Context: an optimization exercise on an open-source flow, tuned for small area, a short achievable clock period and few clock cycles per item. The choices shown serve that exercise and are no tape-out recipe. RTL that was checked went through simulation tests only; none was proved equivalent to the original. Some runs may be left out. An edit can pass the tests and still lose a function that they never use. For runs 5 and 6, only the layout was checked, not whether the RTL still works.

==> flow/design.v <==
`default_nettype none
module fxMulStage1 (
	input wire [31:0] a,
	input wire [31:0] b,
	output wire [31:0] hi0,
	output wire [31:0] hi1,
	output wire [31:0] hi2,
	output wire [1:0] c16
);
	wire t1 = a[0] & b[0];
	wire t2 = a[1] & b[0];
	wire t3 = a[2] & b[0];
	wire t4 = a[3] & b[0];
	wire t5 = a[4] & b[0];
	wire t6 = a[5] & b[0];
	wire t7 = a[6] & b[0];
	wire t8 = a[7] & b[0];
	wire t9 = a[8] & b[0];
	wire t10 = a[9] & b[0];
	wire t11 = a[10] & b[0];
	wire t12 = a[11] & b[0];
	wire t13 = a[12] & b[0];
	wire t14 = a[13] & b[0];
	wire t15 = a[14] & b[0];
	wire t16 = a[15] & b[0];
	wire t17 = a[16] & b[0];
	wire t18 = a[17] & b[0];
	wire t19 = a[18] & b[0];
	wire t20 = a[19] & b[0];
	wire t21 = a[20] & b[0];
	wire t22 = a[21] & b[0];
	wire t23 = a[22] & b[0];
	wire t24 = a[23] & b[0];
	wire t25 = a[24] & b[0];
	wire t26 = a[25] & b[0];
	wire t27 = a[26] & b[0];
	wire t28 = a[27] & b[0];
	wire t29 = a[28] & b[0];
	wire t30 = a[29] & b[0];
	wire t31 = a[30] & b[0];
	wire t32 = ~(a[31] & b[0]);
	wire t33 = a[0] & b[1];
	wire t34 = a[1] & b[1];
	wire t35 = a[2] & b[1];
	wire t36 = a[3] & b[1];
	wire t37 = a[4] & b[1];
	wire t38 = a[5] & b[1];
	wire t39 = a[6] & b[1];
	wire t40 = a[7] & b[1];
	wire t41 = a[8] & b[1];
	wire t42 = a[9] & b[1];
	wire t43 = a[10] & b[1];
	wire t44 = a[11] & b[1];
	wire t45 = a[12] & b[1];
	wire t46 = a[13] & b[1];
	wire t47 = a[14] & b[1];
	wire t48 = a[15] & b[1];
	wire t49 = a[16] & b[1];
	wire t50 = a[17] & b[1];
	wire t51 = a[18] & b[1];
	wire t52 = a[19] & b[1];
	wire t53 = a[20] & b[1];
	wire t54 = a[21] & b[1];
	wire t55 = a[22] & b[1];
	wire t56 = a[23] & b[1];
	wire t57 = a[24] & b[1];
	wire t58 = a[25] & b[1];
	wire t59 = a[26] & b[1];
	wire t60 = a[27] & b[1];
	wire t61 = a[28] & b[1];
	wire t62 = a[29] & b[1];
	wire t63 = a[30] & b[1];
	wire t64 = ~(a[31] & b[1]);
	wire t65 = a[0] & b[2];
	wire t66 = a[1] & b[2];
	wire t67 = a[2] & b[2];
	wire t68 = a[3] & b[2];
	wire t69 = a[4] & b[2];
	wire t70 = a[5] & b[2];
	wire t71 = a[6] & b[2];
	wire t72 = a[7] & b[2];
	wire t73 = a[8] & b[2];
	wire t74 = a[9] & b[2];
	wire t75 = a[10] & b[2];
	wire t76 = a[11] & b[2];
	wire t77 = a[12] & b[2];
	wire t78 = a[13] & b[2];
	wire t79 = a[14] & b[2];
	wire t80 = a[15] & b[2];
	wire t81 = a[16] & b[2];
	wire t82 = a[17] & b[2];
	wire t83 = a[18] & b[2];
	wire t84 = a[19] & b[2];
	wire t85 = a[20] & b[2];
	wire t86 = a[21] & b[2];
	wire t87 = a[22] & b[2];
	wire t88 = a[23] & b[2];
	wire t89 = a[24] & b[2];
	wire t90 = a[25] & b[2];
	wire t91 = a[26] & b[2];
	wire t92 = a[27] & b[2];
	wire t93 = a[28] & b[2];
	wire t94 = a[29] & b[2];
	wire t95 = a[30] & b[2];
	wire t96 = ~(a[31] & b[2]);
	wire t97 = a[0] & b[3];
	wire t98 = a[1] & b[3];
	wire t99 = a[2] & b[3];
	wire t100 = a[3] & b[3];
	wire t101 = a[4] & b[3];
	wire t102 = a[5] & b[3];
	wire t103 = a[6] & b[3];
	wire t104 = a[7] & b[3];
	wire t105 = a[8] & b[3];
	wire t106 = a[9] & b[3];
	wire t107 = a[10] & b[3];
	wire t108 = a[11] & b[3];
	wire t109 = a[12] & b[3];
	wire t110 = a[13] & b[3];
	wire t111 = a[14] & b[3];
	wire t112 = a[15] & b[3];
	wire t113 = a[16] & b[3];
	wire t114 = a[17] & b[3];
	wire t115 = a[18] & b[3];
	wire t116 = a[19] & b[3];
	wire t117 = a[20] & b[3];
	wire t118 = a[21] & b[3];
	wire t119 = a[22] & b[3];
	wire t120 = a[23] & b[3];
	wire t121 = a[24] & b[3];
	wire t122 = a[25] & b[3];
	wire t123 = a[26] & b[3];
	wire t124 = a[27] & b[3];
	wire t125 = a[28] & b[3];
	wire t126 = a[29] & b[3];
	wire t127 = a[30] & b[3];
	wire t128 = ~(a[31] & b[3]);
	wire t129 = a[0] & b[4];
	wire t130 = a[1] & b[4];
	wire t131 = a[2] & b[4];
	wire t132 = a[3] & b[4];
	wire t133 = a[4] & b[4];
	wire t134 = a[5] & b[4];
	wire t135 = a[6] & b[4];
	wire t136 = a[7] & b[4];
	wire t137 = a[8] & b[4];
	wire t138 = a[9] & b[4];
	wire t139 = a[10] & b[4];
	wire t140 = a[11] & b[4];
	wire t141 = a[12] & b[4];
	wire t142 = a[13] & b[4];
	wire t143 = a[14] & b[4];
	wire t144 = a[15] & b[4];
	wire t145 = a[16] & b[4];
	wire t146 = a[17] & b[4];
	wire t147 = a[18] & b[4];
	wire t148 = a[19] & b[4];
	wire t149 = a[20] & b[4];
	wire t150 = a[21] & b[4];
	wire t151 = a[22] & b[4];
	wire t152 = a[23] & b[4];
	wire t153 = a[24] & b[4];
	wire t154 = a[25] & b[4];
	wire t155 = a[26] & b[4];
	wire t156 = a[27] & b[4];
	wire t157 = a[28] & b[4];
	wire t158 = a[29] & b[4];
	wire t159 = a[30] & b[4];
	wire t160 = ~(a[31] & b[4]);
	wire t161 = a[0] & b[5];
	wire t162 = a[1] & b[5];
	wire t163 = a[2] & b[5];
	wire t164 = a[3] & b[5];
	wire t165 = a[4] & b[5];
	wire t166 = a[5] & b[5];
	wire t167 = a[6] & b[5];
	wire t168 = a[7] & b[5];
	wire t169 = a[8] & b[5];
	wire t170 = a[9] & b[5];
	wire t171 = a[10] & b[5];
	wire t172 = a[11] & b[5];
	wire t173 = a[12] & b[5];
	wire t174 = a[13] & b[5];
	wire t175 = a[14] & b[5];
	wire t176 = a[15] & b[5];
	wire t177 = a[16] & b[5];
	wire t178 = a[17] & b[5];
	wire t179 = a[18] & b[5];
	wire t180 = a[19] & b[5];
	wire t181 = a[20] & b[5];
	wire t182 = a[21] & b[5];
	wire t183 = a[22] & b[5];
	wire t184 = a[23] & b[5];
	wire t185 = a[24] & b[5];
	wire t186 = a[25] & b[5];
	wire t187 = a[26] & b[5];
	wire t188 = a[27] & b[5];
	wire t189 = a[28] & b[5];
	wire t190 = a[29] & b[5];
	wire t191 = a[30] & b[5];
	wire t192 = ~(a[31] & b[5]);
	wire t193 = a[0] & b[6];
	wire t194 = a[1] & b[6];
	wire t195 = a[2] & b[6];
	wire t196 = a[3] & b[6];
	wire t197 = a[4] & b[6];
	wire t198 = a[5] & b[6];
	wire t199 = a[6] & b[6];
	wire t200 = a[7] & b[6];
	wire t201 = a[8] & b[6];
	wire t202 = a[9] & b[6];
	wire t203 = a[10] & b[6];
	wire t204 = a[11] & b[6];
	wire t205 = a[12] & b[6];
	wire t206 = a[13] & b[6];
	wire t207 = a[14] & b[6];
	wire t208 = a[15] & b[6];
	wire t209 = a[16] & b[6];
	wire t210 = a[17] & b[6];
	wire t211 = a[18] & b[6];
	wire t212 = a[19] & b[6];
	wire t213 = a[20] & b[6];
	wire t214 = a[21] & b[6];
	wire t215 = a[22] & b[6];
	wire t216 = a[23] & b[6];
	wire t217 = a[24] & b[6];
	wire t218 = a[25] & b[6];
	wire t219 = a[26] & b[6];
	wire t220 = a[27] & b[6];
	wire t221 = a[28] & b[6];
	wire t222 = a[29] & b[6];
	wire t223 = a[30] & b[6];
	wire t224 = ~(a[31] & b[6]);
	wire t225 = a[0] & b[7];
	wire t226 = a[1] & b[7];
	wire t227 = a[2] & b[7];
	wire t228 = a[3] & b[7];
	wire t229 = a[4] & b[7];
	wire t230 = a[5] & b[7];
	wire t231 = a[6] & b[7];
	wire t232 = a[7] & b[7];
	wire t233 = a[8] & b[7];
	wire t234 = a[9] & b[7];
	wire t235 = a[10] & b[7];
	wire t236 = a[11] & b[7];
	wire t237 = a[12] & b[7];
	wire t238 = a[13] & b[7];
	wire t239 = a[14] & b[7];
	wire t240 = a[15] & b[7];
	wire t241 = a[16] & b[7];
	wire t242 = a[17] & b[7];
	wire t243 = a[18] & b[7];
	wire t244 = a[19] & b[7];
	wire t245 = a[20] & b[7];
	wire t246 = a[21] & b[7];
	wire t247 = a[22] & b[7];
	wire t248 = a[23] & b[7];
	wire t249 = a[24] & b[7];
	wire t250 = a[25] & b[7];
	wire t251 = a[26] & b[7];
	wire t252 = a[27] & b[7];
	wire t253 = a[28] & b[7];
	wire t254 = a[29] & b[7];
	wire t255 = a[30] & b[7];
	wire t256 = ~(a[31] & b[7]);
	wire t257 = a[0] & b[8];
	wire t258 = a[1] & b[8];
	wire t259 = a[2] & b[8];
	wire t260 = a[3] & b[8];
	wire t261 = a[4] & b[8];
	wire t262 = a[5] & b[8];
	wire t263 = a[6] & b[8];
	wire t264 = a[7] & b[8];
	wire t265 = a[8] & b[8];
	wire t266 = a[9] & b[8];
	wire t267 = a[10] & b[8];
	wire t268 = a[11] & b[8];
	wire t269 = a[12] & b[8];
	wire t270 = a[13] & b[8];
	wire t271 = a[14] & b[8];
	wire t272 = a[15] & b[8];
	wire t273 = a[16] & b[8];
	wire t274 = a[17] & b[8];
	wire t275 = a[18] & b[8];
	wire t276 = a[19] & b[8];
	wire t277 = a[20] & b[8];
	wire t278 = a[21] & b[8];
	wire t279 = a[22] & b[8];
	wire t280 = a[23] & b[8];
	wire t281 = a[24] & b[8];
	wire t282 = a[25] & b[8];
	wire t283 = a[26] & b[8];
	wire t284 = a[27] & b[8];
	wire t285 = a[28] & b[8];
	wire t286 = a[29] & b[8];
	wire t287 = a[30] & b[8];
	wire t288 = ~(a[31] & b[8]);
	wire t289 = a[0] & b[9];
	wire t290 = a[1] & b[9];
	wire t291 = a[2] & b[9];
	wire t292 = a[3] & b[9];
	wire t293 = a[4] & b[9];
	wire t294 = a[5] & b[9];
	wire t295 = a[6] & b[9];
	wire t296 = a[7] & b[9];
	wire t297 = a[8] & b[9];
	wire t298 = a[9] & b[9];
	wire t299 = a[10] & b[9];
	wire t300 = a[11] & b[9];
	wire t301 = a[12] & b[9];
	wire t302 = a[13] & b[9];
	wire t303 = a[14] & b[9];
	wire t304 = a[15] & b[9];
	wire t305 = a[16] & b[9];
	wire t306 = a[17] & b[9];
	wire t307 = a[18] & b[9];
	wire t308 = a[19] & b[9];
	wire t309 = a[20] & b[9];
	wire t310 = a[21] & b[9];
	wire t311 = a[22] & b[9];
	wire t312 = a[23] & b[9];
	wire t313 = a[24] & b[9];
	wire t314 = a[25] & b[9];
	wire t315 = a[26] & b[9];
	wire t316 = a[27] & b[9];
	wire t317 = a[28] & b[9];
	wire t318 = a[29] & b[9];
	wire t319 = a[30] & b[9];
	wire t320 = ~(a[31] & b[9]);
	wire t321 = a[0] & b[10];
	wire t322 = a[1] & b[10];
	wire t323 = a[2] & b[10];
	wire t324 = a[3] & b[10];
	wire t325 = a[4] & b[10];
	wire t326 = a[5] & b[10];
	wire t327 = a[6] & b[10];
	wire t328 = a[7] & b[10];
	wire t329 = a[8] & b[10];
	wire t330 = a[9] & b[10];
	wire t331 = a[10] & b[10];
	wire t332 = a[11] & b[10];
	wire t333 = a[12] & b[10];
	wire t334 = a[13] & b[10];
	wire t335 = a[14] & b[10];
	wire t336 = a[15] & b[10];
	wire t337 = a[16] & b[10];
	wire t338 = a[17] & b[10];
	wire t339 = a[18] & b[10];
	wire t340 = a[19] & b[10];
	wire t341 = a[20] & b[10];
	wire t342 = a[21] & b[10];
	wire t343 = a[22] & b[10];
	wire t344 = a[23] & b[10];
	wire t345 = a[24] & b[10];
	wire t346 = a[25] & b[10];
	wire t347 = a[26] & b[10];
	wire t348 = a[27] & b[10];
	wire t349 = a[28] & b[10];
	wire t350 = a[29] & b[10];
	wire t351 = a[30] & b[10];
	wire t352 = ~(a[31] & b[10]);
	wire t353 = a[0] & b[11];
	wire t354 = a[1] & b[11];
	wire t355 = a[2] & b[11];
	wire t356 = a[3] & b[11];
	wire t357 = a[4] & b[11];
	wire t358 = a[5] & b[11];
	wire t359 = a[6] & b[11];
	wire t360 = a[7] & b[11];
	wire t361 = a[8] & b[11];
	wire t362 = a[9] & b[11];
	wire t363 = a[10] & b[11];
	wire t364 = a[11] & b[11];
	wire t365 = a[12] & b[11];
	wire t366 = a[13] & b[11];
	wire t367 = a[14] & b[11];
	wire t368 = a[15] & b[11];
	wire t369 = a[16] & b[11];
	wire t370 = a[17] & b[11];
	wire t371 = a[18] & b[11];
	wire t372 = a[19] & b[11];
	wire t373 = a[20] & b[11];
	wire t374 = a[21] & b[11];
	wire t375 = a[22] & b[11];
	wire t376 = a[23] & b[11];
	wire t377 = a[24] & b[11];
	wire t378 = a[25] & b[11];
	wire t379 = a[26] & b[11];
	wire t380 = a[27] & b[11];
	wire t381 = a[28] & b[11];
	wire t382 = a[29] & b[11];
	wire t383 = a[30] & b[11];
	wire t384 = ~(a[31] & b[11]);
	wire t385 = a[0] & b[12];
	wire t386 = a[1] & b[12];
	wire t387 = a[2] & b[12];
	wire t388 = a[3] & b[12];
	wire t389 = a[4] & b[12];
	wire t390 = a[5] & b[12];
	wire t391 = a[6] & b[12];
	wire t392 = a[7] & b[12];
	wire t393 = a[8] & b[12];
	wire t394 = a[9] & b[12];
	wire t395 = a[10] & b[12];
	wire t396 = a[11] & b[12];
	wire t397 = a[12] & b[12];
	wire t398 = a[13] & b[12];
	wire t399 = a[14] & b[12];
	wire t400 = a[15] & b[12];
	wire t401 = a[16] & b[12];
	wire t402 = a[17] & b[12];
	wire t403 = a[18] & b[12];
	wire t404 = a[19] & b[12];
	wire t405 = a[20] & b[12];
	wire t406 = a[21] & b[12];
	wire t407 = a[22] & b[12];
	wire t408 = a[23] & b[12];
	wire t409 = a[24] & b[12];
	wire t410 = a[25] & b[12];
	wire t411 = a[26] & b[12];
	wire t412 = a[27] & b[12];
	wire t413 = a[28] & b[12];
	wire t414 = a[29] & b[12];
	wire t415 = a[30] & b[12];
	wire t416 = ~(a[31] & b[12]);
	wire t417 = a[0] & b[13];
	wire t418 = a[1] & b[13];
	wire t419 = a[2] & b[13];
	wire t420 = a[3] & b[13];
	wire t421 = a[4] & b[13];
	wire t422 = a[5] & b[13];
	wire t423 = a[6] & b[13];
	wire t424 = a[7] & b[13];
	wire t425 = a[8] & b[13];
	wire t426 = a[9] & b[13];
	wire t427 = a[10] & b[13];
	wire t428 = a[11] & b[13];
	wire t429 = a[12] & b[13];
	wire t430 = a[13] & b[13];
	wire t431 = a[14] & b[13];
	wire t432 = a[15] & b[13];
	wire t433 = a[16] & b[13];
	wire t434 = a[17] & b[13];
	wire t435 = a[18] & b[13];
	wire t436 = a[19] & b[13];
	wire t437 = a[20] & b[13];
	wire t438 = a[21] & b[13];
	wire t439 = a[22] & b[13];
	wire t440 = a[23] & b[13];
	wire t441 = a[24] & b[13];
	wire t442 = a[25] & b[13];
	wire t443 = a[26] & b[13];
	wire t444 = a[27] & b[13];
	wire t445 = a[28] & b[13];
	wire t446 = a[29] & b[13];
	wire t447 = a[30] & b[13];
	wire t448 = ~(a[31] & b[13]);
	wire t449 = a[0] & b[14];
	wire t450 = a[1] & b[14];
	wire t451 = a[2] & b[14];
	wire t452 = a[3] & b[14];
	wire t453 = a[4] & b[14];
	wire t454 = a[5] & b[14];
	wire t455 = a[6] & b[14];
	wire t456 = a[7] & b[14];
	wire t457 = a[8] & b[14];
	wire t458 = a[9] & b[14];
	wire t459 = a[10] & b[14];
	wire t460 = a[11] & b[14];
	wire t461 = a[12] & b[14];
	wire t462 = a[13] & b[14];
	wire t463 = a[14] & b[14];
	wire t464 = a[15] & b[14];
	wire t465 = a[16] & b[14];
	wire t466 = a[17] & b[14];
	wire t467 = a[18] & b[14];
	wire t468 = a[19] & b[14];
	wire t469 = a[20] & b[14];
	wire t470 = a[21] & b[14];
	wire t471 = a[22] & b[14];
	wire t472 = a[23] & b[14];
	wire t473 = a[24] & b[14];
	wire t474 = a[25] & b[14];
	wire t475 = a[26] & b[14];
	wire t476 = a[27] & b[14];
	wire t477 = a[28] & b[14];
	wire t478 = a[29] & b[14];
	wire t479 = a[30] & b[14];
	wire t480 = ~(a[31] & b[14]);
	wire t481 = a[0] & b[15];
	wire t482 = a[1] & b[15];
	wire t483 = a[2] & b[15];
	wire t484 = a[3] & b[15];
	wire t485 = a[4] & b[15];
	wire t486 = a[5] & b[15];
	wire t487 = a[6] & b[15];
	wire t488 = a[7] & b[15];
	wire t489 = a[8] & b[15];
	wire t490 = a[9] & b[15];
	wire t491 = a[10] & b[15];
	wire t492 = a[11] & b[15];
	wire t493 = a[12] & b[15];
	wire t494 = a[13] & b[15];
	wire t495 = a[14] & b[15];
	wire t496 = a[15] & b[15];
	wire t497 = a[16] & b[15];
	wire t498 = a[17] & b[15];
	wire t499 = a[18] & b[15];
	wire t500 = a[19] & b[15];
	wire t501 = a[20] & b[15];
	wire t502 = a[21] & b[15];
	wire t503 = a[22] & b[15];
	wire t504 = a[23] & b[15];
	wire t505 = a[24] & b[15];
	wire t506 = a[25] & b[15];
	wire t507 = a[26] & b[15];
	wire t508 = a[27] & b[15];
	wire t509 = a[28] & b[15];
	wire t510 = a[29] & b[15];
	wire t511 = a[30] & b[15];
	wire t512 = ~(a[31] & b[15]);
	wire t513 = a[0] & b[16];
	wire t514 = a[1] & b[16];
	wire t515 = a[2] & b[16];
	wire t516 = a[3] & b[16];
	wire t517 = a[4] & b[16];
	wire t518 = a[5] & b[16];
	wire t519 = a[6] & b[16];
	wire t520 = a[7] & b[16];
	wire t521 = a[8] & b[16];
	wire t522 = a[9] & b[16];
	wire t523 = a[10] & b[16];
	wire t524 = a[11] & b[16];
	wire t525 = a[12] & b[16];
	wire t526 = a[13] & b[16];
	wire t527 = a[14] & b[16];
	wire t528 = a[15] & b[16];
	wire t529 = a[16] & b[16];
	wire t530 = a[17] & b[16];
	wire t531 = a[18] & b[16];
	wire t532 = a[19] & b[16];
	wire t533 = a[20] & b[16];
	wire t534 = a[21] & b[16];
	wire t535 = a[22] & b[16];
	wire t536 = a[23] & b[16];
	wire t537 = a[24] & b[16];
	wire t538 = a[25] & b[16];
	wire t539 = a[26] & b[16];
	wire t540 = a[27] & b[16];
	wire t541 = a[28] & b[16];
	wire t542 = a[29] & b[16];
	wire t543 = a[30] & b[16];
	wire t544 = ~(a[31] & b[16]);
	wire t545 = a[0] & b[17];
	wire t546 = a[1] & b[17];
	wire t547 = a[2] & b[17];
	wire t548 = a[3] & b[17];
	wire t549 = a[4] & b[17];
	wire t550 = a[5] & b[17];
	wire t551 = a[6] & b[17];
	wire t552 = a[7] & b[17];
	wire t553 = a[8] & b[17];
	wire t554 = a[9] & b[17];
	wire t555 = a[10] & b[17];
	wire t556 = a[11] & b[17];
	wire t557 = a[12] & b[17];
	wire t558 = a[13] & b[17];
	wire t559 = a[14] & b[17];
	wire t560 = a[15] & b[17];
	wire t561 = a[16] & b[17];
	wire t562 = a[17] & b[17];
	wire t563 = a[18] & b[17];
	wire t564 = a[19] & b[17];
	wire t565 = a[20] & b[17];
	wire t566 = a[21] & b[17];
	wire t567 = a[22] & b[17];
	wire t568 = a[23] & b[17];
	wire t569 = a[24] & b[17];
	wire t570 = a[25] & b[17];
	wire t571 = a[26] & b[17];
	wire t572 = a[27] & b[17];
	wire t573 = a[28] & b[17];
	wire t574 = a[29] & b[17];
	wire t575 = a[30] & b[17];
	wire t576 = a[0] & b[18];
	wire t577 = a[1] & b[18];
	wire t578 = a[2] & b[18];
	wire t579 = a[3] & b[18];
	wire t580 = a[4] & b[18];
	wire t581 = a[5] & b[18];
	wire t582 = a[6] & b[18];
	wire t583 = a[7] & b[18];
	wire t584 = a[8] & b[18];
	wire t585 = a[9] & b[18];
	wire t586 = a[10] & b[18];
	wire t587 = a[11] & b[18];
	wire t588 = a[12] & b[18];
	wire t589 = a[13] & b[18];
	wire t590 = a[14] & b[18];
	wire t591 = a[15] & b[18];
	wire t592 = a[16] & b[18];
	wire t593 = a[17] & b[18];
	wire t594 = a[18] & b[18];
	wire t595 = a[19] & b[18];
	wire t596 = a[20] & b[18];
	wire t597 = a[21] & b[18];
	wire t598 = a[22] & b[18];
	wire t599 = a[23] & b[18];
	wire t600 = a[24] & b[18];
	wire t601 = a[25] & b[18];
	wire t602 = a[26] & b[18];
	wire t603 = a[27] & b[18];
	wire t604 = a[28] & b[18];
	wire t605 = a[29] & b[18];
	wire t606 = a[0] & b[19];
	wire t607 = a[1] & b[19];
	wire t608 = a[2] & b[19];
	wire t609 = a[3] & b[19];
	wire t610 = a[4] & b[19];
	wire t611 = a[5] & b[19];
	wire t612 = a[6] & b[19];
	wire t613 = a[7] & b[19];
	wire t614 = a[8] & b[19];
	wire t615 = a[9] & b[19];
	wire t616 = a[10] & b[19];
	wire t617 = a[11] & b[19];
	wire t618 = a[12] & b[19];
	wire t619 = a[13] & b[19];
	wire t620 = a[14] & b[19];
	wire t621 = a[15] & b[19];
	wire t622 = a[16] & b[19];
	wire t623 = a[17] & b[19];
	wire t624 = a[18] & b[19];
	wire t625 = a[19] & b[19];
	wire t626 = a[20] & b[19];
	wire t627 = a[21] & b[19];
	wire t628 = a[22] & b[19];
	wire t629 = a[23] & b[19];
	wire t630 = a[24] & b[19];
	wire t631 = a[25] & b[19];
	wire t632 = a[26] & b[19];
	wire t633 = a[27] & b[19];
	wire t634 = a[28] & b[19];
	wire t635 = a[0] & b[20];
	wire t636 = a[1] & b[20];
	wire t637 = a[2] & b[20];
	wire t638 = a[3] & b[20];
	wire t639 = a[4] & b[20];
	wire t640 = a[5] & b[20];
	wire t641 = a[6] & b[20];
	wire t642 = a[7] & b[20];
	wire t643 = a[8] & b[20];
	wire t644 = a[9] & b[20];
	wire t645 = a[10] & b[20];
	wire t646 = a[11] & b[20];
	wire t647 = a[12] & b[20];
	wire t648 = a[13] & b[20];
	wire t649 = a[14] & b[20];
	wire t650 = a[15] & b[20];
	wire t651 = a[16] & b[20];
	wire t652 = a[17] & b[20];
	wire t653 = a[18] & b[20];
	wire t654 = a[19] & b[20];
	wire t655 = a[20] & b[20];
	wire t656 = a[21] & b[20];
	wire t657 = a[22] & b[20];
	wire t658 = a[23] & b[20];
	wire t659 = a[24] & b[20];
	wire t660 = a[25] & b[20];
	wire t661 = a[26] & b[20];
	wire t662 = a[27] & b[20];
	wire t663 = a[0] & b[21];
	wire t664 = a[1] & b[21];
	wire t665 = a[2] & b[21];
	wire t666 = a[3] & b[21];
	wire t667 = a[4] & b[21];
	wire t668 = a[5] & b[21];
	wire t669 = a[6] & b[21];
	wire t670 = a[7] & b[21];
	wire t671 = a[8] & b[21];
	wire t672 = a[9] & b[21];
	wire t673 = a[10] & b[21];
	wire t674 = a[11] & b[21];
	wire t675 = a[12] & b[21];
	wire t676 = a[13] & b[21];
	wire t677 = a[14] & b[21];
	wire t678 = a[15] & b[21];
	wire t679 = a[16] & b[21];
	wire t680 = a[17] & b[21];
	wire t681 = a[18] & b[21];
	wire t682 = a[19] & b[21];
	wire t683 = a[20] & b[21];
	wire t684 = a[21] & b[21];
	wire t685 = a[22] & b[21];
	wire t686 = a[23] & b[21];
	wire t687 = a[24] & b[21];
	wire t688 = a[25] & b[21];
	wire t689 = a[26] & b[21];
	wire t690 = a[0] & b[22];
	wire t691 = a[1] & b[22];
	wire t692 = a[2] & b[22];
	wire t693 = a[3] & b[22];
	wire t694 = a[4] & b[22];
	wire t695 = a[5] & b[22];
	wire t696 = a[6] & b[22];
	wire t697 = a[7] & b[22];
	wire t698 = a[8] & b[22];
	wire t699 = a[9] & b[22];
	wire t700 = a[10] & b[22];
	wire t701 = a[11] & b[22];
	wire t702 = a[12] & b[22];
	wire t703 = a[13] & b[22];
	wire t704 = a[14] & b[22];
	wire t705 = a[15] & b[22];
	wire t706 = a[16] & b[22];
	wire t707 = a[17] & b[22];
	wire t708 = a[18] & b[22];
	wire t709 = a[19] & b[22];
	wire t710 = a[20] & b[22];
	wire t711 = a[21] & b[22];
	wire t712 = a[22] & b[22];
	wire t713 = a[23] & b[22];
	wire t714 = a[24] & b[22];
	wire t715 = a[25] & b[22];
	wire t716 = a[0] & b[23];
	wire t717 = a[1] & b[23];
	wire t718 = a[2] & b[23];
	wire t719 = a[3] & b[23];
	wire t720 = a[4] & b[23];
	wire t721 = a[5] & b[23];
	wire t722 = a[6] & b[23];
	wire t723 = a[7] & b[23];
	wire t724 = a[8] & b[23];
	wire t725 = a[9] & b[23];
	wire t726 = a[10] & b[23];
	wire t727 = a[11] & b[23];
	wire t728 = a[12] & b[23];
	wire t729 = a[13] & b[23];
	wire t730 = a[14] & b[23];
	wire t731 = a[15] & b[23];
	wire t732 = a[16] & b[23];
	wire t733 = a[17] & b[23];
	wire t734 = a[18] & b[23];
	wire t735 = a[19] & b[23];
	wire t736 = a[20] & b[23];
	wire t737 = a[21] & b[23];
	wire t738 = a[22] & b[23];
	wire t739 = a[23] & b[23];
	wire t740 = a[24] & b[23];
	wire t741 = a[0] & b[24];
	wire t742 = a[1] & b[24];
	wire t743 = a[2] & b[24];
	wire t744 = a[3] & b[24];
	wire t745 = a[4] & b[24];
	wire t746 = a[5] & b[24];
	wire t747 = a[6] & b[24];
	wire t748 = a[7] & b[24];
	wire t749 = a[8] & b[24];
	wire t750 = a[9] & b[24];
	wire t751 = a[10] & b[24];
	wire t752 = a[11] & b[24];
	wire t753 = a[12] & b[24];
	wire t754 = a[13] & b[24];
	wire t755 = a[14] & b[24];
	wire t756 = a[15] & b[24];
	wire t757 = a[16] & b[24];
	wire t758 = a[17] & b[24];
	wire t759 = a[18] & b[24];
	wire t760 = a[19] & b[24];
	wire t761 = a[20] & b[24];
	wire t762 = a[21] & b[24];
	wire t763 = a[22] & b[24];
	wire t764 = a[23] & b[24];
	wire t765 = a[0] & b[25];
	wire t766 = a[1] & b[25];
	wire t767 = a[2] & b[25];
	wire t768 = a[3] & b[25];
	wire t769 = a[4] & b[25];
	wire t770 = a[5] & b[25];
	wire t771 = a[6] & b[25];
	wire t772 = a[7] & b[25];
	wire t773 = a[8] & b[25];
	wire t774 = a[9] & b[25];
	wire t775 = a[10] & b[25];
	wire t776 = a[11] & b[25];
	wire t777 = a[12] & b[25];
	wire t778 = a[13] & b[25];
	wire t779 = a[14] & b[25];
	wire t780 = a[15] & b[25];
	wire t781 = a[16] & b[25];
	wire t782 = a[17] & b[25];
	wire t783 = a[18] & b[25];
	wire t784 = a[19] & b[25];
	wire t785 = a[20] & b[25];
	wire t786 = a[21] & b[25];
	wire t787 = a[22] & b[25];
	wire t788 = a[0] & b[26];
	wire t789 = a[1] & b[26];
	wire t790 = a[2] & b[26];
	wire t791 = a[3] & b[26];
	wire t792 = a[4] & b[26];
	wire t793 = a[5] & b[26];
	wire t794 = a[6] & b[26];
	wire t795 = a[7] & b[26];
	wire t796 = a[8] & b[26];
	wire t797 = a[9] & b[26];
	wire t798 = a[10] & b[26];
	wire t799 = a[11] & b[26];
	wire t800 = a[12] & b[26];
	wire t801 = a[13] & b[26];
	wire t802 = a[14] & b[26];
	wire t803 = a[15] & b[26];
	wire t804 = a[16] & b[26];
	wire t805 = a[17] & b[26];
	wire t806 = a[18] & b[26];
	wire t807 = a[19] & b[26];
	wire t808 = a[20] & b[26];
	wire t809 = a[21] & b[26];
	wire t810 = a[0] & b[27];
	wire t811 = a[1] & b[27];
	wire t812 = a[2] & b[27];
	wire t813 = a[3] & b[27];
	wire t814 = a[4] & b[27];
	wire t815 = a[5] & b[27];
	wire t816 = a[6] & b[27];
	wire t817 = a[7] & b[27];
	wire t818 = a[8] & b[27];
	wire t819 = a[9] & b[27];
	wire t820 = a[10] & b[27];
	wire t821 = a[11] & b[27];
	wire t822 = a[12] & b[27];
	wire t823 = a[13] & b[27];
	wire t824 = a[14] & b[27];
	wire t825 = a[15] & b[27];
	wire t826 = a[16] & b[27];
	wire t827 = a[17] & b[27];
	wire t828 = a[18] & b[27];
	wire t829 = a[19] & b[27];
	wire t830 = a[20] & b[27];
	wire t831 = a[0] & b[28];
	wire t832 = a[1] & b[28];
	wire t833 = a[2] & b[28];
	wire t834 = a[3] & b[28];
	wire t835 = a[4] & b[28];
	wire t836 = a[5] & b[28];
	wire t837 = a[6] & b[28];
	wire t838 = a[7] & b[28];
	wire t839 = a[8] & b[28];
	wire t840 = a[9] & b[28];
	wire t841 = a[10] & b[28];
	wire t842 = a[11] & b[28];
	wire t843 = a[12] & b[28];
	wire t844 = a[13] & b[28];
	wire t845 = a[14] & b[28];
	wire t846 = a[15] & b[28];
	wire t847 = a[16] & b[28];
	wire t848 = a[17] & b[28];
	wire t849 = a[18] & b[28];
	wire t850 = a[19] & b[28];
	wire t851 = a[0] & b[29];
	wire t852 = a[1] & b[29];
	wire t853 = a[2] & b[29];
	wire t854 = a[3] & b[29];
	wire t855 = a[4] & b[29];
	wire t856 = a[5] & b[29];
	wire t857 = a[6] & b[29];
	wire t858 = a[7] & b[29];
	wire t859 = a[8] & b[29];
	wire t860 = a[9] & b[29];
	wire t861 = a[10] & b[29];
	wire t862 = a[11] & b[29];
	wire t863 = a[12] & b[29];
	wire t864 = a[13] & b[29];
	wire t865 = a[14] & b[29];
	wire t866 = a[15] & b[29];
	wire t867 = a[16] & b[29];
	wire t868 = a[17] & b[29];
	wire t869 = a[18] & b[29];
	wire t870 = a[0] & b[30];
	wire t871 = a[1] & b[30];
	wire t872 = a[2] & b[30];
	wire t873 = a[3] & b[30];
	wire t874 = a[4] & b[30];
	wire t875 = a[5] & b[30];
	wire t876 = a[6] & b[30];
	wire t877 = a[7] & b[30];
	wire t878 = a[8] & b[30];
	wire t879 = a[9] & b[30];
	wire t880 = a[10] & b[30];
	wire t881 = a[11] & b[30];
	wire t882 = a[12] & b[30];
	wire t883 = a[13] & b[30];
	wire t884 = a[14] & b[30];
	wire t885 = a[15] & b[30];
	wire t886 = a[16] & b[30];
	wire t887 = a[17] & b[30];
	wire t888 = ~(a[0] & b[31]);
	wire t889 = ~(a[1] & b[31]);
	wire t890 = ~(a[2] & b[31]);
	wire t891 = ~(a[3] & b[31]);
	wire t892 = ~(a[4] & b[31]);
	wire t893 = ~(a[5] & b[31]);
	wire t894 = ~(a[6] & b[31]);
	wire t895 = ~(a[7] & b[31]);
	wire t896 = ~(a[8] & b[31]);
	wire t897 = ~(a[9] & b[31]);
	wire t898 = ~(a[10] & b[31]);
	wire t899 = ~(a[11] & b[31]);
	wire t900 = ~(a[12] & b[31]);
	wire t901 = ~(a[13] & b[31]);
	wire t902 = ~(a[14] & b[31]);
	wire t903 = ~(a[15] & b[31]);
	wire t904 = ~(a[16] & b[31]);
	wire t905 = t29 ^ t60;
	wire t906 = t29 & t60;
	wire t907 = t30 ^ t61 ^ t92;
	wire t908 = (t30 & t61) | (t30 & t92) | (t61 & t92);
	wire t909 = t123 ^ t154;
	wire t910 = t123 & t154;
	wire t911 = t31 ^ t62 ^ t93;
	wire t912 = (t31 & t62) | (t31 & t93) | (t62 & t93);
	wire t913 = t124 ^ t155 ^ t186;
	wire t914 = (t124 & t155) | (t124 & t186) | (t155 & t186);
	wire t915 = t217 ^ t248;
	wire t916 = t217 & t248;
	wire t917 = t32 ^ t63 ^ t94;
	wire t918 = (t32 & t63) | (t32 & t94) | (t63 & t94);
	wire t919 = t125 ^ t156 ^ t187;
	wire t920 = (t125 & t156) | (t125 & t187) | (t156 & t187);
	wire t921 = t218 ^ t249 ^ t280;
	wire t922 = (t218 & t249) | (t218 & t280) | (t249 & t280);
	wire t923 = t311 ^ t342;
	wire t924 = t311 & t342;
	wire t925 = t64 ^ t95 ^ t126;
	wire t926 = (t64 & t95) | (t64 & t126) | (t95 & t126);
	wire t927 = t157 ^ t188 ^ t219;
	wire t928 = (t157 & t188) | (t157 & t219) | (t188 & t219);
	wire t929 = t250 ^ t281 ^ t312;
	wire t930 = (t250 & t281) | (t250 & t312) | (t281 & t312);
	wire t931 = t343 ^ t374 ^ t405;
	wire t932 = (t343 & t374) | (t343 & t405) | (t374 & t405);
	wire t933 = t96 ^ t127 ^ t158;
	wire t934 = (t96 & t127) | (t96 & t158) | (t127 & t158);
	wire t935 = t189 ^ t220 ^ t251;
	wire t936 = (t189 & t220) | (t189 & t251) | (t220 & t251);
	wire t937 = t282 ^ t313 ^ t344;
	wire t938 = (t282 & t313) | (t282 & t344) | (t313 & t344);
	wire t939 = t128 ^ t159 ^ t190;
	wire t940 = (t128 & t159) | (t128 & t190) | (t159 & t190);
	wire t941 = t221 ^ t252 ^ t283;
	wire t942 = (t221 & t252) | (t221 & t283) | (t252 & t283);
	wire t943 = t160 ^ t191 ^ t222;
	wire t944 = (t160 & t191) | (t160 & t222) | (t191 & t222);
	wire t945 = t20 ^ t51;
	wire t946 = t20 & t51;
	wire t947 = t21 ^ t52 ^ t83;
	wire t948 = (t21 & t52) | (t21 & t83) | (t52 & t83);
	wire t949 = t114 ^ t145;
	wire t950 = t114 & t145;
	wire t951 = t22 ^ t53 ^ t84;
	wire t952 = (t22 & t53) | (t22 & t84) | (t53 & t84);
	wire t953 = t115 ^ t146 ^ t177;
	wire t954 = (t115 & t146) | (t115 & t177) | (t146 & t177);
	wire t955 = t208 ^ t239;
	wire t956 = t208 & t239;
	wire t957 = t23 ^ t54 ^ t85;
	wire t958 = (t23 & t54) | (t23 & t85) | (t54 & t85);
	wire t959 = t116 ^ t147 ^ t178;
	wire t960 = (t116 & t147) | (t116 & t178) | (t147 & t178);
	wire t961 = t209 ^ t240 ^ t271;
	wire t962 = (t209 & t240) | (t209 & t271) | (t240 & t271);
	wire t963 = t302 ^ t333;
	wire t964 = t302 & t333;
	wire t965 = t24 ^ t55 ^ t86;
	wire t966 = (t24 & t55) | (t24 & t86) | (t55 & t86);
	wire t967 = t117 ^ t148 ^ t179;
	wire t968 = (t117 & t148) | (t117 & t179) | (t148 & t179);
	wire t969 = t210 ^ t241 ^ t272;
	wire t970 = (t210 & t241) | (t210 & t272) | (t241 & t272);
	wire t971 = t303 ^ t334 ^ t365;
	wire t972 = (t303 & t334) | (t303 & t365) | (t334 & t365);
	wire t973 = t396 ^ t427;
	wire t974 = t396 & t427;
	wire t975 = t25 ^ t56 ^ t87;
	wire t976 = (t25 & t56) | (t25 & t87) | (t56 & t87);
	wire t977 = t118 ^ t149 ^ t180;
	wire t978 = (t118 & t149) | (t118 & t180) | (t149 & t180);
	wire t979 = t211 ^ t242 ^ t273;
	wire t980 = (t211 & t242) | (t211 & t273) | (t242 & t273);
	wire t981 = t304 ^ t335 ^ t366;
	wire t982 = (t304 & t335) | (t304 & t366) | (t335 & t366);
	wire t983 = t397 ^ t428 ^ t459;
	wire t984 = (t397 & t428) | (t397 & t459) | (t428 & t459);
	wire t985 = t490 ^ t521;
	wire t986 = t490 & t521;
	wire t987 = t26 ^ t57 ^ t88;
	wire t988 = (t26 & t57) | (t26 & t88) | (t57 & t88);
	wire t989 = t119 ^ t150 ^ t181;
	wire t990 = (t119 & t150) | (t119 & t181) | (t150 & t181);
	wire t991 = t212 ^ t243 ^ t274;
	wire t992 = (t212 & t243) | (t212 & t274) | (t243 & t274);
	wire t993 = t305 ^ t336 ^ t367;
	wire t994 = (t305 & t336) | (t305 & t367) | (t336 & t367);
	wire t995 = t398 ^ t429 ^ t460;
	wire t996 = (t398 & t429) | (t398 & t460) | (t429 & t460);
	wire t997 = t491 ^ t522 ^ t553;
	wire t998 = (t491 & t522) | (t491 & t553) | (t522 & t553);
	wire t999 = t583 ^ t612;
	wire t1000 = t583 & t612;
	wire t1001 = t27 ^ t58 ^ t89;
	wire t1002 = (t27 & t58) | (t27 & t89) | (t58 & t89);
	wire t1003 = t120 ^ t151 ^ t182;
	wire t1004 = (t120 & t151) | (t120 & t182) | (t151 & t182);
	wire t1005 = t213 ^ t244 ^ t275;
	wire t1006 = (t213 & t244) | (t213 & t275) | (t244 & t275);
	wire t1007 = t306 ^ t337 ^ t368;
	wire t1008 = (t306 & t337) | (t306 & t368) | (t337 & t368);
	wire t1009 = t399 ^ t430 ^ t461;
	wire t1010 = (t399 & t430) | (t399 & t461) | (t430 & t461);
	wire t1011 = t492 ^ t523 ^ t554;
	wire t1012 = (t492 & t523) | (t492 & t554) | (t523 & t554);
	wire t1013 = t584 ^ t613 ^ t641;
	wire t1014 = (t584 & t613) | (t584 & t641) | (t613 & t641);
	wire t1015 = t668 ^ t694;
	wire t1016 = t668 & t694;
	wire t1017 = t28 ^ t59 ^ t90;
	wire t1018 = (t28 & t59) | (t28 & t90) | (t59 & t90);
	wire t1019 = t121 ^ t152 ^ t183;
	wire t1020 = (t121 & t152) | (t121 & t183) | (t152 & t183);
	wire t1021 = t214 ^ t245 ^ t276;
	wire t1022 = (t214 & t245) | (t214 & t276) | (t245 & t276);
	wire t1023 = t307 ^ t338 ^ t369;
	wire t1024 = (t307 & t338) | (t307 & t369) | (t338 & t369);
	wire t1025 = t400 ^ t431 ^ t462;
	wire t1026 = (t400 & t431) | (t400 & t462) | (t431 & t462);
	wire t1027 = t493 ^ t524 ^ t555;
	wire t1028 = (t493 & t524) | (t493 & t555) | (t524 & t555);
	wire t1029 = t585 ^ t614 ^ t642;
	wire t1030 = (t585 & t614) | (t585 & t642) | (t614 & t642);
	wire t1031 = t669 ^ t695 ^ t720;
	wire t1032 = (t669 & t695) | (t669 & t720) | (t695 & t720);
	wire t1033 = t744 ^ t767;
	wire t1034 = t744 & t767;
	wire t1035 = t91 ^ t122 ^ t153;
	wire t1036 = (t91 & t122) | (t91 & t153) | (t122 & t153);
	wire t1037 = t184 ^ t215 ^ t246;
	wire t1038 = (t184 & t215) | (t184 & t246) | (t215 & t246);
	wire t1039 = t277 ^ t308 ^ t339;
	wire t1040 = (t277 & t308) | (t277 & t339) | (t308 & t339);
	wire t1041 = t370 ^ t401 ^ t432;
	wire t1042 = (t370 & t401) | (t370 & t432) | (t401 & t432);
	wire t1043 = t463 ^ t494 ^ t525;
	wire t1044 = (t463 & t494) | (t463 & t525) | (t494 & t525);
	wire t1045 = t556 ^ t586 ^ t615;
	wire t1046 = (t556 & t586) | (t556 & t615) | (t586 & t615);
	wire t1047 = t643 ^ t670 ^ t696;
	wire t1048 = (t643 & t670) | (t643 & t696) | (t670 & t696);
	wire t1049 = t721 ^ t745 ^ t768;
	wire t1050 = (t721 & t745) | (t721 & t768) | (t745 & t768);
	wire t1051 = t790 ^ t811 ^ t831;
	wire t1052 = (t790 & t811) | (t790 & t831) | (t811 & t831);
	wire t1053 = t185 ^ t216 ^ t247;
	wire t1054 = (t185 & t216) | (t185 & t247) | (t216 & t247);
	wire t1055 = t278 ^ t309 ^ t340;
	wire t1056 = (t278 & t309) | (t278 & t340) | (t309 & t340);
	wire t1057 = t371 ^ t402 ^ t433;
	wire t1058 = (t371 & t402) | (t371 & t433) | (t402 & t433);
	wire t1059 = t464 ^ t495 ^ t526;
	wire t1060 = (t464 & t495) | (t464 & t526) | (t495 & t526);
	wire t1061 = t557 ^ t587 ^ t616;
	wire t1062 = (t557 & t587) | (t557 & t616) | (t587 & t616);
	wire t1063 = t644 ^ t671 ^ t697;
	wire t1064 = (t644 & t671) | (t644 & t697) | (t671 & t697);
	wire t1065 = t722 ^ t746 ^ t769;
	wire t1066 = (t722 & t746) | (t722 & t769) | (t746 & t769);
	wire t1067 = t791 ^ t812 ^ t832;
	wire t1068 = (t791 & t812) | (t791 & t832) | (t812 & t832);
	wire t1069 = t851 ^ t906 ^ t907;
	wire t1070 = (t851 & t906) | (t851 & t907) | (t906 & t907);
	wire t1071 = t279 ^ t310 ^ t341;
	wire t1072 = (t279 & t310) | (t279 & t341) | (t310 & t341);
	wire t1073 = t372 ^ t403 ^ t434;
	wire t1074 = (t372 & t403) | (t372 & t434) | (t403 & t434);
	wire t1075 = t465 ^ t496 ^ t527;
	wire t1076 = (t465 & t496) | (t465 & t527) | (t496 & t527);
	wire t1077 = t558 ^ t588 ^ t617;
	wire t1078 = (t558 & t588) | (t558 & t617) | (t588 & t617);
	wire t1079 = t645 ^ t672 ^ t698;
	wire t1080 = (t645 & t672) | (t645 & t698) | (t672 & t698);
	wire t1081 = t723 ^ t747 ^ t770;
	wire t1082 = (t723 & t747) | (t723 & t770) | (t747 & t770);
	wire t1083 = t792 ^ t813 ^ t833;
	wire t1084 = (t792 & t813) | (t792 & t833) | (t813 & t833);
	wire t1085 = t852 ^ t870 ^ t908;
	wire t1086 = (t852 & t870) | (t852 & t908) | (t870 & t908);
	wire t1087 = t910 ^ t911 ^ t913;
	wire t1088 = (t910 & t911) | (t910 & t913) | (t911 & t913);
	wire t1089 = t373 ^ t404 ^ t435;
	wire t1090 = (t373 & t404) | (t373 & t435) | (t404 & t435);
	wire t1091 = t466 ^ t497 ^ t528;
	wire t1092 = (t466 & t497) | (t466 & t528) | (t497 & t528);
	wire t1093 = t559 ^ t589 ^ t618;
	wire t1094 = (t559 & t589) | (t559 & t618) | (t589 & t618);
	wire t1095 = t646 ^ t673 ^ t699;
	wire t1096 = (t646 & t673) | (t646 & t699) | (t673 & t699);
	wire t1097 = t724 ^ t748 ^ t771;
	wire t1098 = (t724 & t748) | (t724 & t771) | (t748 & t771);
	wire t1099 = t793 ^ t814 ^ t834;
	wire t1100 = (t793 & t814) | (t793 & t834) | (t814 & t834);
	wire t1101 = t853 ^ t871 ^ t888;
	wire t1102 = (t853 & t871) | (t853 & t888) | (t871 & t888);
	wire t1103 = t912 ^ t914 ^ t916;
	wire t1104 = (t912 & t914) | (t912 & t916) | (t914 & t916);
	wire t1105 = t917 ^ t919 ^ t921;
	wire t1106 = (t917 & t919) | (t917 & t921) | (t919 & t921);
	wire t1107 = t436 ^ t467 ^ t498;
	wire t1108 = (t436 & t467) | (t436 & t498) | (t467 & t498);
	wire t1109 = t529 ^ t560 ^ t590;
	wire t1110 = (t529 & t560) | (t529 & t590) | (t560 & t590);
	wire t1111 = t619 ^ t647 ^ t674;
	wire t1112 = (t619 & t647) | (t619 & t674) | (t647 & t674);
	wire t1113 = t700 ^ t725 ^ t749;
	wire t1114 = (t700 & t725) | (t700 & t749) | (t725 & t749);
	wire t1115 = t772 ^ t794 ^ t815;
	wire t1116 = (t772 & t794) | (t772 & t815) | (t794 & t815);
	wire t1117 = t835 ^ t854 ^ t872;
	wire t1118 = (t835 & t854) | (t835 & t872) | (t854 & t872);
	wire t1119 = t889 ^ 1'b1 ^ t918;
	wire t1120 = (t889 & 1'b1) | (t889 & t918) | (1'b1 & t918);
	wire t1121 = t920 ^ t922 ^ t924;
	wire t1122 = (t920 & t922) | (t920 & t924) | (t922 & t924);
	wire t1123 = t925 ^ t927 ^ t929;
	wire t1124 = (t925 & t927) | (t925 & t929) | (t927 & t929);
	wire t1125 = t375 ^ t406 ^ t437;
	wire t1126 = (t375 & t406) | (t375 & t437) | (t406 & t437);
	wire t1127 = t468 ^ t499 ^ t530;
	wire t1128 = (t468 & t499) | (t468 & t530) | (t499 & t530);
	wire t1129 = t561 ^ t591 ^ t620;
	wire t1130 = (t561 & t591) | (t561 & t620) | (t591 & t620);
	wire t1131 = t648 ^ t675 ^ t701;
	wire t1132 = (t648 & t675) | (t648 & t701) | (t675 & t701);
	wire t1133 = t726 ^ t750 ^ t773;
	wire t1134 = (t726 & t750) | (t726 & t773) | (t750 & t773);
	wire t1135 = t795 ^ t816 ^ t836;
	wire t1136 = (t795 & t816) | (t795 & t836) | (t816 & t836);
	wire t1137 = t855 ^ t873 ^ t890;
	wire t1138 = (t855 & t873) | (t855 & t890) | (t873 & t890);
	wire t1139 = t926 ^ t928 ^ t930;
	wire t1140 = (t926 & t928) | (t926 & t930) | (t928 & t930);
	wire t1141 = t932 ^ t933 ^ t935;
	wire t1142 = (t932 & t933) | (t932 & t935) | (t933 & t935);
	wire t1143 = t314 ^ t345 ^ t376;
	wire t1144 = (t314 & t345) | (t314 & t376) | (t345 & t376);
	wire t1145 = t407 ^ t438 ^ t469;
	wire t1146 = (t407 & t438) | (t407 & t469) | (t438 & t469);
	wire t1147 = t500 ^ t531 ^ t562;
	wire t1148 = (t500 & t531) | (t500 & t562) | (t531 & t562);
	wire t1149 = t592 ^ t621 ^ t649;
	wire t1150 = (t592 & t621) | (t592 & t649) | (t621 & t649);
	wire t1151 = t676 ^ t702 ^ t727;
	wire t1152 = (t676 & t702) | (t676 & t727) | (t702 & t727);
	wire t1153 = t751 ^ t774 ^ t796;
	wire t1154 = (t751 & t774) | (t751 & t796) | (t774 & t796);
	wire t1155 = t817 ^ t837 ^ t856;
	wire t1156 = (t817 & t837) | (t817 & t856) | (t837 & t856);
	wire t1157 = t874 ^ t891 ^ t934;
	wire t1158 = (t874 & t891) | (t874 & t934) | (t891 & t934);
	wire t1159 = t936 ^ t938 ^ t939;
	wire t1160 = (t936 & t938) | (t936 & t939) | (t938 & t939);
	wire t1161 = t253 ^ t284 ^ t315;
	wire t1162 = (t253 & t284) | (t253 & t315) | (t284 & t315);
	wire t1163 = t346 ^ t377 ^ t408;
	wire t1164 = (t346 & t377) | (t346 & t408) | (t377 & t408);
	wire t1165 = t439 ^ t470 ^ t501;
	wire t1166 = (t439 & t470) | (t439 & t501) | (t470 & t501);
	wire t1167 = t532 ^ t563 ^ t593;
	wire t1168 = (t532 & t563) | (t532 & t593) | (t563 & t593);
	wire t1169 = t622 ^ t650 ^ t677;
	wire t1170 = (t622 & t650) | (t622 & t677) | (t650 & t677);
	wire t1171 = t703 ^ t728 ^ t752;
	wire t1172 = (t703 & t728) | (t703 & t752) | (t728 & t752);
	wire t1173 = t775 ^ t797 ^ t818;
	wire t1174 = (t775 & t797) | (t775 & t818) | (t797 & t818);
	wire t1175 = t838 ^ t857 ^ t875;
	wire t1176 = (t838 & t857) | (t838 & t875) | (t857 & t875);
	wire t1177 = t892 ^ t940 ^ t942;
	wire t1178 = (t892 & t940) | (t892 & t942) | (t940 & t942);
	wire t1179 = t192 ^ t223 ^ t254;
	wire t1180 = (t192 & t223) | (t192 & t254) | (t223 & t254);
	wire t1181 = t285 ^ t316 ^ t347;
	wire t1182 = (t285 & t316) | (t285 & t347) | (t316 & t347);
	wire t1183 = t378 ^ t409 ^ t440;
	wire t1184 = (t378 & t409) | (t378 & t440) | (t409 & t440);
	wire t1185 = t471 ^ t502 ^ t533;
	wire t1186 = (t471 & t502) | (t471 & t533) | (t502 & t533);
	wire t1187 = t564 ^ t594 ^ t623;
	wire t1188 = (t564 & t594) | (t564 & t623) | (t594 & t623);
	wire t1189 = t651 ^ t678 ^ t704;
	wire t1190 = (t651 & t678) | (t651 & t704) | (t678 & t704);
	wire t1191 = t729 ^ t753 ^ t776;
	wire t1192 = (t729 & t753) | (t729 & t776) | (t753 & t776);
	wire t1193 = t798 ^ t819 ^ t839;
	wire t1194 = (t798 & t819) | (t798 & t839) | (t819 & t839);
	wire t1195 = t858 ^ t876 ^ t893;
	wire t1196 = (t858 & t876) | (t858 & t893) | (t876 & t893);
	wire t1197 = t224 ^ t255 ^ t286;
	wire t1198 = (t224 & t255) | (t224 & t286) | (t255 & t286);
	wire t1199 = t317 ^ t348 ^ t379;
	wire t1200 = (t317 & t348) | (t317 & t379) | (t348 & t379);
	wire t1201 = t410 ^ t441 ^ t472;
	wire t1202 = (t410 & t441) | (t410 & t472) | (t441 & t472);
	wire t1203 = t503 ^ t534 ^ t565;
	wire t1204 = (t503 & t534) | (t503 & t565) | (t534 & t565);
	wire t1205 = t595 ^ t624 ^ t652;
	wire t1206 = (t595 & t624) | (t595 & t652) | (t624 & t652);
	wire t1207 = t679 ^ t705 ^ t730;
	wire t1208 = (t679 & t705) | (t679 & t730) | (t705 & t730);
	wire t1209 = t754 ^ t777 ^ t799;
	wire t1210 = (t754 & t777) | (t754 & t799) | (t777 & t799);
	wire t1211 = t820 ^ t840 ^ t859;
	wire t1212 = (t820 & t840) | (t820 & t859) | (t840 & t859);
	wire t1213 = t256 ^ t287 ^ t318;
	wire t1214 = (t256 & t287) | (t256 & t318) | (t287 & t318);
	wire t1215 = t349 ^ t380 ^ t411;
	wire t1216 = (t349 & t380) | (t349 & t411) | (t380 & t411);
	wire t1217 = t442 ^ t473 ^ t504;
	wire t1218 = (t442 & t473) | (t442 & t504) | (t473 & t504);
	wire t1219 = t535 ^ t566 ^ t596;
	wire t1220 = (t535 & t566) | (t535 & t596) | (t566 & t596);
	wire t1221 = t625 ^ t653 ^ t680;
	wire t1222 = (t625 & t653) | (t625 & t680) | (t653 & t680);
	wire t1223 = t706 ^ t731 ^ t755;
	wire t1224 = (t706 & t731) | (t706 & t755) | (t731 & t755);
	wire t1225 = t778 ^ t800 ^ t821;
	wire t1226 = (t778 & t800) | (t778 & t821) | (t800 & t821);
	wire t1227 = t288 ^ t319 ^ t350;
	wire t1228 = (t288 & t319) | (t288 & t350) | (t319 & t350);
	wire t1229 = t381 ^ t412 ^ t443;
	wire t1230 = (t381 & t412) | (t381 & t443) | (t412 & t443);
	wire t1231 = t474 ^ t505 ^ t536;
	wire t1232 = (t474 & t505) | (t474 & t536) | (t505 & t536);
	wire t1233 = t567 ^ t597 ^ t626;
	wire t1234 = (t567 & t597) | (t567 & t626) | (t597 & t626);
	wire t1235 = t654 ^ t681 ^ t707;
	wire t1236 = (t654 & t681) | (t654 & t707) | (t681 & t707);
	wire t1237 = t732 ^ t756 ^ t779;
	wire t1238 = (t732 & t756) | (t732 & t779) | (t756 & t779);
	wire t1239 = t320 ^ t351 ^ t382;
	wire t1240 = (t320 & t351) | (t320 & t382) | (t351 & t382);
	wire t1241 = t413 ^ t444 ^ t475;
	wire t1242 = (t413 & t444) | (t413 & t475) | (t444 & t475);
	wire t1243 = t506 ^ t537 ^ t568;
	wire t1244 = (t506 & t537) | (t506 & t568) | (t537 & t568);
	wire t1245 = t598 ^ t627 ^ t655;
	wire t1246 = (t598 & t627) | (t598 & t655) | (t627 & t655);
	wire t1247 = t682 ^ t708 ^ t733;
	wire t1248 = (t682 & t708) | (t682 & t733) | (t708 & t733);
	wire t1249 = t352 ^ t383 ^ t414;
	wire t1250 = (t352 & t383) | (t352 & t414) | (t383 & t414);
	wire t1251 = t445 ^ t476 ^ t507;
	wire t1252 = (t445 & t476) | (t445 & t507) | (t476 & t507);
	wire t1253 = t538 ^ t569 ^ t599;
	wire t1254 = (t538 & t569) | (t538 & t599) | (t569 & t599);
	wire t1255 = t628 ^ t656 ^ t683;
	wire t1256 = (t628 & t656) | (t628 & t683) | (t656 & t683);
	wire t1257 = t384 ^ t415 ^ t446;
	wire t1258 = (t384 & t415) | (t384 & t446) | (t415 & t446);
	wire t1259 = t477 ^ t508 ^ t539;
	wire t1260 = (t477 & t508) | (t477 & t539) | (t508 & t539);
	wire t1261 = t570 ^ t600 ^ t629;
	wire t1262 = (t570 & t600) | (t570 & t629) | (t600 & t629);
	wire t1263 = t416 ^ t447 ^ t478;
	wire t1264 = (t416 & t447) | (t416 & t478) | (t447 & t478);
	wire t1265 = t509 ^ t540 ^ t571;
	wire t1266 = (t509 & t540) | (t509 & t571) | (t540 & t571);
	wire t1267 = t448 ^ t479 ^ t510;
	wire t1268 = (t448 & t479) | (t448 & t510) | (t479 & t510);
	wire t1269 = t14 ^ t45;
	wire t1270 = t14 & t45;
	wire t1271 = t15 ^ t46 ^ t77;
	wire t1272 = (t15 & t46) | (t15 & t77) | (t46 & t77);
	wire t1273 = t108 ^ t139;
	wire t1274 = t108 & t139;
	wire t1275 = t16 ^ t47 ^ t78;
	wire t1276 = (t16 & t47) | (t16 & t78) | (t47 & t78);
	wire t1277 = t109 ^ t140 ^ t171;
	wire t1278 = (t109 & t140) | (t109 & t171) | (t140 & t171);
	wire t1279 = t202 ^ t233;
	wire t1280 = t202 & t233;
	wire t1281 = t17 ^ t48 ^ t79;
	wire t1282 = (t17 & t48) | (t17 & t79) | (t48 & t79);
	wire t1283 = t110 ^ t141 ^ t172;
	wire t1284 = (t110 & t141) | (t110 & t172) | (t141 & t172);
	wire t1285 = t203 ^ t234 ^ t265;
	wire t1286 = (t203 & t234) | (t203 & t265) | (t234 & t265);
	wire t1287 = t296 ^ t327;
	wire t1288 = t296 & t327;
	wire t1289 = t18 ^ t49 ^ t80;
	wire t1290 = (t18 & t49) | (t18 & t80) | (t49 & t80);
	wire t1291 = t111 ^ t142 ^ t173;
	wire t1292 = (t111 & t142) | (t111 & t173) | (t142 & t173);
	wire t1293 = t204 ^ t235 ^ t266;
	wire t1294 = (t204 & t235) | (t204 & t266) | (t235 & t266);
	wire t1295 = t297 ^ t328 ^ t359;
	wire t1296 = (t297 & t328) | (t297 & t359) | (t328 & t359);
	wire t1297 = t390 ^ t421;
	wire t1298 = t390 & t421;
	wire t1299 = t19 ^ t50 ^ t81;
	wire t1300 = (t19 & t50) | (t19 & t81) | (t50 & t81);
	wire t1301 = t112 ^ t143 ^ t174;
	wire t1302 = (t112 & t143) | (t112 & t174) | (t143 & t174);
	wire t1303 = t205 ^ t236 ^ t267;
	wire t1304 = (t205 & t236) | (t205 & t267) | (t236 & t267);
	wire t1305 = t298 ^ t329 ^ t360;
	wire t1306 = (t298 & t329) | (t298 & t360) | (t329 & t360);
	wire t1307 = t391 ^ t422 ^ t453;
	wire t1308 = (t391 & t422) | (t391 & t453) | (t422 & t453);
	wire t1309 = t484 ^ t515;
	wire t1310 = t484 & t515;
	wire t1311 = t82 ^ t113 ^ t144;
	wire t1312 = (t82 & t113) | (t82 & t144) | (t113 & t144);
	wire t1313 = t175 ^ t206 ^ t237;
	wire t1314 = (t175 & t206) | (t175 & t237) | (t206 & t237);
	wire t1315 = t268 ^ t299 ^ t330;
	wire t1316 = (t268 & t299) | (t268 & t330) | (t299 & t330);
	wire t1317 = t361 ^ t392 ^ t423;
	wire t1318 = (t361 & t392) | (t361 & t423) | (t392 & t423);
	wire t1319 = t454 ^ t485 ^ t516;
	wire t1320 = (t454 & t485) | (t454 & t516) | (t485 & t516);
	wire t1321 = t547 ^ t577 ^ t606;
	wire t1322 = (t547 & t577) | (t547 & t606) | (t577 & t606);
	wire t1323 = t176 ^ t207 ^ t238;
	wire t1324 = (t176 & t207) | (t176 & t238) | (t207 & t238);
	wire t1325 = t269 ^ t300 ^ t331;
	wire t1326 = (t269 & t300) | (t269 & t331) | (t300 & t331);
	wire t1327 = t362 ^ t393 ^ t424;
	wire t1328 = (t362 & t393) | (t362 & t424) | (t393 & t424);
	wire t1329 = t455 ^ t486 ^ t517;
	wire t1330 = (t455 & t486) | (t455 & t517) | (t486 & t517);
	wire t1331 = t548 ^ t578 ^ t607;
	wire t1332 = (t548 & t578) | (t548 & t607) | (t578 & t607);
	wire t1333 = t635 ^ t946 ^ t947;
	wire t1334 = (t635 & t946) | (t635 & t947) | (t946 & t947);
	wire t1335 = t270 ^ t301 ^ t332;
	wire t1336 = (t270 & t301) | (t270 & t332) | (t301 & t332);
	wire t1337 = t363 ^ t394 ^ t425;
	wire t1338 = (t363 & t394) | (t363 & t425) | (t394 & t425);
	wire t1339 = t456 ^ t487 ^ t518;
	wire t1340 = (t456 & t487) | (t456 & t518) | (t487 & t518);
	wire t1341 = t549 ^ t579 ^ t608;
	wire t1342 = (t549 & t579) | (t549 & t608) | (t579 & t608);
	wire t1343 = t636 ^ t663 ^ t948;
	wire t1344 = (t636 & t663) | (t636 & t948) | (t663 & t948);
	wire t1345 = t950 ^ t951 ^ t953;
	wire t1346 = (t950 & t951) | (t950 & t953) | (t951 & t953);
	wire t1347 = t364 ^ t395 ^ t426;
	wire t1348 = (t364 & t395) | (t364 & t426) | (t395 & t426);
	wire t1349 = t457 ^ t488 ^ t519;
	wire t1350 = (t457 & t488) | (t457 & t519) | (t488 & t519);
	wire t1351 = t550 ^ t580 ^ t609;
	wire t1352 = (t550 & t580) | (t550 & t609) | (t580 & t609);
	wire t1353 = t637 ^ t664 ^ t690;
	wire t1354 = (t637 & t664) | (t637 & t690) | (t664 & t690);
	wire t1355 = t952 ^ t954 ^ t956;
	wire t1356 = (t952 & t954) | (t952 & t956) | (t954 & t956);
	wire t1357 = t957 ^ t959 ^ t961;
	wire t1358 = (t957 & t959) | (t957 & t961) | (t959 & t961);
	wire t1359 = t458 ^ t489 ^ t520;
	wire t1360 = (t458 & t489) | (t458 & t520) | (t489 & t520);
	wire t1361 = t551 ^ t581 ^ t610;
	wire t1362 = (t551 & t581) | (t551 & t610) | (t581 & t610);
	wire t1363 = t638 ^ t665 ^ t691;
	wire t1364 = (t638 & t665) | (t638 & t691) | (t665 & t691);
	wire t1365 = t716 ^ t958 ^ t960;
	wire t1366 = (t716 & t958) | (t716 & t960) | (t958 & t960);
	wire t1367 = t962 ^ t964 ^ t965;
	wire t1368 = (t962 & t964) | (t962 & t965) | (t964 & t965);
	wire t1369 = t967 ^ t969 ^ t971;
	wire t1370 = (t967 & t969) | (t967 & t971) | (t969 & t971);
	wire t1371 = t552 ^ t582 ^ t611;
	wire t1372 = (t552 & t582) | (t552 & t611) | (t582 & t611);
	wire t1373 = t639 ^ t666 ^ t692;
	wire t1374 = (t639 & t666) | (t639 & t692) | (t666 & t692);
	wire t1375 = t717 ^ t741 ^ t966;
	wire t1376 = (t717 & t741) | (t717 & t966) | (t741 & t966);
	wire t1377 = t968 ^ t970 ^ t972;
	wire t1378 = (t968 & t970) | (t968 & t972) | (t970 & t972);
	wire t1379 = t974 ^ t975 ^ t977;
	wire t1380 = (t974 & t975) | (t974 & t977) | (t975 & t977);
	wire t1381 = t979 ^ t981 ^ t983;
	wire t1382 = (t979 & t981) | (t979 & t983) | (t981 & t983);
	wire t1383 = t640 ^ t667 ^ t693;
	wire t1384 = (t640 & t667) | (t640 & t693) | (t667 & t693);
	wire t1385 = t718 ^ t742 ^ t765;
	wire t1386 = (t718 & t742) | (t718 & t765) | (t742 & t765);
	wire t1387 = t976 ^ t978 ^ t980;
	wire t1388 = (t976 & t978) | (t976 & t980) | (t978 & t980);
	wire t1389 = t982 ^ t984 ^ t986;
	wire t1390 = (t982 & t984) | (t982 & t986) | (t984 & t986);
	wire t1391 = t987 ^ t989 ^ t991;
	wire t1392 = (t987 & t989) | (t987 & t991) | (t989 & t991);
	wire t1393 = t993 ^ t995 ^ t997;
	wire t1394 = (t993 & t995) | (t993 & t997) | (t995 & t997);
	wire t1395 = t719 ^ t743 ^ t766;
	wire t1396 = (t719 & t743) | (t719 & t766) | (t743 & t766);
	wire t1397 = t788 ^ t988 ^ t990;
	wire t1398 = (t788 & t988) | (t788 & t990) | (t988 & t990);
	wire t1399 = t992 ^ t994 ^ t996;
	wire t1400 = (t992 & t994) | (t992 & t996) | (t994 & t996);
	wire t1401 = t998 ^ t1000 ^ t1001;
	wire t1402 = (t998 & t1000) | (t998 & t1001) | (t1000 & t1001);
	wire t1403 = t1003 ^ t1005 ^ t1007;
	wire t1404 = (t1003 & t1005) | (t1003 & t1007) | (t1005 & t1007);
	wire t1405 = t1009 ^ t1011 ^ t1013;
	wire t1406 = (t1009 & t1011) | (t1009 & t1013) | (t1011 & t1013);
	wire t1407 = t789 ^ t810 ^ t1002;
	wire t1408 = (t789 & t810) | (t789 & t1002) | (t810 & t1002);
	wire t1409 = t1004 ^ t1006 ^ t1008;
	wire t1410 = (t1004 & t1006) | (t1004 & t1008) | (t1006 & t1008);
	wire t1411 = t1010 ^ t1012 ^ t1014;
	wire t1412 = (t1010 & t1012) | (t1010 & t1014) | (t1012 & t1014);
	wire t1413 = t1016 ^ t1017 ^ t1019;
	wire t1414 = (t1016 & t1017) | (t1016 & t1019) | (t1017 & t1019);
	wire t1415 = t1021 ^ t1023 ^ t1025;
	wire t1416 = (t1021 & t1023) | (t1021 & t1025) | (t1023 & t1025);
	wire t1417 = t1027 ^ t1029 ^ t1031;
	wire t1418 = (t1027 & t1029) | (t1027 & t1031) | (t1029 & t1031);
	wire t1419 = t905 ^ t1018 ^ t1020;
	wire t1420 = (t905 & t1018) | (t905 & t1020) | (t1018 & t1020);
	wire t1421 = t1022 ^ t1024 ^ t1026;
	wire t1422 = (t1022 & t1024) | (t1022 & t1026) | (t1024 & t1026);
	wire t1423 = t1028 ^ t1030 ^ t1032;
	wire t1424 = (t1028 & t1030) | (t1028 & t1032) | (t1030 & t1032);
	wire t1425 = t1034 ^ t1035 ^ t1037;
	wire t1426 = (t1034 & t1035) | (t1034 & t1037) | (t1035 & t1037);
	wire t1427 = t1039 ^ t1041 ^ t1043;
	wire t1428 = (t1039 & t1041) | (t1039 & t1043) | (t1041 & t1043);
	wire t1429 = t1045 ^ t1047 ^ t1049;
	wire t1430 = (t1045 & t1047) | (t1045 & t1049) | (t1047 & t1049);
	wire t1431 = t909 ^ t1036 ^ t1038;
	wire t1432 = (t909 & t1036) | (t909 & t1038) | (t1036 & t1038);
	wire t1433 = t1040 ^ t1042 ^ t1044;
	wire t1434 = (t1040 & t1042) | (t1040 & t1044) | (t1042 & t1044);
	wire t1435 = t1046 ^ t1048 ^ t1050;
	wire t1436 = (t1046 & t1048) | (t1046 & t1050) | (t1048 & t1050);
	wire t1437 = t1052 ^ t1053 ^ t1055;
	wire t1438 = (t1052 & t1053) | (t1052 & t1055) | (t1053 & t1055);
	wire t1439 = t1057 ^ t1059 ^ t1061;
	wire t1440 = (t1057 & t1059) | (t1057 & t1061) | (t1059 & t1061);
	wire t1441 = t1063 ^ t1065 ^ t1067;
	wire t1442 = (t1063 & t1065) | (t1063 & t1067) | (t1065 & t1067);
	wire t1443 = t915 ^ t1054 ^ t1056;
	wire t1444 = (t915 & t1054) | (t915 & t1056) | (t1054 & t1056);
	wire t1445 = t1058 ^ t1060 ^ t1062;
	wire t1446 = (t1058 & t1060) | (t1058 & t1062) | (t1060 & t1062);
	wire t1447 = t1064 ^ t1066 ^ t1068;
	wire t1448 = (t1064 & t1066) | (t1064 & t1068) | (t1066 & t1068);
	wire t1449 = t1070 ^ t1071 ^ t1073;
	wire t1450 = (t1070 & t1071) | (t1070 & t1073) | (t1071 & t1073);
	wire t1451 = t1075 ^ t1077 ^ t1079;
	wire t1452 = (t1075 & t1077) | (t1075 & t1079) | (t1077 & t1079);
	wire t1453 = t1081 ^ t1083 ^ t1085;
	wire t1454 = (t1081 & t1083) | (t1081 & t1085) | (t1083 & t1085);
	wire t1455 = t923 ^ t1072 ^ t1074;
	wire t1456 = (t923 & t1072) | (t923 & t1074) | (t1072 & t1074);
	wire t1457 = t1076 ^ t1078 ^ t1080;
	wire t1458 = (t1076 & t1078) | (t1076 & t1080) | (t1078 & t1080);
	wire t1459 = t1082 ^ t1084 ^ t1086;
	wire t1460 = (t1082 & t1084) | (t1082 & t1086) | (t1084 & t1086);
	wire t1461 = t1088 ^ t1089 ^ t1091;
	wire t1462 = (t1088 & t1089) | (t1088 & t1091) | (t1089 & t1091);
	wire t1463 = t1093 ^ t1095 ^ t1097;
	wire t1464 = (t1093 & t1095) | (t1093 & t1097) | (t1095 & t1097);
	wire t1465 = t1099 ^ t1101 ^ t1103;
	wire t1466 = (t1099 & t1101) | (t1099 & t1103) | (t1101 & t1103);
	wire t1467 = t931 ^ t1090 ^ t1092;
	wire t1468 = (t931 & t1090) | (t931 & t1092) | (t1090 & t1092);
	wire t1469 = t1094 ^ t1096 ^ t1098;
	wire t1470 = (t1094 & t1096) | (t1094 & t1098) | (t1096 & t1098);
	wire t1471 = t1100 ^ t1102 ^ t1104;
	wire t1472 = (t1100 & t1102) | (t1100 & t1104) | (t1102 & t1104);
	wire t1473 = t1106 ^ t1107 ^ t1109;
	wire t1474 = (t1106 & t1107) | (t1106 & t1109) | (t1107 & t1109);
	wire t1475 = t1111 ^ t1113 ^ t1115;
	wire t1476 = (t1111 & t1113) | (t1111 & t1115) | (t1113 & t1115);
	wire t1477 = t1117 ^ t1119 ^ t1121;
	wire t1478 = (t1117 & t1119) | (t1117 & t1121) | (t1119 & t1121);
	wire t1479 = t937 ^ t1108 ^ t1110;
	wire t1480 = (t937 & t1108) | (t937 & t1110) | (t1108 & t1110);
	wire t1481 = t1112 ^ t1114 ^ t1116;
	wire t1482 = (t1112 & t1114) | (t1112 & t1116) | (t1114 & t1116);
	wire t1483 = t1118 ^ t1120 ^ t1122;
	wire t1484 = (t1118 & t1120) | (t1118 & t1122) | (t1120 & t1122);
	wire t1485 = t1124 ^ t1125 ^ t1127;
	wire t1486 = (t1124 & t1125) | (t1124 & t1127) | (t1125 & t1127);
	wire t1487 = t1129 ^ t1131 ^ t1133;
	wire t1488 = (t1129 & t1131) | (t1129 & t1133) | (t1131 & t1133);
	wire t1489 = t1135 ^ t1137 ^ t1139;
	wire t1490 = (t1135 & t1137) | (t1135 & t1139) | (t1137 & t1139);
	wire t1491 = t941 ^ t1126 ^ t1128;
	wire t1492 = (t941 & t1126) | (t941 & t1128) | (t1126 & t1128);
	wire t1493 = t1130 ^ t1132 ^ t1134;
	wire t1494 = (t1130 & t1132) | (t1130 & t1134) | (t1132 & t1134);
	wire t1495 = t1136 ^ t1138 ^ t1140;
	wire t1496 = (t1136 & t1138) | (t1136 & t1140) | (t1138 & t1140);
	wire t1497 = t1142 ^ t1143 ^ t1145;
	wire t1498 = (t1142 & t1143) | (t1142 & t1145) | (t1143 & t1145);
	wire t1499 = t1147 ^ t1149 ^ t1151;
	wire t1500 = (t1147 & t1149) | (t1147 & t1151) | (t1149 & t1151);
	wire t1501 = t1153 ^ t1155 ^ t1157;
	wire t1502 = (t1153 & t1155) | (t1153 & t1157) | (t1155 & t1157);
	wire t1503 = t943 ^ t1144 ^ t1146;
	wire t1504 = (t943 & t1144) | (t943 & t1146) | (t1144 & t1146);
	wire t1505 = t1148 ^ t1150 ^ t1152;
	wire t1506 = (t1148 & t1150) | (t1148 & t1152) | (t1150 & t1152);
	wire t1507 = t1154 ^ t1156 ^ t1158;
	wire t1508 = (t1154 & t1156) | (t1154 & t1158) | (t1156 & t1158);
	wire t1509 = t1160 ^ t1161 ^ t1163;
	wire t1510 = (t1160 & t1161) | (t1160 & t1163) | (t1161 & t1163);
	wire t1511 = t1165 ^ t1167 ^ t1169;
	wire t1512 = (t1165 & t1167) | (t1165 & t1169) | (t1167 & t1169);
	wire t1513 = t1171 ^ t1173 ^ t1175;
	wire t1514 = (t1171 & t1173) | (t1171 & t1175) | (t1173 & t1175);
	wire t1515 = t944 ^ t1162 ^ t1164;
	wire t1516 = (t944 & t1162) | (t944 & t1164) | (t1162 & t1164);
	wire t1517 = t1166 ^ t1168 ^ t1170;
	wire t1518 = (t1166 & t1168) | (t1166 & t1170) | (t1168 & t1170);
	wire t1519 = t1172 ^ t1174 ^ t1176;
	wire t1520 = (t1172 & t1174) | (t1172 & t1176) | (t1174 & t1176);
	wire t1521 = t1178 ^ t1179 ^ t1181;
	wire t1522 = (t1178 & t1179) | (t1178 & t1181) | (t1179 & t1181);
	wire t1523 = t1183 ^ t1185 ^ t1187;
	wire t1524 = (t1183 & t1185) | (t1183 & t1187) | (t1185 & t1187);
	wire t1525 = t1189 ^ t1191 ^ t1193;
	wire t1526 = (t1189 & t1191) | (t1189 & t1193) | (t1191 & t1193);
	wire t1527 = t877 ^ t894 ^ t1180;
	wire t1528 = (t877 & t894) | (t877 & t1180) | (t894 & t1180);
	wire t1529 = t1182 ^ t1184 ^ t1186;
	wire t1530 = (t1182 & t1184) | (t1182 & t1186) | (t1184 & t1186);
	wire t1531 = t1188 ^ t1190 ^ t1192;
	wire t1532 = (t1188 & t1190) | (t1188 & t1192) | (t1190 & t1192);
	wire t1533 = t1194 ^ t1196 ^ t1197;
	wire t1534 = (t1194 & t1196) | (t1194 & t1197) | (t1196 & t1197);
	wire t1535 = t1199 ^ t1201 ^ t1203;
	wire t1536 = (t1199 & t1201) | (t1199 & t1203) | (t1201 & t1203);
	wire t1537 = t1205 ^ t1207 ^ t1209;
	wire t1538 = (t1205 & t1207) | (t1205 & t1209) | (t1207 & t1209);
	wire t1539 = t841 ^ t860 ^ t878;
	wire t1540 = (t841 & t860) | (t841 & t878) | (t860 & t878);
	wire t1541 = t895 ^ t1198 ^ t1200;
	wire t1542 = (t895 & t1198) | (t895 & t1200) | (t1198 & t1200);
	wire t1543 = t1202 ^ t1204 ^ t1206;
	wire t1544 = (t1202 & t1204) | (t1202 & t1206) | (t1204 & t1206);
	wire t1545 = t1208 ^ t1210 ^ t1212;
	wire t1546 = (t1208 & t1210) | (t1208 & t1212) | (t1210 & t1212);
	wire t1547 = t1213 ^ t1215 ^ t1217;
	wire t1548 = (t1213 & t1215) | (t1213 & t1217) | (t1215 & t1217);
	wire t1549 = t1219 ^ t1221 ^ t1223;
	wire t1550 = (t1219 & t1221) | (t1219 & t1223) | (t1221 & t1223);
	wire t1551 = t801 ^ t822 ^ t842;
	wire t1552 = (t801 & t822) | (t801 & t842) | (t822 & t842);
	wire t1553 = t861 ^ t879 ^ t896;
	wire t1554 = (t861 & t879) | (t861 & t896) | (t879 & t896);
	wire t1555 = t1214 ^ t1216 ^ t1218;
	wire t1556 = (t1214 & t1216) | (t1214 & t1218) | (t1216 & t1218);
	wire t1557 = t1220 ^ t1222 ^ t1224;
	wire t1558 = (t1220 & t1222) | (t1220 & t1224) | (t1222 & t1224);
	wire t1559 = t1226 ^ t1227 ^ t1229;
	wire t1560 = (t1226 & t1227) | (t1226 & t1229) | (t1227 & t1229);
	wire t1561 = t1231 ^ t1233 ^ t1235;
	wire t1562 = (t1231 & t1233) | (t1231 & t1235) | (t1233 & t1235);
	wire t1563 = t757 ^ t780 ^ t802;
	wire t1564 = (t757 & t780) | (t757 & t802) | (t780 & t802);
	wire t1565 = t823 ^ t843 ^ t862;
	wire t1566 = (t823 & t843) | (t823 & t862) | (t843 & t862);
	wire t1567 = t880 ^ t897 ^ t1228;
	wire t1568 = (t880 & t897) | (t880 & t1228) | (t897 & t1228);
	wire t1569 = t1230 ^ t1232 ^ t1234;
	wire t1570 = (t1230 & t1232) | (t1230 & t1234) | (t1232 & t1234);
	wire t1571 = t1236 ^ t1238 ^ t1239;
	wire t1572 = (t1236 & t1238) | (t1236 & t1239) | (t1238 & t1239);
	wire t1573 = t1241 ^ t1243 ^ t1245;
	wire t1574 = (t1241 & t1243) | (t1241 & t1245) | (t1243 & t1245);
	wire t1575 = t709 ^ t734 ^ t758;
	wire t1576 = (t709 & t734) | (t709 & t758) | (t734 & t758);
	wire t1577 = t781 ^ t803 ^ t824;
	wire t1578 = (t781 & t803) | (t781 & t824) | (t803 & t824);
	wire t1579 = t844 ^ t863 ^ t881;
	wire t1580 = (t844 & t863) | (t844 & t881) | (t863 & t881);
	wire t1581 = t898 ^ t1240 ^ t1242;
	wire t1582 = (t898 & t1240) | (t898 & t1242) | (t1240 & t1242);
	wire t1583 = t1244 ^ t1246 ^ t1248;
	wire t1584 = (t1244 & t1246) | (t1244 & t1248) | (t1246 & t1248);
	wire t1585 = t1249 ^ t1251 ^ t1253;
	wire t1586 = (t1249 & t1251) | (t1249 & t1253) | (t1251 & t1253);
	wire t1587 = t657 ^ t684 ^ t710;
	wire t1588 = (t657 & t684) | (t657 & t710) | (t684 & t710);
	wire t1589 = t735 ^ t759 ^ t782;
	wire t1590 = (t735 & t759) | (t735 & t782) | (t759 & t782);
	wire t1591 = t804 ^ t825 ^ t845;
	wire t1592 = (t804 & t825) | (t804 & t845) | (t825 & t845);
	wire t1593 = t864 ^ t882 ^ t899;
	wire t1594 = (t864 & t882) | (t864 & t899) | (t882 & t899);
	wire t1595 = t1250 ^ t1252 ^ t1254;
	wire t1596 = (t1250 & t1252) | (t1250 & t1254) | (t1252 & t1254);
	wire t1597 = t1256 ^ t1257 ^ t1259;
	wire t1598 = (t1256 & t1257) | (t1256 & t1259) | (t1257 & t1259);
	wire t1599 = t601 ^ t630 ^ t658;
	wire t1600 = (t601 & t630) | (t601 & t658) | (t630 & t658);
	wire t1601 = t685 ^ t711 ^ t736;
	wire t1602 = (t685 & t711) | (t685 & t736) | (t711 & t736);
	wire t1603 = t760 ^ t783 ^ t805;
	wire t1604 = (t760 & t783) | (t760 & t805) | (t783 & t805);
	wire t1605 = t826 ^ t846 ^ t865;
	wire t1606 = (t826 & t846) | (t826 & t865) | (t846 & t865);
	wire t1607 = t883 ^ t900 ^ t1258;
	wire t1608 = (t883 & t900) | (t883 & t1258) | (t900 & t1258);
	wire t1609 = t1260 ^ t1262 ^ t1263;
	wire t1610 = (t1260 & t1262) | (t1260 & t1263) | (t1262 & t1263);
	wire t1611 = t541 ^ t572 ^ t602;
	wire t1612 = (t541 & t572) | (t541 & t602) | (t572 & t602);
	wire t1613 = t631 ^ t659 ^ t686;
	wire t1614 = (t631 & t659) | (t631 & t686) | (t659 & t686);
	wire t1615 = t712 ^ t737 ^ t761;
	wire t1616 = (t712 & t737) | (t712 & t761) | (t737 & t761);
	wire t1617 = t784 ^ t806 ^ t827;
	wire t1618 = (t784 & t806) | (t784 & t827) | (t806 & t827);
	wire t1619 = t847 ^ t866 ^ t884;
	wire t1620 = (t847 & t866) | (t847 & t884) | (t866 & t884);
	wire t1621 = t901 ^ t1264 ^ t1266;
	wire t1622 = (t901 & t1264) | (t901 & t1266) | (t1264 & t1266);
	wire t1623 = t480 ^ t511 ^ t542;
	wire t1624 = (t480 & t511) | (t480 & t542) | (t511 & t542);
	wire t1625 = t573 ^ t603 ^ t632;
	wire t1626 = (t573 & t603) | (t573 & t632) | (t603 & t632);
	wire t1627 = t660 ^ t687 ^ t713;
	wire t1628 = (t660 & t687) | (t660 & t713) | (t687 & t713);
	wire t1629 = t738 ^ t762 ^ t785;
	wire t1630 = (t738 & t762) | (t738 & t785) | (t762 & t785);
	wire t1631 = t807 ^ t828 ^ t848;
	wire t1632 = (t807 & t828) | (t807 & t848) | (t828 & t848);
	wire t1633 = t867 ^ t885 ^ t902;
	wire t1634 = (t867 & t885) | (t867 & t902) | (t885 & t902);
	wire t1635 = t512 ^ t543 ^ t574;
	wire t1636 = (t512 & t543) | (t512 & t574) | (t543 & t574);
	wire t1637 = t604 ^ t633 ^ t661;
	wire t1638 = (t604 & t633) | (t604 & t661) | (t633 & t661);
	wire t1639 = t688 ^ t714 ^ t739;
	wire t1640 = (t688 & t714) | (t688 & t739) | (t714 & t739);
	wire t1641 = t763 ^ t786 ^ t808;
	wire t1642 = (t763 & t786) | (t763 & t808) | (t786 & t808);
	wire t1643 = t829 ^ t849 ^ t868;
	wire t1644 = (t829 & t849) | (t829 & t868) | (t849 & t868);
	wire t1645 = t544 ^ t575 ^ t605;
	wire t1646 = (t544 & t575) | (t544 & t605) | (t575 & t605);
	wire t1647 = t634 ^ t662 ^ t689;
	wire t1648 = (t634 & t662) | (t634 & t689) | (t662 & t689);
	wire t1649 = t715 ^ t740 ^ t764;
	wire t1650 = (t715 & t740) | (t715 & t764) | (t740 & t764);
	wire t1651 = t787 ^ t809 ^ t830;
	wire t1652 = (t787 & t809) | (t787 & t830) | (t809 & t830);
	wire t1653 = t10 ^ t41;
	wire t1654 = t10 & t41;
	wire t1655 = t11 ^ t42 ^ t73;
	wire t1656 = (t11 & t42) | (t11 & t73) | (t42 & t73);
	wire t1657 = t104 ^ t135;
	wire t1658 = t104 & t135;
	wire t1659 = t12 ^ t43 ^ t74;
	wire t1660 = (t12 & t43) | (t12 & t74) | (t43 & t74);
	wire t1661 = t105 ^ t136 ^ t167;
	wire t1662 = (t105 & t136) | (t105 & t167) | (t136 & t167);
	wire t1663 = t198 ^ t229;
	wire t1664 = t198 & t229;
	wire t1665 = t13 ^ t44 ^ t75;
	wire t1666 = (t13 & t44) | (t13 & t75) | (t44 & t75);
	wire t1667 = t106 ^ t137 ^ t168;
	wire t1668 = (t106 & t137) | (t106 & t168) | (t137 & t168);
	wire t1669 = t199 ^ t230 ^ t261;
	wire t1670 = (t199 & t230) | (t199 & t261) | (t230 & t261);
	wire t1671 = t292 ^ t323;
	wire t1672 = t292 & t323;
	wire t1673 = t76 ^ t107 ^ t138;
	wire t1674 = (t76 & t107) | (t76 & t138) | (t107 & t138);
	wire t1675 = t169 ^ t200 ^ t231;
	wire t1676 = (t169 & t200) | (t169 & t231) | (t200 & t231);
	wire t1677 = t262 ^ t293 ^ t324;
	wire t1678 = (t262 & t293) | (t262 & t324) | (t293 & t324);
	wire t1679 = t355 ^ t386 ^ t417;
	wire t1680 = (t355 & t386) | (t355 & t417) | (t386 & t417);
	wire t1681 = t170 ^ t201 ^ t232;
	wire t1682 = (t170 & t201) | (t170 & t232) | (t201 & t232);
	wire t1683 = t263 ^ t294 ^ t325;
	wire t1684 = (t263 & t294) | (t263 & t325) | (t294 & t325);
	wire t1685 = t356 ^ t387 ^ t418;
	wire t1686 = (t356 & t387) | (t356 & t418) | (t387 & t418);
	wire t1687 = t449 ^ t1270 ^ t1271;
	wire t1688 = (t449 & t1270) | (t449 & t1271) | (t1270 & t1271);
	wire t1689 = t264 ^ t295 ^ t326;
	wire t1690 = (t264 & t295) | (t264 & t326) | (t295 & t326);
	wire t1691 = t357 ^ t388 ^ t419;
	wire t1692 = (t357 & t388) | (t357 & t419) | (t388 & t419);
	wire t1693 = t450 ^ t481 ^ t1272;
	wire t1694 = (t450 & t481) | (t450 & t1272) | (t481 & t1272);
	wire t1695 = t1274 ^ t1275 ^ t1277;
	wire t1696 = (t1274 & t1275) | (t1274 & t1277) | (t1275 & t1277);
	wire t1697 = t358 ^ t389 ^ t420;
	wire t1698 = (t358 & t389) | (t358 & t420) | (t389 & t420);
	wire t1699 = t451 ^ t482 ^ t513;
	wire t1700 = (t451 & t482) | (t451 & t513) | (t482 & t513);
	wire t1701 = t1276 ^ t1278 ^ t1280;
	wire t1702 = (t1276 & t1278) | (t1276 & t1280) | (t1278 & t1280);
	wire t1703 = t1281 ^ t1283 ^ t1285;
	wire t1704 = (t1281 & t1283) | (t1281 & t1285) | (t1283 & t1285);
	wire t1705 = t452 ^ t483 ^ t514;
	wire t1706 = (t452 & t483) | (t452 & t514) | (t483 & t514);
	wire t1707 = t545 ^ t1282 ^ t1284;
	wire t1708 = (t545 & t1282) | (t545 & t1284) | (t1282 & t1284);
	wire t1709 = t1286 ^ t1288 ^ t1289;
	wire t1710 = (t1286 & t1288) | (t1286 & t1289) | (t1288 & t1289);
	wire t1711 = t1291 ^ t1293 ^ t1295;
	wire t1712 = (t1291 & t1293) | (t1291 & t1295) | (t1293 & t1295);
	wire t1713 = t546 ^ t576 ^ t1290;
	wire t1714 = (t546 & t576) | (t546 & t1290) | (t576 & t1290);
	wire t1715 = t1292 ^ t1294 ^ t1296;
	wire t1716 = (t1292 & t1294) | (t1292 & t1296) | (t1294 & t1296);
	wire t1717 = t1298 ^ t1299 ^ t1301;
	wire t1718 = (t1298 & t1299) | (t1298 & t1301) | (t1299 & t1301);
	wire t1719 = t1303 ^ t1305 ^ t1307;
	wire t1720 = (t1303 & t1305) | (t1303 & t1307) | (t1305 & t1307);
	wire t1721 = t945 ^ t1300 ^ t1302;
	wire t1722 = (t945 & t1300) | (t945 & t1302) | (t1300 & t1302);
	wire t1723 = t1304 ^ t1306 ^ t1308;
	wire t1724 = (t1304 & t1306) | (t1304 & t1308) | (t1306 & t1308);
	wire t1725 = t1310 ^ t1311 ^ t1313;
	wire t1726 = (t1310 & t1311) | (t1310 & t1313) | (t1311 & t1313);
	wire t1727 = t1315 ^ t1317 ^ t1319;
	wire t1728 = (t1315 & t1317) | (t1315 & t1319) | (t1317 & t1319);
	wire t1729 = t949 ^ t1312 ^ t1314;
	wire t1730 = (t949 & t1312) | (t949 & t1314) | (t1312 & t1314);
	wire t1731 = t1316 ^ t1318 ^ t1320;
	wire t1732 = (t1316 & t1318) | (t1316 & t1320) | (t1318 & t1320);
	wire t1733 = t1322 ^ t1323 ^ t1325;
	wire t1734 = (t1322 & t1323) | (t1322 & t1325) | (t1323 & t1325);
	wire t1735 = t1327 ^ t1329 ^ t1331;
	wire t1736 = (t1327 & t1329) | (t1327 & t1331) | (t1329 & t1331);
	wire t1737 = t955 ^ t1324 ^ t1326;
	wire t1738 = (t955 & t1324) | (t955 & t1326) | (t1324 & t1326);
	wire t1739 = t1328 ^ t1330 ^ t1332;
	wire t1740 = (t1328 & t1330) | (t1328 & t1332) | (t1330 & t1332);
	wire t1741 = t1334 ^ t1335 ^ t1337;
	wire t1742 = (t1334 & t1335) | (t1334 & t1337) | (t1335 & t1337);
	wire t1743 = t1339 ^ t1341 ^ t1343;
	wire t1744 = (t1339 & t1341) | (t1339 & t1343) | (t1341 & t1343);
	wire t1745 = t963 ^ t1336 ^ t1338;
	wire t1746 = (t963 & t1336) | (t963 & t1338) | (t1336 & t1338);
	wire t1747 = t1340 ^ t1342 ^ t1344;
	wire t1748 = (t1340 & t1342) | (t1340 & t1344) | (t1342 & t1344);
	wire t1749 = t1346 ^ t1347 ^ t1349;
	wire t1750 = (t1346 & t1347) | (t1346 & t1349) | (t1347 & t1349);
	wire t1751 = t1351 ^ t1353 ^ t1355;
	wire t1752 = (t1351 & t1353) | (t1351 & t1355) | (t1353 & t1355);
	wire t1753 = t973 ^ t1348 ^ t1350;
	wire t1754 = (t973 & t1348) | (t973 & t1350) | (t1348 & t1350);
	wire t1755 = t1352 ^ t1354 ^ t1356;
	wire t1756 = (t1352 & t1354) | (t1352 & t1356) | (t1354 & t1356);
	wire t1757 = t1358 ^ t1359 ^ t1361;
	wire t1758 = (t1358 & t1359) | (t1358 & t1361) | (t1359 & t1361);
	wire t1759 = t1363 ^ t1365 ^ t1367;
	wire t1760 = (t1363 & t1365) | (t1363 & t1367) | (t1365 & t1367);
	wire t1761 = t985 ^ t1360 ^ t1362;
	wire t1762 = (t985 & t1360) | (t985 & t1362) | (t1360 & t1362);
	wire t1763 = t1364 ^ t1366 ^ t1368;
	wire t1764 = (t1364 & t1366) | (t1364 & t1368) | (t1366 & t1368);
	wire t1765 = t1370 ^ t1371 ^ t1373;
	wire t1766 = (t1370 & t1371) | (t1370 & t1373) | (t1371 & t1373);
	wire t1767 = t1375 ^ t1377 ^ t1379;
	wire t1768 = (t1375 & t1377) | (t1375 & t1379) | (t1377 & t1379);
	wire t1769 = t999 ^ t1372 ^ t1374;
	wire t1770 = (t999 & t1372) | (t999 & t1374) | (t1372 & t1374);
	wire t1771 = t1376 ^ t1378 ^ t1380;
	wire t1772 = (t1376 & t1378) | (t1376 & t1380) | (t1378 & t1380);
	wire t1773 = t1382 ^ t1383 ^ t1385;
	wire t1774 = (t1382 & t1383) | (t1382 & t1385) | (t1383 & t1385);
	wire t1775 = t1387 ^ t1389 ^ t1391;
	wire t1776 = (t1387 & t1389) | (t1387 & t1391) | (t1389 & t1391);
	wire t1777 = t1015 ^ t1384 ^ t1386;
	wire t1778 = (t1015 & t1384) | (t1015 & t1386) | (t1384 & t1386);
	wire t1779 = t1388 ^ t1390 ^ t1392;
	wire t1780 = (t1388 & t1390) | (t1388 & t1392) | (t1390 & t1392);
	wire t1781 = t1394 ^ t1395 ^ t1397;
	wire t1782 = (t1394 & t1395) | (t1394 & t1397) | (t1395 & t1397);
	wire t1783 = t1399 ^ t1401 ^ t1403;
	wire t1784 = (t1399 & t1401) | (t1399 & t1403) | (t1401 & t1403);
	wire t1785 = t1033 ^ t1396 ^ t1398;
	wire t1786 = (t1033 & t1396) | (t1033 & t1398) | (t1396 & t1398);
	wire t1787 = t1400 ^ t1402 ^ t1404;
	wire t1788 = (t1400 & t1402) | (t1400 & t1404) | (t1402 & t1404);
	wire t1789 = t1406 ^ t1407 ^ t1409;
	wire t1790 = (t1406 & t1407) | (t1406 & t1409) | (t1407 & t1409);
	wire t1791 = t1411 ^ t1413 ^ t1415;
	wire t1792 = (t1411 & t1413) | (t1411 & t1415) | (t1413 & t1415);
	wire t1793 = t1051 ^ t1408 ^ t1410;
	wire t1794 = (t1051 & t1408) | (t1051 & t1410) | (t1408 & t1410);
	wire t1795 = t1412 ^ t1414 ^ t1416;
	wire t1796 = (t1412 & t1414) | (t1412 & t1416) | (t1414 & t1416);
	wire t1797 = t1418 ^ t1419 ^ t1421;
	wire t1798 = (t1418 & t1419) | (t1418 & t1421) | (t1419 & t1421);
	wire t1799 = t1423 ^ t1425 ^ t1427;
	wire t1800 = (t1423 & t1425) | (t1423 & t1427) | (t1425 & t1427);
	wire t1801 = t1069 ^ t1420 ^ t1422;
	wire t1802 = (t1069 & t1420) | (t1069 & t1422) | (t1420 & t1422);
	wire t1803 = t1424 ^ t1426 ^ t1428;
	wire t1804 = (t1424 & t1426) | (t1424 & t1428) | (t1426 & t1428);
	wire t1805 = t1430 ^ t1431 ^ t1433;
	wire t1806 = (t1430 & t1431) | (t1430 & t1433) | (t1431 & t1433);
	wire t1807 = t1435 ^ t1437 ^ t1439;
	wire t1808 = (t1435 & t1437) | (t1435 & t1439) | (t1437 & t1439);
	wire t1809 = t1087 ^ t1432 ^ t1434;
	wire t1810 = (t1087 & t1432) | (t1087 & t1434) | (t1432 & t1434);
	wire t1811 = t1436 ^ t1438 ^ t1440;
	wire t1812 = (t1436 & t1438) | (t1436 & t1440) | (t1438 & t1440);
	wire t1813 = t1442 ^ t1443 ^ t1445;
	wire t1814 = (t1442 & t1443) | (t1442 & t1445) | (t1443 & t1445);
	wire t1815 = t1447 ^ t1449 ^ t1451;
	wire t1816 = (t1447 & t1449) | (t1447 & t1451) | (t1449 & t1451);
	wire t1817 = t1105 ^ t1444 ^ t1446;
	wire t1818 = (t1105 & t1444) | (t1105 & t1446) | (t1444 & t1446);
	wire t1819 = t1448 ^ t1450 ^ t1452;
	wire t1820 = (t1448 & t1450) | (t1448 & t1452) | (t1450 & t1452);
	wire t1821 = t1454 ^ t1455 ^ t1457;
	wire t1822 = (t1454 & t1455) | (t1454 & t1457) | (t1455 & t1457);
	wire t1823 = t1459 ^ t1461 ^ t1463;
	wire t1824 = (t1459 & t1461) | (t1459 & t1463) | (t1461 & t1463);
	wire t1825 = t1123 ^ t1456 ^ t1458;
	wire t1826 = (t1123 & t1456) | (t1123 & t1458) | (t1456 & t1458);
	wire t1827 = t1460 ^ t1462 ^ t1464;
	wire t1828 = (t1460 & t1462) | (t1460 & t1464) | (t1462 & t1464);
	wire t1829 = t1466 ^ t1467 ^ t1469;
	wire t1830 = (t1466 & t1467) | (t1466 & t1469) | (t1467 & t1469);
	wire t1831 = t1471 ^ t1473 ^ t1475;
	wire t1832 = (t1471 & t1473) | (t1471 & t1475) | (t1473 & t1475);
	wire t1833 = t1141 ^ t1468 ^ t1470;
	wire t1834 = (t1141 & t1468) | (t1141 & t1470) | (t1468 & t1470);
	wire t1835 = t1472 ^ t1474 ^ t1476;
	wire t1836 = (t1472 & t1474) | (t1472 & t1476) | (t1474 & t1476);
	wire t1837 = t1478 ^ t1479 ^ t1481;
	wire t1838 = (t1478 & t1479) | (t1478 & t1481) | (t1479 & t1481);
	wire t1839 = t1483 ^ t1485 ^ t1487;
	wire t1840 = (t1483 & t1485) | (t1483 & t1487) | (t1485 & t1487);
	wire t1841 = t1159 ^ t1480 ^ t1482;
	wire t1842 = (t1159 & t1480) | (t1159 & t1482) | (t1480 & t1482);
	wire t1843 = t1484 ^ t1486 ^ t1488;
	wire t1844 = (t1484 & t1486) | (t1484 & t1488) | (t1486 & t1488);
	wire t1845 = t1490 ^ t1491 ^ t1493;
	wire t1846 = (t1490 & t1491) | (t1490 & t1493) | (t1491 & t1493);
	wire t1847 = t1495 ^ t1497 ^ t1499;
	wire t1848 = (t1495 & t1497) | (t1495 & t1499) | (t1497 & t1499);
	wire t1849 = t1177 ^ t1492 ^ t1494;
	wire t1850 = (t1177 & t1492) | (t1177 & t1494) | (t1492 & t1494);
	wire t1851 = t1496 ^ t1498 ^ t1500;
	wire t1852 = (t1496 & t1498) | (t1496 & t1500) | (t1498 & t1500);
	wire t1853 = t1502 ^ t1503 ^ t1505;
	wire t1854 = (t1502 & t1503) | (t1502 & t1505) | (t1503 & t1505);
	wire t1855 = t1507 ^ t1509 ^ t1511;
	wire t1856 = (t1507 & t1509) | (t1507 & t1511) | (t1509 & t1511);
	wire t1857 = t1195 ^ t1504 ^ t1506;
	wire t1858 = (t1195 & t1504) | (t1195 & t1506) | (t1504 & t1506);
	wire t1859 = t1508 ^ t1510 ^ t1512;
	wire t1860 = (t1508 & t1510) | (t1508 & t1512) | (t1510 & t1512);
	wire t1861 = t1514 ^ t1515 ^ t1517;
	wire t1862 = (t1514 & t1515) | (t1514 & t1517) | (t1515 & t1517);
	wire t1863 = t1519 ^ t1521 ^ t1523;
	wire t1864 = (t1519 & t1521) | (t1519 & t1523) | (t1521 & t1523);
	wire t1865 = t1211 ^ t1516 ^ t1518;
	wire t1866 = (t1211 & t1516) | (t1211 & t1518) | (t1516 & t1518);
	wire t1867 = t1520 ^ t1522 ^ t1524;
	wire t1868 = (t1520 & t1522) | (t1520 & t1524) | (t1522 & t1524);
	wire t1869 = t1526 ^ t1527 ^ t1529;
	wire t1870 = (t1526 & t1527) | (t1526 & t1529) | (t1527 & t1529);
	wire t1871 = t1531 ^ t1533 ^ t1535;
	wire t1872 = (t1531 & t1533) | (t1531 & t1535) | (t1533 & t1535);
	wire t1873 = t1225 ^ t1528 ^ t1530;
	wire t1874 = (t1225 & t1528) | (t1225 & t1530) | (t1528 & t1530);
	wire t1875 = t1532 ^ t1534 ^ t1536;
	wire t1876 = (t1532 & t1534) | (t1532 & t1536) | (t1534 & t1536);
	wire t1877 = t1538 ^ t1539 ^ t1541;
	wire t1878 = (t1538 & t1539) | (t1538 & t1541) | (t1539 & t1541);
	wire t1879 = t1543 ^ t1545 ^ t1547;
	wire t1880 = (t1543 & t1545) | (t1543 & t1547) | (t1545 & t1547);
	wire t1881 = t1237 ^ t1540 ^ t1542;
	wire t1882 = (t1237 & t1540) | (t1237 & t1542) | (t1540 & t1542);
	wire t1883 = t1544 ^ t1546 ^ t1548;
	wire t1884 = (t1544 & t1546) | (t1544 & t1548) | (t1546 & t1548);
	wire t1885 = t1550 ^ t1551 ^ t1553;
	wire t1886 = (t1550 & t1551) | (t1550 & t1553) | (t1551 & t1553);
	wire t1887 = t1555 ^ t1557 ^ t1559;
	wire t1888 = (t1555 & t1557) | (t1555 & t1559) | (t1557 & t1559);
	wire t1889 = t1247 ^ t1552 ^ t1554;
	wire t1890 = (t1247 & t1552) | (t1247 & t1554) | (t1552 & t1554);
	wire t1891 = t1556 ^ t1558 ^ t1560;
	wire t1892 = (t1556 & t1558) | (t1556 & t1560) | (t1558 & t1560);
	wire t1893 = t1562 ^ t1563 ^ t1565;
	wire t1894 = (t1562 & t1563) | (t1562 & t1565) | (t1563 & t1565);
	wire t1895 = t1567 ^ t1569 ^ t1571;
	wire t1896 = (t1567 & t1569) | (t1567 & t1571) | (t1569 & t1571);
	wire t1897 = t1255 ^ t1564 ^ t1566;
	wire t1898 = (t1255 & t1564) | (t1255 & t1566) | (t1564 & t1566);
	wire t1899 = t1568 ^ t1570 ^ t1572;
	wire t1900 = (t1568 & t1570) | (t1568 & t1572) | (t1570 & t1572);
	wire t1901 = t1574 ^ t1575 ^ t1577;
	wire t1902 = (t1574 & t1575) | (t1574 & t1577) | (t1575 & t1577);
	wire t1903 = t1579 ^ t1581 ^ t1583;
	wire t1904 = (t1579 & t1581) | (t1579 & t1583) | (t1581 & t1583);
	wire t1905 = t1261 ^ t1576 ^ t1578;
	wire t1906 = (t1261 & t1576) | (t1261 & t1578) | (t1576 & t1578);
	wire t1907 = t1580 ^ t1582 ^ t1584;
	wire t1908 = (t1580 & t1582) | (t1580 & t1584) | (t1582 & t1584);
	wire t1909 = t1586 ^ t1587 ^ t1589;
	wire t1910 = (t1586 & t1587) | (t1586 & t1589) | (t1587 & t1589);
	wire t1911 = t1591 ^ t1593 ^ t1595;
	wire t1912 = (t1591 & t1593) | (t1591 & t1595) | (t1593 & t1595);
	wire t1913 = t1265 ^ t1588 ^ t1590;
	wire t1914 = (t1265 & t1588) | (t1265 & t1590) | (t1588 & t1590);
	wire t1915 = t1592 ^ t1594 ^ t1596;
	wire t1916 = (t1592 & t1594) | (t1592 & t1596) | (t1594 & t1596);
	wire t1917 = t1598 ^ t1599 ^ t1601;
	wire t1918 = (t1598 & t1599) | (t1598 & t1601) | (t1599 & t1601);
	wire t1919 = t1603 ^ t1605 ^ t1607;
	wire t1920 = (t1603 & t1605) | (t1603 & t1607) | (t1605 & t1607);
	wire t1921 = t1267 ^ t1600 ^ t1602;
	wire t1922 = (t1267 & t1600) | (t1267 & t1602) | (t1600 & t1602);
	wire t1923 = t1604 ^ t1606 ^ t1608;
	wire t1924 = (t1604 & t1606) | (t1604 & t1608) | (t1606 & t1608);
	wire t1925 = t1610 ^ t1611 ^ t1613;
	wire t1926 = (t1610 & t1611) | (t1610 & t1613) | (t1611 & t1613);
	wire t1927 = t1615 ^ t1617 ^ t1619;
	wire t1928 = (t1615 & t1617) | (t1615 & t1619) | (t1617 & t1619);
	wire t1929 = t1268 ^ t1612 ^ t1614;
	wire t1930 = (t1268 & t1612) | (t1268 & t1614) | (t1612 & t1614);
	wire t1931 = t1616 ^ t1618 ^ t1620;
	wire t1932 = (t1616 & t1618) | (t1616 & t1620) | (t1618 & t1620);
	wire t1933 = t1622 ^ t1623 ^ t1625;
	wire t1934 = (t1622 & t1623) | (t1622 & t1625) | (t1623 & t1625);
	wire t1935 = t1627 ^ t1629 ^ t1631;
	wire t1936 = (t1627 & t1629) | (t1627 & t1631) | (t1629 & t1631);
	wire t1937 = t886 ^ t903 ^ t1624;
	wire t1938 = (t886 & t903) | (t886 & t1624) | (t903 & t1624);
	wire t1939 = t1626 ^ t1628 ^ t1630;
	wire t1940 = (t1626 & t1628) | (t1626 & t1630) | (t1628 & t1630);
	wire t1941 = t1632 ^ t1634 ^ t1635;
	wire t1942 = (t1632 & t1634) | (t1632 & t1635) | (t1634 & t1635);
	wire t1943 = t1637 ^ t1639 ^ t1641;
	wire t1944 = (t1637 & t1639) | (t1637 & t1641) | (t1639 & t1641);
	wire t1945 = t850 ^ t869 ^ t887;
	wire t1946 = (t850 & t869) | (t850 & t887) | (t869 & t887);
	wire t1947 = t904 ^ t1636 ^ t1638;
	wire t1948 = (t904 & t1636) | (t904 & t1638) | (t1636 & t1638);
	wire t1949 = t1640 ^ t1642 ^ t1644;
	wire t1950 = (t1640 & t1642) | (t1640 & t1644) | (t1642 & t1644);
	wire t1951 = t1645 ^ t1647 ^ t1649;
	wire t1952 = (t1645 & t1647) | (t1645 & t1649) | (t1647 & t1649);
	wire t1953 = t7 ^ t38;
	wire t1954 = t7 & t38;
	wire t1955 = t8 ^ t39 ^ t70;
	wire t1956 = (t8 & t39) | (t8 & t70) | (t39 & t70);
	wire t1957 = t101 ^ t132;
	wire t1958 = t101 & t132;
	wire t1959 = t9 ^ t40 ^ t71;
	wire t1960 = (t9 & t40) | (t9 & t71) | (t40 & t71);
	wire t1961 = t102 ^ t133 ^ t164;
	wire t1962 = (t102 & t133) | (t102 & t164) | (t133 & t164);
	wire t1963 = t195 ^ t226;
	wire t1964 = t195 & t226;
	wire t1965 = t72 ^ t103 ^ t134;
	wire t1966 = (t72 & t103) | (t72 & t134) | (t103 & t134);
	wire t1967 = t165 ^ t196 ^ t227;
	wire t1968 = (t165 & t196) | (t165 & t227) | (t196 & t227);
	wire t1969 = t258 ^ t289 ^ t1653;
	wire t1970 = (t258 & t289) | (t258 & t1653) | (t289 & t1653);
	wire t1971 = t166 ^ t197 ^ t228;
	wire t1972 = (t166 & t197) | (t166 & t228) | (t197 & t228);
	wire t1973 = t259 ^ t290 ^ t321;
	wire t1974 = (t259 & t290) | (t259 & t321) | (t290 & t321);
	wire t1975 = t1654 ^ t1655 ^ t1657;
	wire t1976 = (t1654 & t1655) | (t1654 & t1657) | (t1655 & t1657);
	wire t1977 = t260 ^ t291 ^ t322;
	wire t1978 = (t260 & t291) | (t260 & t322) | (t291 & t322);
	wire t1979 = t353 ^ t1656 ^ t1658;
	wire t1980 = (t353 & t1656) | (t353 & t1658) | (t1656 & t1658);
	wire t1981 = t1659 ^ t1661 ^ t1663;
	wire t1982 = (t1659 & t1661) | (t1659 & t1663) | (t1661 & t1663);
	wire t1983 = t354 ^ t385 ^ t1660;
	wire t1984 = (t354 & t385) | (t354 & t1660) | (t385 & t1660);
	wire t1985 = t1662 ^ t1664 ^ t1665;
	wire t1986 = (t1662 & t1664) | (t1662 & t1665) | (t1664 & t1665);
	wire t1987 = t1667 ^ t1669 ^ t1671;
	wire t1988 = (t1667 & t1669) | (t1667 & t1671) | (t1669 & t1671);
	wire t1989 = t1269 ^ t1666 ^ t1668;
	wire t1990 = (t1269 & t1666) | (t1269 & t1668) | (t1666 & t1668);
	wire t1991 = t1670 ^ t1672 ^ t1673;
	wire t1992 = (t1670 & t1672) | (t1670 & t1673) | (t1672 & t1673);
	wire t1993 = t1675 ^ t1677 ^ t1679;
	wire t1994 = (t1675 & t1677) | (t1675 & t1679) | (t1677 & t1679);
	wire t1995 = t1273 ^ t1674 ^ t1676;
	wire t1996 = (t1273 & t1674) | (t1273 & t1676) | (t1674 & t1676);
	wire t1997 = t1678 ^ t1680 ^ t1681;
	wire t1998 = (t1678 & t1680) | (t1678 & t1681) | (t1680 & t1681);
	wire t1999 = t1683 ^ t1685 ^ t1687;
	wire t2000 = (t1683 & t1685) | (t1683 & t1687) | (t1685 & t1687);
	wire t2001 = t1279 ^ t1682 ^ t1684;
	wire t2002 = (t1279 & t1682) | (t1279 & t1684) | (t1682 & t1684);
	wire t2003 = t1686 ^ t1688 ^ t1689;
	wire t2004 = (t1686 & t1688) | (t1686 & t1689) | (t1688 & t1689);
	wire t2005 = t1691 ^ t1693 ^ t1695;
	wire t2006 = (t1691 & t1693) | (t1691 & t1695) | (t1693 & t1695);
	wire t2007 = t1287 ^ t1690 ^ t1692;
	wire t2008 = (t1287 & t1690) | (t1287 & t1692) | (t1690 & t1692);
	wire t2009 = t1694 ^ t1696 ^ t1697;
	wire t2010 = (t1694 & t1696) | (t1694 & t1697) | (t1696 & t1697);
	wire t2011 = t1699 ^ t1701 ^ t1703;
	wire t2012 = (t1699 & t1701) | (t1699 & t1703) | (t1701 & t1703);
	wire t2013 = t1297 ^ t1698 ^ t1700;
	wire t2014 = (t1297 & t1698) | (t1297 & t1700) | (t1698 & t1700);
	wire t2015 = t1702 ^ t1704 ^ t1705;
	wire t2016 = (t1702 & t1704) | (t1702 & t1705) | (t1704 & t1705);
	wire t2017 = t1707 ^ t1709 ^ t1711;
	wire t2018 = (t1707 & t1709) | (t1707 & t1711) | (t1709 & t1711);
	wire t2019 = t1309 ^ t1706 ^ t1708;
	wire t2020 = (t1309 & t1706) | (t1309 & t1708) | (t1706 & t1708);
	wire t2021 = t1710 ^ t1712 ^ t1713;
	wire t2022 = (t1710 & t1712) | (t1710 & t1713) | (t1712 & t1713);
	wire t2023 = t1715 ^ t1717 ^ t1719;
	wire t2024 = (t1715 & t1717) | (t1715 & t1719) | (t1717 & t1719);
	wire t2025 = t1321 ^ t1714 ^ t1716;
	wire t2026 = (t1321 & t1714) | (t1321 & t1716) | (t1714 & t1716);
	wire t2027 = t1718 ^ t1720 ^ t1721;
	wire t2028 = (t1718 & t1720) | (t1718 & t1721) | (t1720 & t1721);
	wire t2029 = t1723 ^ t1725 ^ t1727;
	wire t2030 = (t1723 & t1725) | (t1723 & t1727) | (t1725 & t1727);
	wire t2031 = t1333 ^ t1722 ^ t1724;
	wire t2032 = (t1333 & t1722) | (t1333 & t1724) | (t1722 & t1724);
	wire t2033 = t1726 ^ t1728 ^ t1729;
	wire t2034 = (t1726 & t1728) | (t1726 & t1729) | (t1728 & t1729);
	wire t2035 = t1731 ^ t1733 ^ t1735;
	wire t2036 = (t1731 & t1733) | (t1731 & t1735) | (t1733 & t1735);
	wire t2037 = t1345 ^ t1730 ^ t1732;
	wire t2038 = (t1345 & t1730) | (t1345 & t1732) | (t1730 & t1732);
	wire t2039 = t1734 ^ t1736 ^ t1737;
	wire t2040 = (t1734 & t1736) | (t1734 & t1737) | (t1736 & t1737);
	wire t2041 = t1739 ^ t1741 ^ t1743;
	wire t2042 = (t1739 & t1741) | (t1739 & t1743) | (t1741 & t1743);
	wire t2043 = t1357 ^ t1738 ^ t1740;
	wire t2044 = (t1357 & t1738) | (t1357 & t1740) | (t1738 & t1740);
	wire t2045 = t1742 ^ t1744 ^ t1745;
	wire t2046 = (t1742 & t1744) | (t1742 & t1745) | (t1744 & t1745);
	wire t2047 = t1747 ^ t1749 ^ t1751;
	wire t2048 = (t1747 & t1749) | (t1747 & t1751) | (t1749 & t1751);
	wire t2049 = t1369 ^ t1746 ^ t1748;
	wire t2050 = (t1369 & t1746) | (t1369 & t1748) | (t1746 & t1748);
	wire t2051 = t1750 ^ t1752 ^ t1753;
	wire t2052 = (t1750 & t1752) | (t1750 & t1753) | (t1752 & t1753);
	wire t2053 = t1755 ^ t1757 ^ t1759;
	wire t2054 = (t1755 & t1757) | (t1755 & t1759) | (t1757 & t1759);
	wire t2055 = t1381 ^ t1754 ^ t1756;
	wire t2056 = (t1381 & t1754) | (t1381 & t1756) | (t1754 & t1756);
	wire t2057 = t1758 ^ t1760 ^ t1761;
	wire t2058 = (t1758 & t1760) | (t1758 & t1761) | (t1760 & t1761);
	wire t2059 = t1763 ^ t1765 ^ t1767;
	wire t2060 = (t1763 & t1765) | (t1763 & t1767) | (t1765 & t1767);
	wire t2061 = t1393 ^ t1762 ^ t1764;
	wire t2062 = (t1393 & t1762) | (t1393 & t1764) | (t1762 & t1764);
	wire t2063 = t1766 ^ t1768 ^ t1769;
	wire t2064 = (t1766 & t1768) | (t1766 & t1769) | (t1768 & t1769);
	wire t2065 = t1771 ^ t1773 ^ t1775;
	wire t2066 = (t1771 & t1773) | (t1771 & t1775) | (t1773 & t1775);
	wire t2067 = t1405 ^ t1770 ^ t1772;
	wire t2068 = (t1405 & t1770) | (t1405 & t1772) | (t1770 & t1772);
	wire t2069 = t1774 ^ t1776 ^ t1777;
	wire t2070 = (t1774 & t1776) | (t1774 & t1777) | (t1776 & t1777);
	wire t2071 = t1779 ^ t1781 ^ t1783;
	wire t2072 = (t1779 & t1781) | (t1779 & t1783) | (t1781 & t1783);
	wire t2073 = t1417 ^ t1778 ^ t1780;
	wire t2074 = (t1417 & t1778) | (t1417 & t1780) | (t1778 & t1780);
	wire t2075 = t1782 ^ t1784 ^ t1785;
	wire t2076 = (t1782 & t1784) | (t1782 & t1785) | (t1784 & t1785);
	wire t2077 = t1787 ^ t1789 ^ t1791;
	wire t2078 = (t1787 & t1789) | (t1787 & t1791) | (t1789 & t1791);
	wire t2079 = t1429 ^ t1786 ^ t1788;
	wire t2080 = (t1429 & t1786) | (t1429 & t1788) | (t1786 & t1788);
	wire t2081 = t1790 ^ t1792 ^ t1793;
	wire t2082 = (t1790 & t1792) | (t1790 & t1793) | (t1792 & t1793);
	wire t2083 = t1795 ^ t1797 ^ t1799;
	wire t2084 = (t1795 & t1797) | (t1795 & t1799) | (t1797 & t1799);
	wire t2085 = t1441 ^ t1794 ^ t1796;
	wire t2086 = (t1441 & t1794) | (t1441 & t1796) | (t1794 & t1796);
	wire t2087 = t1798 ^ t1800 ^ t1801;
	wire t2088 = (t1798 & t1800) | (t1798 & t1801) | (t1800 & t1801);
	wire t2089 = t1803 ^ t1805 ^ t1807;
	wire t2090 = (t1803 & t1805) | (t1803 & t1807) | (t1805 & t1807);
	wire t2091 = t1453 ^ t1802 ^ t1804;
	wire t2092 = (t1453 & t1802) | (t1453 & t1804) | (t1802 & t1804);
	wire t2093 = t1806 ^ t1808 ^ t1809;
	wire t2094 = (t1806 & t1808) | (t1806 & t1809) | (t1808 & t1809);
	wire t2095 = t1811 ^ t1813 ^ t1815;
	wire t2096 = (t1811 & t1813) | (t1811 & t1815) | (t1813 & t1815);
	wire t2097 = t1465 ^ t1810 ^ t1812;
	wire t2098 = (t1465 & t1810) | (t1465 & t1812) | (t1810 & t1812);
	wire t2099 = t1814 ^ t1816 ^ t1817;
	wire t2100 = (t1814 & t1816) | (t1814 & t1817) | (t1816 & t1817);
	wire t2101 = t1819 ^ t1821 ^ t1823;
	wire t2102 = (t1819 & t1821) | (t1819 & t1823) | (t1821 & t1823);
	wire t2103 = t1477 ^ t1818 ^ t1820;
	wire t2104 = (t1477 & t1818) | (t1477 & t1820) | (t1818 & t1820);
	wire t2105 = t1822 ^ t1824 ^ t1825;
	wire t2106 = (t1822 & t1824) | (t1822 & t1825) | (t1824 & t1825);
	wire t2107 = t1827 ^ t1829 ^ t1831;
	wire t2108 = (t1827 & t1829) | (t1827 & t1831) | (t1829 & t1831);
	wire t2109 = t1489 ^ t1826 ^ t1828;
	wire t2110 = (t1489 & t1826) | (t1489 & t1828) | (t1826 & t1828);
	wire t2111 = t1830 ^ t1832 ^ t1833;
	wire t2112 = (t1830 & t1832) | (t1830 & t1833) | (t1832 & t1833);
	wire t2113 = t1835 ^ t1837 ^ t1839;
	wire t2114 = (t1835 & t1837) | (t1835 & t1839) | (t1837 & t1839);
	wire t2115 = t1501 ^ t1834 ^ t1836;
	wire t2116 = (t1501 & t1834) | (t1501 & t1836) | (t1834 & t1836);
	wire t2117 = t1838 ^ t1840 ^ t1841;
	wire t2118 = (t1838 & t1840) | (t1838 & t1841) | (t1840 & t1841);
	wire t2119 = t1843 ^ t1845 ^ t1847;
	wire t2120 = (t1843 & t1845) | (t1843 & t1847) | (t1845 & t1847);
	wire t2121 = t1513 ^ t1842 ^ t1844;
	wire t2122 = (t1513 & t1842) | (t1513 & t1844) | (t1842 & t1844);
	wire t2123 = t1846 ^ t1848 ^ t1849;
	wire t2124 = (t1846 & t1848) | (t1846 & t1849) | (t1848 & t1849);
	wire t2125 = t1851 ^ t1853 ^ t1855;
	wire t2126 = (t1851 & t1853) | (t1851 & t1855) | (t1853 & t1855);
	wire t2127 = t1525 ^ t1850 ^ t1852;
	wire t2128 = (t1525 & t1850) | (t1525 & t1852) | (t1850 & t1852);
	wire t2129 = t1854 ^ t1856 ^ t1857;
	wire t2130 = (t1854 & t1856) | (t1854 & t1857) | (t1856 & t1857);
	wire t2131 = t1859 ^ t1861 ^ t1863;
	wire t2132 = (t1859 & t1861) | (t1859 & t1863) | (t1861 & t1863);
	wire t2133 = t1537 ^ t1858 ^ t1860;
	wire t2134 = (t1537 & t1858) | (t1537 & t1860) | (t1858 & t1860);
	wire t2135 = t1862 ^ t1864 ^ t1865;
	wire t2136 = (t1862 & t1864) | (t1862 & t1865) | (t1864 & t1865);
	wire t2137 = t1867 ^ t1869 ^ t1871;
	wire t2138 = (t1867 & t1869) | (t1867 & t1871) | (t1869 & t1871);
	wire t2139 = t1549 ^ t1866 ^ t1868;
	wire t2140 = (t1549 & t1866) | (t1549 & t1868) | (t1866 & t1868);
	wire t2141 = t1870 ^ t1872 ^ t1873;
	wire t2142 = (t1870 & t1872) | (t1870 & t1873) | (t1872 & t1873);
	wire t2143 = t1875 ^ t1877 ^ t1879;
	wire t2144 = (t1875 & t1877) | (t1875 & t1879) | (t1877 & t1879);
	wire t2145 = t1561 ^ t1874 ^ t1876;
	wire t2146 = (t1561 & t1874) | (t1561 & t1876) | (t1874 & t1876);
	wire t2147 = t1878 ^ t1880 ^ t1881;
	wire t2148 = (t1878 & t1880) | (t1878 & t1881) | (t1880 & t1881);
	wire t2149 = t1883 ^ t1885 ^ t1887;
	wire t2150 = (t1883 & t1885) | (t1883 & t1887) | (t1885 & t1887);
	wire t2151 = t1573 ^ t1882 ^ t1884;
	wire t2152 = (t1573 & t1882) | (t1573 & t1884) | (t1882 & t1884);
	wire t2153 = t1886 ^ t1888 ^ t1889;
	wire t2154 = (t1886 & t1888) | (t1886 & t1889) | (t1888 & t1889);
	wire t2155 = t1891 ^ t1893 ^ t1895;
	wire t2156 = (t1891 & t1893) | (t1891 & t1895) | (t1893 & t1895);
	wire t2157 = t1585 ^ t1890 ^ t1892;
	wire t2158 = (t1585 & t1890) | (t1585 & t1892) | (t1890 & t1892);
	wire t2159 = t1894 ^ t1896 ^ t1897;
	wire t2160 = (t1894 & t1896) | (t1894 & t1897) | (t1896 & t1897);
	wire t2161 = t1899 ^ t1901 ^ t1903;
	wire t2162 = (t1899 & t1901) | (t1899 & t1903) | (t1901 & t1903);
	wire t2163 = t1597 ^ t1898 ^ t1900;
	wire t2164 = (t1597 & t1898) | (t1597 & t1900) | (t1898 & t1900);
	wire t2165 = t1902 ^ t1904 ^ t1905;
	wire t2166 = (t1902 & t1904) | (t1902 & t1905) | (t1904 & t1905);
	wire t2167 = t1907 ^ t1909 ^ t1911;
	wire t2168 = (t1907 & t1909) | (t1907 & t1911) | (t1909 & t1911);
	wire t2169 = t1609 ^ t1906 ^ t1908;
	wire t2170 = (t1609 & t1906) | (t1609 & t1908) | (t1906 & t1908);
	wire t2171 = t1910 ^ t1912 ^ t1913;
	wire t2172 = (t1910 & t1912) | (t1910 & t1913) | (t1912 & t1913);
	wire t2173 = t1915 ^ t1917 ^ t1919;
	wire t2174 = (t1915 & t1917) | (t1915 & t1919) | (t1917 & t1919);
	wire t2175 = t1621 ^ t1914 ^ t1916;
	wire t2176 = (t1621 & t1914) | (t1621 & t1916) | (t1914 & t1916);
	wire t2177 = t1918 ^ t1920 ^ t1921;
	wire t2178 = (t1918 & t1920) | (t1918 & t1921) | (t1920 & t1921);
	wire t2179 = t1923 ^ t1925 ^ t1927;
	wire t2180 = (t1923 & t1925) | (t1923 & t1927) | (t1925 & t1927);
	wire t2181 = t1633 ^ t1922 ^ t1924;
	wire t2182 = (t1633 & t1922) | (t1633 & t1924) | (t1922 & t1924);
	wire t2183 = t1926 ^ t1928 ^ t1929;
	wire t2184 = (t1926 & t1928) | (t1926 & t1929) | (t1928 & t1929);
	wire t2185 = t1931 ^ t1933 ^ t1935;
	wire t2186 = (t1931 & t1933) | (t1931 & t1935) | (t1933 & t1935);
	wire t2187 = t1643 ^ t1930 ^ t1932;
	wire t2188 = (t1643 & t1930) | (t1643 & t1932) | (t1930 & t1932);
	wire t2189 = t1934 ^ t1936 ^ t1937;
	wire t2190 = (t1934 & t1936) | (t1934 & t1937) | (t1936 & t1937);
	wire t2191 = t1939 ^ t1941 ^ t1943;
	wire t2192 = (t1939 & t1941) | (t1939 & t1943) | (t1941 & t1943);
	wire t2193 = t1651 ^ t1938 ^ t1940;
	wire t2194 = (t1651 & t1938) | (t1651 & t1940) | (t1938 & t1940);
	wire t2195 = t1942 ^ t1944 ^ t1945;
	wire t2196 = (t1942 & t1944) | (t1942 & t1945) | (t1944 & t1945);
	wire t2197 = t1947 ^ t1949 ^ t1951;
	wire t2198 = (t1947 & t1949) | (t1947 & t1951) | (t1949 & t1951);
	wire t2199 = t5 ^ t36;
	wire t2200 = t5 & t36;
	wire t2201 = t6 ^ t37 ^ t68;
	wire t2202 = (t6 & t37) | (t6 & t68) | (t37 & t68);
	wire t2203 = t99 ^ t130;
	wire t2204 = t99 & t130;
	wire t2205 = t69 ^ t100 ^ t131;
	wire t2206 = (t69 & t100) | (t69 & t131) | (t100 & t131);
	wire t2207 = t162 ^ t193 ^ t1953;
	wire t2208 = (t162 & t193) | (t162 & t1953) | (t193 & t1953);
	wire t2209 = t163 ^ t194 ^ t225;
	wire t2210 = (t163 & t194) | (t163 & t225) | (t194 & t225);
	wire t2211 = t1954 ^ t1955 ^ t1957;
	wire t2212 = (t1954 & t1955) | (t1954 & t1957) | (t1955 & t1957);
	wire t2213 = t257 ^ t1956 ^ t1958;
	wire t2214 = (t257 & t1956) | (t257 & t1958) | (t1956 & t1958);
	wire t2215 = t1959 ^ t1961 ^ t1963;
	wire t2216 = (t1959 & t1961) | (t1959 & t1963) | (t1961 & t1963);
	wire t2217 = t1960 ^ t1962 ^ t1964;
	wire t2218 = (t1960 & t1962) | (t1960 & t1964) | (t1962 & t1964);
	wire t2219 = t1965 ^ t1967 ^ t1969;
	wire t2220 = (t1965 & t1967) | (t1965 & t1969) | (t1967 & t1969);
	wire t2221 = t1966 ^ t1968 ^ t1970;
	wire t2222 = (t1966 & t1968) | (t1966 & t1970) | (t1968 & t1970);
	wire t2223 = t1971 ^ t1973 ^ t1975;
	wire t2224 = (t1971 & t1973) | (t1971 & t1975) | (t1973 & t1975);
	wire t2225 = t1972 ^ t1974 ^ t1976;
	wire t2226 = (t1972 & t1974) | (t1972 & t1976) | (t1974 & t1976);
	wire t2227 = t1977 ^ t1979 ^ t1981;
	wire t2228 = (t1977 & t1979) | (t1977 & t1981) | (t1979 & t1981);
	wire t2229 = t1978 ^ t1980 ^ t1982;
	wire t2230 = (t1978 & t1980) | (t1978 & t1982) | (t1980 & t1982);
	wire t2231 = t1983 ^ t1985 ^ t1987;
	wire t2232 = (t1983 & t1985) | (t1983 & t1987) | (t1985 & t1987);
	wire t2233 = t1984 ^ t1986 ^ t1988;
	wire t2234 = (t1984 & t1986) | (t1984 & t1988) | (t1986 & t1988);
	wire t2235 = t1989 ^ t1991 ^ t1993;
	wire t2236 = (t1989 & t1991) | (t1989 & t1993) | (t1991 & t1993);
	wire t2237 = t1990 ^ t1992 ^ t1994;
	wire t2238 = (t1990 & t1992) | (t1990 & t1994) | (t1992 & t1994);
	wire t2239 = t1995 ^ t1997 ^ t1999;
	wire t2240 = (t1995 & t1997) | (t1995 & t1999) | (t1997 & t1999);
	wire t2241 = t1996 ^ t1998 ^ t2000;
	wire t2242 = (t1996 & t1998) | (t1996 & t2000) | (t1998 & t2000);
	wire t2243 = t2001 ^ t2003 ^ t2005;
	wire t2244 = (t2001 & t2003) | (t2001 & t2005) | (t2003 & t2005);
	wire t2245 = t2002 ^ t2004 ^ t2006;
	wire t2246 = (t2002 & t2004) | (t2002 & t2006) | (t2004 & t2006);
	wire t2247 = t2007 ^ t2009 ^ t2011;
	wire t2248 = (t2007 & t2009) | (t2007 & t2011) | (t2009 & t2011);
	wire t2249 = t2008 ^ t2010 ^ t2012;
	wire t2250 = (t2008 & t2010) | (t2008 & t2012) | (t2010 & t2012);
	wire t2251 = t2013 ^ t2015 ^ t2017;
	wire t2252 = (t2013 & t2015) | (t2013 & t2017) | (t2015 & t2017);
	wire t2253 = t2014 ^ t2016 ^ t2018;
	wire t2254 = (t2014 & t2016) | (t2014 & t2018) | (t2016 & t2018);
	wire t2255 = t2019 ^ t2021 ^ t2023;
	wire t2256 = (t2019 & t2021) | (t2019 & t2023) | (t2021 & t2023);
	wire t2257 = t2020 ^ t2022 ^ t2024;
	wire t2258 = (t2020 & t2022) | (t2020 & t2024) | (t2022 & t2024);
	wire t2259 = t2025 ^ t2027 ^ t2029;
	wire t2260 = (t2025 & t2027) | (t2025 & t2029) | (t2027 & t2029);
	wire t2261 = t2026 ^ t2028 ^ t2030;
	wire t2262 = (t2026 & t2028) | (t2026 & t2030) | (t2028 & t2030);
	wire t2263 = t2031 ^ t2033 ^ t2035;
	wire t2264 = (t2031 & t2033) | (t2031 & t2035) | (t2033 & t2035);
	wire t2265 = t2032 ^ t2034 ^ t2036;
	wire t2266 = (t2032 & t2034) | (t2032 & t2036) | (t2034 & t2036);
	wire t2267 = t2037 ^ t2039 ^ t2041;
	wire t2268 = (t2037 & t2039) | (t2037 & t2041) | (t2039 & t2041);
	wire t2269 = t2038 ^ t2040 ^ t2042;
	wire t2270 = (t2038 & t2040) | (t2038 & t2042) | (t2040 & t2042);
	wire t2271 = t2043 ^ t2045 ^ t2047;
	wire t2272 = (t2043 & t2045) | (t2043 & t2047) | (t2045 & t2047);
	wire t2273 = t2044 ^ t2046 ^ t2048;
	wire t2274 = (t2044 & t2046) | (t2044 & t2048) | (t2046 & t2048);
	wire t2275 = t2049 ^ t2051 ^ t2053;
	wire t2276 = (t2049 & t2051) | (t2049 & t2053) | (t2051 & t2053);
	wire t2277 = t2050 ^ t2052 ^ t2054;
	wire t2278 = (t2050 & t2052) | (t2050 & t2054) | (t2052 & t2054);
	wire t2279 = t2055 ^ t2057 ^ t2059;
	wire t2280 = (t2055 & t2057) | (t2055 & t2059) | (t2057 & t2059);
	wire t2281 = t2056 ^ t2058 ^ t2060;
	wire t2282 = (t2056 & t2058) | (t2056 & t2060) | (t2058 & t2060);
	wire t2283 = t2061 ^ t2063 ^ t2065;
	wire t2284 = (t2061 & t2063) | (t2061 & t2065) | (t2063 & t2065);
	wire t2285 = t2062 ^ t2064 ^ t2066;
	wire t2286 = (t2062 & t2064) | (t2062 & t2066) | (t2064 & t2066);
	wire t2287 = t2067 ^ t2069 ^ t2071;
	wire t2288 = (t2067 & t2069) | (t2067 & t2071) | (t2069 & t2071);
	wire t2289 = t2068 ^ t2070 ^ t2072;
	wire t2290 = (t2068 & t2070) | (t2068 & t2072) | (t2070 & t2072);
	wire t2291 = t2073 ^ t2075 ^ t2077;
	wire t2292 = (t2073 & t2075) | (t2073 & t2077) | (t2075 & t2077);
	wire t2293 = t2074 ^ t2076 ^ t2078;
	wire t2294 = (t2074 & t2076) | (t2074 & t2078) | (t2076 & t2078);
	wire t2295 = t2079 ^ t2081 ^ t2083;
	wire t2296 = (t2079 & t2081) | (t2079 & t2083) | (t2081 & t2083);
	wire t2297 = t2080 ^ t2082 ^ t2084;
	wire t2298 = (t2080 & t2082) | (t2080 & t2084) | (t2082 & t2084);
	wire t2299 = t2085 ^ t2087 ^ t2089;
	wire t2300 = (t2085 & t2087) | (t2085 & t2089) | (t2087 & t2089);
	wire t2301 = t2086 ^ t2088 ^ t2090;
	wire t2302 = (t2086 & t2088) | (t2086 & t2090) | (t2088 & t2090);
	wire t2303 = t2091 ^ t2093 ^ t2095;
	wire t2304 = (t2091 & t2093) | (t2091 & t2095) | (t2093 & t2095);
	wire t2305 = t2092 ^ t2094 ^ t2096;
	wire t2306 = (t2092 & t2094) | (t2092 & t2096) | (t2094 & t2096);
	wire t2307 = t2097 ^ t2099 ^ t2101;
	wire t2308 = (t2097 & t2099) | (t2097 & t2101) | (t2099 & t2101);
	wire t2309 = t2098 ^ t2100 ^ t2102;
	wire t2310 = (t2098 & t2100) | (t2098 & t2102) | (t2100 & t2102);
	wire t2311 = t2103 ^ t2105 ^ t2107;
	wire t2312 = (t2103 & t2105) | (t2103 & t2107) | (t2105 & t2107);
	wire t2313 = t2104 ^ t2106 ^ t2108;
	wire t2314 = (t2104 & t2106) | (t2104 & t2108) | (t2106 & t2108);
	wire t2315 = t2109 ^ t2111 ^ t2113;
	wire t2316 = (t2109 & t2111) | (t2109 & t2113) | (t2111 & t2113);
	wire t2317 = t2110 ^ t2112 ^ t2114;
	wire t2318 = (t2110 & t2112) | (t2110 & t2114) | (t2112 & t2114);
	wire t2319 = t2115 ^ t2117 ^ t2119;
	wire t2320 = (t2115 & t2117) | (t2115 & t2119) | (t2117 & t2119);
	wire t2321 = t2116 ^ t2118 ^ t2120;
	wire t2322 = (t2116 & t2118) | (t2116 & t2120) | (t2118 & t2120);
	wire t2323 = t2121 ^ t2123 ^ t2125;
	wire t2324 = (t2121 & t2123) | (t2121 & t2125) | (t2123 & t2125);
	wire t2325 = t2122 ^ t2124 ^ t2126;
	wire t2326 = (t2122 & t2124) | (t2122 & t2126) | (t2124 & t2126);
	wire t2327 = t2127 ^ t2129 ^ t2131;
	wire t2328 = (t2127 & t2129) | (t2127 & t2131) | (t2129 & t2131);
	wire t2329 = t2128 ^ t2130 ^ t2132;
	wire t2330 = (t2128 & t2130) | (t2128 & t2132) | (t2130 & t2132);
	wire t2331 = t2133 ^ t2135 ^ t2137;
	wire t2332 = (t2133 & t2135) | (t2133 & t2137) | (t2135 & t2137);
	wire t2333 = t2134 ^ t2136 ^ t2138;
	wire t2334 = (t2134 & t2136) | (t2134 & t2138) | (t2136 & t2138);
	wire t2335 = t2139 ^ t2141 ^ t2143;
	wire t2336 = (t2139 & t2141) | (t2139 & t2143) | (t2141 & t2143);
	wire t2337 = t2140 ^ t2142 ^ t2144;
	wire t2338 = (t2140 & t2142) | (t2140 & t2144) | (t2142 & t2144);
	wire t2339 = t2145 ^ t2147 ^ t2149;
	wire t2340 = (t2145 & t2147) | (t2145 & t2149) | (t2147 & t2149);
	wire t2341 = t2146 ^ t2148 ^ t2150;
	wire t2342 = (t2146 & t2148) | (t2146 & t2150) | (t2148 & t2150);
	wire t2343 = t2151 ^ t2153 ^ t2155;
	wire t2344 = (t2151 & t2153) | (t2151 & t2155) | (t2153 & t2155);
	wire t2345 = t2152 ^ t2154 ^ t2156;
	wire t2346 = (t2152 & t2154) | (t2152 & t2156) | (t2154 & t2156);
	wire t2347 = t2157 ^ t2159 ^ t2161;
	wire t2348 = (t2157 & t2159) | (t2157 & t2161) | (t2159 & t2161);
	wire t2349 = t2158 ^ t2160 ^ t2162;
	wire t2350 = (t2158 & t2160) | (t2158 & t2162) | (t2160 & t2162);
	wire t2351 = t2163 ^ t2165 ^ t2167;
	wire t2352 = (t2163 & t2165) | (t2163 & t2167) | (t2165 & t2167);
	wire t2353 = t2164 ^ t2166 ^ t2168;
	wire t2354 = (t2164 & t2166) | (t2164 & t2168) | (t2166 & t2168);
	wire t2355 = t2169 ^ t2171 ^ t2173;
	wire t2356 = (t2169 & t2171) | (t2169 & t2173) | (t2171 & t2173);
	wire t2357 = t2170 ^ t2172 ^ t2174;
	wire t2358 = (t2170 & t2172) | (t2170 & t2174) | (t2172 & t2174);
	wire t2359 = t2175 ^ t2177 ^ t2179;
	wire t2360 = (t2175 & t2177) | (t2175 & t2179) | (t2177 & t2179);
	wire t2361 = t2176 ^ t2178 ^ t2180;
	wire t2362 = (t2176 & t2178) | (t2176 & t2180) | (t2178 & t2180);
	wire t2363 = t2181 ^ t2183 ^ t2185;
	wire t2364 = (t2181 & t2183) | (t2181 & t2185) | (t2183 & t2185);
	wire t2365 = t2182 ^ t2184 ^ t2186;
	wire t2366 = (t2182 & t2184) | (t2182 & t2186) | (t2184 & t2186);
	wire t2367 = t2187 ^ t2189 ^ t2191;
	wire t2368 = (t2187 & t2189) | (t2187 & t2191) | (t2189 & t2191);
	wire t2369 = t2188 ^ t2190 ^ t2192;
	wire t2370 = (t2188 & t2190) | (t2188 & t2192) | (t2190 & t2192);
	wire t2371 = t2193 ^ t2195 ^ t2197;
	wire t2372 = (t2193 & t2195) | (t2193 & t2197) | (t2195 & t2197);
	wire t2373 = t4 ^ t35;
	wire t2374 = t4 & t35;
	wire t2375 = t67 ^ t98 ^ t129;
	wire t2376 = (t67 & t98) | (t67 & t129) | (t98 & t129);
	wire t2377 = t161 ^ t2200 ^ t2201;
	wire t2378 = (t161 & t2200) | (t161 & t2201) | (t2200 & t2201);
	wire t2379 = t2202 ^ t2204 ^ t2205;
	wire t2380 = (t2202 & t2204) | (t2202 & t2205) | (t2204 & t2205);
	wire t2381 = t2206 ^ t2208 ^ t2209;
	wire t2382 = (t2206 & t2208) | (t2206 & t2209) | (t2208 & t2209);
	wire t2383 = t2210 ^ t2212 ^ t2213;
	wire t2384 = (t2210 & t2212) | (t2210 & t2213) | (t2212 & t2213);
	wire t2385 = t2214 ^ t2216 ^ t2217;
	wire t2386 = (t2214 & t2216) | (t2214 & t2217) | (t2216 & t2217);
	wire t2387 = t2218 ^ t2220 ^ t2221;
	wire t2388 = (t2218 & t2220) | (t2218 & t2221) | (t2220 & t2221);
	wire t2389 = t2222 ^ t2224 ^ t2225;
	wire t2390 = (t2222 & t2224) | (t2222 & t2225) | (t2224 & t2225);
	wire t2391 = t2226 ^ t2228 ^ t2229;
	wire t2392 = (t2226 & t2228) | (t2226 & t2229) | (t2228 & t2229);
	wire t2393 = t2230 ^ t2232 ^ t2233;
	wire t2394 = (t2230 & t2232) | (t2230 & t2233) | (t2232 & t2233);
	wire t2395 = t2234 ^ t2236 ^ t2237;
	wire t2396 = (t2234 & t2236) | (t2234 & t2237) | (t2236 & t2237);
	wire t2397 = t2238 ^ t2240 ^ t2241;
	wire t2398 = (t2238 & t2240) | (t2238 & t2241) | (t2240 & t2241);
	wire t2399 = t2242 ^ t2244 ^ t2245;
	wire t2400 = (t2242 & t2244) | (t2242 & t2245) | (t2244 & t2245);
	wire t2401 = t2246 ^ t2248 ^ t2249;
	wire t2402 = (t2246 & t2248) | (t2246 & t2249) | (t2248 & t2249);
	wire t2403 = t2250 ^ t2252 ^ t2253;
	wire t2404 = (t2250 & t2252) | (t2250 & t2253) | (t2252 & t2253);
	wire t2405 = t2254 ^ t2256 ^ t2257;
	wire t2406 = (t2254 & t2256) | (t2254 & t2257) | (t2256 & t2257);
	wire t2407 = t2258 ^ t2260 ^ t2261;
	wire t2408 = (t2258 & t2260) | (t2258 & t2261) | (t2260 & t2261);
	wire t2409 = t2262 ^ t2264 ^ t2265;
	wire t2410 = (t2262 & t2264) | (t2262 & t2265) | (t2264 & t2265);
	wire t2411 = t2266 ^ t2268 ^ t2269;
	wire t2412 = (t2266 & t2268) | (t2266 & t2269) | (t2268 & t2269);
	wire t2413 = t2270 ^ t2272 ^ t2273;
	wire t2414 = (t2270 & t2272) | (t2270 & t2273) | (t2272 & t2273);
	wire t2415 = t2274 ^ t2276 ^ t2277;
	wire t2416 = (t2274 & t2276) | (t2274 & t2277) | (t2276 & t2277);
	wire t2417 = t2278 ^ t2280 ^ t2281;
	wire t2418 = (t2278 & t2280) | (t2278 & t2281) | (t2280 & t2281);
	wire t2419 = t2282 ^ t2284 ^ t2285;
	wire t2420 = (t2282 & t2284) | (t2282 & t2285) | (t2284 & t2285);
	wire t2421 = t2286 ^ t2288 ^ t2289;
	wire t2422 = (t2286 & t2288) | (t2286 & t2289) | (t2288 & t2289);
	wire t2423 = t2290 ^ t2292 ^ t2293;
	wire t2424 = (t2290 & t2292) | (t2290 & t2293) | (t2292 & t2293);
	wire t2425 = t2294 ^ t2296 ^ t2297;
	wire t2426 = (t2294 & t2296) | (t2294 & t2297) | (t2296 & t2297);
	wire t2427 = t2298 ^ t2300 ^ t2301;
	wire t2428 = (t2298 & t2300) | (t2298 & t2301) | (t2300 & t2301);
	wire t2429 = t2302 ^ t2304 ^ t2305;
	wire t2430 = (t2302 & t2304) | (t2302 & t2305) | (t2304 & t2305);
	wire t2431 = t2306 ^ t2308 ^ t2309;
	wire t2432 = (t2306 & t2308) | (t2306 & t2309) | (t2308 & t2309);
	wire t2433 = t2310 ^ t2312 ^ t2313;
	wire t2434 = (t2310 & t2312) | (t2310 & t2313) | (t2312 & t2313);
	wire t2435 = t2314 ^ t2316 ^ t2317;
	wire t2436 = (t2314 & t2316) | (t2314 & t2317) | (t2316 & t2317);
	wire t2437 = t2318 ^ t2320 ^ t2321;
	wire t2438 = (t2318 & t2320) | (t2318 & t2321) | (t2320 & t2321);
	wire t2439 = t2322 ^ t2324 ^ t2325;
	wire t2440 = (t2322 & t2324) | (t2322 & t2325) | (t2324 & t2325);
	wire t2441 = t2326 ^ t2328 ^ t2329;
	wire t2442 = (t2326 & t2328) | (t2326 & t2329) | (t2328 & t2329);
	wire t2443 = t2330 ^ t2332 ^ t2333;
	wire t2444 = (t2330 & t2332) | (t2330 & t2333) | (t2332 & t2333);
	wire t2445 = t2334 ^ t2336 ^ t2337;
	wire t2446 = (t2334 & t2336) | (t2334 & t2337) | (t2336 & t2337);
	wire t2447 = t2338 ^ t2340 ^ t2341;
	wire t2448 = (t2338 & t2340) | (t2338 & t2341) | (t2340 & t2341);
	wire t2449 = t2342 ^ t2344 ^ t2345;
	wire t2450 = (t2342 & t2344) | (t2342 & t2345) | (t2344 & t2345);
	wire t2451 = t2346 ^ t2348 ^ t2349;
	wire t2452 = (t2346 & t2348) | (t2346 & t2349) | (t2348 & t2349);
	wire t2453 = t2350 ^ t2352 ^ t2353;
	wire t2454 = (t2350 & t2352) | (t2350 & t2353) | (t2352 & t2353);
	wire t2455 = t2354 ^ t2356 ^ t2357;
	wire t2456 = (t2354 & t2356) | (t2354 & t2357) | (t2356 & t2357);
	wire t2457 = t2358 ^ t2360 ^ t2361;
	wire t2458 = (t2358 & t2360) | (t2358 & t2361) | (t2360 & t2361);
	wire t2459 = t2362 ^ t2364 ^ t2365;
	wire t2460 = (t2362 & t2364) | (t2362 & t2365) | (t2364 & t2365);
	wire t2461 = t2366 ^ t2368 ^ t2369;
	wire t2462 = (t2366 & t2368) | (t2366 & t2369) | (t2368 & t2369);
	wire [47:0] r0 = {t2371, t2367, t2363, t2359, t2355, t2351, t2347, t2343, t2339, t2335, t2331, t2327, t2323, t2319, t2315, t2311, t2307, t2303, t2299, t2295, t2291, t2287, t2283, t2279, t2275, t2271, t2267, t2263, t2259, t2255, t2251, t2247, t2243, t2239, t2235, t2231, t2227, t2223, t2219, t2215, t2211, t2207, t2203, t2199, t66, t3, t2, t1};
	wire [47:0] r1 = {t2460, t2458, t2456, t2454, t2452, t2450, t2448, t2446, t2444, t2442, t2440, t2438, t2436, t2434, t2432, t2430, t2428, t2426, t2424, t2422, t2420, t2418, t2416, t2414, t2412, t2410, t2408, t2406, t2404, t2402, t2400, t2398, t2396, t2394, t2392, t2390, t2388, t2386, t2384, t2382, t2380, t2378, t2376, t2374, t97, t34, t33, 1'b0};
	wire [47:0] r2 = {t2461, t2459, t2457, t2455, t2453, t2451, t2449, t2447, t2445, t2443, t2441, t2439, t2437, t2435, t2433, t2431, t2429, t2427, t2425, t2423, t2421, t2419, t2417, t2415, t2413, t2411, t2409, t2407, t2405, t2403, t2401, t2399, t2397, t2395, t2393, t2391, t2389, t2387, t2385, t2383, t2381, t2379, t2377, t2375, t2373, t65, 1'b0, 1'b0};
	wire [17:0] lo = {2'b0, r0[15:0]} + {2'b0, r1[15:0]} + {2'b0, r2[15:0]};
	assign hi0 = r0[47:16];
	assign hi1 = r1[47:16];
	assign hi2 = r2[47:16];
	assign c16 = lo[17:16];
endmodule
`default_nettype none
module recipStep2 (
	input wire [31:0] rem,
	input wire [31:0] w,
	output wire [31:0] remNext,
	output wire q1,
	output wire q0
	);
	wire c = ~w[31];
	wire [34:0] x1 = {3'b111, w ^ {32{c}}};
	wire [34:0] x2 = {x1[33:0], 1'b0};
	wire [34:0] r2 = {2'b00, rem, 1'b0};
	wire [34:0] r4 = {1'b0, rem, 2'b00};
	wire [34:0] cs = r4 ^ x1 ^ x2;
	wire [34:0] cc = (r4 & x1) | (r4 & x2) | (x1 & x2);
	wire [34:0] t1 = r2 + x1 + {34'd0, c};                      
	wire [34:0] ta = cs + {cc[33:0], 1'b0} + {33'd0, c, c};     
	wire [34:0] tb = r4 + x1 + {34'd0, c};                      
	assign q1 = ~t1[34];
	assign q0 = q1 ? ~ta[34] : ~tb[34];
	assign remNext = q1 ? (q0 ? ta[31:0] : {t1[30:0], 1'b0})
	                    : (q0 ? tb[31:0] : {rem[29:0], 2'b00});
endmodule
`default_nettype none
`default_nettype none
`default_nettype none
module matrixProcessor #(
	parameter WIDTH = 32
) (
	input wire clk,
	input wire rst_n,
	input wire start,
	input wire [13:0] workItemCount,
	input wire [WIDTH - 1:0] matrixInAddr,
	input wire [WIDTH - 1:0] dataInAddr,
	input wire [WIDTH - 1:0] dataOutAddr,
	input wire [WIDTH - 1:0] dataIn,
	output reg [WIDTH - 1:0] readAddr,
	output reg [WIDTH - 1:0] writeAddr,
	output reg [WIDTH - 1:0] writeData,
	output reg writeEn
	);
	reg busy;
	reg [4:0] rs;
	reg pro;           
	reg macOn;         
	reg divOn;         
	reg wrOn;          
	reg [13:0] fcnt;   
	reg tailDiv;       
	reg notLast;       
	wire finalW = busy & wrOn & ~divOn & (rs == 5'd3);
	wire accept = start & (~busy | finalW);
	wire frameEnd = (rs == 5'd19);
	reg [4:0] divLast;   
	wire divDone = tailDiv & (rs == divLast);
	wire [4:0] rsNext = accept ? 5'd16 : (frameEnd ? 5'd0 : (divDone ? 5'd17 : rs + 5'd1));
	wire wrOnNext = accept ? 1'b0 : (frameEnd ? divOn : wrOn);
	wire busyNext = accept | (busy & ~finalW);
	always @(posedge clk) begin
		if (~rst_n) begin
			busy <= 1'b0;
			writeEn <= 1'b0;
		end else begin
			busy <= busyNext;
			writeEn <= busyNext & wrOnNext & (rsNext <= 5'd3);
		end
	end
	reg atRs0;     
	reg atMac;     
	reg atVLoad;   
	reg accHold;   
	reg [3:0] rowEnd;   
	always @(posedge clk) begin
		atRs0 <= (rsNext == 5'd0);
		atMac <= (rsNext >= 5'd1) & (rsNext <= 5'd16);
		atVLoad <= (rsNext >= 5'd17) | (rsNext == 5'd0);
		accHold <= (rsNext >= 5'd3) & (rsNext <= 5'd18) & (rsNext[1:0] != 2'd3);
		rowEnd[0] <= (rsNext == 5'd6);
		rowEnd[1] <= (rsNext == 5'd10);
		rowEnd[2] <= (rsNext == 5'd14);
		rowEnd[3] <= (rsNext == 5'd18);
	end
	always @(posedge clk) begin
		notLast <= (fcnt != workItemCount);
		rs <= rsNext;
		wrOn <= wrOnNext;
		if (accept) begin
			pro <= 1'b1;
			macOn <= 1'b0;
			divOn <= 1'b0;
			fcnt <= 14'd0;
		end else if (frameEnd) begin
			pro <= 1'b0;
			divOn <= macOn;
			macOn <= pro | (macOn & notLast);
			if (~pro) fcnt <= fcnt + 14'd1;
		end
	end
	reg [WIDTH - 1:2] vptr;   
	wire [WIDTH - 1:0] readAddrInc = readAddr + 32'd4;
	wire readMatrixNext = (rsNext <= 5'd15);
	always @(posedge clk) begin
		if (accept) readAddr[31:2] <= dataInAddr[31:2];
		else if (frameEnd) readAddr[31:2] <= matrixInAddr[31:2];
		else if (rs == 5'd15) readAddr[31:2] <= vptr[31:2];
		else readAddr[31:2] <= readAddrInc[31:2];
		readAddr[1:0] <= readMatrixNext ? matrixInAddr[1:0] : dataInAddr[1:0];
		if (frameEnd) vptr[31:2] <= readAddrInc[31:2];
		writeAddr <= accept ? dataOutAddr : writeAddr + {31'd0, writeEn};
	end
	reg [WIDTH - 1:0] vb0, vb1, vb2, vb3;
	reg [WIDTH - 1:0] opA, opB;
	reg [WIDTH - 1:0] racc [0:3];
	reg [WIDTH - 1:0] rh0, rh1, rh2;   
	reg [WIDTH - 1:0] w;               
	reg [WIDTH - 1:0] q;               
	reg [WIDTH - 1:0] rem;
	wire [WIDTH - 1:0] qs = w[WIDTH - 1] ? (~q + 32'd1) : q;
	always @(posedge clk) begin
		vb0 <= vb1;
		vb1 <= vb2;
		vb2 <= vb3;
		vb3 <= atVLoad ? dataIn : vb0;
		opA <= atMac ? dataIn : qs;
		case (rs)
			5'd17: opB <= rh0;
			5'd18: opB <= rh1;
			5'd19: opB <= rh2;
			5'd0:  opB <= w;
			default: opB <= vb0;
		endcase
	end
	wire [WIDTH - 1:0] t0, t1, t2;
	wire [1:0] tc;
	fxMulStage1 mul1 (.a(opA), .b(opB), .hi0(t0), .hi1(t1), .hi2(t2), .c16(tc));
	reg [WIDTH - 1:0] p0, p1, p2;
	reg [1:0] pc;
	always @(posedge clk) begin
		p0 <= t0;
		p1 <= t1;
		p2 <= t2;
		pc <= tc;
	end
	wire [WIDTH - 1:0] accIn = accHold ? writeData : {WIDTH{1'b0}};
	wire [WIDTH - 1:0] sum = accIn + p0 + p1 + p2 + {30'd0, pc};
	always @(posedge clk) begin
		writeData <= sum;
		if (rowEnd[0]) racc[0] <= sum;
		if (rowEnd[1]) racc[1] <= sum;
		if (rowEnd[2]) racc[2] <= sum;
		if (rowEnd[3]) racc[3] <= sum;
	end
	wire [WIDTH - 1:0] r3 = racc[3];
	wire remInit = ~((r3 == 32'd0) | (r3 == 32'd1) | (r3 == 32'hFFFFFFFF));
	wire [WIDTH - 1:0] r3Mag = r3 ^ {WIDTH{r3[WIDTH - 1]}};
	reg [5:0] r3Len;
	integer bi;
	always @(*) begin
		r3Len = 6'd0;
		for (bi = 0; bi < WIDTH; bi = bi + 1)
			if (r3Mag[bi]) r3Len = bi[5:0] + 6'd1;
	end
	wire [3:0] skip = (r3Len < 6'd2) ? 4'd0 : ((r3Len >= 6'd28) ? 4'd13 : r3Len[4:1] - 4'd1);
	wire tailNow = divOn & ~macOn;
	wire [WIDTH - 1:0] rem2;
	wire qb1, qb0;
	recipStep2 st (.rem(rem), .w(w), .remNext(rem2), .q1(qb1), .q0(qb0));
	always @(posedge clk) begin
		if (atRs0) begin
			rh0 <= racc[0];
			rh1 <= racc[1];
			rh2 <= racc[2];
			w <= r3;
			if (tailNow & remInit) begin
				rem <= 32'd1 << {skip, 1'b0};
				divLast <= 5'd16 - {1'b0, skip};
			end else begin
				rem <= {31'd0, remInit};
				divLast <= 5'd16;
			end
			q <= {WIDTH{1'b0}};
		end else begin
			rem <= rem2;
		end
		if (atMac) q <= {q[WIDTH - 3:0], qb1, qb0};
		if (accept) tailDiv <= 1'b0;
		else if (atRs0) tailDiv <= tailNow;
	end
endmodule
==> flow/flow/run.sh <==
#!/bin/bash
# The standard layout with these changes to how it is made:
# - synthesis maps the logic without Yosys's early "abc -fast" pass (the
#   registers are the standard synthesis's; full adders are then found in the
#   RTL's own adder structure rather than in ABC's restructured gates);
# - timing repair aims well past the clock period: repair_timing treats any
#   path with less than SETUP_SLACK_MARGIN of slack as failing;
set -euo pipefail
bash standard.sh SYNTH_ARGS=-noabc SETUP_SLACK_MARGIN=14.85 MATCH_CELL_FOOTPRINT=0 \
	"BUFFER_PORTS_ARGS=-buffer_cell sky130_fd_sc_hd__buf_1" finish > flow_make.log 2>&1
==> flow/standard.sh <==
#!/bin/bash
# synth_recipe.tcl (not shown) runs the flow's synth.tcl, then flattens the netlist and writes it again
# the make line also repeats each setting of config.mk as NAME=value (left out here)
make -C /OpenROAD-flow-scripts/flow DESIGN_CONFIG=/design/flow/config.mk WORK_HOME=/design/flow/orfs CLKGATE_MAP_FILE= SYNTH_SCRIPT=/design/flow/synth_recipe.tcl "${@:-finish}"
==> flow/config.mk <==
export PLATFORM = sky130hd
export DESIGN_NAME = matrixProcessor
export DESIGN_NICKNAME = matrixProcessor
export VERILOG_FILES = /design/flow/design.v
export SDC_FILE = /design/flow/constraint.sdc
export NUM_CORES = 4
export LEC_CHECK = 0
export ABC_CLOCK_PERIOD_IN_PS = 4500
export CAP_MARGIN = 20
export CORE_MARGIN = 2
export CORE_UTILIZATION = 60
export SLEW_MARGIN = 20
==> flow/constraint.sdc <==
create_clock -name core_clock -period 20.0 [get_ports {clk}]
set_input_delay 4.0000 -clock core_clock [delete_from_list [all_inputs] [get_ports {clk}]]
set_output_delay 4.0000 -clock core_clock [all_outputs]
set_load 0.01 [all_outputs]
Figure 1. Cell density map (run 1).
Drawn at 1 px/micron. 31 x 31 tiles, from black (low) to pale yellow (high), 0 to 100% covered.
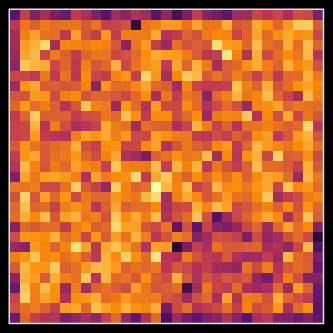
- emptiest ninth of the die: south-east
- tiles over 75% full: 25%
- fullest tile: 100%
- mean over tiles: 63%
core box area: 0.09473 sq mm
Initial Utilization: 60.36%
post-layout util: 67.12%

Figure 2. Ports around the boundary (run 1).
Drawn at 1.5 px/micron. Pins as bars across the die edge, other pins in grey.
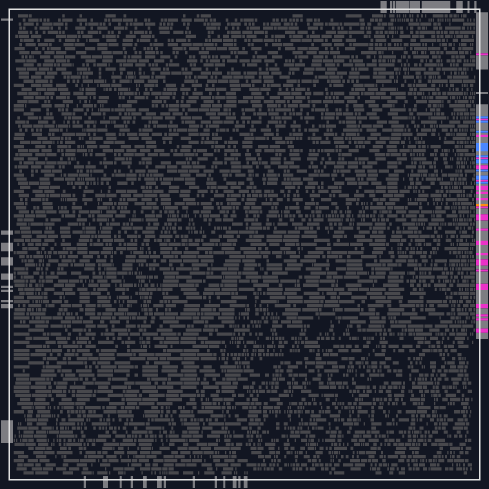
- blue: workItemCount (pins 14; direction input; edge east)
- orange: writeEn (pins 1; direction output; edge east)
- magenta: dataOutAddr (pins 32; direction input; edge east)

Figure 3. Power grid (run 1).
Drawn at 1.5 px/micron. Pins as bars on the die edge.
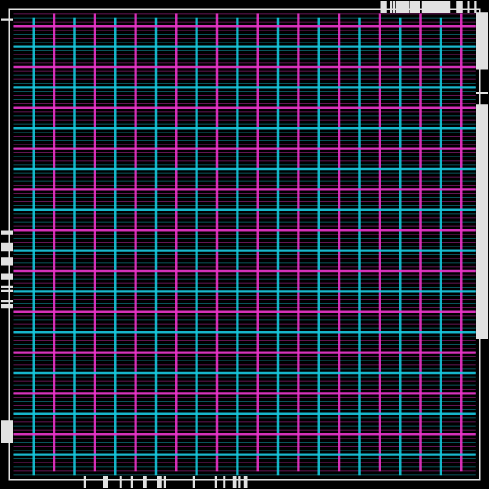
- cyan: VSS
- magenta: VDD
- met1 rails: 114
- signal pins: 242
Die Width: 312.7 microns
Die Ht: 312.7 microns

==> run notes, run 1 <==
Final Setup Violations=0; RR Startpoint=p0[8]$_DFF_P_; R2R Setup Slk=14.98 ns; fillers=7341; Synth top area share=29.58%; maximum buffer depth of the clock tree=3; Worst EP required=16.00 ns; share of layout cells above drive strength 1=11.43%; post-synthesis mux area share=1.475%; largest net degree at the start of global routing=96; Worst Hold End=vb0[8]$_DFF_P_; synth cell count leaders=and2_1, fa_1, dfxtp_1; fraction of area in multi-input gates=58.35%; met2 Track Usage GR=57.91%; MaxCap Viol Count=0; asr flop ratio synth=0%; post-cts sizing count=351; Setup Fix Bufs, Post-CTS=54; worst slack, placed=14.43 ns; DRT antenna net count=0; most frequent cells in the layout=and2_1, fa_1, dfxtp_1, edfxtp_1, nand2_1; CP startpoint=writeData[12]$_DFF_P_; drt first pass iters=5; run status=no timing/DRC/antenna violations; register share of the cell area=29.89%; initial antenna violation count=12; Worst Path Arrival=1.20 ns; CTS root buf=clkbuf_16; Multi-input gate area=0.03710 sq mm; busiest grt layer=met2; comb_multi_in=3845; Hold WS=0.3181 ns; fin. max-slew vios=0; count leader, synth=and2_1; # rows=113; M1 GR Usage=48.33%; R2R cell count=13; met3 wire len=15050 microns; Via Count=39952; commonest non-fill, non-tap cell in the layout=and2_1; WP depth=1; worst setup path endpoint=writeData[12]; minimum clock period after layout=5.203 ns; met3 usage=7.960%; hold buffers post-CTS=0; post-synthesis compound-gate area fraction=8.562%; CP max stage delay=0.42 ns; Tapcells=1265; placed instance area=0.05929 sq mm; final period utilization=26.01%; dominant cell type by area after synthesis=fa_1; WL final=174900 microns; Met1 Wirelength=70280 microns; number of synthesized flops with an enable pin=323; fin cells=6558; Port-buffer cells=241; CTS Buf Count=87; Slew HR=22.76%; TNS Setup=0 ns; I/O pins=242; Finished Cell Area=0.06359 sq mm; sequential element share of the synthesized area=32.82%; Hold Path Depth=0; H-tree depth=3; Largest register FFs=128; FF+latch area=0.01901 sq mm; clkbuf count=119; vias in the first global route=41728; hold wc startpoint=vb1[8]$_DFF_P_; fmax=192.2 MHz; CP top delay family=flip-flops; CP Class=register to output pin; clock tree from TritonCTS=built; Synth Register Bits=776; Clock Skew=0.03886 ns; DRC=0; clk sink count=776; Cells after Synth=5011; WP buf/inv=1; Startpoint Class=register; largest family of logic cells by synthesized area=adder cells; die area=0.09779 sq mm; Layout area overhead=11.20%; met2 routed WL=81210 microns; FFs & Latches=776; FF-to-FF End=racc[0][31]$_DFFE_PP_; total track usage=36.29%; global-route wire length before repair=263400 microns; worst-path maximum fanout=2; Worst-path clk slew=0.06 ns; slowest cell on the critical path=dfxtp_4; cell area after synthesis=0.05718 sq mm; Worst Tran Pin Value=1.159 ns; dominant cells by area after synthesis=fa_1, edfxtp_1, dfxtp_1; final worst slack=14.80 ns; Layout non-clock buf frac=3.762%; Simple-Gate Fraction of Synth Area=16.37%; yosys warns=2; vias per inst=6.092; DP Wirelength=120600 microns; dominant synthesized flop cell=dfxtp_1; clock tree cell share of total cell area=4.721%; gr ovfl total=0; worst hold-check path type=register to register; Leading cell kind=multi-input gates; Final Hold Violating Endpoints=0; Detailed Route Iter0 Violations=3631; syn_area_per_cell=11.41 sq um; DR WL/cell=26.67 microns; Synth Area in XOR/XNOR=4.427%; clk latency of the worst-skew pair=0.67 ns; CP Capture Type=output pin; Synth Area in Adders=33.72%
Testbench counts for the RTL of run 1, summed over its fixed seeds: cycles 34,168, items 1,630.
==> run 2: changes to the inputs <==
--- a/flow/flow/run.sh
+++ b/flow/flow/run.sh
@@ -6,5 +6,8 @@
 # - timing repair aims well past the clock period: repair_timing treats any
 #   path with less than SETUP_SLACK_MARGIN of slack as failing;
+# - port buffers are plain buffers, and gates may be resized to any cell of
+#   the same function;
 set -euo pipefail
-bash standard.sh SYNTH_ARGS=-noabc SETUP_SLACK_MARGIN=14.85 MATCH_CELL_FOOTPRINT=0 \
-	"BUFFER_PORTS_ARGS=-buffer_cell sky130_fd_sc_hd__buf_1" finish > flow_make.log 2>&1
+bash standard.sh SYNTH_ARGS=-noabc SETUP_SLACK_MARGIN=15.0 MATCH_CELL_FOOTPRINT=0 \
+	"BUFFER_PORTS_ARGS=-buffer_cell sky130_fd_sc_hd__buf_1" \
+	"CTS_ARGS=-sink_clustering_enable -repair_clock_nets -dont_use_dummy_load" finish > flow_make.log 2>&1
--- a/flow/config.mk
+++ b/flow/config.mk
@@ -9,4 +9,4 @@
 export CAP_MARGIN = 20
 export CORE_MARGIN = 2
-export CORE_UTILIZATION = 60
+export CORE_UTILIZATION = 55
 export SLEW_MARGIN = 20
Figure 4. Ports around the boundary (run 2).
Drawn at 1.5 px/micron. Pins as bars across the die edge, other pins in grey.
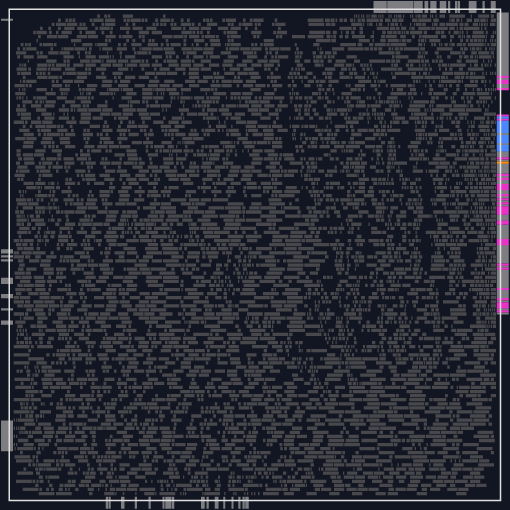
- orange: writeEn (pins 1; direction output; edge east)
- magenta: dataOutAddr (pins 32; direction input; edge east)
- blue: workItemCount (pins 14; direction input; edge east)

Figure 5. Cell density map (run 2).
Drawn at 1 px/micron. 33 x 33 tiles, from black (low) to pale yellow (high), 0 to 100% covered.
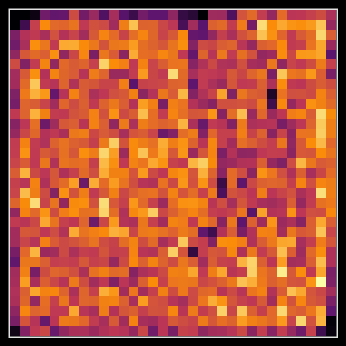
Initial Utilization: 55.33%
core box area: 0.1033 sq mm
post-layout util: 61.49%

==> run 2 against run 1 <==
Effect of this change:
- still clean
- synthesized area unchanged
- die area up 9.0%
- first-iteration DRC count fell by 3.0%
- critical path depth unchanged
- critical endpoint is now writeData[16]
- highest routed layer unchanged
==> run notes, run 2 <==
yosys warns=2 (unchanged); share of layout cells above drive strength 1=11.46% (+0.030 points); Port-buffer cells=241 (unchanged); post-synthesis compound-gate area fraction=8.562% (unchanged); largest net degree at the start of global routing=87 (-9.4%); Worst-path clk slew=0.06 ns (about the same); MaxCap Viol Count=0 (unchanged); clk latency of the worst-skew pair=0.70 ns (+0.03 ns); global-route wire length before repair=273700 microns (+3.9%); Hold WS=0.2622 ns (-0.05591 ns); WL final=185100 microns (+5.8%); syn_area_per_cell=11.41 sq um (unchanged); Multi-input gate area=0.03716 sq mm (+0.16%); Startpoint Class=register; FFs & Latches=776 (unchanged); register share of the cell area=30.00% (+0.11 points); CP startpoint=writeData[16]$_DFF_P_; Setup Fix Bufs, Post-CTS=73 (+35%); fillers=8548 (+16%); R2R Setup Slk=15.07 ns (+0.09 ns); run status=no timing/DRC/antenna violations; Synth Area in Adders=33.72% (unchanged); commonest non-fill, non-tap cell in the layout=and2_1; sequential element share of the synthesized area=32.82% (unchanged); # rows=118 (+4.4%); Synth Register Bits=776 (unchanged); drt first pass iters=6 (+1); dominant synthesized flop cell=dfxtp_1; fmax=191.5 MHz (-0.37%); comb_multi_in=3845 (unchanged); Met1 Wirelength=75730 microns (+7.8%); cell area after synthesis=0.05718 sq mm (unchanged); Synth Area in XOR/XNOR=4.427% (unchanged); asr flop ratio synth=0% (unchanged); worst hold-check path type=register to register; maximum buffer depth of the clock tree=3 (unchanged); fraction of area in multi-input gates=58.48% (+0.13 points); Hold Path Depth=0 (unchanged); R2R cell count=14 (+1); hold wc startpoint=vb2[25]$_DFF_P_; met3 usage=7.627% (-0.33 points); M1 GR Usage=48.43% (+0.096 points); FF+latch area=0.01906 sq mm (+0.30%); worst slack, placed=14.50 ns (+0.06920 ns); Finished Cell Area=0.06355 sq mm (about the same); CTS root buf=clkbuf_16; Worst Path Arrival=1.22 ns (+0.02 ns); Layout non-clock buf frac=4.574% (+0.81 points); DRC=0 (unchanged); busiest grt layer=met2; die area=0.1066 sq mm (+9.0%); Via Count=40139 (+0.47%); placed instance area=0.05945 sq mm (+0.27%); slowest cell on the critical path=dfxtp_4; clkbuf count=88 (-26%); count leader, synth=and2_1; WP depth=1 (unchanged); vias in the first global route=41667 (-0.15%); clk sink count=776 (unchanged); hold buffers post-CTS=0 (unchanged); Slew HR=23.42% (+0.66 points); largest family of logic cells by synthesized area=adder cells; DP Wirelength=129300 microns (+7.2%); Cells after Synth=5011 (unchanged); CP max stage delay=0.42 ns (about the same); met2 routed WL=84040 microns (+3.5%); DRT antenna net count=0 (unchanged); Clock Skew=0.1064 ns (+0.06757 ns); CP Class=register to output pin; worst setup path endpoint=writeData[16]; initial antenna violation count=17 (+5); H-tree depth=3 (unchanged); post-synthesis mux area share=1.475% (unchanged); Detailed Route Iter0 Violations=3521 (-3.0%); RR Startpoint=p0[0]$_DFF_P_; number of synthesized flops with an enable pin=323 (unchanged); vias per inst=6.055 (-0.61%); CTS Buf Count=88 (+1.1%); clock tree cell share of total cell area=3.465% (-1.3 points); dominant cell type by area after synthesis=fa_1; Leading cell kind=multi-input gates; FF-to-FF End=racc[3][26]$_DFFE_PP_; WP buf/inv=1 (unchanged); Worst Hold End=vb1[25]$_DFF_P_; Synth top area share=29.58% (unchanged); Worst EP required=16.00 ns (about the same); met3 wire len=17940 microns (+19%); Die Ht=326.4 microns (+4.4%); clock tree from TritonCTS=built; Final Hold Violating Endpoints=0 (unchanged); synth cell count leaders=and2_1, fa_1, dfxtp_1; I/O pins=242 (unchanged); Worst Tran Pin Value=1.147 ns (-0.01143 ns); fin. max-slew vios=0 (unchanged); Tapcells=1380 (+9.1%); met2 Track Usage GR=55.07% (-2.8 points); worst-path maximum fanout=2 (unchanged); Layout area overhead=11.14% (about the same); CP top delay family=flip-flops; gr ovfl total=0 (unchanged); most frequent cells in the layout=and2_1, fa_1, edfxtp_1, dfxtp_1, nand2_1
Figure 6. Path with the least slack (run 2).
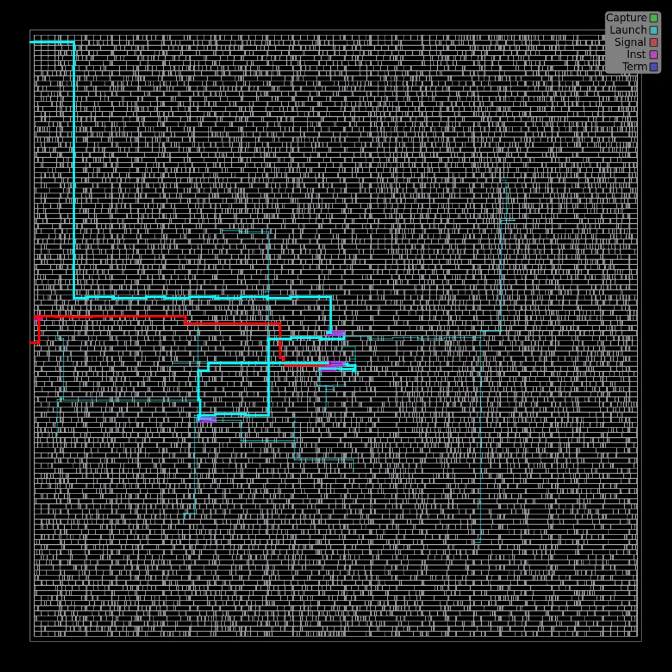
fin cells: 6629
TNS Setup: 0 ns
final worst slack: 14.78 ns
minimum clock period after layout: 5.222 ns

==> run 3: changes to the inputs <==
--- a/flow/design.v
+++ b/flow/design.v
@@ -5,6 +5,5 @@
 	output wire [31:0] hi0,
 	output wire [31:0] hi1,
-	output wire [31:0] hi2,
-	output wire [1:0] c16
+	output wire c16
 );
 	wire t1 = a[0] & b[0];
@@ -2470,12 +2469,102 @@
 	wire t2461 = t2366 ^ t2368 ^ t2369;
 	wire t2462 = (t2366 & t2368) | (t2366 & t2369) | (t2368 & t2369);
-	wire [47:0] r0 = {t2371, t2367, t2363, t2359, t2355, t2351, t2347, t2343, t2339, t2335, t2331, t2327, t2323, t2319, t2315, t2311, t2307, t2303, t2299, t2295, t2291, t2287, t2283, t2279, t2275, t2271, t2267, t2263, t2259, t2255, t2251, t2247, t2243, t2239, t2235, t2231, t2227, t2223, t2219, t2215, t2211, t2207, t2203, t2199, t66, t3, t2, t1};
-	wire [47:0] r1 = {t2460, t2458, t2456, t2454, t2452, t2450, t2448, t2446, t2444, t2442, t2440, t2438, t2436, t2434, t2432, t2430, t2428, t2426, t2424, t2422, t2420, t2418, t2416, t2414, t2412, t2410, t2408, t2406, t2404, t2402, t2400, t2398, t2396, t2394, t2392, t2390, t2388, t2386, t2384, t2382, t2380, t2378, t2376, t2374, t97, t34, t33, 1'b0};
-	wire [47:0] r2 = {t2461, t2459, t2457, t2455, t2453, t2451, t2449, t2447, t2445, t2443, t2441, t2439, t2437, t2435, t2433, t2431, t2429, t2427, t2425, t2423, t2421, t2419, t2417, t2415, t2413, t2411, t2409, t2407, t2405, t2403, t2401, t2399, t2397, t2395, t2393, t2391, t2389, t2387, t2385, t2383, t2381, t2379, t2377, t2375, t2373, t65, 1'b0, 1'b0};
-	wire [17:0] lo = {2'b0, r0[15:0]} + {2'b0, r1[15:0]} + {2'b0, r2[15:0]};
+	wire t2463 = t3 ^ t34;
+	wire t2464 = t3 & t34;
+	wire t2465 = t66 ^ t97 ^ t2373;
+	wire t2466 = (t66 & t97) | (t66 & t2373) | (t97 & t2373);
+	wire t2467 = t2199 ^ t2374 ^ t2375;
+	wire t2468 = (t2199 & t2374) | (t2199 & t2375) | (t2374 & t2375);
+	wire t2469 = t2203 ^ t2376 ^ t2377;
+	wire t2470 = (t2203 & t2376) | (t2203 & t2377) | (t2376 & t2377);
+	wire t2471 = t2207 ^ t2378 ^ t2379;
+	wire t2472 = (t2207 & t2378) | (t2207 & t2379) | (t2378 & t2379);
+	wire t2473 = t2211 ^ t2380 ^ t2381;
+	wire t2474 = (t2211 & t2380) | (t2211 & t2381) | (t2380 & t2381);
+	wire t2475 = t2215 ^ t2382 ^ t2383;
+	wire t2476 = (t2215 & t2382) | (t2215 & t2383) | (t2382 & t2383);
+	wire t2477 = t2219 ^ t2384 ^ t2385;
+	wire t2478 = (t2219 & t2384) | (t2219 & t2385) | (t2384 & t2385);
+	wire t2479 = t2223 ^ t2386 ^ t2387;
+	wire t2480 = (t2223 & t2386) | (t2223 & t2387) | (t2386 & t2387);
+	wire t2481 = t2227 ^ t2388 ^ t2389;
+	wire t2482 = (t2227 & t2388) | (t2227 & t2389) | (t2388 & t2389);
+	wire t2483 = t2231 ^ t2390 ^ t2391;
+	wire t2484 = (t2231 & t2390) | (t2231 & t2391) | (t2390 & t2391);
+	wire t2485 = t2235 ^ t2392 ^ t2393;
+	wire t2486 = (t2235 & t2392) | (t2235 & t2393) | (t2392 & t2393);
+	wire t2487 = t2239 ^ t2394 ^ t2395;
+	wire t2488 = (t2239 & t2394) | (t2239 & t2395) | (t2394 & t2395);
+	wire t2489 = t2243 ^ t2396 ^ t2397;
+	wire t2490 = (t2243 & t2396) | (t2243 & t2397) | (t2396 & t2397);
+	wire t2491 = t2247 ^ t2398 ^ t2399;
+	wire t2492 = (t2247 & t2398) | (t2247 & t2399) | (t2398 & t2399);
+	wire t2493 = t2251 ^ t2400 ^ t2401;
+	wire t2494 = (t2251 & t2400) | (t2251 & t2401) | (t2400 & t2401);
+	wire t2495 = t2255 ^ t2402 ^ t2403;
+	wire t2496 = (t2255 & t2402) | (t2255 & t2403) | (t2402 & t2403);
+	wire t2497 = t2259 ^ t2404 ^ t2405;
+	wire t2498 = (t2259 & t2404) | (t2259 & t2405) | (t2404 & t2405);
+	wire t2499 = t2263 ^ t2406 ^ t2407;
+	wire t2500 = (t2263 & t2406) | (t2263 & t2407) | (t2406 & t2407);
+	wire t2501 = t2267 ^ t2408 ^ t2409;
+	wire t2502 = (t2267 & t2408) | (t2267 & t2409) | (t2408 & t2409);
+	wire t2503 = t2271 ^ t2410 ^ t2411;
+	wire t2504 = (t2271 & t2410) | (t2271 & t2411) | (t2410 & t2411);
+	wire t2505 = t2275 ^ t2412 ^ t2413;
+	wire t2506 = (t2275 & t2412) | (t2275 & t2413) | (t2412 & t2413);
+	wire t2507 = t2279 ^ t2414 ^ t2415;
+	wire t2508 = (t2279 & t2414) | (t2279 & t2415) | (t2414 & t2415);
+	wire t2509 = t2283 ^ t2416 ^ t2417;
+	wire t2510 = (t2283 & t2416) | (t2283 & t2417) | (t2416 & t2417);
+	wire t2511 = t2287 ^ t2418 ^ t2419;
+	wire t2512 = (t2287 & t2418) | (t2287 & t2419) | (t2418 & t2419);
+	wire t2513 = t2291 ^ t2420 ^ t2421;
+	wire t2514 = (t2291 & t2420) | (t2291 & t2421) | (t2420 & t2421);
+	wire t2515 = t2295 ^ t2422 ^ t2423;
+	wire t2516 = (t2295 & t2422) | (t2295 & t2423) | (t2422 & t2423);
+	wire t2517 = t2299 ^ t2424 ^ t2425;
+	wire t2518 = (t2299 & t2424) | (t2299 & t2425) | (t2424 & t2425);
+	wire t2519 = t2303 ^ t2426 ^ t2427;
+	wire t2520 = (t2303 & t2426) | (t2303 & t2427) | (t2426 & t2427);
+	wire t2521 = t2307 ^ t2428 ^ t2429;
+	wire t2522 = (t2307 & t2428) | (t2307 & t2429) | (t2428 & t2429);
+	wire t2523 = t2311 ^ t2430 ^ t2431;
+	wire t2524 = (t2311 & t2430) | (t2311 & t2431) | (t2430 & t2431);
+	wire t2525 = t2315 ^ t2432 ^ t2433;
+	wire t2526 = (t2315 & t2432) | (t2315 & t2433) | (t2432 & t2433);
+	wire t2527 = t2319 ^ t2434 ^ t2435;
+	wire t2528 = (t2319 & t2434) | (t2319 & t2435) | (t2434 & t2435);
+	wire t2529 = t2323 ^ t2436 ^ t2437;
+	wire t2530 = (t2323 & t2436) | (t2323 & t2437) | (t2436 & t2437);
+	wire t2531 = t2327 ^ t2438 ^ t2439;
+	wire t2532 = (t2327 & t2438) | (t2327 & t2439) | (t2438 & t2439);
+	wire t2533 = t2331 ^ t2440 ^ t2441;
+	wire t2534 = (t2331 & t2440) | (t2331 & t2441) | (t2440 & t2441);
+	wire t2535 = t2335 ^ t2442 ^ t2443;
+	wire t2536 = (t2335 & t2442) | (t2335 & t2443) | (t2442 & t2443);
+	wire t2537 = t2339 ^ t2444 ^ t2445;
+	wire t2538 = (t2339 & t2444) | (t2339 & t2445) | (t2444 & t2445);
+	wire t2539 = t2343 ^ t2446 ^ t2447;
+	wire t2540 = (t2343 & t2446) | (t2343 & t2447) | (t2446 & t2447);
+	wire t2541 = t2347 ^ t2448 ^ t2449;
+	wire t2542 = (t2347 & t2448) | (t2347 & t2449) | (t2448 & t2449);
+	wire t2543 = t2351 ^ t2450 ^ t2451;
+	wire t2544 = (t2351 & t2450) | (t2351 & t2451) | (t2450 & t2451);
+	wire t2545 = t2355 ^ t2452 ^ t2453;
+	wire t2546 = (t2355 & t2452) | (t2355 & t2453) | (t2452 & t2453);
+	wire t2547 = t2359 ^ t2454 ^ t2455;
+	wire t2548 = (t2359 & t2454) | (t2359 & t2455) | (t2454 & t2455);
+	wire t2549 = t2363 ^ t2456 ^ t2457;
+	wire t2550 = (t2363 & t2456) | (t2363 & t2457) | (t2456 & t2457);
+	wire t2551 = t2367 ^ t2458 ^ t2459;
+	wire t2552 = (t2367 & t2458) | (t2367 & t2459) | (t2458 & t2459);
+	wire t2553 = t2371 ^ t2460 ^ t2461;
+	wire t2554 = (t2371 & t2460) | (t2371 & t2461) | (t2460 & t2461);
+	wire [47:0] r0 = {t2552, t2550, t2548, t2546, t2544, t2542, t2540, t2538, t2536, t2534, t2532, t2530, t2528, t2526, t2524, t2522, t2520, t2518, t2516, t2514, t2512, t2510, t2508, t2506, t2504, t2502, t2500, t2498, t2496, t2494, t2492, t2490, t2488, t2486, t2484, t2482, t2480, t2478, t2476, t2474, t2472, t2470, t2468, t2466, t2464, t65, t2, t1};
+	wire [47:0] r1 = {t2553, t2551, t2549, t2547, t2545, t2543, t2541, t2539, t2537, t2535, t2533, t2531, t2529, t2527, t2525, t2523, t2521, t2519, t2517, t2515, t2513, t2511, t2509, t2507, t2505, t2503, t2501, t2499, t2497, t2495, t2493, t2491, t2489, t2487, t2485, t2483, t2481, t2479, t2477, t2475, t2473, t2471, t2469, t2467, t2465, t2463, t33, 1'b0};
+	wire [16:0] lo = {1'b0, r0[15:0]} + {1'b0, r1[15:0]};
 	assign hi0 = r0[47:16];
 	assign hi1 = r1[47:16];
-	assign hi2 = r2[47:16];
-	assign c16 = lo[17:16];
+	assign c16 = lo[16];
 endmodule
 `default_nettype none
@@ -2612,17 +2701,16 @@
 		endcase
 	end
-	wire [WIDTH - 1:0] t0, t1, t2;
-	wire [1:0] tc;
-	fxMulStage1 mul1 (.a(opA), .b(opB), .hi0(t0), .hi1(t1), .hi2(t2), .c16(tc));
-	reg [WIDTH - 1:0] p0, p1, p2;
-	reg [1:0] pc;
+	wire [WIDTH - 1:0] t0, t1;
+	wire tc;
+	fxMulStage1 mul1 (.a(opA), .b(opB), .hi0(t0), .hi1(t1), .c16(tc));
+	reg [WIDTH - 1:0] p0, p1;
+	reg pc;
 	always @(posedge clk) begin
 		p0 <= t0;
 		p1 <= t1;
-		p2 <= t2;
 		pc <= tc;
 	end
 	wire [WIDTH - 1:0] accIn = accHold ? writeData : {WIDTH{1'b0}};
-	wire [WIDTH - 1:0] sum = accIn + p0 + p1 + p2 + {30'd0, pc};
+	wire [WIDTH - 1:0] sum = accIn + p0 + p1 + {31'd0, pc};
 	always @(posedge clk) begin
 		writeData <= sum;
==> flow/flow/run.sh (replaced) <==
#!/bin/bash
# The standard layout with these changes to how it is made:
# - synthesis maps the logic without Yosys's early "abc -fast" pass (the
#   registers are the standard synthesis's; full adders are then found in the
#   RTL's own adder structure rather than in ABC's restructured gates);
# - timing repair aims well past the clock period: repair_timing treats any
#   path with less than SETUP_SLACK_MARGIN of slack as failing;
set -euo pipefail
bash standard.sh SYNTH_ARGS=-noabc SETUP_SLACK_MARGIN=15.0 MATCH_CELL_FOOTPRINT=0 \
	"BUFFER_PORTS_ARGS=-buffer_cell sky130_fd_sc_hd__buf_1" finish > flow_make.log 2>&1
Figure 7. Cell density map (run 3).
Drawn at 1 px/micron. 32 x 32 tiles, from black (low) to pale yellow (high), 0 to 100% covered.
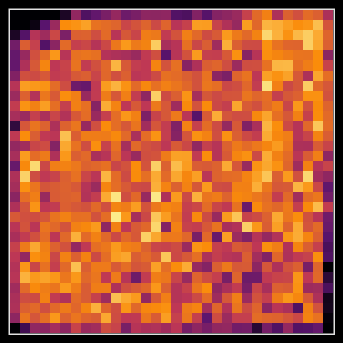
- nearly empty tiles: 1.1%
- fullest tile: 96%
- tiles over 75% full: 16%
- mean over tiles: 59%
core box area: 0.1014 sq mm
Initial Utilization: 55.32%
post-layout util: 62.47%

Figure 8. Power grid (run 3).
Drawn at 1.5 px/micron. Pins as bars on the die edge.
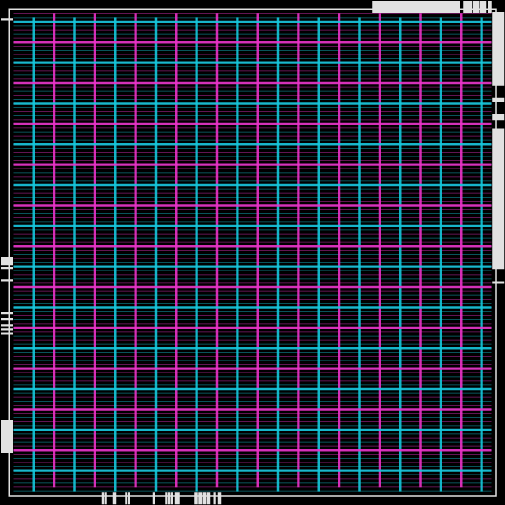
- magenta: VDD
- cyan: VSS
- rows: 117
- met4 straps: 23
- met1 rails: 118
- met5 straps: 23

==> run 3 against run 2 <==
Effect of this change:
- clock-buffer cell count grew 27
- worst hold slack improved by 0.047 ns
- final area fell by 0.27%
- global-route usage decreased by 0.47 points
==> run notes, run 3 <==
R2R Setup Slk=15.10 ns (+0.03 ns); global-route wire length before repair=264300 microns (-3.4%); dominant cells by area after synthesis=fa_1, edfxtp_1, dfxtp_1; Placed Instances=6352; worst slack, placed=13.84 ns (-0.6604 ns); final period utilization=25.90%; clk latency of the worst-skew pair=0.68 ns (-0.02 ns); RSZ-0062 raised after global routing=yes; CP startpoint=writeData[19]$_DFF_P_; FF-to-FF End=p1[13]$_DFF_P_; Slew HR=29.83% (+6.4 points); DRT antenna net count=0 (unchanged); total track usage=34.75%; clk sink count=743 (-4.3%); busiest grt layer=met2; cell area after synthesis=0.05612 sq mm (-1.9%); share of layout cells above drive strength 1=12.00% (+0.54 points); synth cell count leaders=and2_1, fa_1, dfxtp_1; CP max stage delay=0.40 ns (-0.02 ns); die area=0.1046 sq mm (-1.8%); post-cts sizing count=488; placed instance area=0.05837 sq mm (-1.8%); Via Count=39628 (-1.3%); vias per inst=5.990 (-1.1%); Synth cell types=78; Worst EP required=16.00 ns (about the same); Synth Register Bits=743 (-4.3%); Synth top area share=30.07% (+0.49 points); Worst Hold End=vb2[3]$_DFF_P_; CP Capture Type=output pin; Multi-input gate area=0.03681 sq mm (-0.95%); RR Startpoint=opB[14]$_DFF_P_; largest family of logic cells by synthesized area=adder cells; Startpoint Class=register; run status=no timing/DRC/antenna violations; clock tree from TritonCTS=built; worst setup path endpoint=writeData[19]; maximum buffer depth of the clock tree=3 (unchanged); DP Wirelength=122400 microns (-5.3%); Leading cell kind=multi-input gates; met2 routed WL=85780 microns (+2.1%); commonest non-fill, non-tap cell in the layout=and2_1; dominant synthesized flop cell=dfxtp_1; Worst Tran Pin Value=1.053 ns (-0.09461 ns); Hold Path Depth=0 (unchanged); final worst slack=14.82 ns (+0.04110 ns); yosys warns=2 (unchanged); met3 usage=6.098% (-1.5 points); Detailed Route Iter0 Violations=3426 (-2.7%); R2R cell count=9 (-5); H-tree depth=3 (unchanged); MaxCap Viol Count=0 (unchanged); CP top delay family=flip-flops; Clock Skew=0.05191 ns (-0.05452 ns); Final Hold Violating Endpoints=0 (unchanged); Final Wtd Congestion=0.9237; sequential element share of the synthesized area=32.27% (-0.56 points); vias in the first global route=40722 (-2.3%); drt first pass iters=8 (+2); most frequent cells in the layout=and2_1, fa_1, edfxtp_1, nand2_1, dfxtp_1; Layout area overhead=12.93%; post-synthesis mux area share=1.133% (-0.34 points); buffers outside the clock class=410; comb_multi_in=3811 (-0.88%); Inserted Diodes=15; register share of the cell area=29.04% (-0.96 points); # rows=117 (-0.85%); largest net degree at the start of global routing=87 (unchanged); initial antenna violation count=18 (+1); Tapcells=1368 (-0.87%); fin. max-slew vios=0 (unchanged); Synth Area in XOR/XNOR=4.510% (+0.084 points); post-synthesis compound-gate area fraction=8.394% (-0.17 points); DR WL/cell=27.12 microns; Hold WS=0.3095 ns (+0.04726 ns); WL final=179400 microns (-3.1%); met2 Track Usage GR=57.25% (+2.2 points); Non-CTS inverters=115; DRC=0 (unchanged); TNS Setup=0 ns (unchanged); Final Setup Violations=0; Layout non-clock buf frac=4.831% (+0.26 points); I/O pins=242 (unchanged); number of synthesized flops with an enable pin=323 (unchanged); CP cell instances=buf_6; FF+latch area=0.01840 sq mm (-3.5%); hold wc startpoint=vb3[3]$_DFF_P_; Worst-path clk slew=0.06 ns (about the same); clock tree cell share of total cell area=4.606% (+1.1 points); worst-path maximum fanout=2 (unchanged); FFs & Latches=743 (-4.3%); fin cells=6616 (-0.20%); Worst Path Arrival=1.18 ns (-0.04 ns); Setup Fix Bufs, Post-CTS=75 (+2.7%); Met1 Wirelength=72160 microns (-4.7%); met3 wire len=14400 microns (-20%); Cells after Synth=4937 (-1.5%); asr flop ratio synth=0% (unchanged); dominant cell type by area after synthesis=fa_1; WP depth=1 (unchanged); worst hold-check path type=register to register; Finished Cell Area=0.06338 sq mm (-0.27%); gr ovfl total=0 (unchanged); fraction of area in multi-input gates=58.08% (-0.40 points); minimum clock period after layout=5.181 ns (-0.04110 ns); count leader, synth=and2_1; final net count=6343; syn_area_per_cell=11.37 sq um (-0.38%); slowest cell on the critical path=dfxtp_4; fillers=8295 (-3.0%); hold buffers post-CTS=0 (unchanged); CTS root buf=clkbuf_16; DR top layer=met4; CTS Buf Count=82 (-6.8%); CP Class=register to output pin; Largest register FFs=128; Synth Area in Adders=34.35% (+0.63 points); WP buf/inv=1 (unchanged); Simple-Gate Fraction of Synth Area=16.74%; fmax=193.0 MHz (+0.79%); M1 GR Usage=46.10% (-2.3 points); clkbuf count=115 (+31%)
Testbench counts for the RTL of run 3, summed over its fixed seeds: cycles 34,168, items 1,630.
Figure 9. Ports around the boundary (run 3).
Drawn at 1.5 px/micron. Pins as bars across the die edge, other pins in grey.
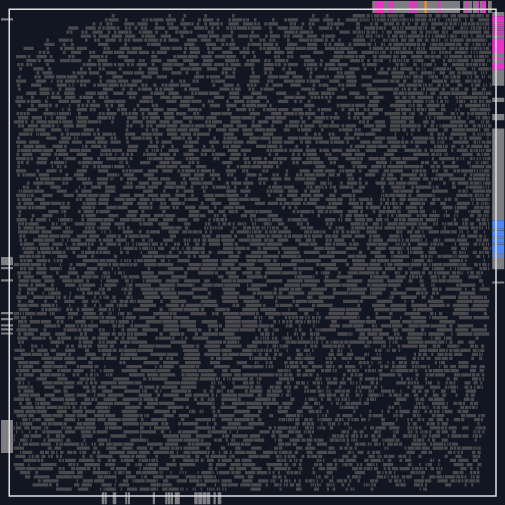
- magenta: dataOutAddr (pins 32; direction input; edge 17 east, 15 north)
- blue: workItemCount (pins 14; direction input; edge east)
- orange: writeEn (pins 1; direction output; edge north)
Die Ht: 323.4 microns
Die Width: 323.4 microns
Port-buffer cells: 241

==> run 4: changes to the inputs <==
--- a/flow/flow/run.sh
+++ b/flow/flow/run.sh
@@ -6,5 +6,8 @@
 # - timing repair aims well past the clock period: repair_timing treats any
 #   path with less than SETUP_SLACK_MARGIN of slack as failing;
+# - port buffers are plain buffers, and gates may be resized to any cell of
+#   the same function;
 set -euo pipefail
 bash standard.sh SYNTH_ARGS=-noabc SETUP_SLACK_MARGIN=15.0 MATCH_CELL_FOOTPRINT=0 \
-	"BUFFER_PORTS_ARGS=-buffer_cell sky130_fd_sc_hd__buf_1" finish > flow_make.log 2>&1
+	"BUFFER_PORTS_ARGS=-buffer_cell sky130_fd_sc_hd__buf_1" \
+	"CTS_ARGS=-sink_clustering_enable -repair_clock_nets -dont_use_dummy_load" finish > flow_make.log 2>&1
Figure 10. Path with the least slack (run 4).
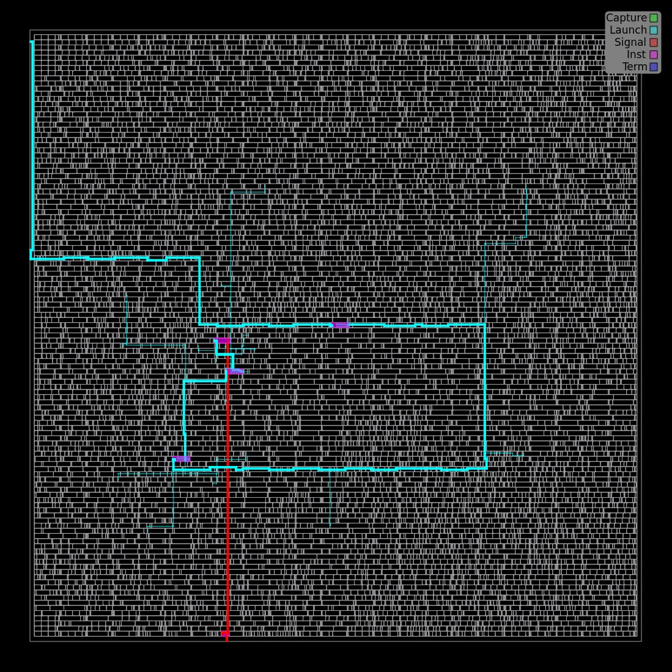
final worst slack: 14.83 ns
minimum clock period after layout: 5.169 ns
post-layout util: 61.57%
fin cells: 6543

Figure 11. Metal 2 (run 4).
Drawn at 1.5 px/micron. Cells faint in the background.
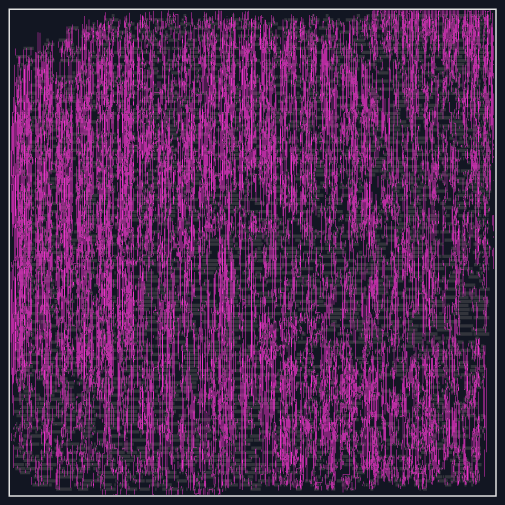
- share of all routed wire: 48%
- wire length on this layer: 85.9 mm
- nets with wire on the layer: 5440

==> run 4 against run 3 <==
Effect of this change:
- global-route usage is 0.080 points lower
- worst hold slack worse by 0.012 ns
- die area stayed put
- via count is 0.58% lower
- still clean on timing, DRC and antenna
- final cell count is 1.1% lower
- highest routed layer is now met5
- sequential cell count stayed put
- synthesized cell count stayed put
- core utilization is 0.90 points lower
- setup slack better by 0.011 ns
==> run notes, run 4 <==
Hold WS=0.2970 ns (-0.01245 ns); post-cts sizing count=485 (-0.61%); # rows=117 (unchanged); H-tree depth=3 (unchanged); DRC=0 (unchanged); hold buffers post-CTS=0 (unchanged); fillers=8399 (+1.3%); Multi-input gate area=0.03679 sq mm (about the same); sequential element share of the synthesized area=32.27% (unchanged); DRT antenna net count=0 (unchanged); Initial Utilization=55.32% (unchanged); FF+latch area=0.01841 sq mm (about the same); comb_multi_in=3812 (+0.026%); run status=no timing/DRC/antenna violations; clock tree from TritonCTS=built; synth cell count leaders=and2_1, fa_1, dfxtp_1; Final Hold Violating Endpoints=0 (unchanged); worst setup path endpoint=writeData[19]; Slew HR=20.76% (-9.1 points); largest net degree at the start of global routing=87 (unchanged); final period utilization=25.85% (-0.057 points); post-synthesis mux area share=1.133% (unchanged); Worst Tran Pin Value=1.181 ns (+0.1289 ns); largest family of logic cells by synthesized area=adder cells; Die Ht=323.4 microns (unchanged); CP max stage delay=0.39 ns (about the same); Layout area overhead=11.29%; TNS Setup=0 ns (unchanged); DR top layer=met5; WL final=179000 microns (-0.22%); Synth cell types=78 (unchanged); worst hold-check path type=register to register; Synth Register Bits=743 (unchanged); count leader, synth=and2_1; met3 wire len=14160 microns (-1.7%); Via Count=39397 (-0.58%); Cells after Synth=4937 (unchanged); Hold Path Depth=0 (unchanged); clk latency of the worst-skew pair=0.67 ns (about the same); placed instance area=0.05837 sq mm (unchanged); Finished Cell Area=0.06246 sq mm (-1.4%); vias per inst=6.021 (+0.53%); final net count=6346 (+0.047%); gr ovfl total=0 (unchanged); Met1 Wirelength=72170 microns (about the same); Inserted Diodes=11 (-4); buffers outside the clock class=412 (+0.49%); Tapcells=1368 (unchanged); CP startpoint=writeData[19]$_DFF_P_; met3 usage=6.499% (+0.40 points); CP Capture Type=output pin; Largest register FFs=128 (unchanged); Worst Hold End=vb2[3]$_DFF_P_; I/O pins=242 (unchanged); Non-CTS inverters=115 (unchanged); core box area=0.1014 sq mm (unchanged); Setup Fix Bufs, Post-CTS=77 (+2.7%); maximum buffer depth of the clock tree=3 (unchanged); post-synthesis compound-gate area fraction=8.394% (unchanged); Die Width=323.4 microns (unchanged); clkbuf count=82 (-29%); Leading cell kind=multi-input gates; Synth top area share=30.07% (unchanged); most frequent cells in the layout=and2_1, fa_1, edfxtp_1, nand2_1, dfxtp_1; R2R cell count=9 (unchanged); Layout non-clock buf frac=4.860% (+0.029 points); M1 GR Usage=45.80% (-0.30 points); Final Setup Violations=0 (unchanged); slowest cell on the critical path=dfxtp_4; global-route wire length before repair=263500 microns (-0.30%); drt first pass iters=5 (-3); Worst-path clk slew=0.06 ns (about the same); FF-to-FF End=p1[10]$_DFF_P_; met2 Track Usage GR=57.29% (about the same); yosys warns=2 (unchanged); Simple-Gate Fraction of Synth Area=16.74% (unchanged); Startpoint Class=register; busiest grt layer=met2
Figure 12. Cell density map (run 4).
Drawn at 1 px/micron. 32 x 32 tiles, from black (low) to pale yellow (high), 0 to 100% covered.
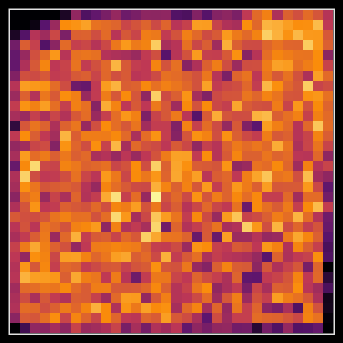
- tiles over 75% full: 14%
- nearly empty tiles: 1.1%
- mean over tiles: 58%
- fullest tile: 98%

==> run 5: too many edits to list; what changed since run 4 <==
flow/design.v: 2758 -> 2641 lines; modules unchanged: 0
  fxMulStage1: edited, 2568 -> 2479 lines
  recipStep2: edited, 22 -> 18 lines
  matrixProcessor: edited, 163 -> 139 lines
==> module recipStep2 as of run 5 <==
module recipStep2 (
	input wire [31:0] rem,
	input wire [31:0] m,
	output wire [31:0] remNext,
	output wire q1,
	output wire q0
	);
	wire [34:0] r4 = {1'b0, rem, 2'b00};
	wire [34:0] m1 = {3'b000, m};
	wire [34:0] m2 = {2'b00, m, 1'b0};
	wire [34:0] t1 = {1'b0, rem, 1'b0} - m1;       
	wire [34:0] ta = r4 - m1 - m2;                 
	wire [34:0] tb = r4 - m1;                      
	assign q1 = ~t1[34];
	assign q0 = q1 ? ~ta[34] : ~tb[34];
	assign remNext = q1 ? (q0 ? ta[31:0] : {t1[30:0], 1'b0})
	                    : (q0 ? tb[31:0] : {rem[29:0], 2'b00});
endmodule
==> module matrixProcessor as of run 5 <==
module matrixProcessor #(
	parameter WIDTH = 32
) (
	input wire clk,
	input wire rst_n,
	input wire start,
	input wire [13:0] workItemCount,
	input wire [WIDTH - 1:0] matrixInAddr,
	input wire [WIDTH - 1:0] dataInAddr,
	input wire [WIDTH - 1:0] dataOutAddr,
	input wire [WIDTH - 1:0] dataIn,
	output reg [WIDTH - 1:0] readAddr,
	output reg [WIDTH - 1:0] writeAddr,
	output reg [WIDTH - 1:0] writeData,
	output reg writeEn
	);
	reg busy;
	reg [4:0] rs;
	reg pro;           
	reg macOn;         
	reg divOn;         
	reg wrOn;          
	reg [13:0] fcnt;   
	reg notLast;       
	wire finalW = busy & wrOn & ~divOn & (rs == 5'd3);
	wire accept = start & (~busy | finalW);
	wire frameEnd = (rs == 5'd19);
	wire [4:0] rsNext = accept ? 5'd16 : (frameEnd ? 5'd0 : rs + 5'd1);
	wire wrOnNext = accept ? 1'b0 : (frameEnd ? divOn : wrOn);
	wire busyNext = accept | (busy & ~finalW);
	always @(posedge clk) begin
		if (~rst_n) begin
			busy <= 1'b0;
			writeEn <= 1'b0;
		end else begin
			busy <= busyNext;
			writeEn <= busyNext & wrOnNext & (rsNext <= 5'd3);
		end
	end
	reg atRs0;     
	reg atMac;     
	reg atVLoad;   
	reg atS2Mac;   
	always @(posedge clk) begin
		atRs0 <= (rsNext == 5'd0);
		atMac <= (rsNext >= 5'd1) & (rsNext <= 5'd16);
		atVLoad <= (rsNext >= 5'd17) | (rsNext == 5'd0);
		atS2Mac <= (rsNext >= 5'd3) & (rsNext <= 5'd18);
	end
	always @(posedge clk) begin
		notLast <= (fcnt != workItemCount);
		rs <= rsNext;
		wrOn <= wrOnNext;
		if (accept) begin
			pro <= 1'b1;
			macOn <= 1'b0;
			divOn <= 1'b0;
			fcnt <= 14'd0;
		end else if (frameEnd) begin
			pro <= 1'b0;
			divOn <= macOn;
			macOn <= pro | (macOn & notLast);
			if (~pro) fcnt <= fcnt + 14'd1;
		end
	end
	reg [WIDTH - 1:2] vptr;   
	wire [WIDTH - 1:0] readAddrInc = readAddr + 32'd4;
	wire readMatrixNext = (rsNext <= 5'd15);
	always @(posedge clk) begin
		if (accept) readAddr[31:2] <= dataInAddr[31:2];
		else if (frameEnd) readAddr[31:2] <= matrixInAddr[31:2];
		else if (rs == 5'd15) readAddr[31:2] <= vptr[31:2];
		else readAddr[31:2] <= readAddrInc[31:2];
		readAddr[1:0] <= readMatrixNext ? matrixInAddr[1:0] : dataInAddr[1:0];
		if (frameEnd) vptr[31:2] <= readAddrInc[31:2];
		writeAddr <= accept ? dataOutAddr : writeAddr + {31'd0, writeEn};
	end
	reg [WIDTH - 1:0] vb0, vb1, vb2, vb3;
	reg [WIDTH - 1:0] opA, opB;
	reg [WIDTH - 1:0] racc [0:3];
	reg [WIDTH - 1:0] rh0, rh1, rh2;   
	reg [WIDTH - 1:0] m;               
	reg wneg;                          
	reg [WIDTH - 1:0] q;               
	reg [WIDTH - 1:0] rem;
	wire [WIDTH - 1:0] qs = wneg ? (~q + 32'd1) : q;
	wire [WIDTH - 1:0] w = wneg ? (~m + 32'd1) : m;
	always @(posedge clk) begin
		vb0 <= vb1;
		vb1 <= vb2;
		vb2 <= vb3;
		vb3 <= atVLoad ? dataIn : vb0;
		opA <= atMac ? dataIn : qs;
		case (rs)
			5'd17: opB <= rh0;
			5'd18: opB <= rh1;
			5'd19: opB <= rh2;
			5'd0:  opB <= w;
			default: opB <= vb0;
		endcase
	end
	wire [WIDTH - 1:0] t0, t1, t2;
	wire [1:0] tc;
	fxMulStage1 mul1 (.a(opA), .b(opB), .hi0(t0), .hi1(t1), .hi2(t2), .c16(tc));
	reg [WIDTH - 1:0] p0, p1, p2;
	reg [1:0] pc;
	always @(posedge clk) begin
		p0 <= t0;
		p1 <= t1;
		p2 <= t2;
		pc <= tc;
	end
	wire [3:0] j2 = rs[3:0] - 4'd3;
	wire accHold = atS2Mac & (j2[1:0] != 2'd0);
	wire [WIDTH - 1:0] accIn = accHold ? writeData : {WIDTH{1'b0}};
	wire [WIDTH - 1:0] sum = accIn + p0 + p1 + p2 + {30'd0, pc};
	always @(posedge clk) begin
		writeData <= sum;
		if (atS2Mac & (j2[1:0] == 2'd3)) racc[j2[3:2]] <= sum;
	end
	wire [WIDTH - 1:0] r3 = racc[3];
	wire remInit = ~((r3 == 32'd0) | (r3 == 32'd1) | (r3 == 32'hFFFFFFFF));
	wire [WIDTH - 1:0] rem2;
	wire qb1, qb0;
	recipStep2 st (.rem(rem), .m(m), .remNext(rem2), .q1(qb1), .q0(qb0));
	always @(posedge clk) begin
		if (atRs0) begin
			rh0 <= racc[0];
			rh1 <= racc[1];
			rh2 <= racc[2];
			m <= r3[WIDTH - 1] ? (~r3 + 32'd1) : r3;
			wneg <= r3[WIDTH - 1];
			rem <= {31'd0, remInit};
		end else begin
			rem <= rem2;
		end
		if (atMac) q <= {q[WIDTH - 3:0], qb1, qb0};
	end
endmodule
==> flow/flow/run.sh (replaced) <==
#!/bin/bash
set -euo pipefail
bash standard.sh SETUP_SLACK_MARGIN=15.0 MATCH_CELL_FOOTPRINT=0 \
	"BUFFER_PORTS_ARGS=-buffer_cell sky130_fd_sc_hd__buf_4" finish > flow_make.log 2>&1
Figure 13. Cell density map (run 5).
Drawn at 1 px/micron. 33 x 33 tiles, from black (low) to pale yellow (high), 0 to 100% covered.
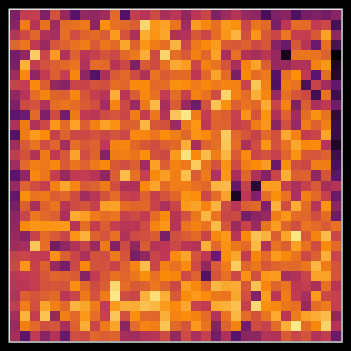
Initial Utilization: 55.28%
post-layout util: 63.61%

Figure 14. Power grid (run 5).
Drawn at 1.5 px/micron. Pins as bars on the die edge.
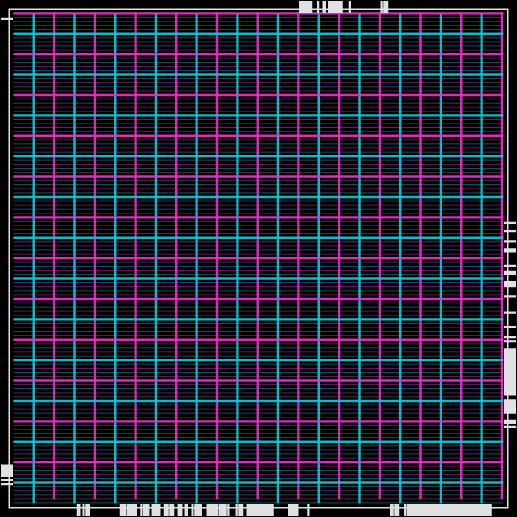
core box area: 0.1066 sq mm
Die Width: 331.3 microns
Die Ht: 331.3 microns

==> run 5 against run 4 <==
Effect of this change:
- still clean
- clock skew decreased by 0.040 ns
- worst hold slack improved by 0.022 ns
- core utilization rose by 2.0 points
==> run notes, run 5 <==
largest family of logic cells by synthesized area=adder cells; fin cells=7527 (+15%); # rows=120 (+2.6%); count leader, synth=inv_1; FFs & Latches=767; Worst Tran Pin Value=1.227 ns (+0.04580 ns); syn_area_per_cell=10.23 sq um; RR Startpoint=m[8]$_DFFE_PP_; CP startpoint=writeData[3]$_DFF_P_; comb_multi_in=3811 (-0.026%); DRT antenna net count=0 (unchanged); post-synthesis compound-gate area fraction=7.645% (-0.75 points); most frequent cells in the layout=inv_1, fa_1, and2_1, nand2_1, buf_4; Via Count=42731 (+8.5%); gr ovfl total=0 (unchanged); busiest grt layer=met2; clk latency of the worst-skew pair=0.68 ns (about the same); final period utilization=26.02% (+0.18 points); M1 GR Usage=45.20% (-0.59 points); I/O pins=242 (unchanged); buffers outside the clock class=481 (+17%); Hold WS=0.3189 ns (+0.02189 ns); Slew HR=18.18% (-2.6 points); Synth Register Bits=767 (+3.2%); Non-CTS inverters=906 (+690%); Worst Hold End=vb0[0]$_DFF_P_; Hold Path Depth=0 (unchanged); run status=no timing/DRC/antenna violations; clkbuf count=110 (+34%); Layout non-clock buf frac=6.497% (+1.6 points); vias per inst=5.677 (-5.7%); met2 Track Usage GR=54.84% (-2.5 points); DRC=0 (unchanged); Met1 Wirelength=76140 microns (+5.5%); Synth top area share=27.69% (-2.4 points); WL final=188800 microns (+5.5%); met3 wire len=14640 microns (+3.4%); H-tree depth=3 (unchanged); yosys warns=1 (-1); CP Capture Type=output pin; Synth cell types=89 (+14%); R2R cell count=22 (+13); FF-to-FF End=rem[26]$_SDFF_PP0_; worst hold-check path type=register to register; CP top delay family=flip-flops; maximum buffer depth of the clock tree=3 (unchanged); post-cts sizing count=311 (-36%); Inserted Diodes=4 (-7); largest net degree at the start of global routing=84 (-3.4%); worst setup path endpoint=writeData[3]; CP max stage delay=0.41 ns (+0.02 ns); post-synthesis mux area share=1.665% (+0.53 points); Simple-Gate Fraction of Synth Area=15.25% (-1.5 points); global-route wire length before repair=277000 microns (+5.1%); FF+latch area=0.01884 sq mm (+2.4%); number of synthesized flops with an enable pin=319; Worst EP required=16.00 ns; clock tree from TritonCTS=built; met3 usage=5.466% (-1.0 points); Largest register FFs=128 (unchanged); DR top layer=met5; final net count=7191 (+13%); Finished Cell Area=0.06781 sq mm (+8.6%); synth cell count leaders=inv_1, fa_1, and2_1; Tapcells=1403 (+2.6%); Final Hold Violating Endpoints=0 (unchanged); fillers=8776 (+4.5%); Cells after Synth=5758 (+17%); placed instance area=0.06224 sq mm (+6.6%); hold buffers post-CTS=0 (unchanged); Final Setup Violations=0 (unchanged); Layout area overhead=15.07%; final worst slack=14.80 ns (-0.03520 ns); WP depth=1; Worst-path clk slew=0.06 ns (about the same); Leading cell kind=multi-input gates; slowest cell on the critical path=dfxtp_4; Multi-input gate area=0.03650 sq mm (-0.80%); Setup Fix Bufs, Post-CTS=115 (+49%); vias in the first global route=43501; drt first pass iters=5 (unchanged); CTS Buf Count=83; minimum clock period after layout=5.204 ns (+0.03520 ns); Startpoint Class=register; TNS Setup=0 ns (unchanged)
Figure 15. Ports around the boundary (run 5).
Drawn at 1.5 px/micron. Pins as bars across the die edge, other pins in grey.
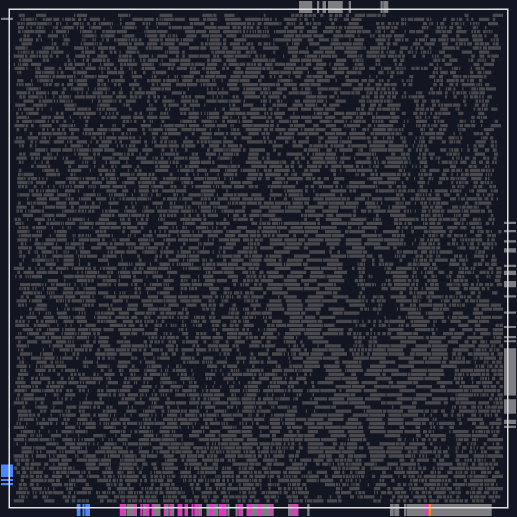

==> run 6: changes to the inputs <==
==> flow/flow/run.sh (replaced) <==
#!/bin/bash
set -euo pipefail
bash standard.sh SETUP_SLACK_MARGIN=14.85 MATCH_CELL_FOOTPRINT=0 \
	"BUFFER_PORTS_ARGS=-buffer_cell sky130_fd_sc_hd__buf_4" finish > flow_make.log 2>&1
--- a/flow/config.mk
+++ b/flow/config.mk
@@ -9,4 +9,4 @@
 export CAP_MARGIN = 20
 export CORE_MARGIN = 2
-export CORE_UTILIZATION = 55
+export CORE_UTILIZATION = 62
 export SLEW_MARGIN = 20
Figure 16. Path with the least slack (run 6).
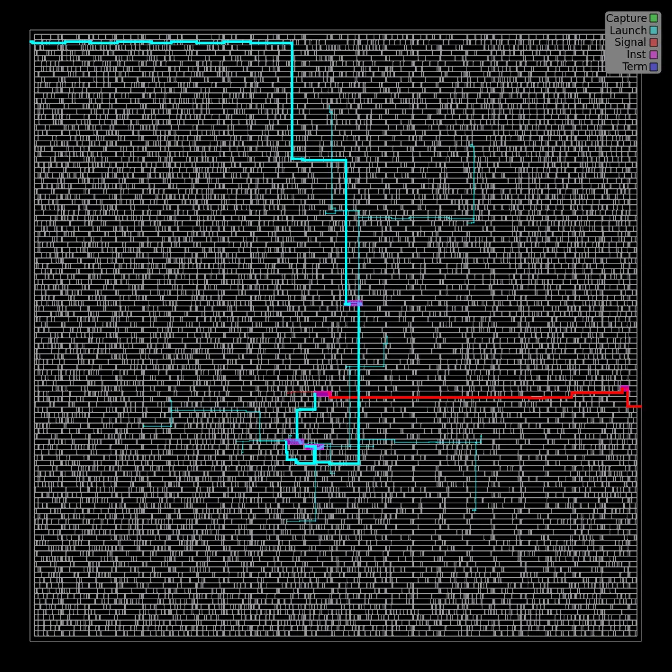
final worst slack: 14.81 ns
minimum clock period after layout: 5.187 ns
post-layout util: 70.52%
fin cells: 7360

Figure 17. Ports around the boundary (run 6).
Drawn at 1.5 px/micron. Pins as bars across the die edge, other pins in grey.
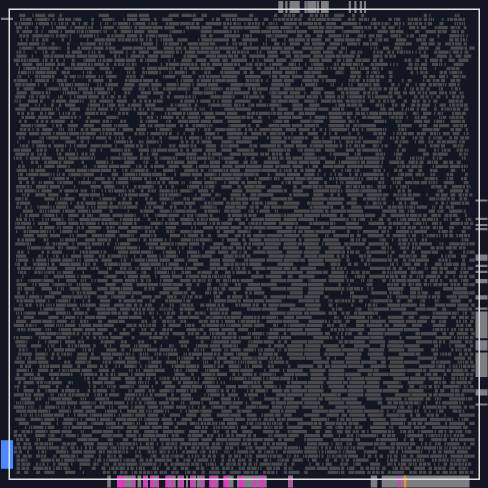
Die Width: 312.3 microns
Die Ht: 312.3 microns

==> run 6 against run 5 <==
Effect of this change:
- maximum frequency up 0.34%
- non-clock buffer count down 26
- still clean on timing, DRC and antenna
- via count up 0.53%
- worst hold slack worse by 0.014 ns
- synthesized cell count unchanged
- global-route usage up 3.0 points
- setup slack better by 0.018 ns
- sequential share of layout area up 0.40 points
- synthesized area unchanged
- routed wire length down 5.5%
- final area down 1.6%
==> run notes, run 6 <==
CP startpoint=writeData[11]$_DFF_P_; clock tree cell share of total cell area=4.123%; drt first pass iters=6 (+1); Simple-Gate Fraction of Synth Area=15.25% (unchanged); H-tree depth=3 (unchanged); final net count=7161 (-0.42%); Synth Register Bits=767 (unchanged); Final Setup Violations=0 (unchanged); Synth Area in XOR/XNOR=4.849%; Worst-path clk slew=0.07 ns (about the same); DRC=0 (unchanged); worst hold-check path type=register to register; FF+latch area=0.01880 sq mm (-0.23%); Via Count=42957 (+0.53%); Non-CTS inverters=906 (unchanged); Port-buffer cells=241; WL final=178300 microns (-5.5%); clock tree from TritonCTS=built; initial antenna violation count=9; WP depth=1 (unchanged); dominant cells by area after synthesis=fa_1, edfxtp_1, dfxtp_1; Worst EP required=16.00 ns (about the same); synth cell count leaders=inv_1, fa_1, and2_1; vias per inst=5.837 (+2.8%); Layout non-clock buf frac=5.680% (-0.82 points); Initial Utilization=62.31% (+7.0 points); asr flop ratio synth=0%; fmax=192.8 MHz; count leader, synth=inv_1; Met1 Wirelength=69690 microns (-8.5%); Inserted Diodes=8 (+4); DRT antenna net count=0 (unchanged); dominant cell type by area after synthesis=fa_1; Cells after Synth=5758 (unchanged); dominant synthesized flop cell=dfxtp_1; met3 usage=7.883% (+2.4 points); Tapcells=1265 (-9.8%); comb_multi_in=3810 (-0.026%); R2R cell count=22 (unchanged); Synth top area share=27.69% (unchanged); DP Wirelength=121400 microns; final period utilization=25.93% (-0.087 points); Hold WS=0.3044 ns (-0.01446 ns); FF-to-FF End=rem[26]$_SDFF_PP0_; clkbuf count=109 (-0.91%); slowest cell on the critical path=dfxtp_4; run status=no timing/DRC/antenna violations; Final Hold Violating Endpoints=0 (unchanged); syn_area_per_cell=10.23 sq um (unchanged); Startpoint Class=register; Largest register FFs=128 (unchanged); worst setup path endpoint=writeData[11]; I/O pins=242 (unchanged); largest net degree at the start of global routing=85 (+1.2%); M1 GR Usage=48.56% (+3.4 points); register share of the cell area=28.18%; fillers=7137 (-19%); TNS Setup=0 ns (unchanged); Clock Skew=0.03285 ns; maximum buffer depth of the clock tree=3 (unchanged); yosys warns=1 (unchanged); R2R Setup Slk=14.85 ns; Hold Path Depth=0 (unchanged); post-synthesis mux area share=1.665% (unchanged); FFs & Latches=767 (unchanged); worst-path maximum fanout=2; RR Startpoint=m[5]$_DFFE_PP_; gr ovfl total=0 (unchanged); post-synthesis compound-gate area fraction=7.645% (unchanged); Final Wtd Congestion=0.9818; number of synthesized flops with an enable pin=319 (unchanged); fin. max-slew vios=0; largest family of logic cells by synthesized area=adder cells; # rows=113 (-5.8%); placed instance area=0.06197 sq mm (-0.43%); Synth cell types=89 (unchanged); met2 Track Usage GR=59.03% (+4.2 points); CP top delay family=flip-flops; Setup Fix Bufs, Post-CTS=103 (-10%); clk latency of the worst-skew pair=0.66 ns (-0.02 ns); met3 wire len=16100 microns (+10%); most frequent cells in the layout=inv_1, fa_1, and2_1, nand2_1, buf_4; Multi-input gate area=0.03636 sq mm (-0.37%); Worst Tran Pin Value=1.278 ns (+0.05104 ns); core box area=0.09459 sq mm (-11%); RSZ-0062 raised after global routing=yes; hold buffers post-CTS=0 (unchanged); Worst Hold End=vb1[22]$_DFF_P_; CP max stage delay=0.41 ns (about the same); Placed Instances=7066; CP Capture Type=output pin; hold wc startpoint=vb2[22]$_DFF_P_; global-route wire length before repair=269000 microns (-2.9%); Leading cell kind=multi-input gates; buffers outside the clock class=455 (-5.4%); Worst Path Arrival=1.19 ns; Finished Cell Area=0.06670 sq mm (-1.6%); CTS Buf Count=80 (-3.6%); DR top layer=met5; busiest grt layer=met2; Slew HR=14.78% (-3.4 points); Layout area overhead=13.18%; post-cts sizing count=210 (-32%); sequential element share of the synthesized area=31.47%; vias in the first global route=43992 (+1.1%)
Figure 18. Power grid (run 6).
Drawn at 1.5 px/micron. Pins as bars on the die edge.
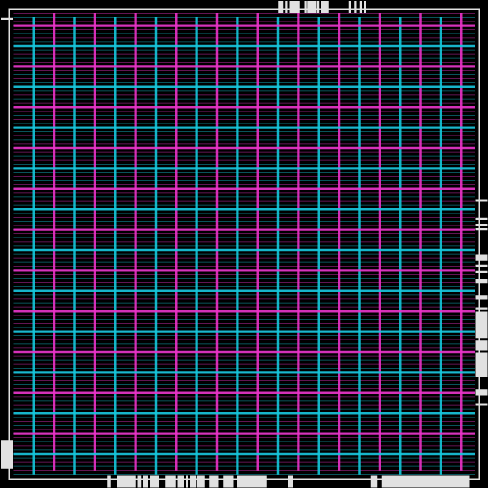
- magenta: VDD
- cyan: VSS
- met5 straps: 22
- met4 straps: 22

## Run 7: large edit since run 6, in outline
flow/design.v: 2641 -> 2760 lines; modules unchanged: 0
  fxMulStage1: edited, 2479 -> 2570 lines
  recipStep2: edited, 18 -> 22 lines
  matrixProcessor: edited, 139 -> 163 lines
==> module recipStep2 as of run 7 <==
module recipStep2 (
	input wire [31:0] rem,
	input wire [31:0] w,
	output wire [31:0] remNext,
	output wire q1,
	output wire q0
	);
	wire c = ~w[31];
	wire [34:0] x1 = {3'b111, w ^ {32{c}}};
	wire [34:0] x2 = {x1[33:0], 1'b0};
	wire [34:0] r2 = {2'b00, rem, 1'b0};
	wire [34:0] r4 = {1'b0, rem, 2'b00};
	wire [34:0] cs = r4 ^ x1 ^ x2;
	wire [34:0] cc = (r4 & x1) | (r4 & x2) | (x1 & x2);
	wire [34:0] t1 = r2 + x1 + {34'd0, c};                      
	wire [34:0] ta = cs + {cc[33:0], 1'b0} + {33'd0, c, c};     
	wire [34:0] tb = r4 + x1 + {34'd0, c};                      
	assign q1 = ~t1[34];
	assign q0 = q1 ? ~ta[34] : ~tb[34];
	assign remNext = q1 ? (q0 ? ta[31:0] : {t1[30:0], 1'b0})
	                    : (q0 ? tb[31:0] : {rem[29:0], 2'b00});
endmodule
==> module matrixProcessor as of run 7 <==
module matrixProcessor #(
	parameter WIDTH = 32
) (
	input wire clk,
	input wire rst_n,
	input wire start,
	input wire [13:0] workItemCount,
	input wire [WIDTH - 1:0] matrixInAddr,
	input wire [WIDTH - 1:0] dataInAddr,
	input wire [WIDTH - 1:0] dataOutAddr,
	input wire [WIDTH - 1:0] dataIn,
	output reg [WIDTH - 1:0] readAddr,
	output reg [WIDTH - 1:0] writeAddr,
	output reg [WIDTH - 1:0] writeData,
	output reg writeEn
	);
	reg busy;
	reg [4:0] rs;
	reg pro;           
	reg macOn;         
	reg divOn;         
	reg wrOn;          
	reg [13:0] fcnt;   
	reg tailDiv;       
	reg notLast;       
	wire finalW = busy & wrOn & ~divOn & (rs == 5'd3);
	wire accept = start & (~busy | finalW);
	wire frameEnd = (rs == 5'd19);
	reg [4:0] divLast;   
	wire divDone = tailDiv & (rs == divLast);
	wire [4:0] rsNext = accept ? 5'd16 : (frameEnd ? 5'd0 : (divDone ? 5'd17 : rs + 5'd1));
	wire wrOnNext = accept ? 1'b0 : (frameEnd ? divOn : wrOn);
	wire busyNext = accept | (busy & ~finalW);
	always @(posedge clk) begin
		if (~rst_n) begin
			busy <= 1'b0;
			writeEn <= 1'b0;
		end else begin
			busy <= busyNext;
			writeEn <= busyNext & wrOnNext & (rsNext <= 5'd3);
		end
	end
	reg atRs0;     
	reg atMac;     
	reg atVLoad;   
	reg accHold;   
	reg [3:0] rowEnd;   
	always @(posedge clk) begin
		atRs0 <= (rsNext == 5'd0);
		atMac <= (rsNext >= 5'd1) & (rsNext <= 5'd16);
		atVLoad <= (rsNext >= 5'd17) | (rsNext == 5'd0);
		accHold <= (rsNext >= 5'd3) & (rsNext <= 5'd18) & (rsNext[1:0] != 2'd3);
		rowEnd[0] <= (rsNext == 5'd6);
		rowEnd[1] <= (rsNext == 5'd10);
		rowEnd[2] <= (rsNext == 5'd14);
		rowEnd[3] <= (rsNext == 5'd18);
	end
	always @(posedge clk) begin
		notLast <= (fcnt != workItemCount);
		rs <= rsNext;
		wrOn <= wrOnNext;
		if (accept) begin
			pro <= 1'b1;
			macOn <= 1'b0;
			divOn <= 1'b0;
			fcnt <= 14'd0;
		end else if (frameEnd) begin
			pro <= 1'b0;
			divOn <= macOn;
			macOn <= pro | (macOn & notLast);
			if (~pro) fcnt <= fcnt + 14'd1;
		end
	end
	reg [WIDTH - 1:2] vptr;   
	wire [WIDTH - 1:0] readAddrInc = readAddr + 32'd4;
	wire readMatrixNext = (rsNext <= 5'd15);
	always @(posedge clk) begin
		if (accept) readAddr[31:2] <= dataInAddr[31:2];
		else if (frameEnd) readAddr[31:2] <= matrixInAddr[31:2];
		else if (rs == 5'd15) readAddr[31:2] <= vptr[31:2];
		else readAddr[31:2] <= readAddrInc[31:2];
		readAddr[1:0] <= readMatrixNext ? matrixInAddr[1:0] : dataInAddr[1:0];
		if (frameEnd) vptr[31:2] <= readAddrInc[31:2];
		writeAddr <= accept ? dataOutAddr : writeAddr + {31'd0, writeEn};
	end
	reg [WIDTH - 1:0] vb0, vb1, vb2, vb3;
	reg [WIDTH - 1:0] opA, opB;
	reg [WIDTH - 1:0] racc [0:3];
	reg [WIDTH - 1:0] rh0, rh1, rh2;   
	reg [WIDTH - 1:0] w;               
	reg [WIDTH - 1:0] q;               
	reg [WIDTH - 1:0] rem;
	wire [WIDTH - 1:0] qs = w[WIDTH - 1] ? (~q + 32'd1) : q;
	always @(posedge clk) begin
		vb0 <= vb1;
		vb1 <= vb2;
		vb2 <= vb3;
		vb3 <= atVLoad ? dataIn : vb0;
		opA <= atMac ? dataIn : qs;
		case (rs)
			5'd17: opB <= rh0;
			5'd18: opB <= rh1;
			5'd19: opB <= rh2;
			5'd0:  opB <= w;
			default: opB <= vb0;
		endcase
	end
	wire [WIDTH - 1:0] t0, t1;
	wire tc;
	fxMulStage1 mul1 (.a(opA), .b(opB), .hi0(t0), .hi1(t1), .c16(tc));
	reg [WIDTH - 1:0] p0, p1;
	reg pc;
	always @(posedge clk) begin
		p0 <= t0;
		p1 <= t1;
		pc <= tc;
	end
	wire [WIDTH - 1:0] accIn = accHold ? writeData : {WIDTH{1'b0}};
	wire [WIDTH - 1:0] sum = accIn + p0 + p1 + {31'd0, pc};
	always @(posedge clk) begin
		writeData <= sum;
		if (rowEnd[0]) racc[0] <= sum;
		if (rowEnd[1]) racc[1] <= sum;
		if (rowEnd[2]) racc[2] <= sum;
		if (rowEnd[3]) racc[3] <= sum;
	end
	wire [WIDTH - 1:0] r3 = racc[3];
	wire remInit = ~((r3 == 32'd0) | (r3 == 32'd1) | (r3 == 32'hFFFFFFFF));
	wire [WIDTH - 1:0] r3Mag = r3 ^ {WIDTH{r3[WIDTH - 1]}};
	reg [5:0] r3Len;
	integer bi;
	always @(*) begin
		r3Len = 6'd0;
		for (bi = 0; bi < WIDTH; bi = bi + 1)
			if (r3Mag[bi]) r3Len = bi[5:0] + 6'd1;
	end
	wire [3:0] skip = (r3Len < 6'd2) ? 4'd0 : ((r3Len >= 6'd28) ? 4'd13 : r3Len[4:1] - 4'd1);
	wire tailNow = divOn & ~macOn;
	wire [WIDTH - 1:0] rem2;
	wire qb1, qb0;
	recipStep2 st (.rem(rem), .w(w), .remNext(rem2), .q1(qb1), .q0(qb0));
	always @(posedge clk) begin
		if (atRs0) begin
			rh0 <= racc[0];
			rh1 <= racc[1];
			rh2 <= racc[2];
			w <= r3;
			if (tailNow & remInit) begin
				rem <= 32'd1 << {skip, 1'b0};
				divLast <= 5'd16 - {1'b0, skip};
			end else begin
				rem <= {31'd0, remInit};
				divLast <= 5'd16;
			end
			q <= {WIDTH{1'b0}};
		end else begin
			rem <= rem2;
		end
		if (atMac) q <= {q[WIDTH - 3:0], qb1, qb0};
		if (accept) tailDiv <= 1'b0;
		else if (atRs0) tailDiv <= tailNow;
	end
endmodule
==> flow/flow/run.sh (replaced) <==
#!/bin/bash
# The standard layout with these changes to how it is made:
# - synthesis maps the logic without Yosys's early "abc -fast" pass (the
#   registers are the standard synthesis's; full adders are then found in the
#   RTL's own adder structure rather than in ABC's restructured gates);
# - timing repair aims well past the clock period: repair_timing treats any
#   path with less than SETUP_SLACK_MARGIN of slack as failing;
# - port buffers are plain buffers, and gates may be resized to any cell of
#   the same function;
set -euo pipefail
bash standard.sh SYNTH_ARGS=-noabc SETUP_SLACK_MARGIN=15.0 MATCH_CELL_FOOTPRINT=0 \
	"BUFFER_PORTS_ARGS=-buffer_cell sky130_fd_sc_hd__buf_1" \
	"CTS_ARGS=-sink_clustering_enable -repair_clock_nets -dont_use_dummy_load" finish > flow_make.log 2>&1
--- a/flow/config.mk
+++ b/flow/config.mk
@@ -9,4 +9,4 @@
 export CAP_MARGIN = 20
 export CORE_MARGIN = 2
-export CORE_UTILIZATION = 62
+export CORE_UTILIZATION = 55
 export SLEW_MARGIN = 20
Figure 19. Ports around the boundary (run 7).
Drawn at 1.5 px/micron. Pins as bars across the die edge, other pins in grey.
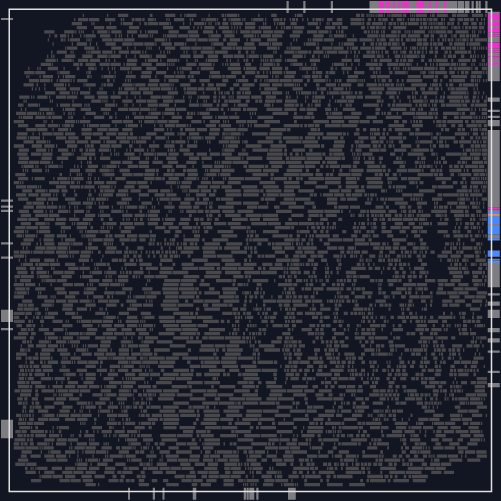
- orange: writeEn (pins 1; direction output; edge east)
- magenta: dataOutAddr (pins 32; direction input; edge 17 north, 15 east)
- blue: workItemCount (pins 14; direction input; edge east)
Die Ht: 320.5 microns
Die Width: 320.5 microns

Figure 20. Metal 2 (run 7).
Drawn at 1.5 px/micron. Cells faint in the background.
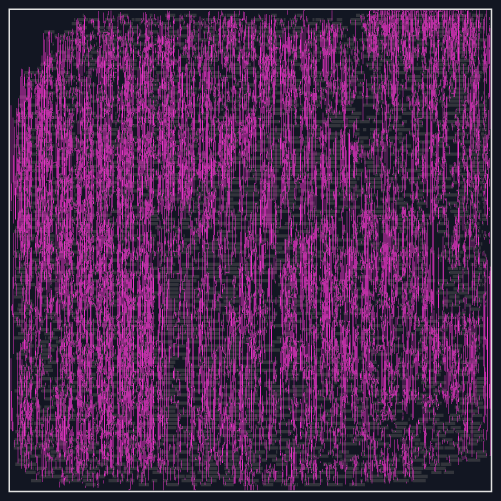
met2 Track Usage GR: 55.94%
WL final: 186200 microns

==> run 7 against run 6 <==
Effect of this change:
- routed wire length rose by 4.4%
- highest routed layer is now met4
- setup slack improved by 0.025 ns
- final cell count fell by 8.9%
- synthesized cell count fell by 11%
- sequential share of layout area rose by 1.2 points
==> run notes, run 7 <==
run status=no timing/DRC/antenna violations; MaxCap Viol Count=0; DRC=0 (unchanged); busiest grt layer=met2; WP buf/inv=1; Via Count=41366 (-3.7%); DRT antenna net count=0 (unchanged); M1 GR Usage=49.37% (+0.80 points); post-cts sizing count=579 (+180%); Cells after Synth=5112 (-11%); vias per inst=6.170 (+5.7%); Synth Area in XOR/XNOR=4.578% (-0.27 points); R2R Setup Slk=15.05 ns (+0.20 ns); Worst Tran Pin Value=1.128 ns (-0.1506 ns); fin. max-slew vios=0 (unchanged); Final Wtd Congestion=0.9619 (-2.0%); clkbuf count=83 (-24%); most frequent cells in the layout=nand2_1, fa_1, edfxtp_1, dfxtp_1, inv_1; Final Hold Violating Endpoints=0 (unchanged); Met1 Wirelength=73650 microns (+5.7%); core box area=0.09971 sq mm (+5.4%); share of layout cells above drive strength 1=12.44%; Final Setup Violations=0 (unchanged); Setup Fix Bufs, Post-CTS=86 (-17%); syn_area_per_cell=10.78 sq um (+5.3%); CTS root buf=clkbuf_16; TNS Setup=0 ns (unchanged); Simple-Gate Fraction of Synth Area=13.55% (-1.7 points); vias in the first global route=41923 (-4.7%); CP top delay family=flip-flops; worst setup path endpoint=writeData[10]; minimum clock period after layout=5.162 ns (-0.02510 ns); RR Startpoint=opA[27]$_DFF_P_; CP startpoint=writeData[10]$_DFF_P_; post-synthesis mux area share=1.646% (-0.018 points); met3 usage=8.512% (+0.63 points); RSZ-0062 raised after global routing=yes; I/O pins=242 (unchanged); Worst-path clk slew=0.06 ns (about the same); FFs & Latches=743 (-3.1%); die area=0.1027 sq mm; met3 wire len=19750 microns (+23%); FF+latch area=0.01840 sq mm (-2.1%); cell area after synthesis=0.05510 sq mm; dominant synthesized flop cell=dfxtp_1; Finished Cell Area=0.06265 sq mm (-6.1%); R2R cell count=11 (-50%); DP Wirelength=123300 microns (+1.5%); Synth Area in Adders=34.97%; Leading cell kind=multi-input gates; # rows=116 (+2.7%); Non-CTS inverters=274 (-70%); register share of the cell area=29.37% (+1.2 points); Startpoint Class=register; Initial Utilization=55.26% (-7.0 points); Tapcells=1298 (+2.6%); CTS Buf Count=83 (+3.8%); clk sink count=743; final period utilization=25.81% (-0.13 points); FF-to-FF End=p1[15]$_DFF_P_; Clock Skew=0.09013 ns (+0.05728 ns); Worst EP required=16.00 ns (about the same); total track usage=36.21%; H-tree depth=3 (unchanged); worst slack, placed=13.92 ns; CP Class=register to output pin; Synth Register Bits=743 (-3.1%); Inserted Diodes=5 (-3); asr flop ratio synth=0% (unchanged); slowest cell on the critical path=dfxtp_4; fmax=193.7 MHz (+0.49%); placed instance area=0.05730 sq mm (-7.5%); Worst Hold End=vb0[31]$_DFF_P_; clk latency of the worst-skew pair=0.67 ns (about the same); post-layout util=62.83% (-7.7 points); Layout non-clock buf frac=6.533% (+0.85 points); sequential element share of the synthesized area=32.86% (+1.4 points); Multi-input gate area=0.03541 sq mm (-2.6%); worst hold-check path type=register to register; Largest register FFs=128 (unchanged); Detailed Route Iter0 Violations=4202; Placed Instances=6460 (-8.6%); CP Capture Type=output pin; fin cells=6704 (-8.9%); DR WL/cell=27.77 microns; Hold Path Depth=0 (unchanged); Synth top area share=30.63% (+2.9 points); fillers=8143 (+14%); comb_multi_in=3821 (+0.29%); yosys warns=2 (+1); largest net degree at the start of global routing=94 (+11%); synth cell count leaders=nand2_1, fa_1, dfxtp_1; CP max stage delay=0.40 ns (about the same); maximum buffer depth of the clock tree=3 (unchanged); drt first pass iters=5 (-1); Hold WS=0.2892 ns (-0.01523 ns); Worst Path Arrival=1.16 ns (-0.03 ns); initial antenna violation count=8 (-1); number of synthesized flops with an enable pin=323 (+1.3%); Slew HR=24.82% (+10 points); clock tree from TritonCTS=built; dominant cell type by area after synthesis=fa_1; hold buffers post-CTS=0 (unchanged); largest family of logic cells by synthesized area=adder cells; DR top layer=met4; Layout area overhead=13.70%; met2 routed WL=83680 microns; clock tree cell share of total cell area=3.315% (-0.81 points); Synth cell types=87 (-2.2%); commonest non-fill, non-tap cell in the layout=nand2_1; CP cell instances=buf_6; WP depth=1 (unchanged); global-route wire length before repair=271600 microns (+0.94%); post-synthesis compound-gate area fraction=8.563% (+0.92 points); fraction of area in multi-input gates=56.52%; final worst slack=14.84 ns (+0.02510 ns); worst-path maximum fanout=2 (unchanged); gr ovfl total=0 (unchanged); dominant cells by area after synthesis=fa_1, edfxtp_1, dfxtp_1; buffers outside the clock class=480 (+5.5%); hold wc startpoint=vb1[31]$_DFF_P_; count leader, synth=nand2_1; Port-buffer cells=241 (unchanged); final net count=6582 (-8.1%)
Testbench counts for the RTL of run 7, summed over its fixed seeds: cycles 34,168, items 1,630.
Figure 21. Cell density map (run 7).
Drawn at 1 px/micron. 32 x 32 tiles, from black (low) to pale yellow (high), 0 to 100% covered.
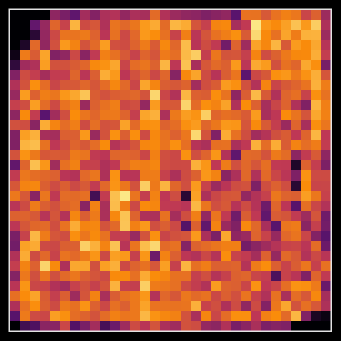
- mean over tiles: 59%
- tiles over 75% full: 17%
- fullest tile: 95%
- nearly empty tiles: 1.4%


==> layout pictures side by side <==
Metal 2.
Drawn at 1.5 px/micron. Cells faint in the background.
panel A
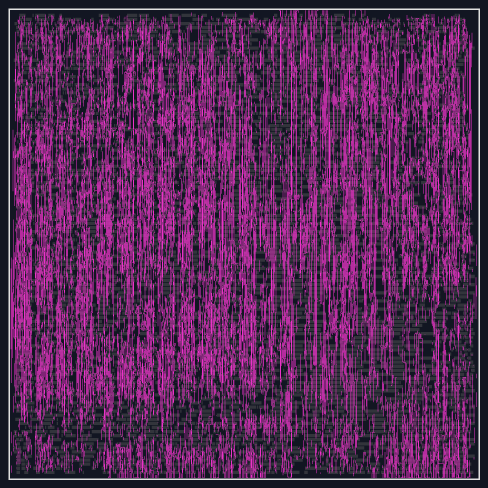
panel B
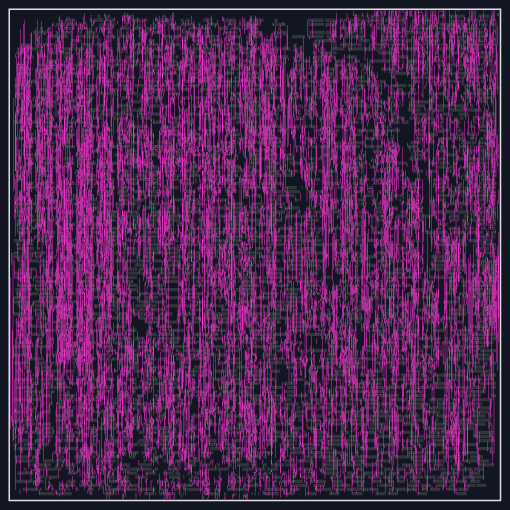
panel C
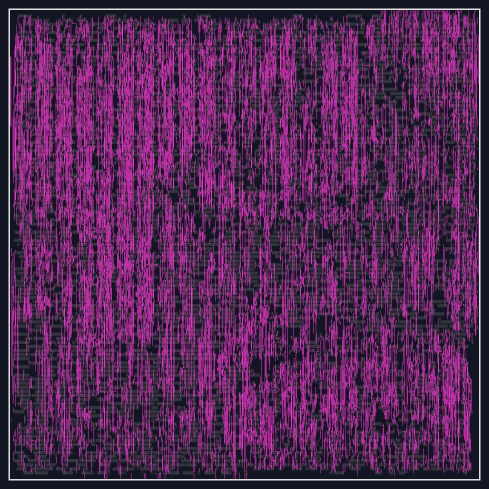
Panel B is run 2.
Panel A is run 6.
Panel C is run 1.

Key to panel B:
- nets with wire on the layer: 5540
- wire length on this layer: 84.0 mm
- main direction: vertical

static timing again, ports no longer ideal:
The results above use ideal ports. As a check the final layouts listed here were re-extracted and re-timed, cells and wires unchanged. Step 1 sets driving cells, clkbuf_16 on the clock port and buf_2 on the other inputs (assumed; they add their load-dependent delay and slew). Step 2 times the ports against the registers' clock, not the clock port: input delays grow and output delays shrink by t, the midpoint of the rising clock arrivals with the driver on. a / b / c = ideal ports / drivers / drivers and shift; a / b = the first two.
run	t, ns	setup WS [ns]	latest minus earliest clock arrival (ns)	worst slew at a driven data input, ns	cell pins on the clock port's net
run 1	0.736	14.798 / 14.717 / 14.386	0.039 / 0.039	0.09	1
run 2	0.727	14.778 / 14.698 / 14.505	0.108 / 0.107	0.10	1
run 3	0.725	14.819 / 14.744 / 14.492	0.052 / 0.052	0.10	1
run 4	0.700	14.831 / 14.757 / 14.477	0.094 / 0.093	0.09	1
run 5	0.737	14.796 / 14.717 / 14.554	0.056 / 0.056	0.07	1
run 6	0.720	14.813 / 14.738 / 14.636	0.033 / 0.033	0.08	1
run 7	0.702	14.838 / 14.758 / 14.491	0.090 / 0.090	0.12	1
After both steps every run listed still meets setup and hold. For run 1, which loses most, drivers alone change the setup slack by -0.081 ns; drivers and shift together by -0.412 ns.
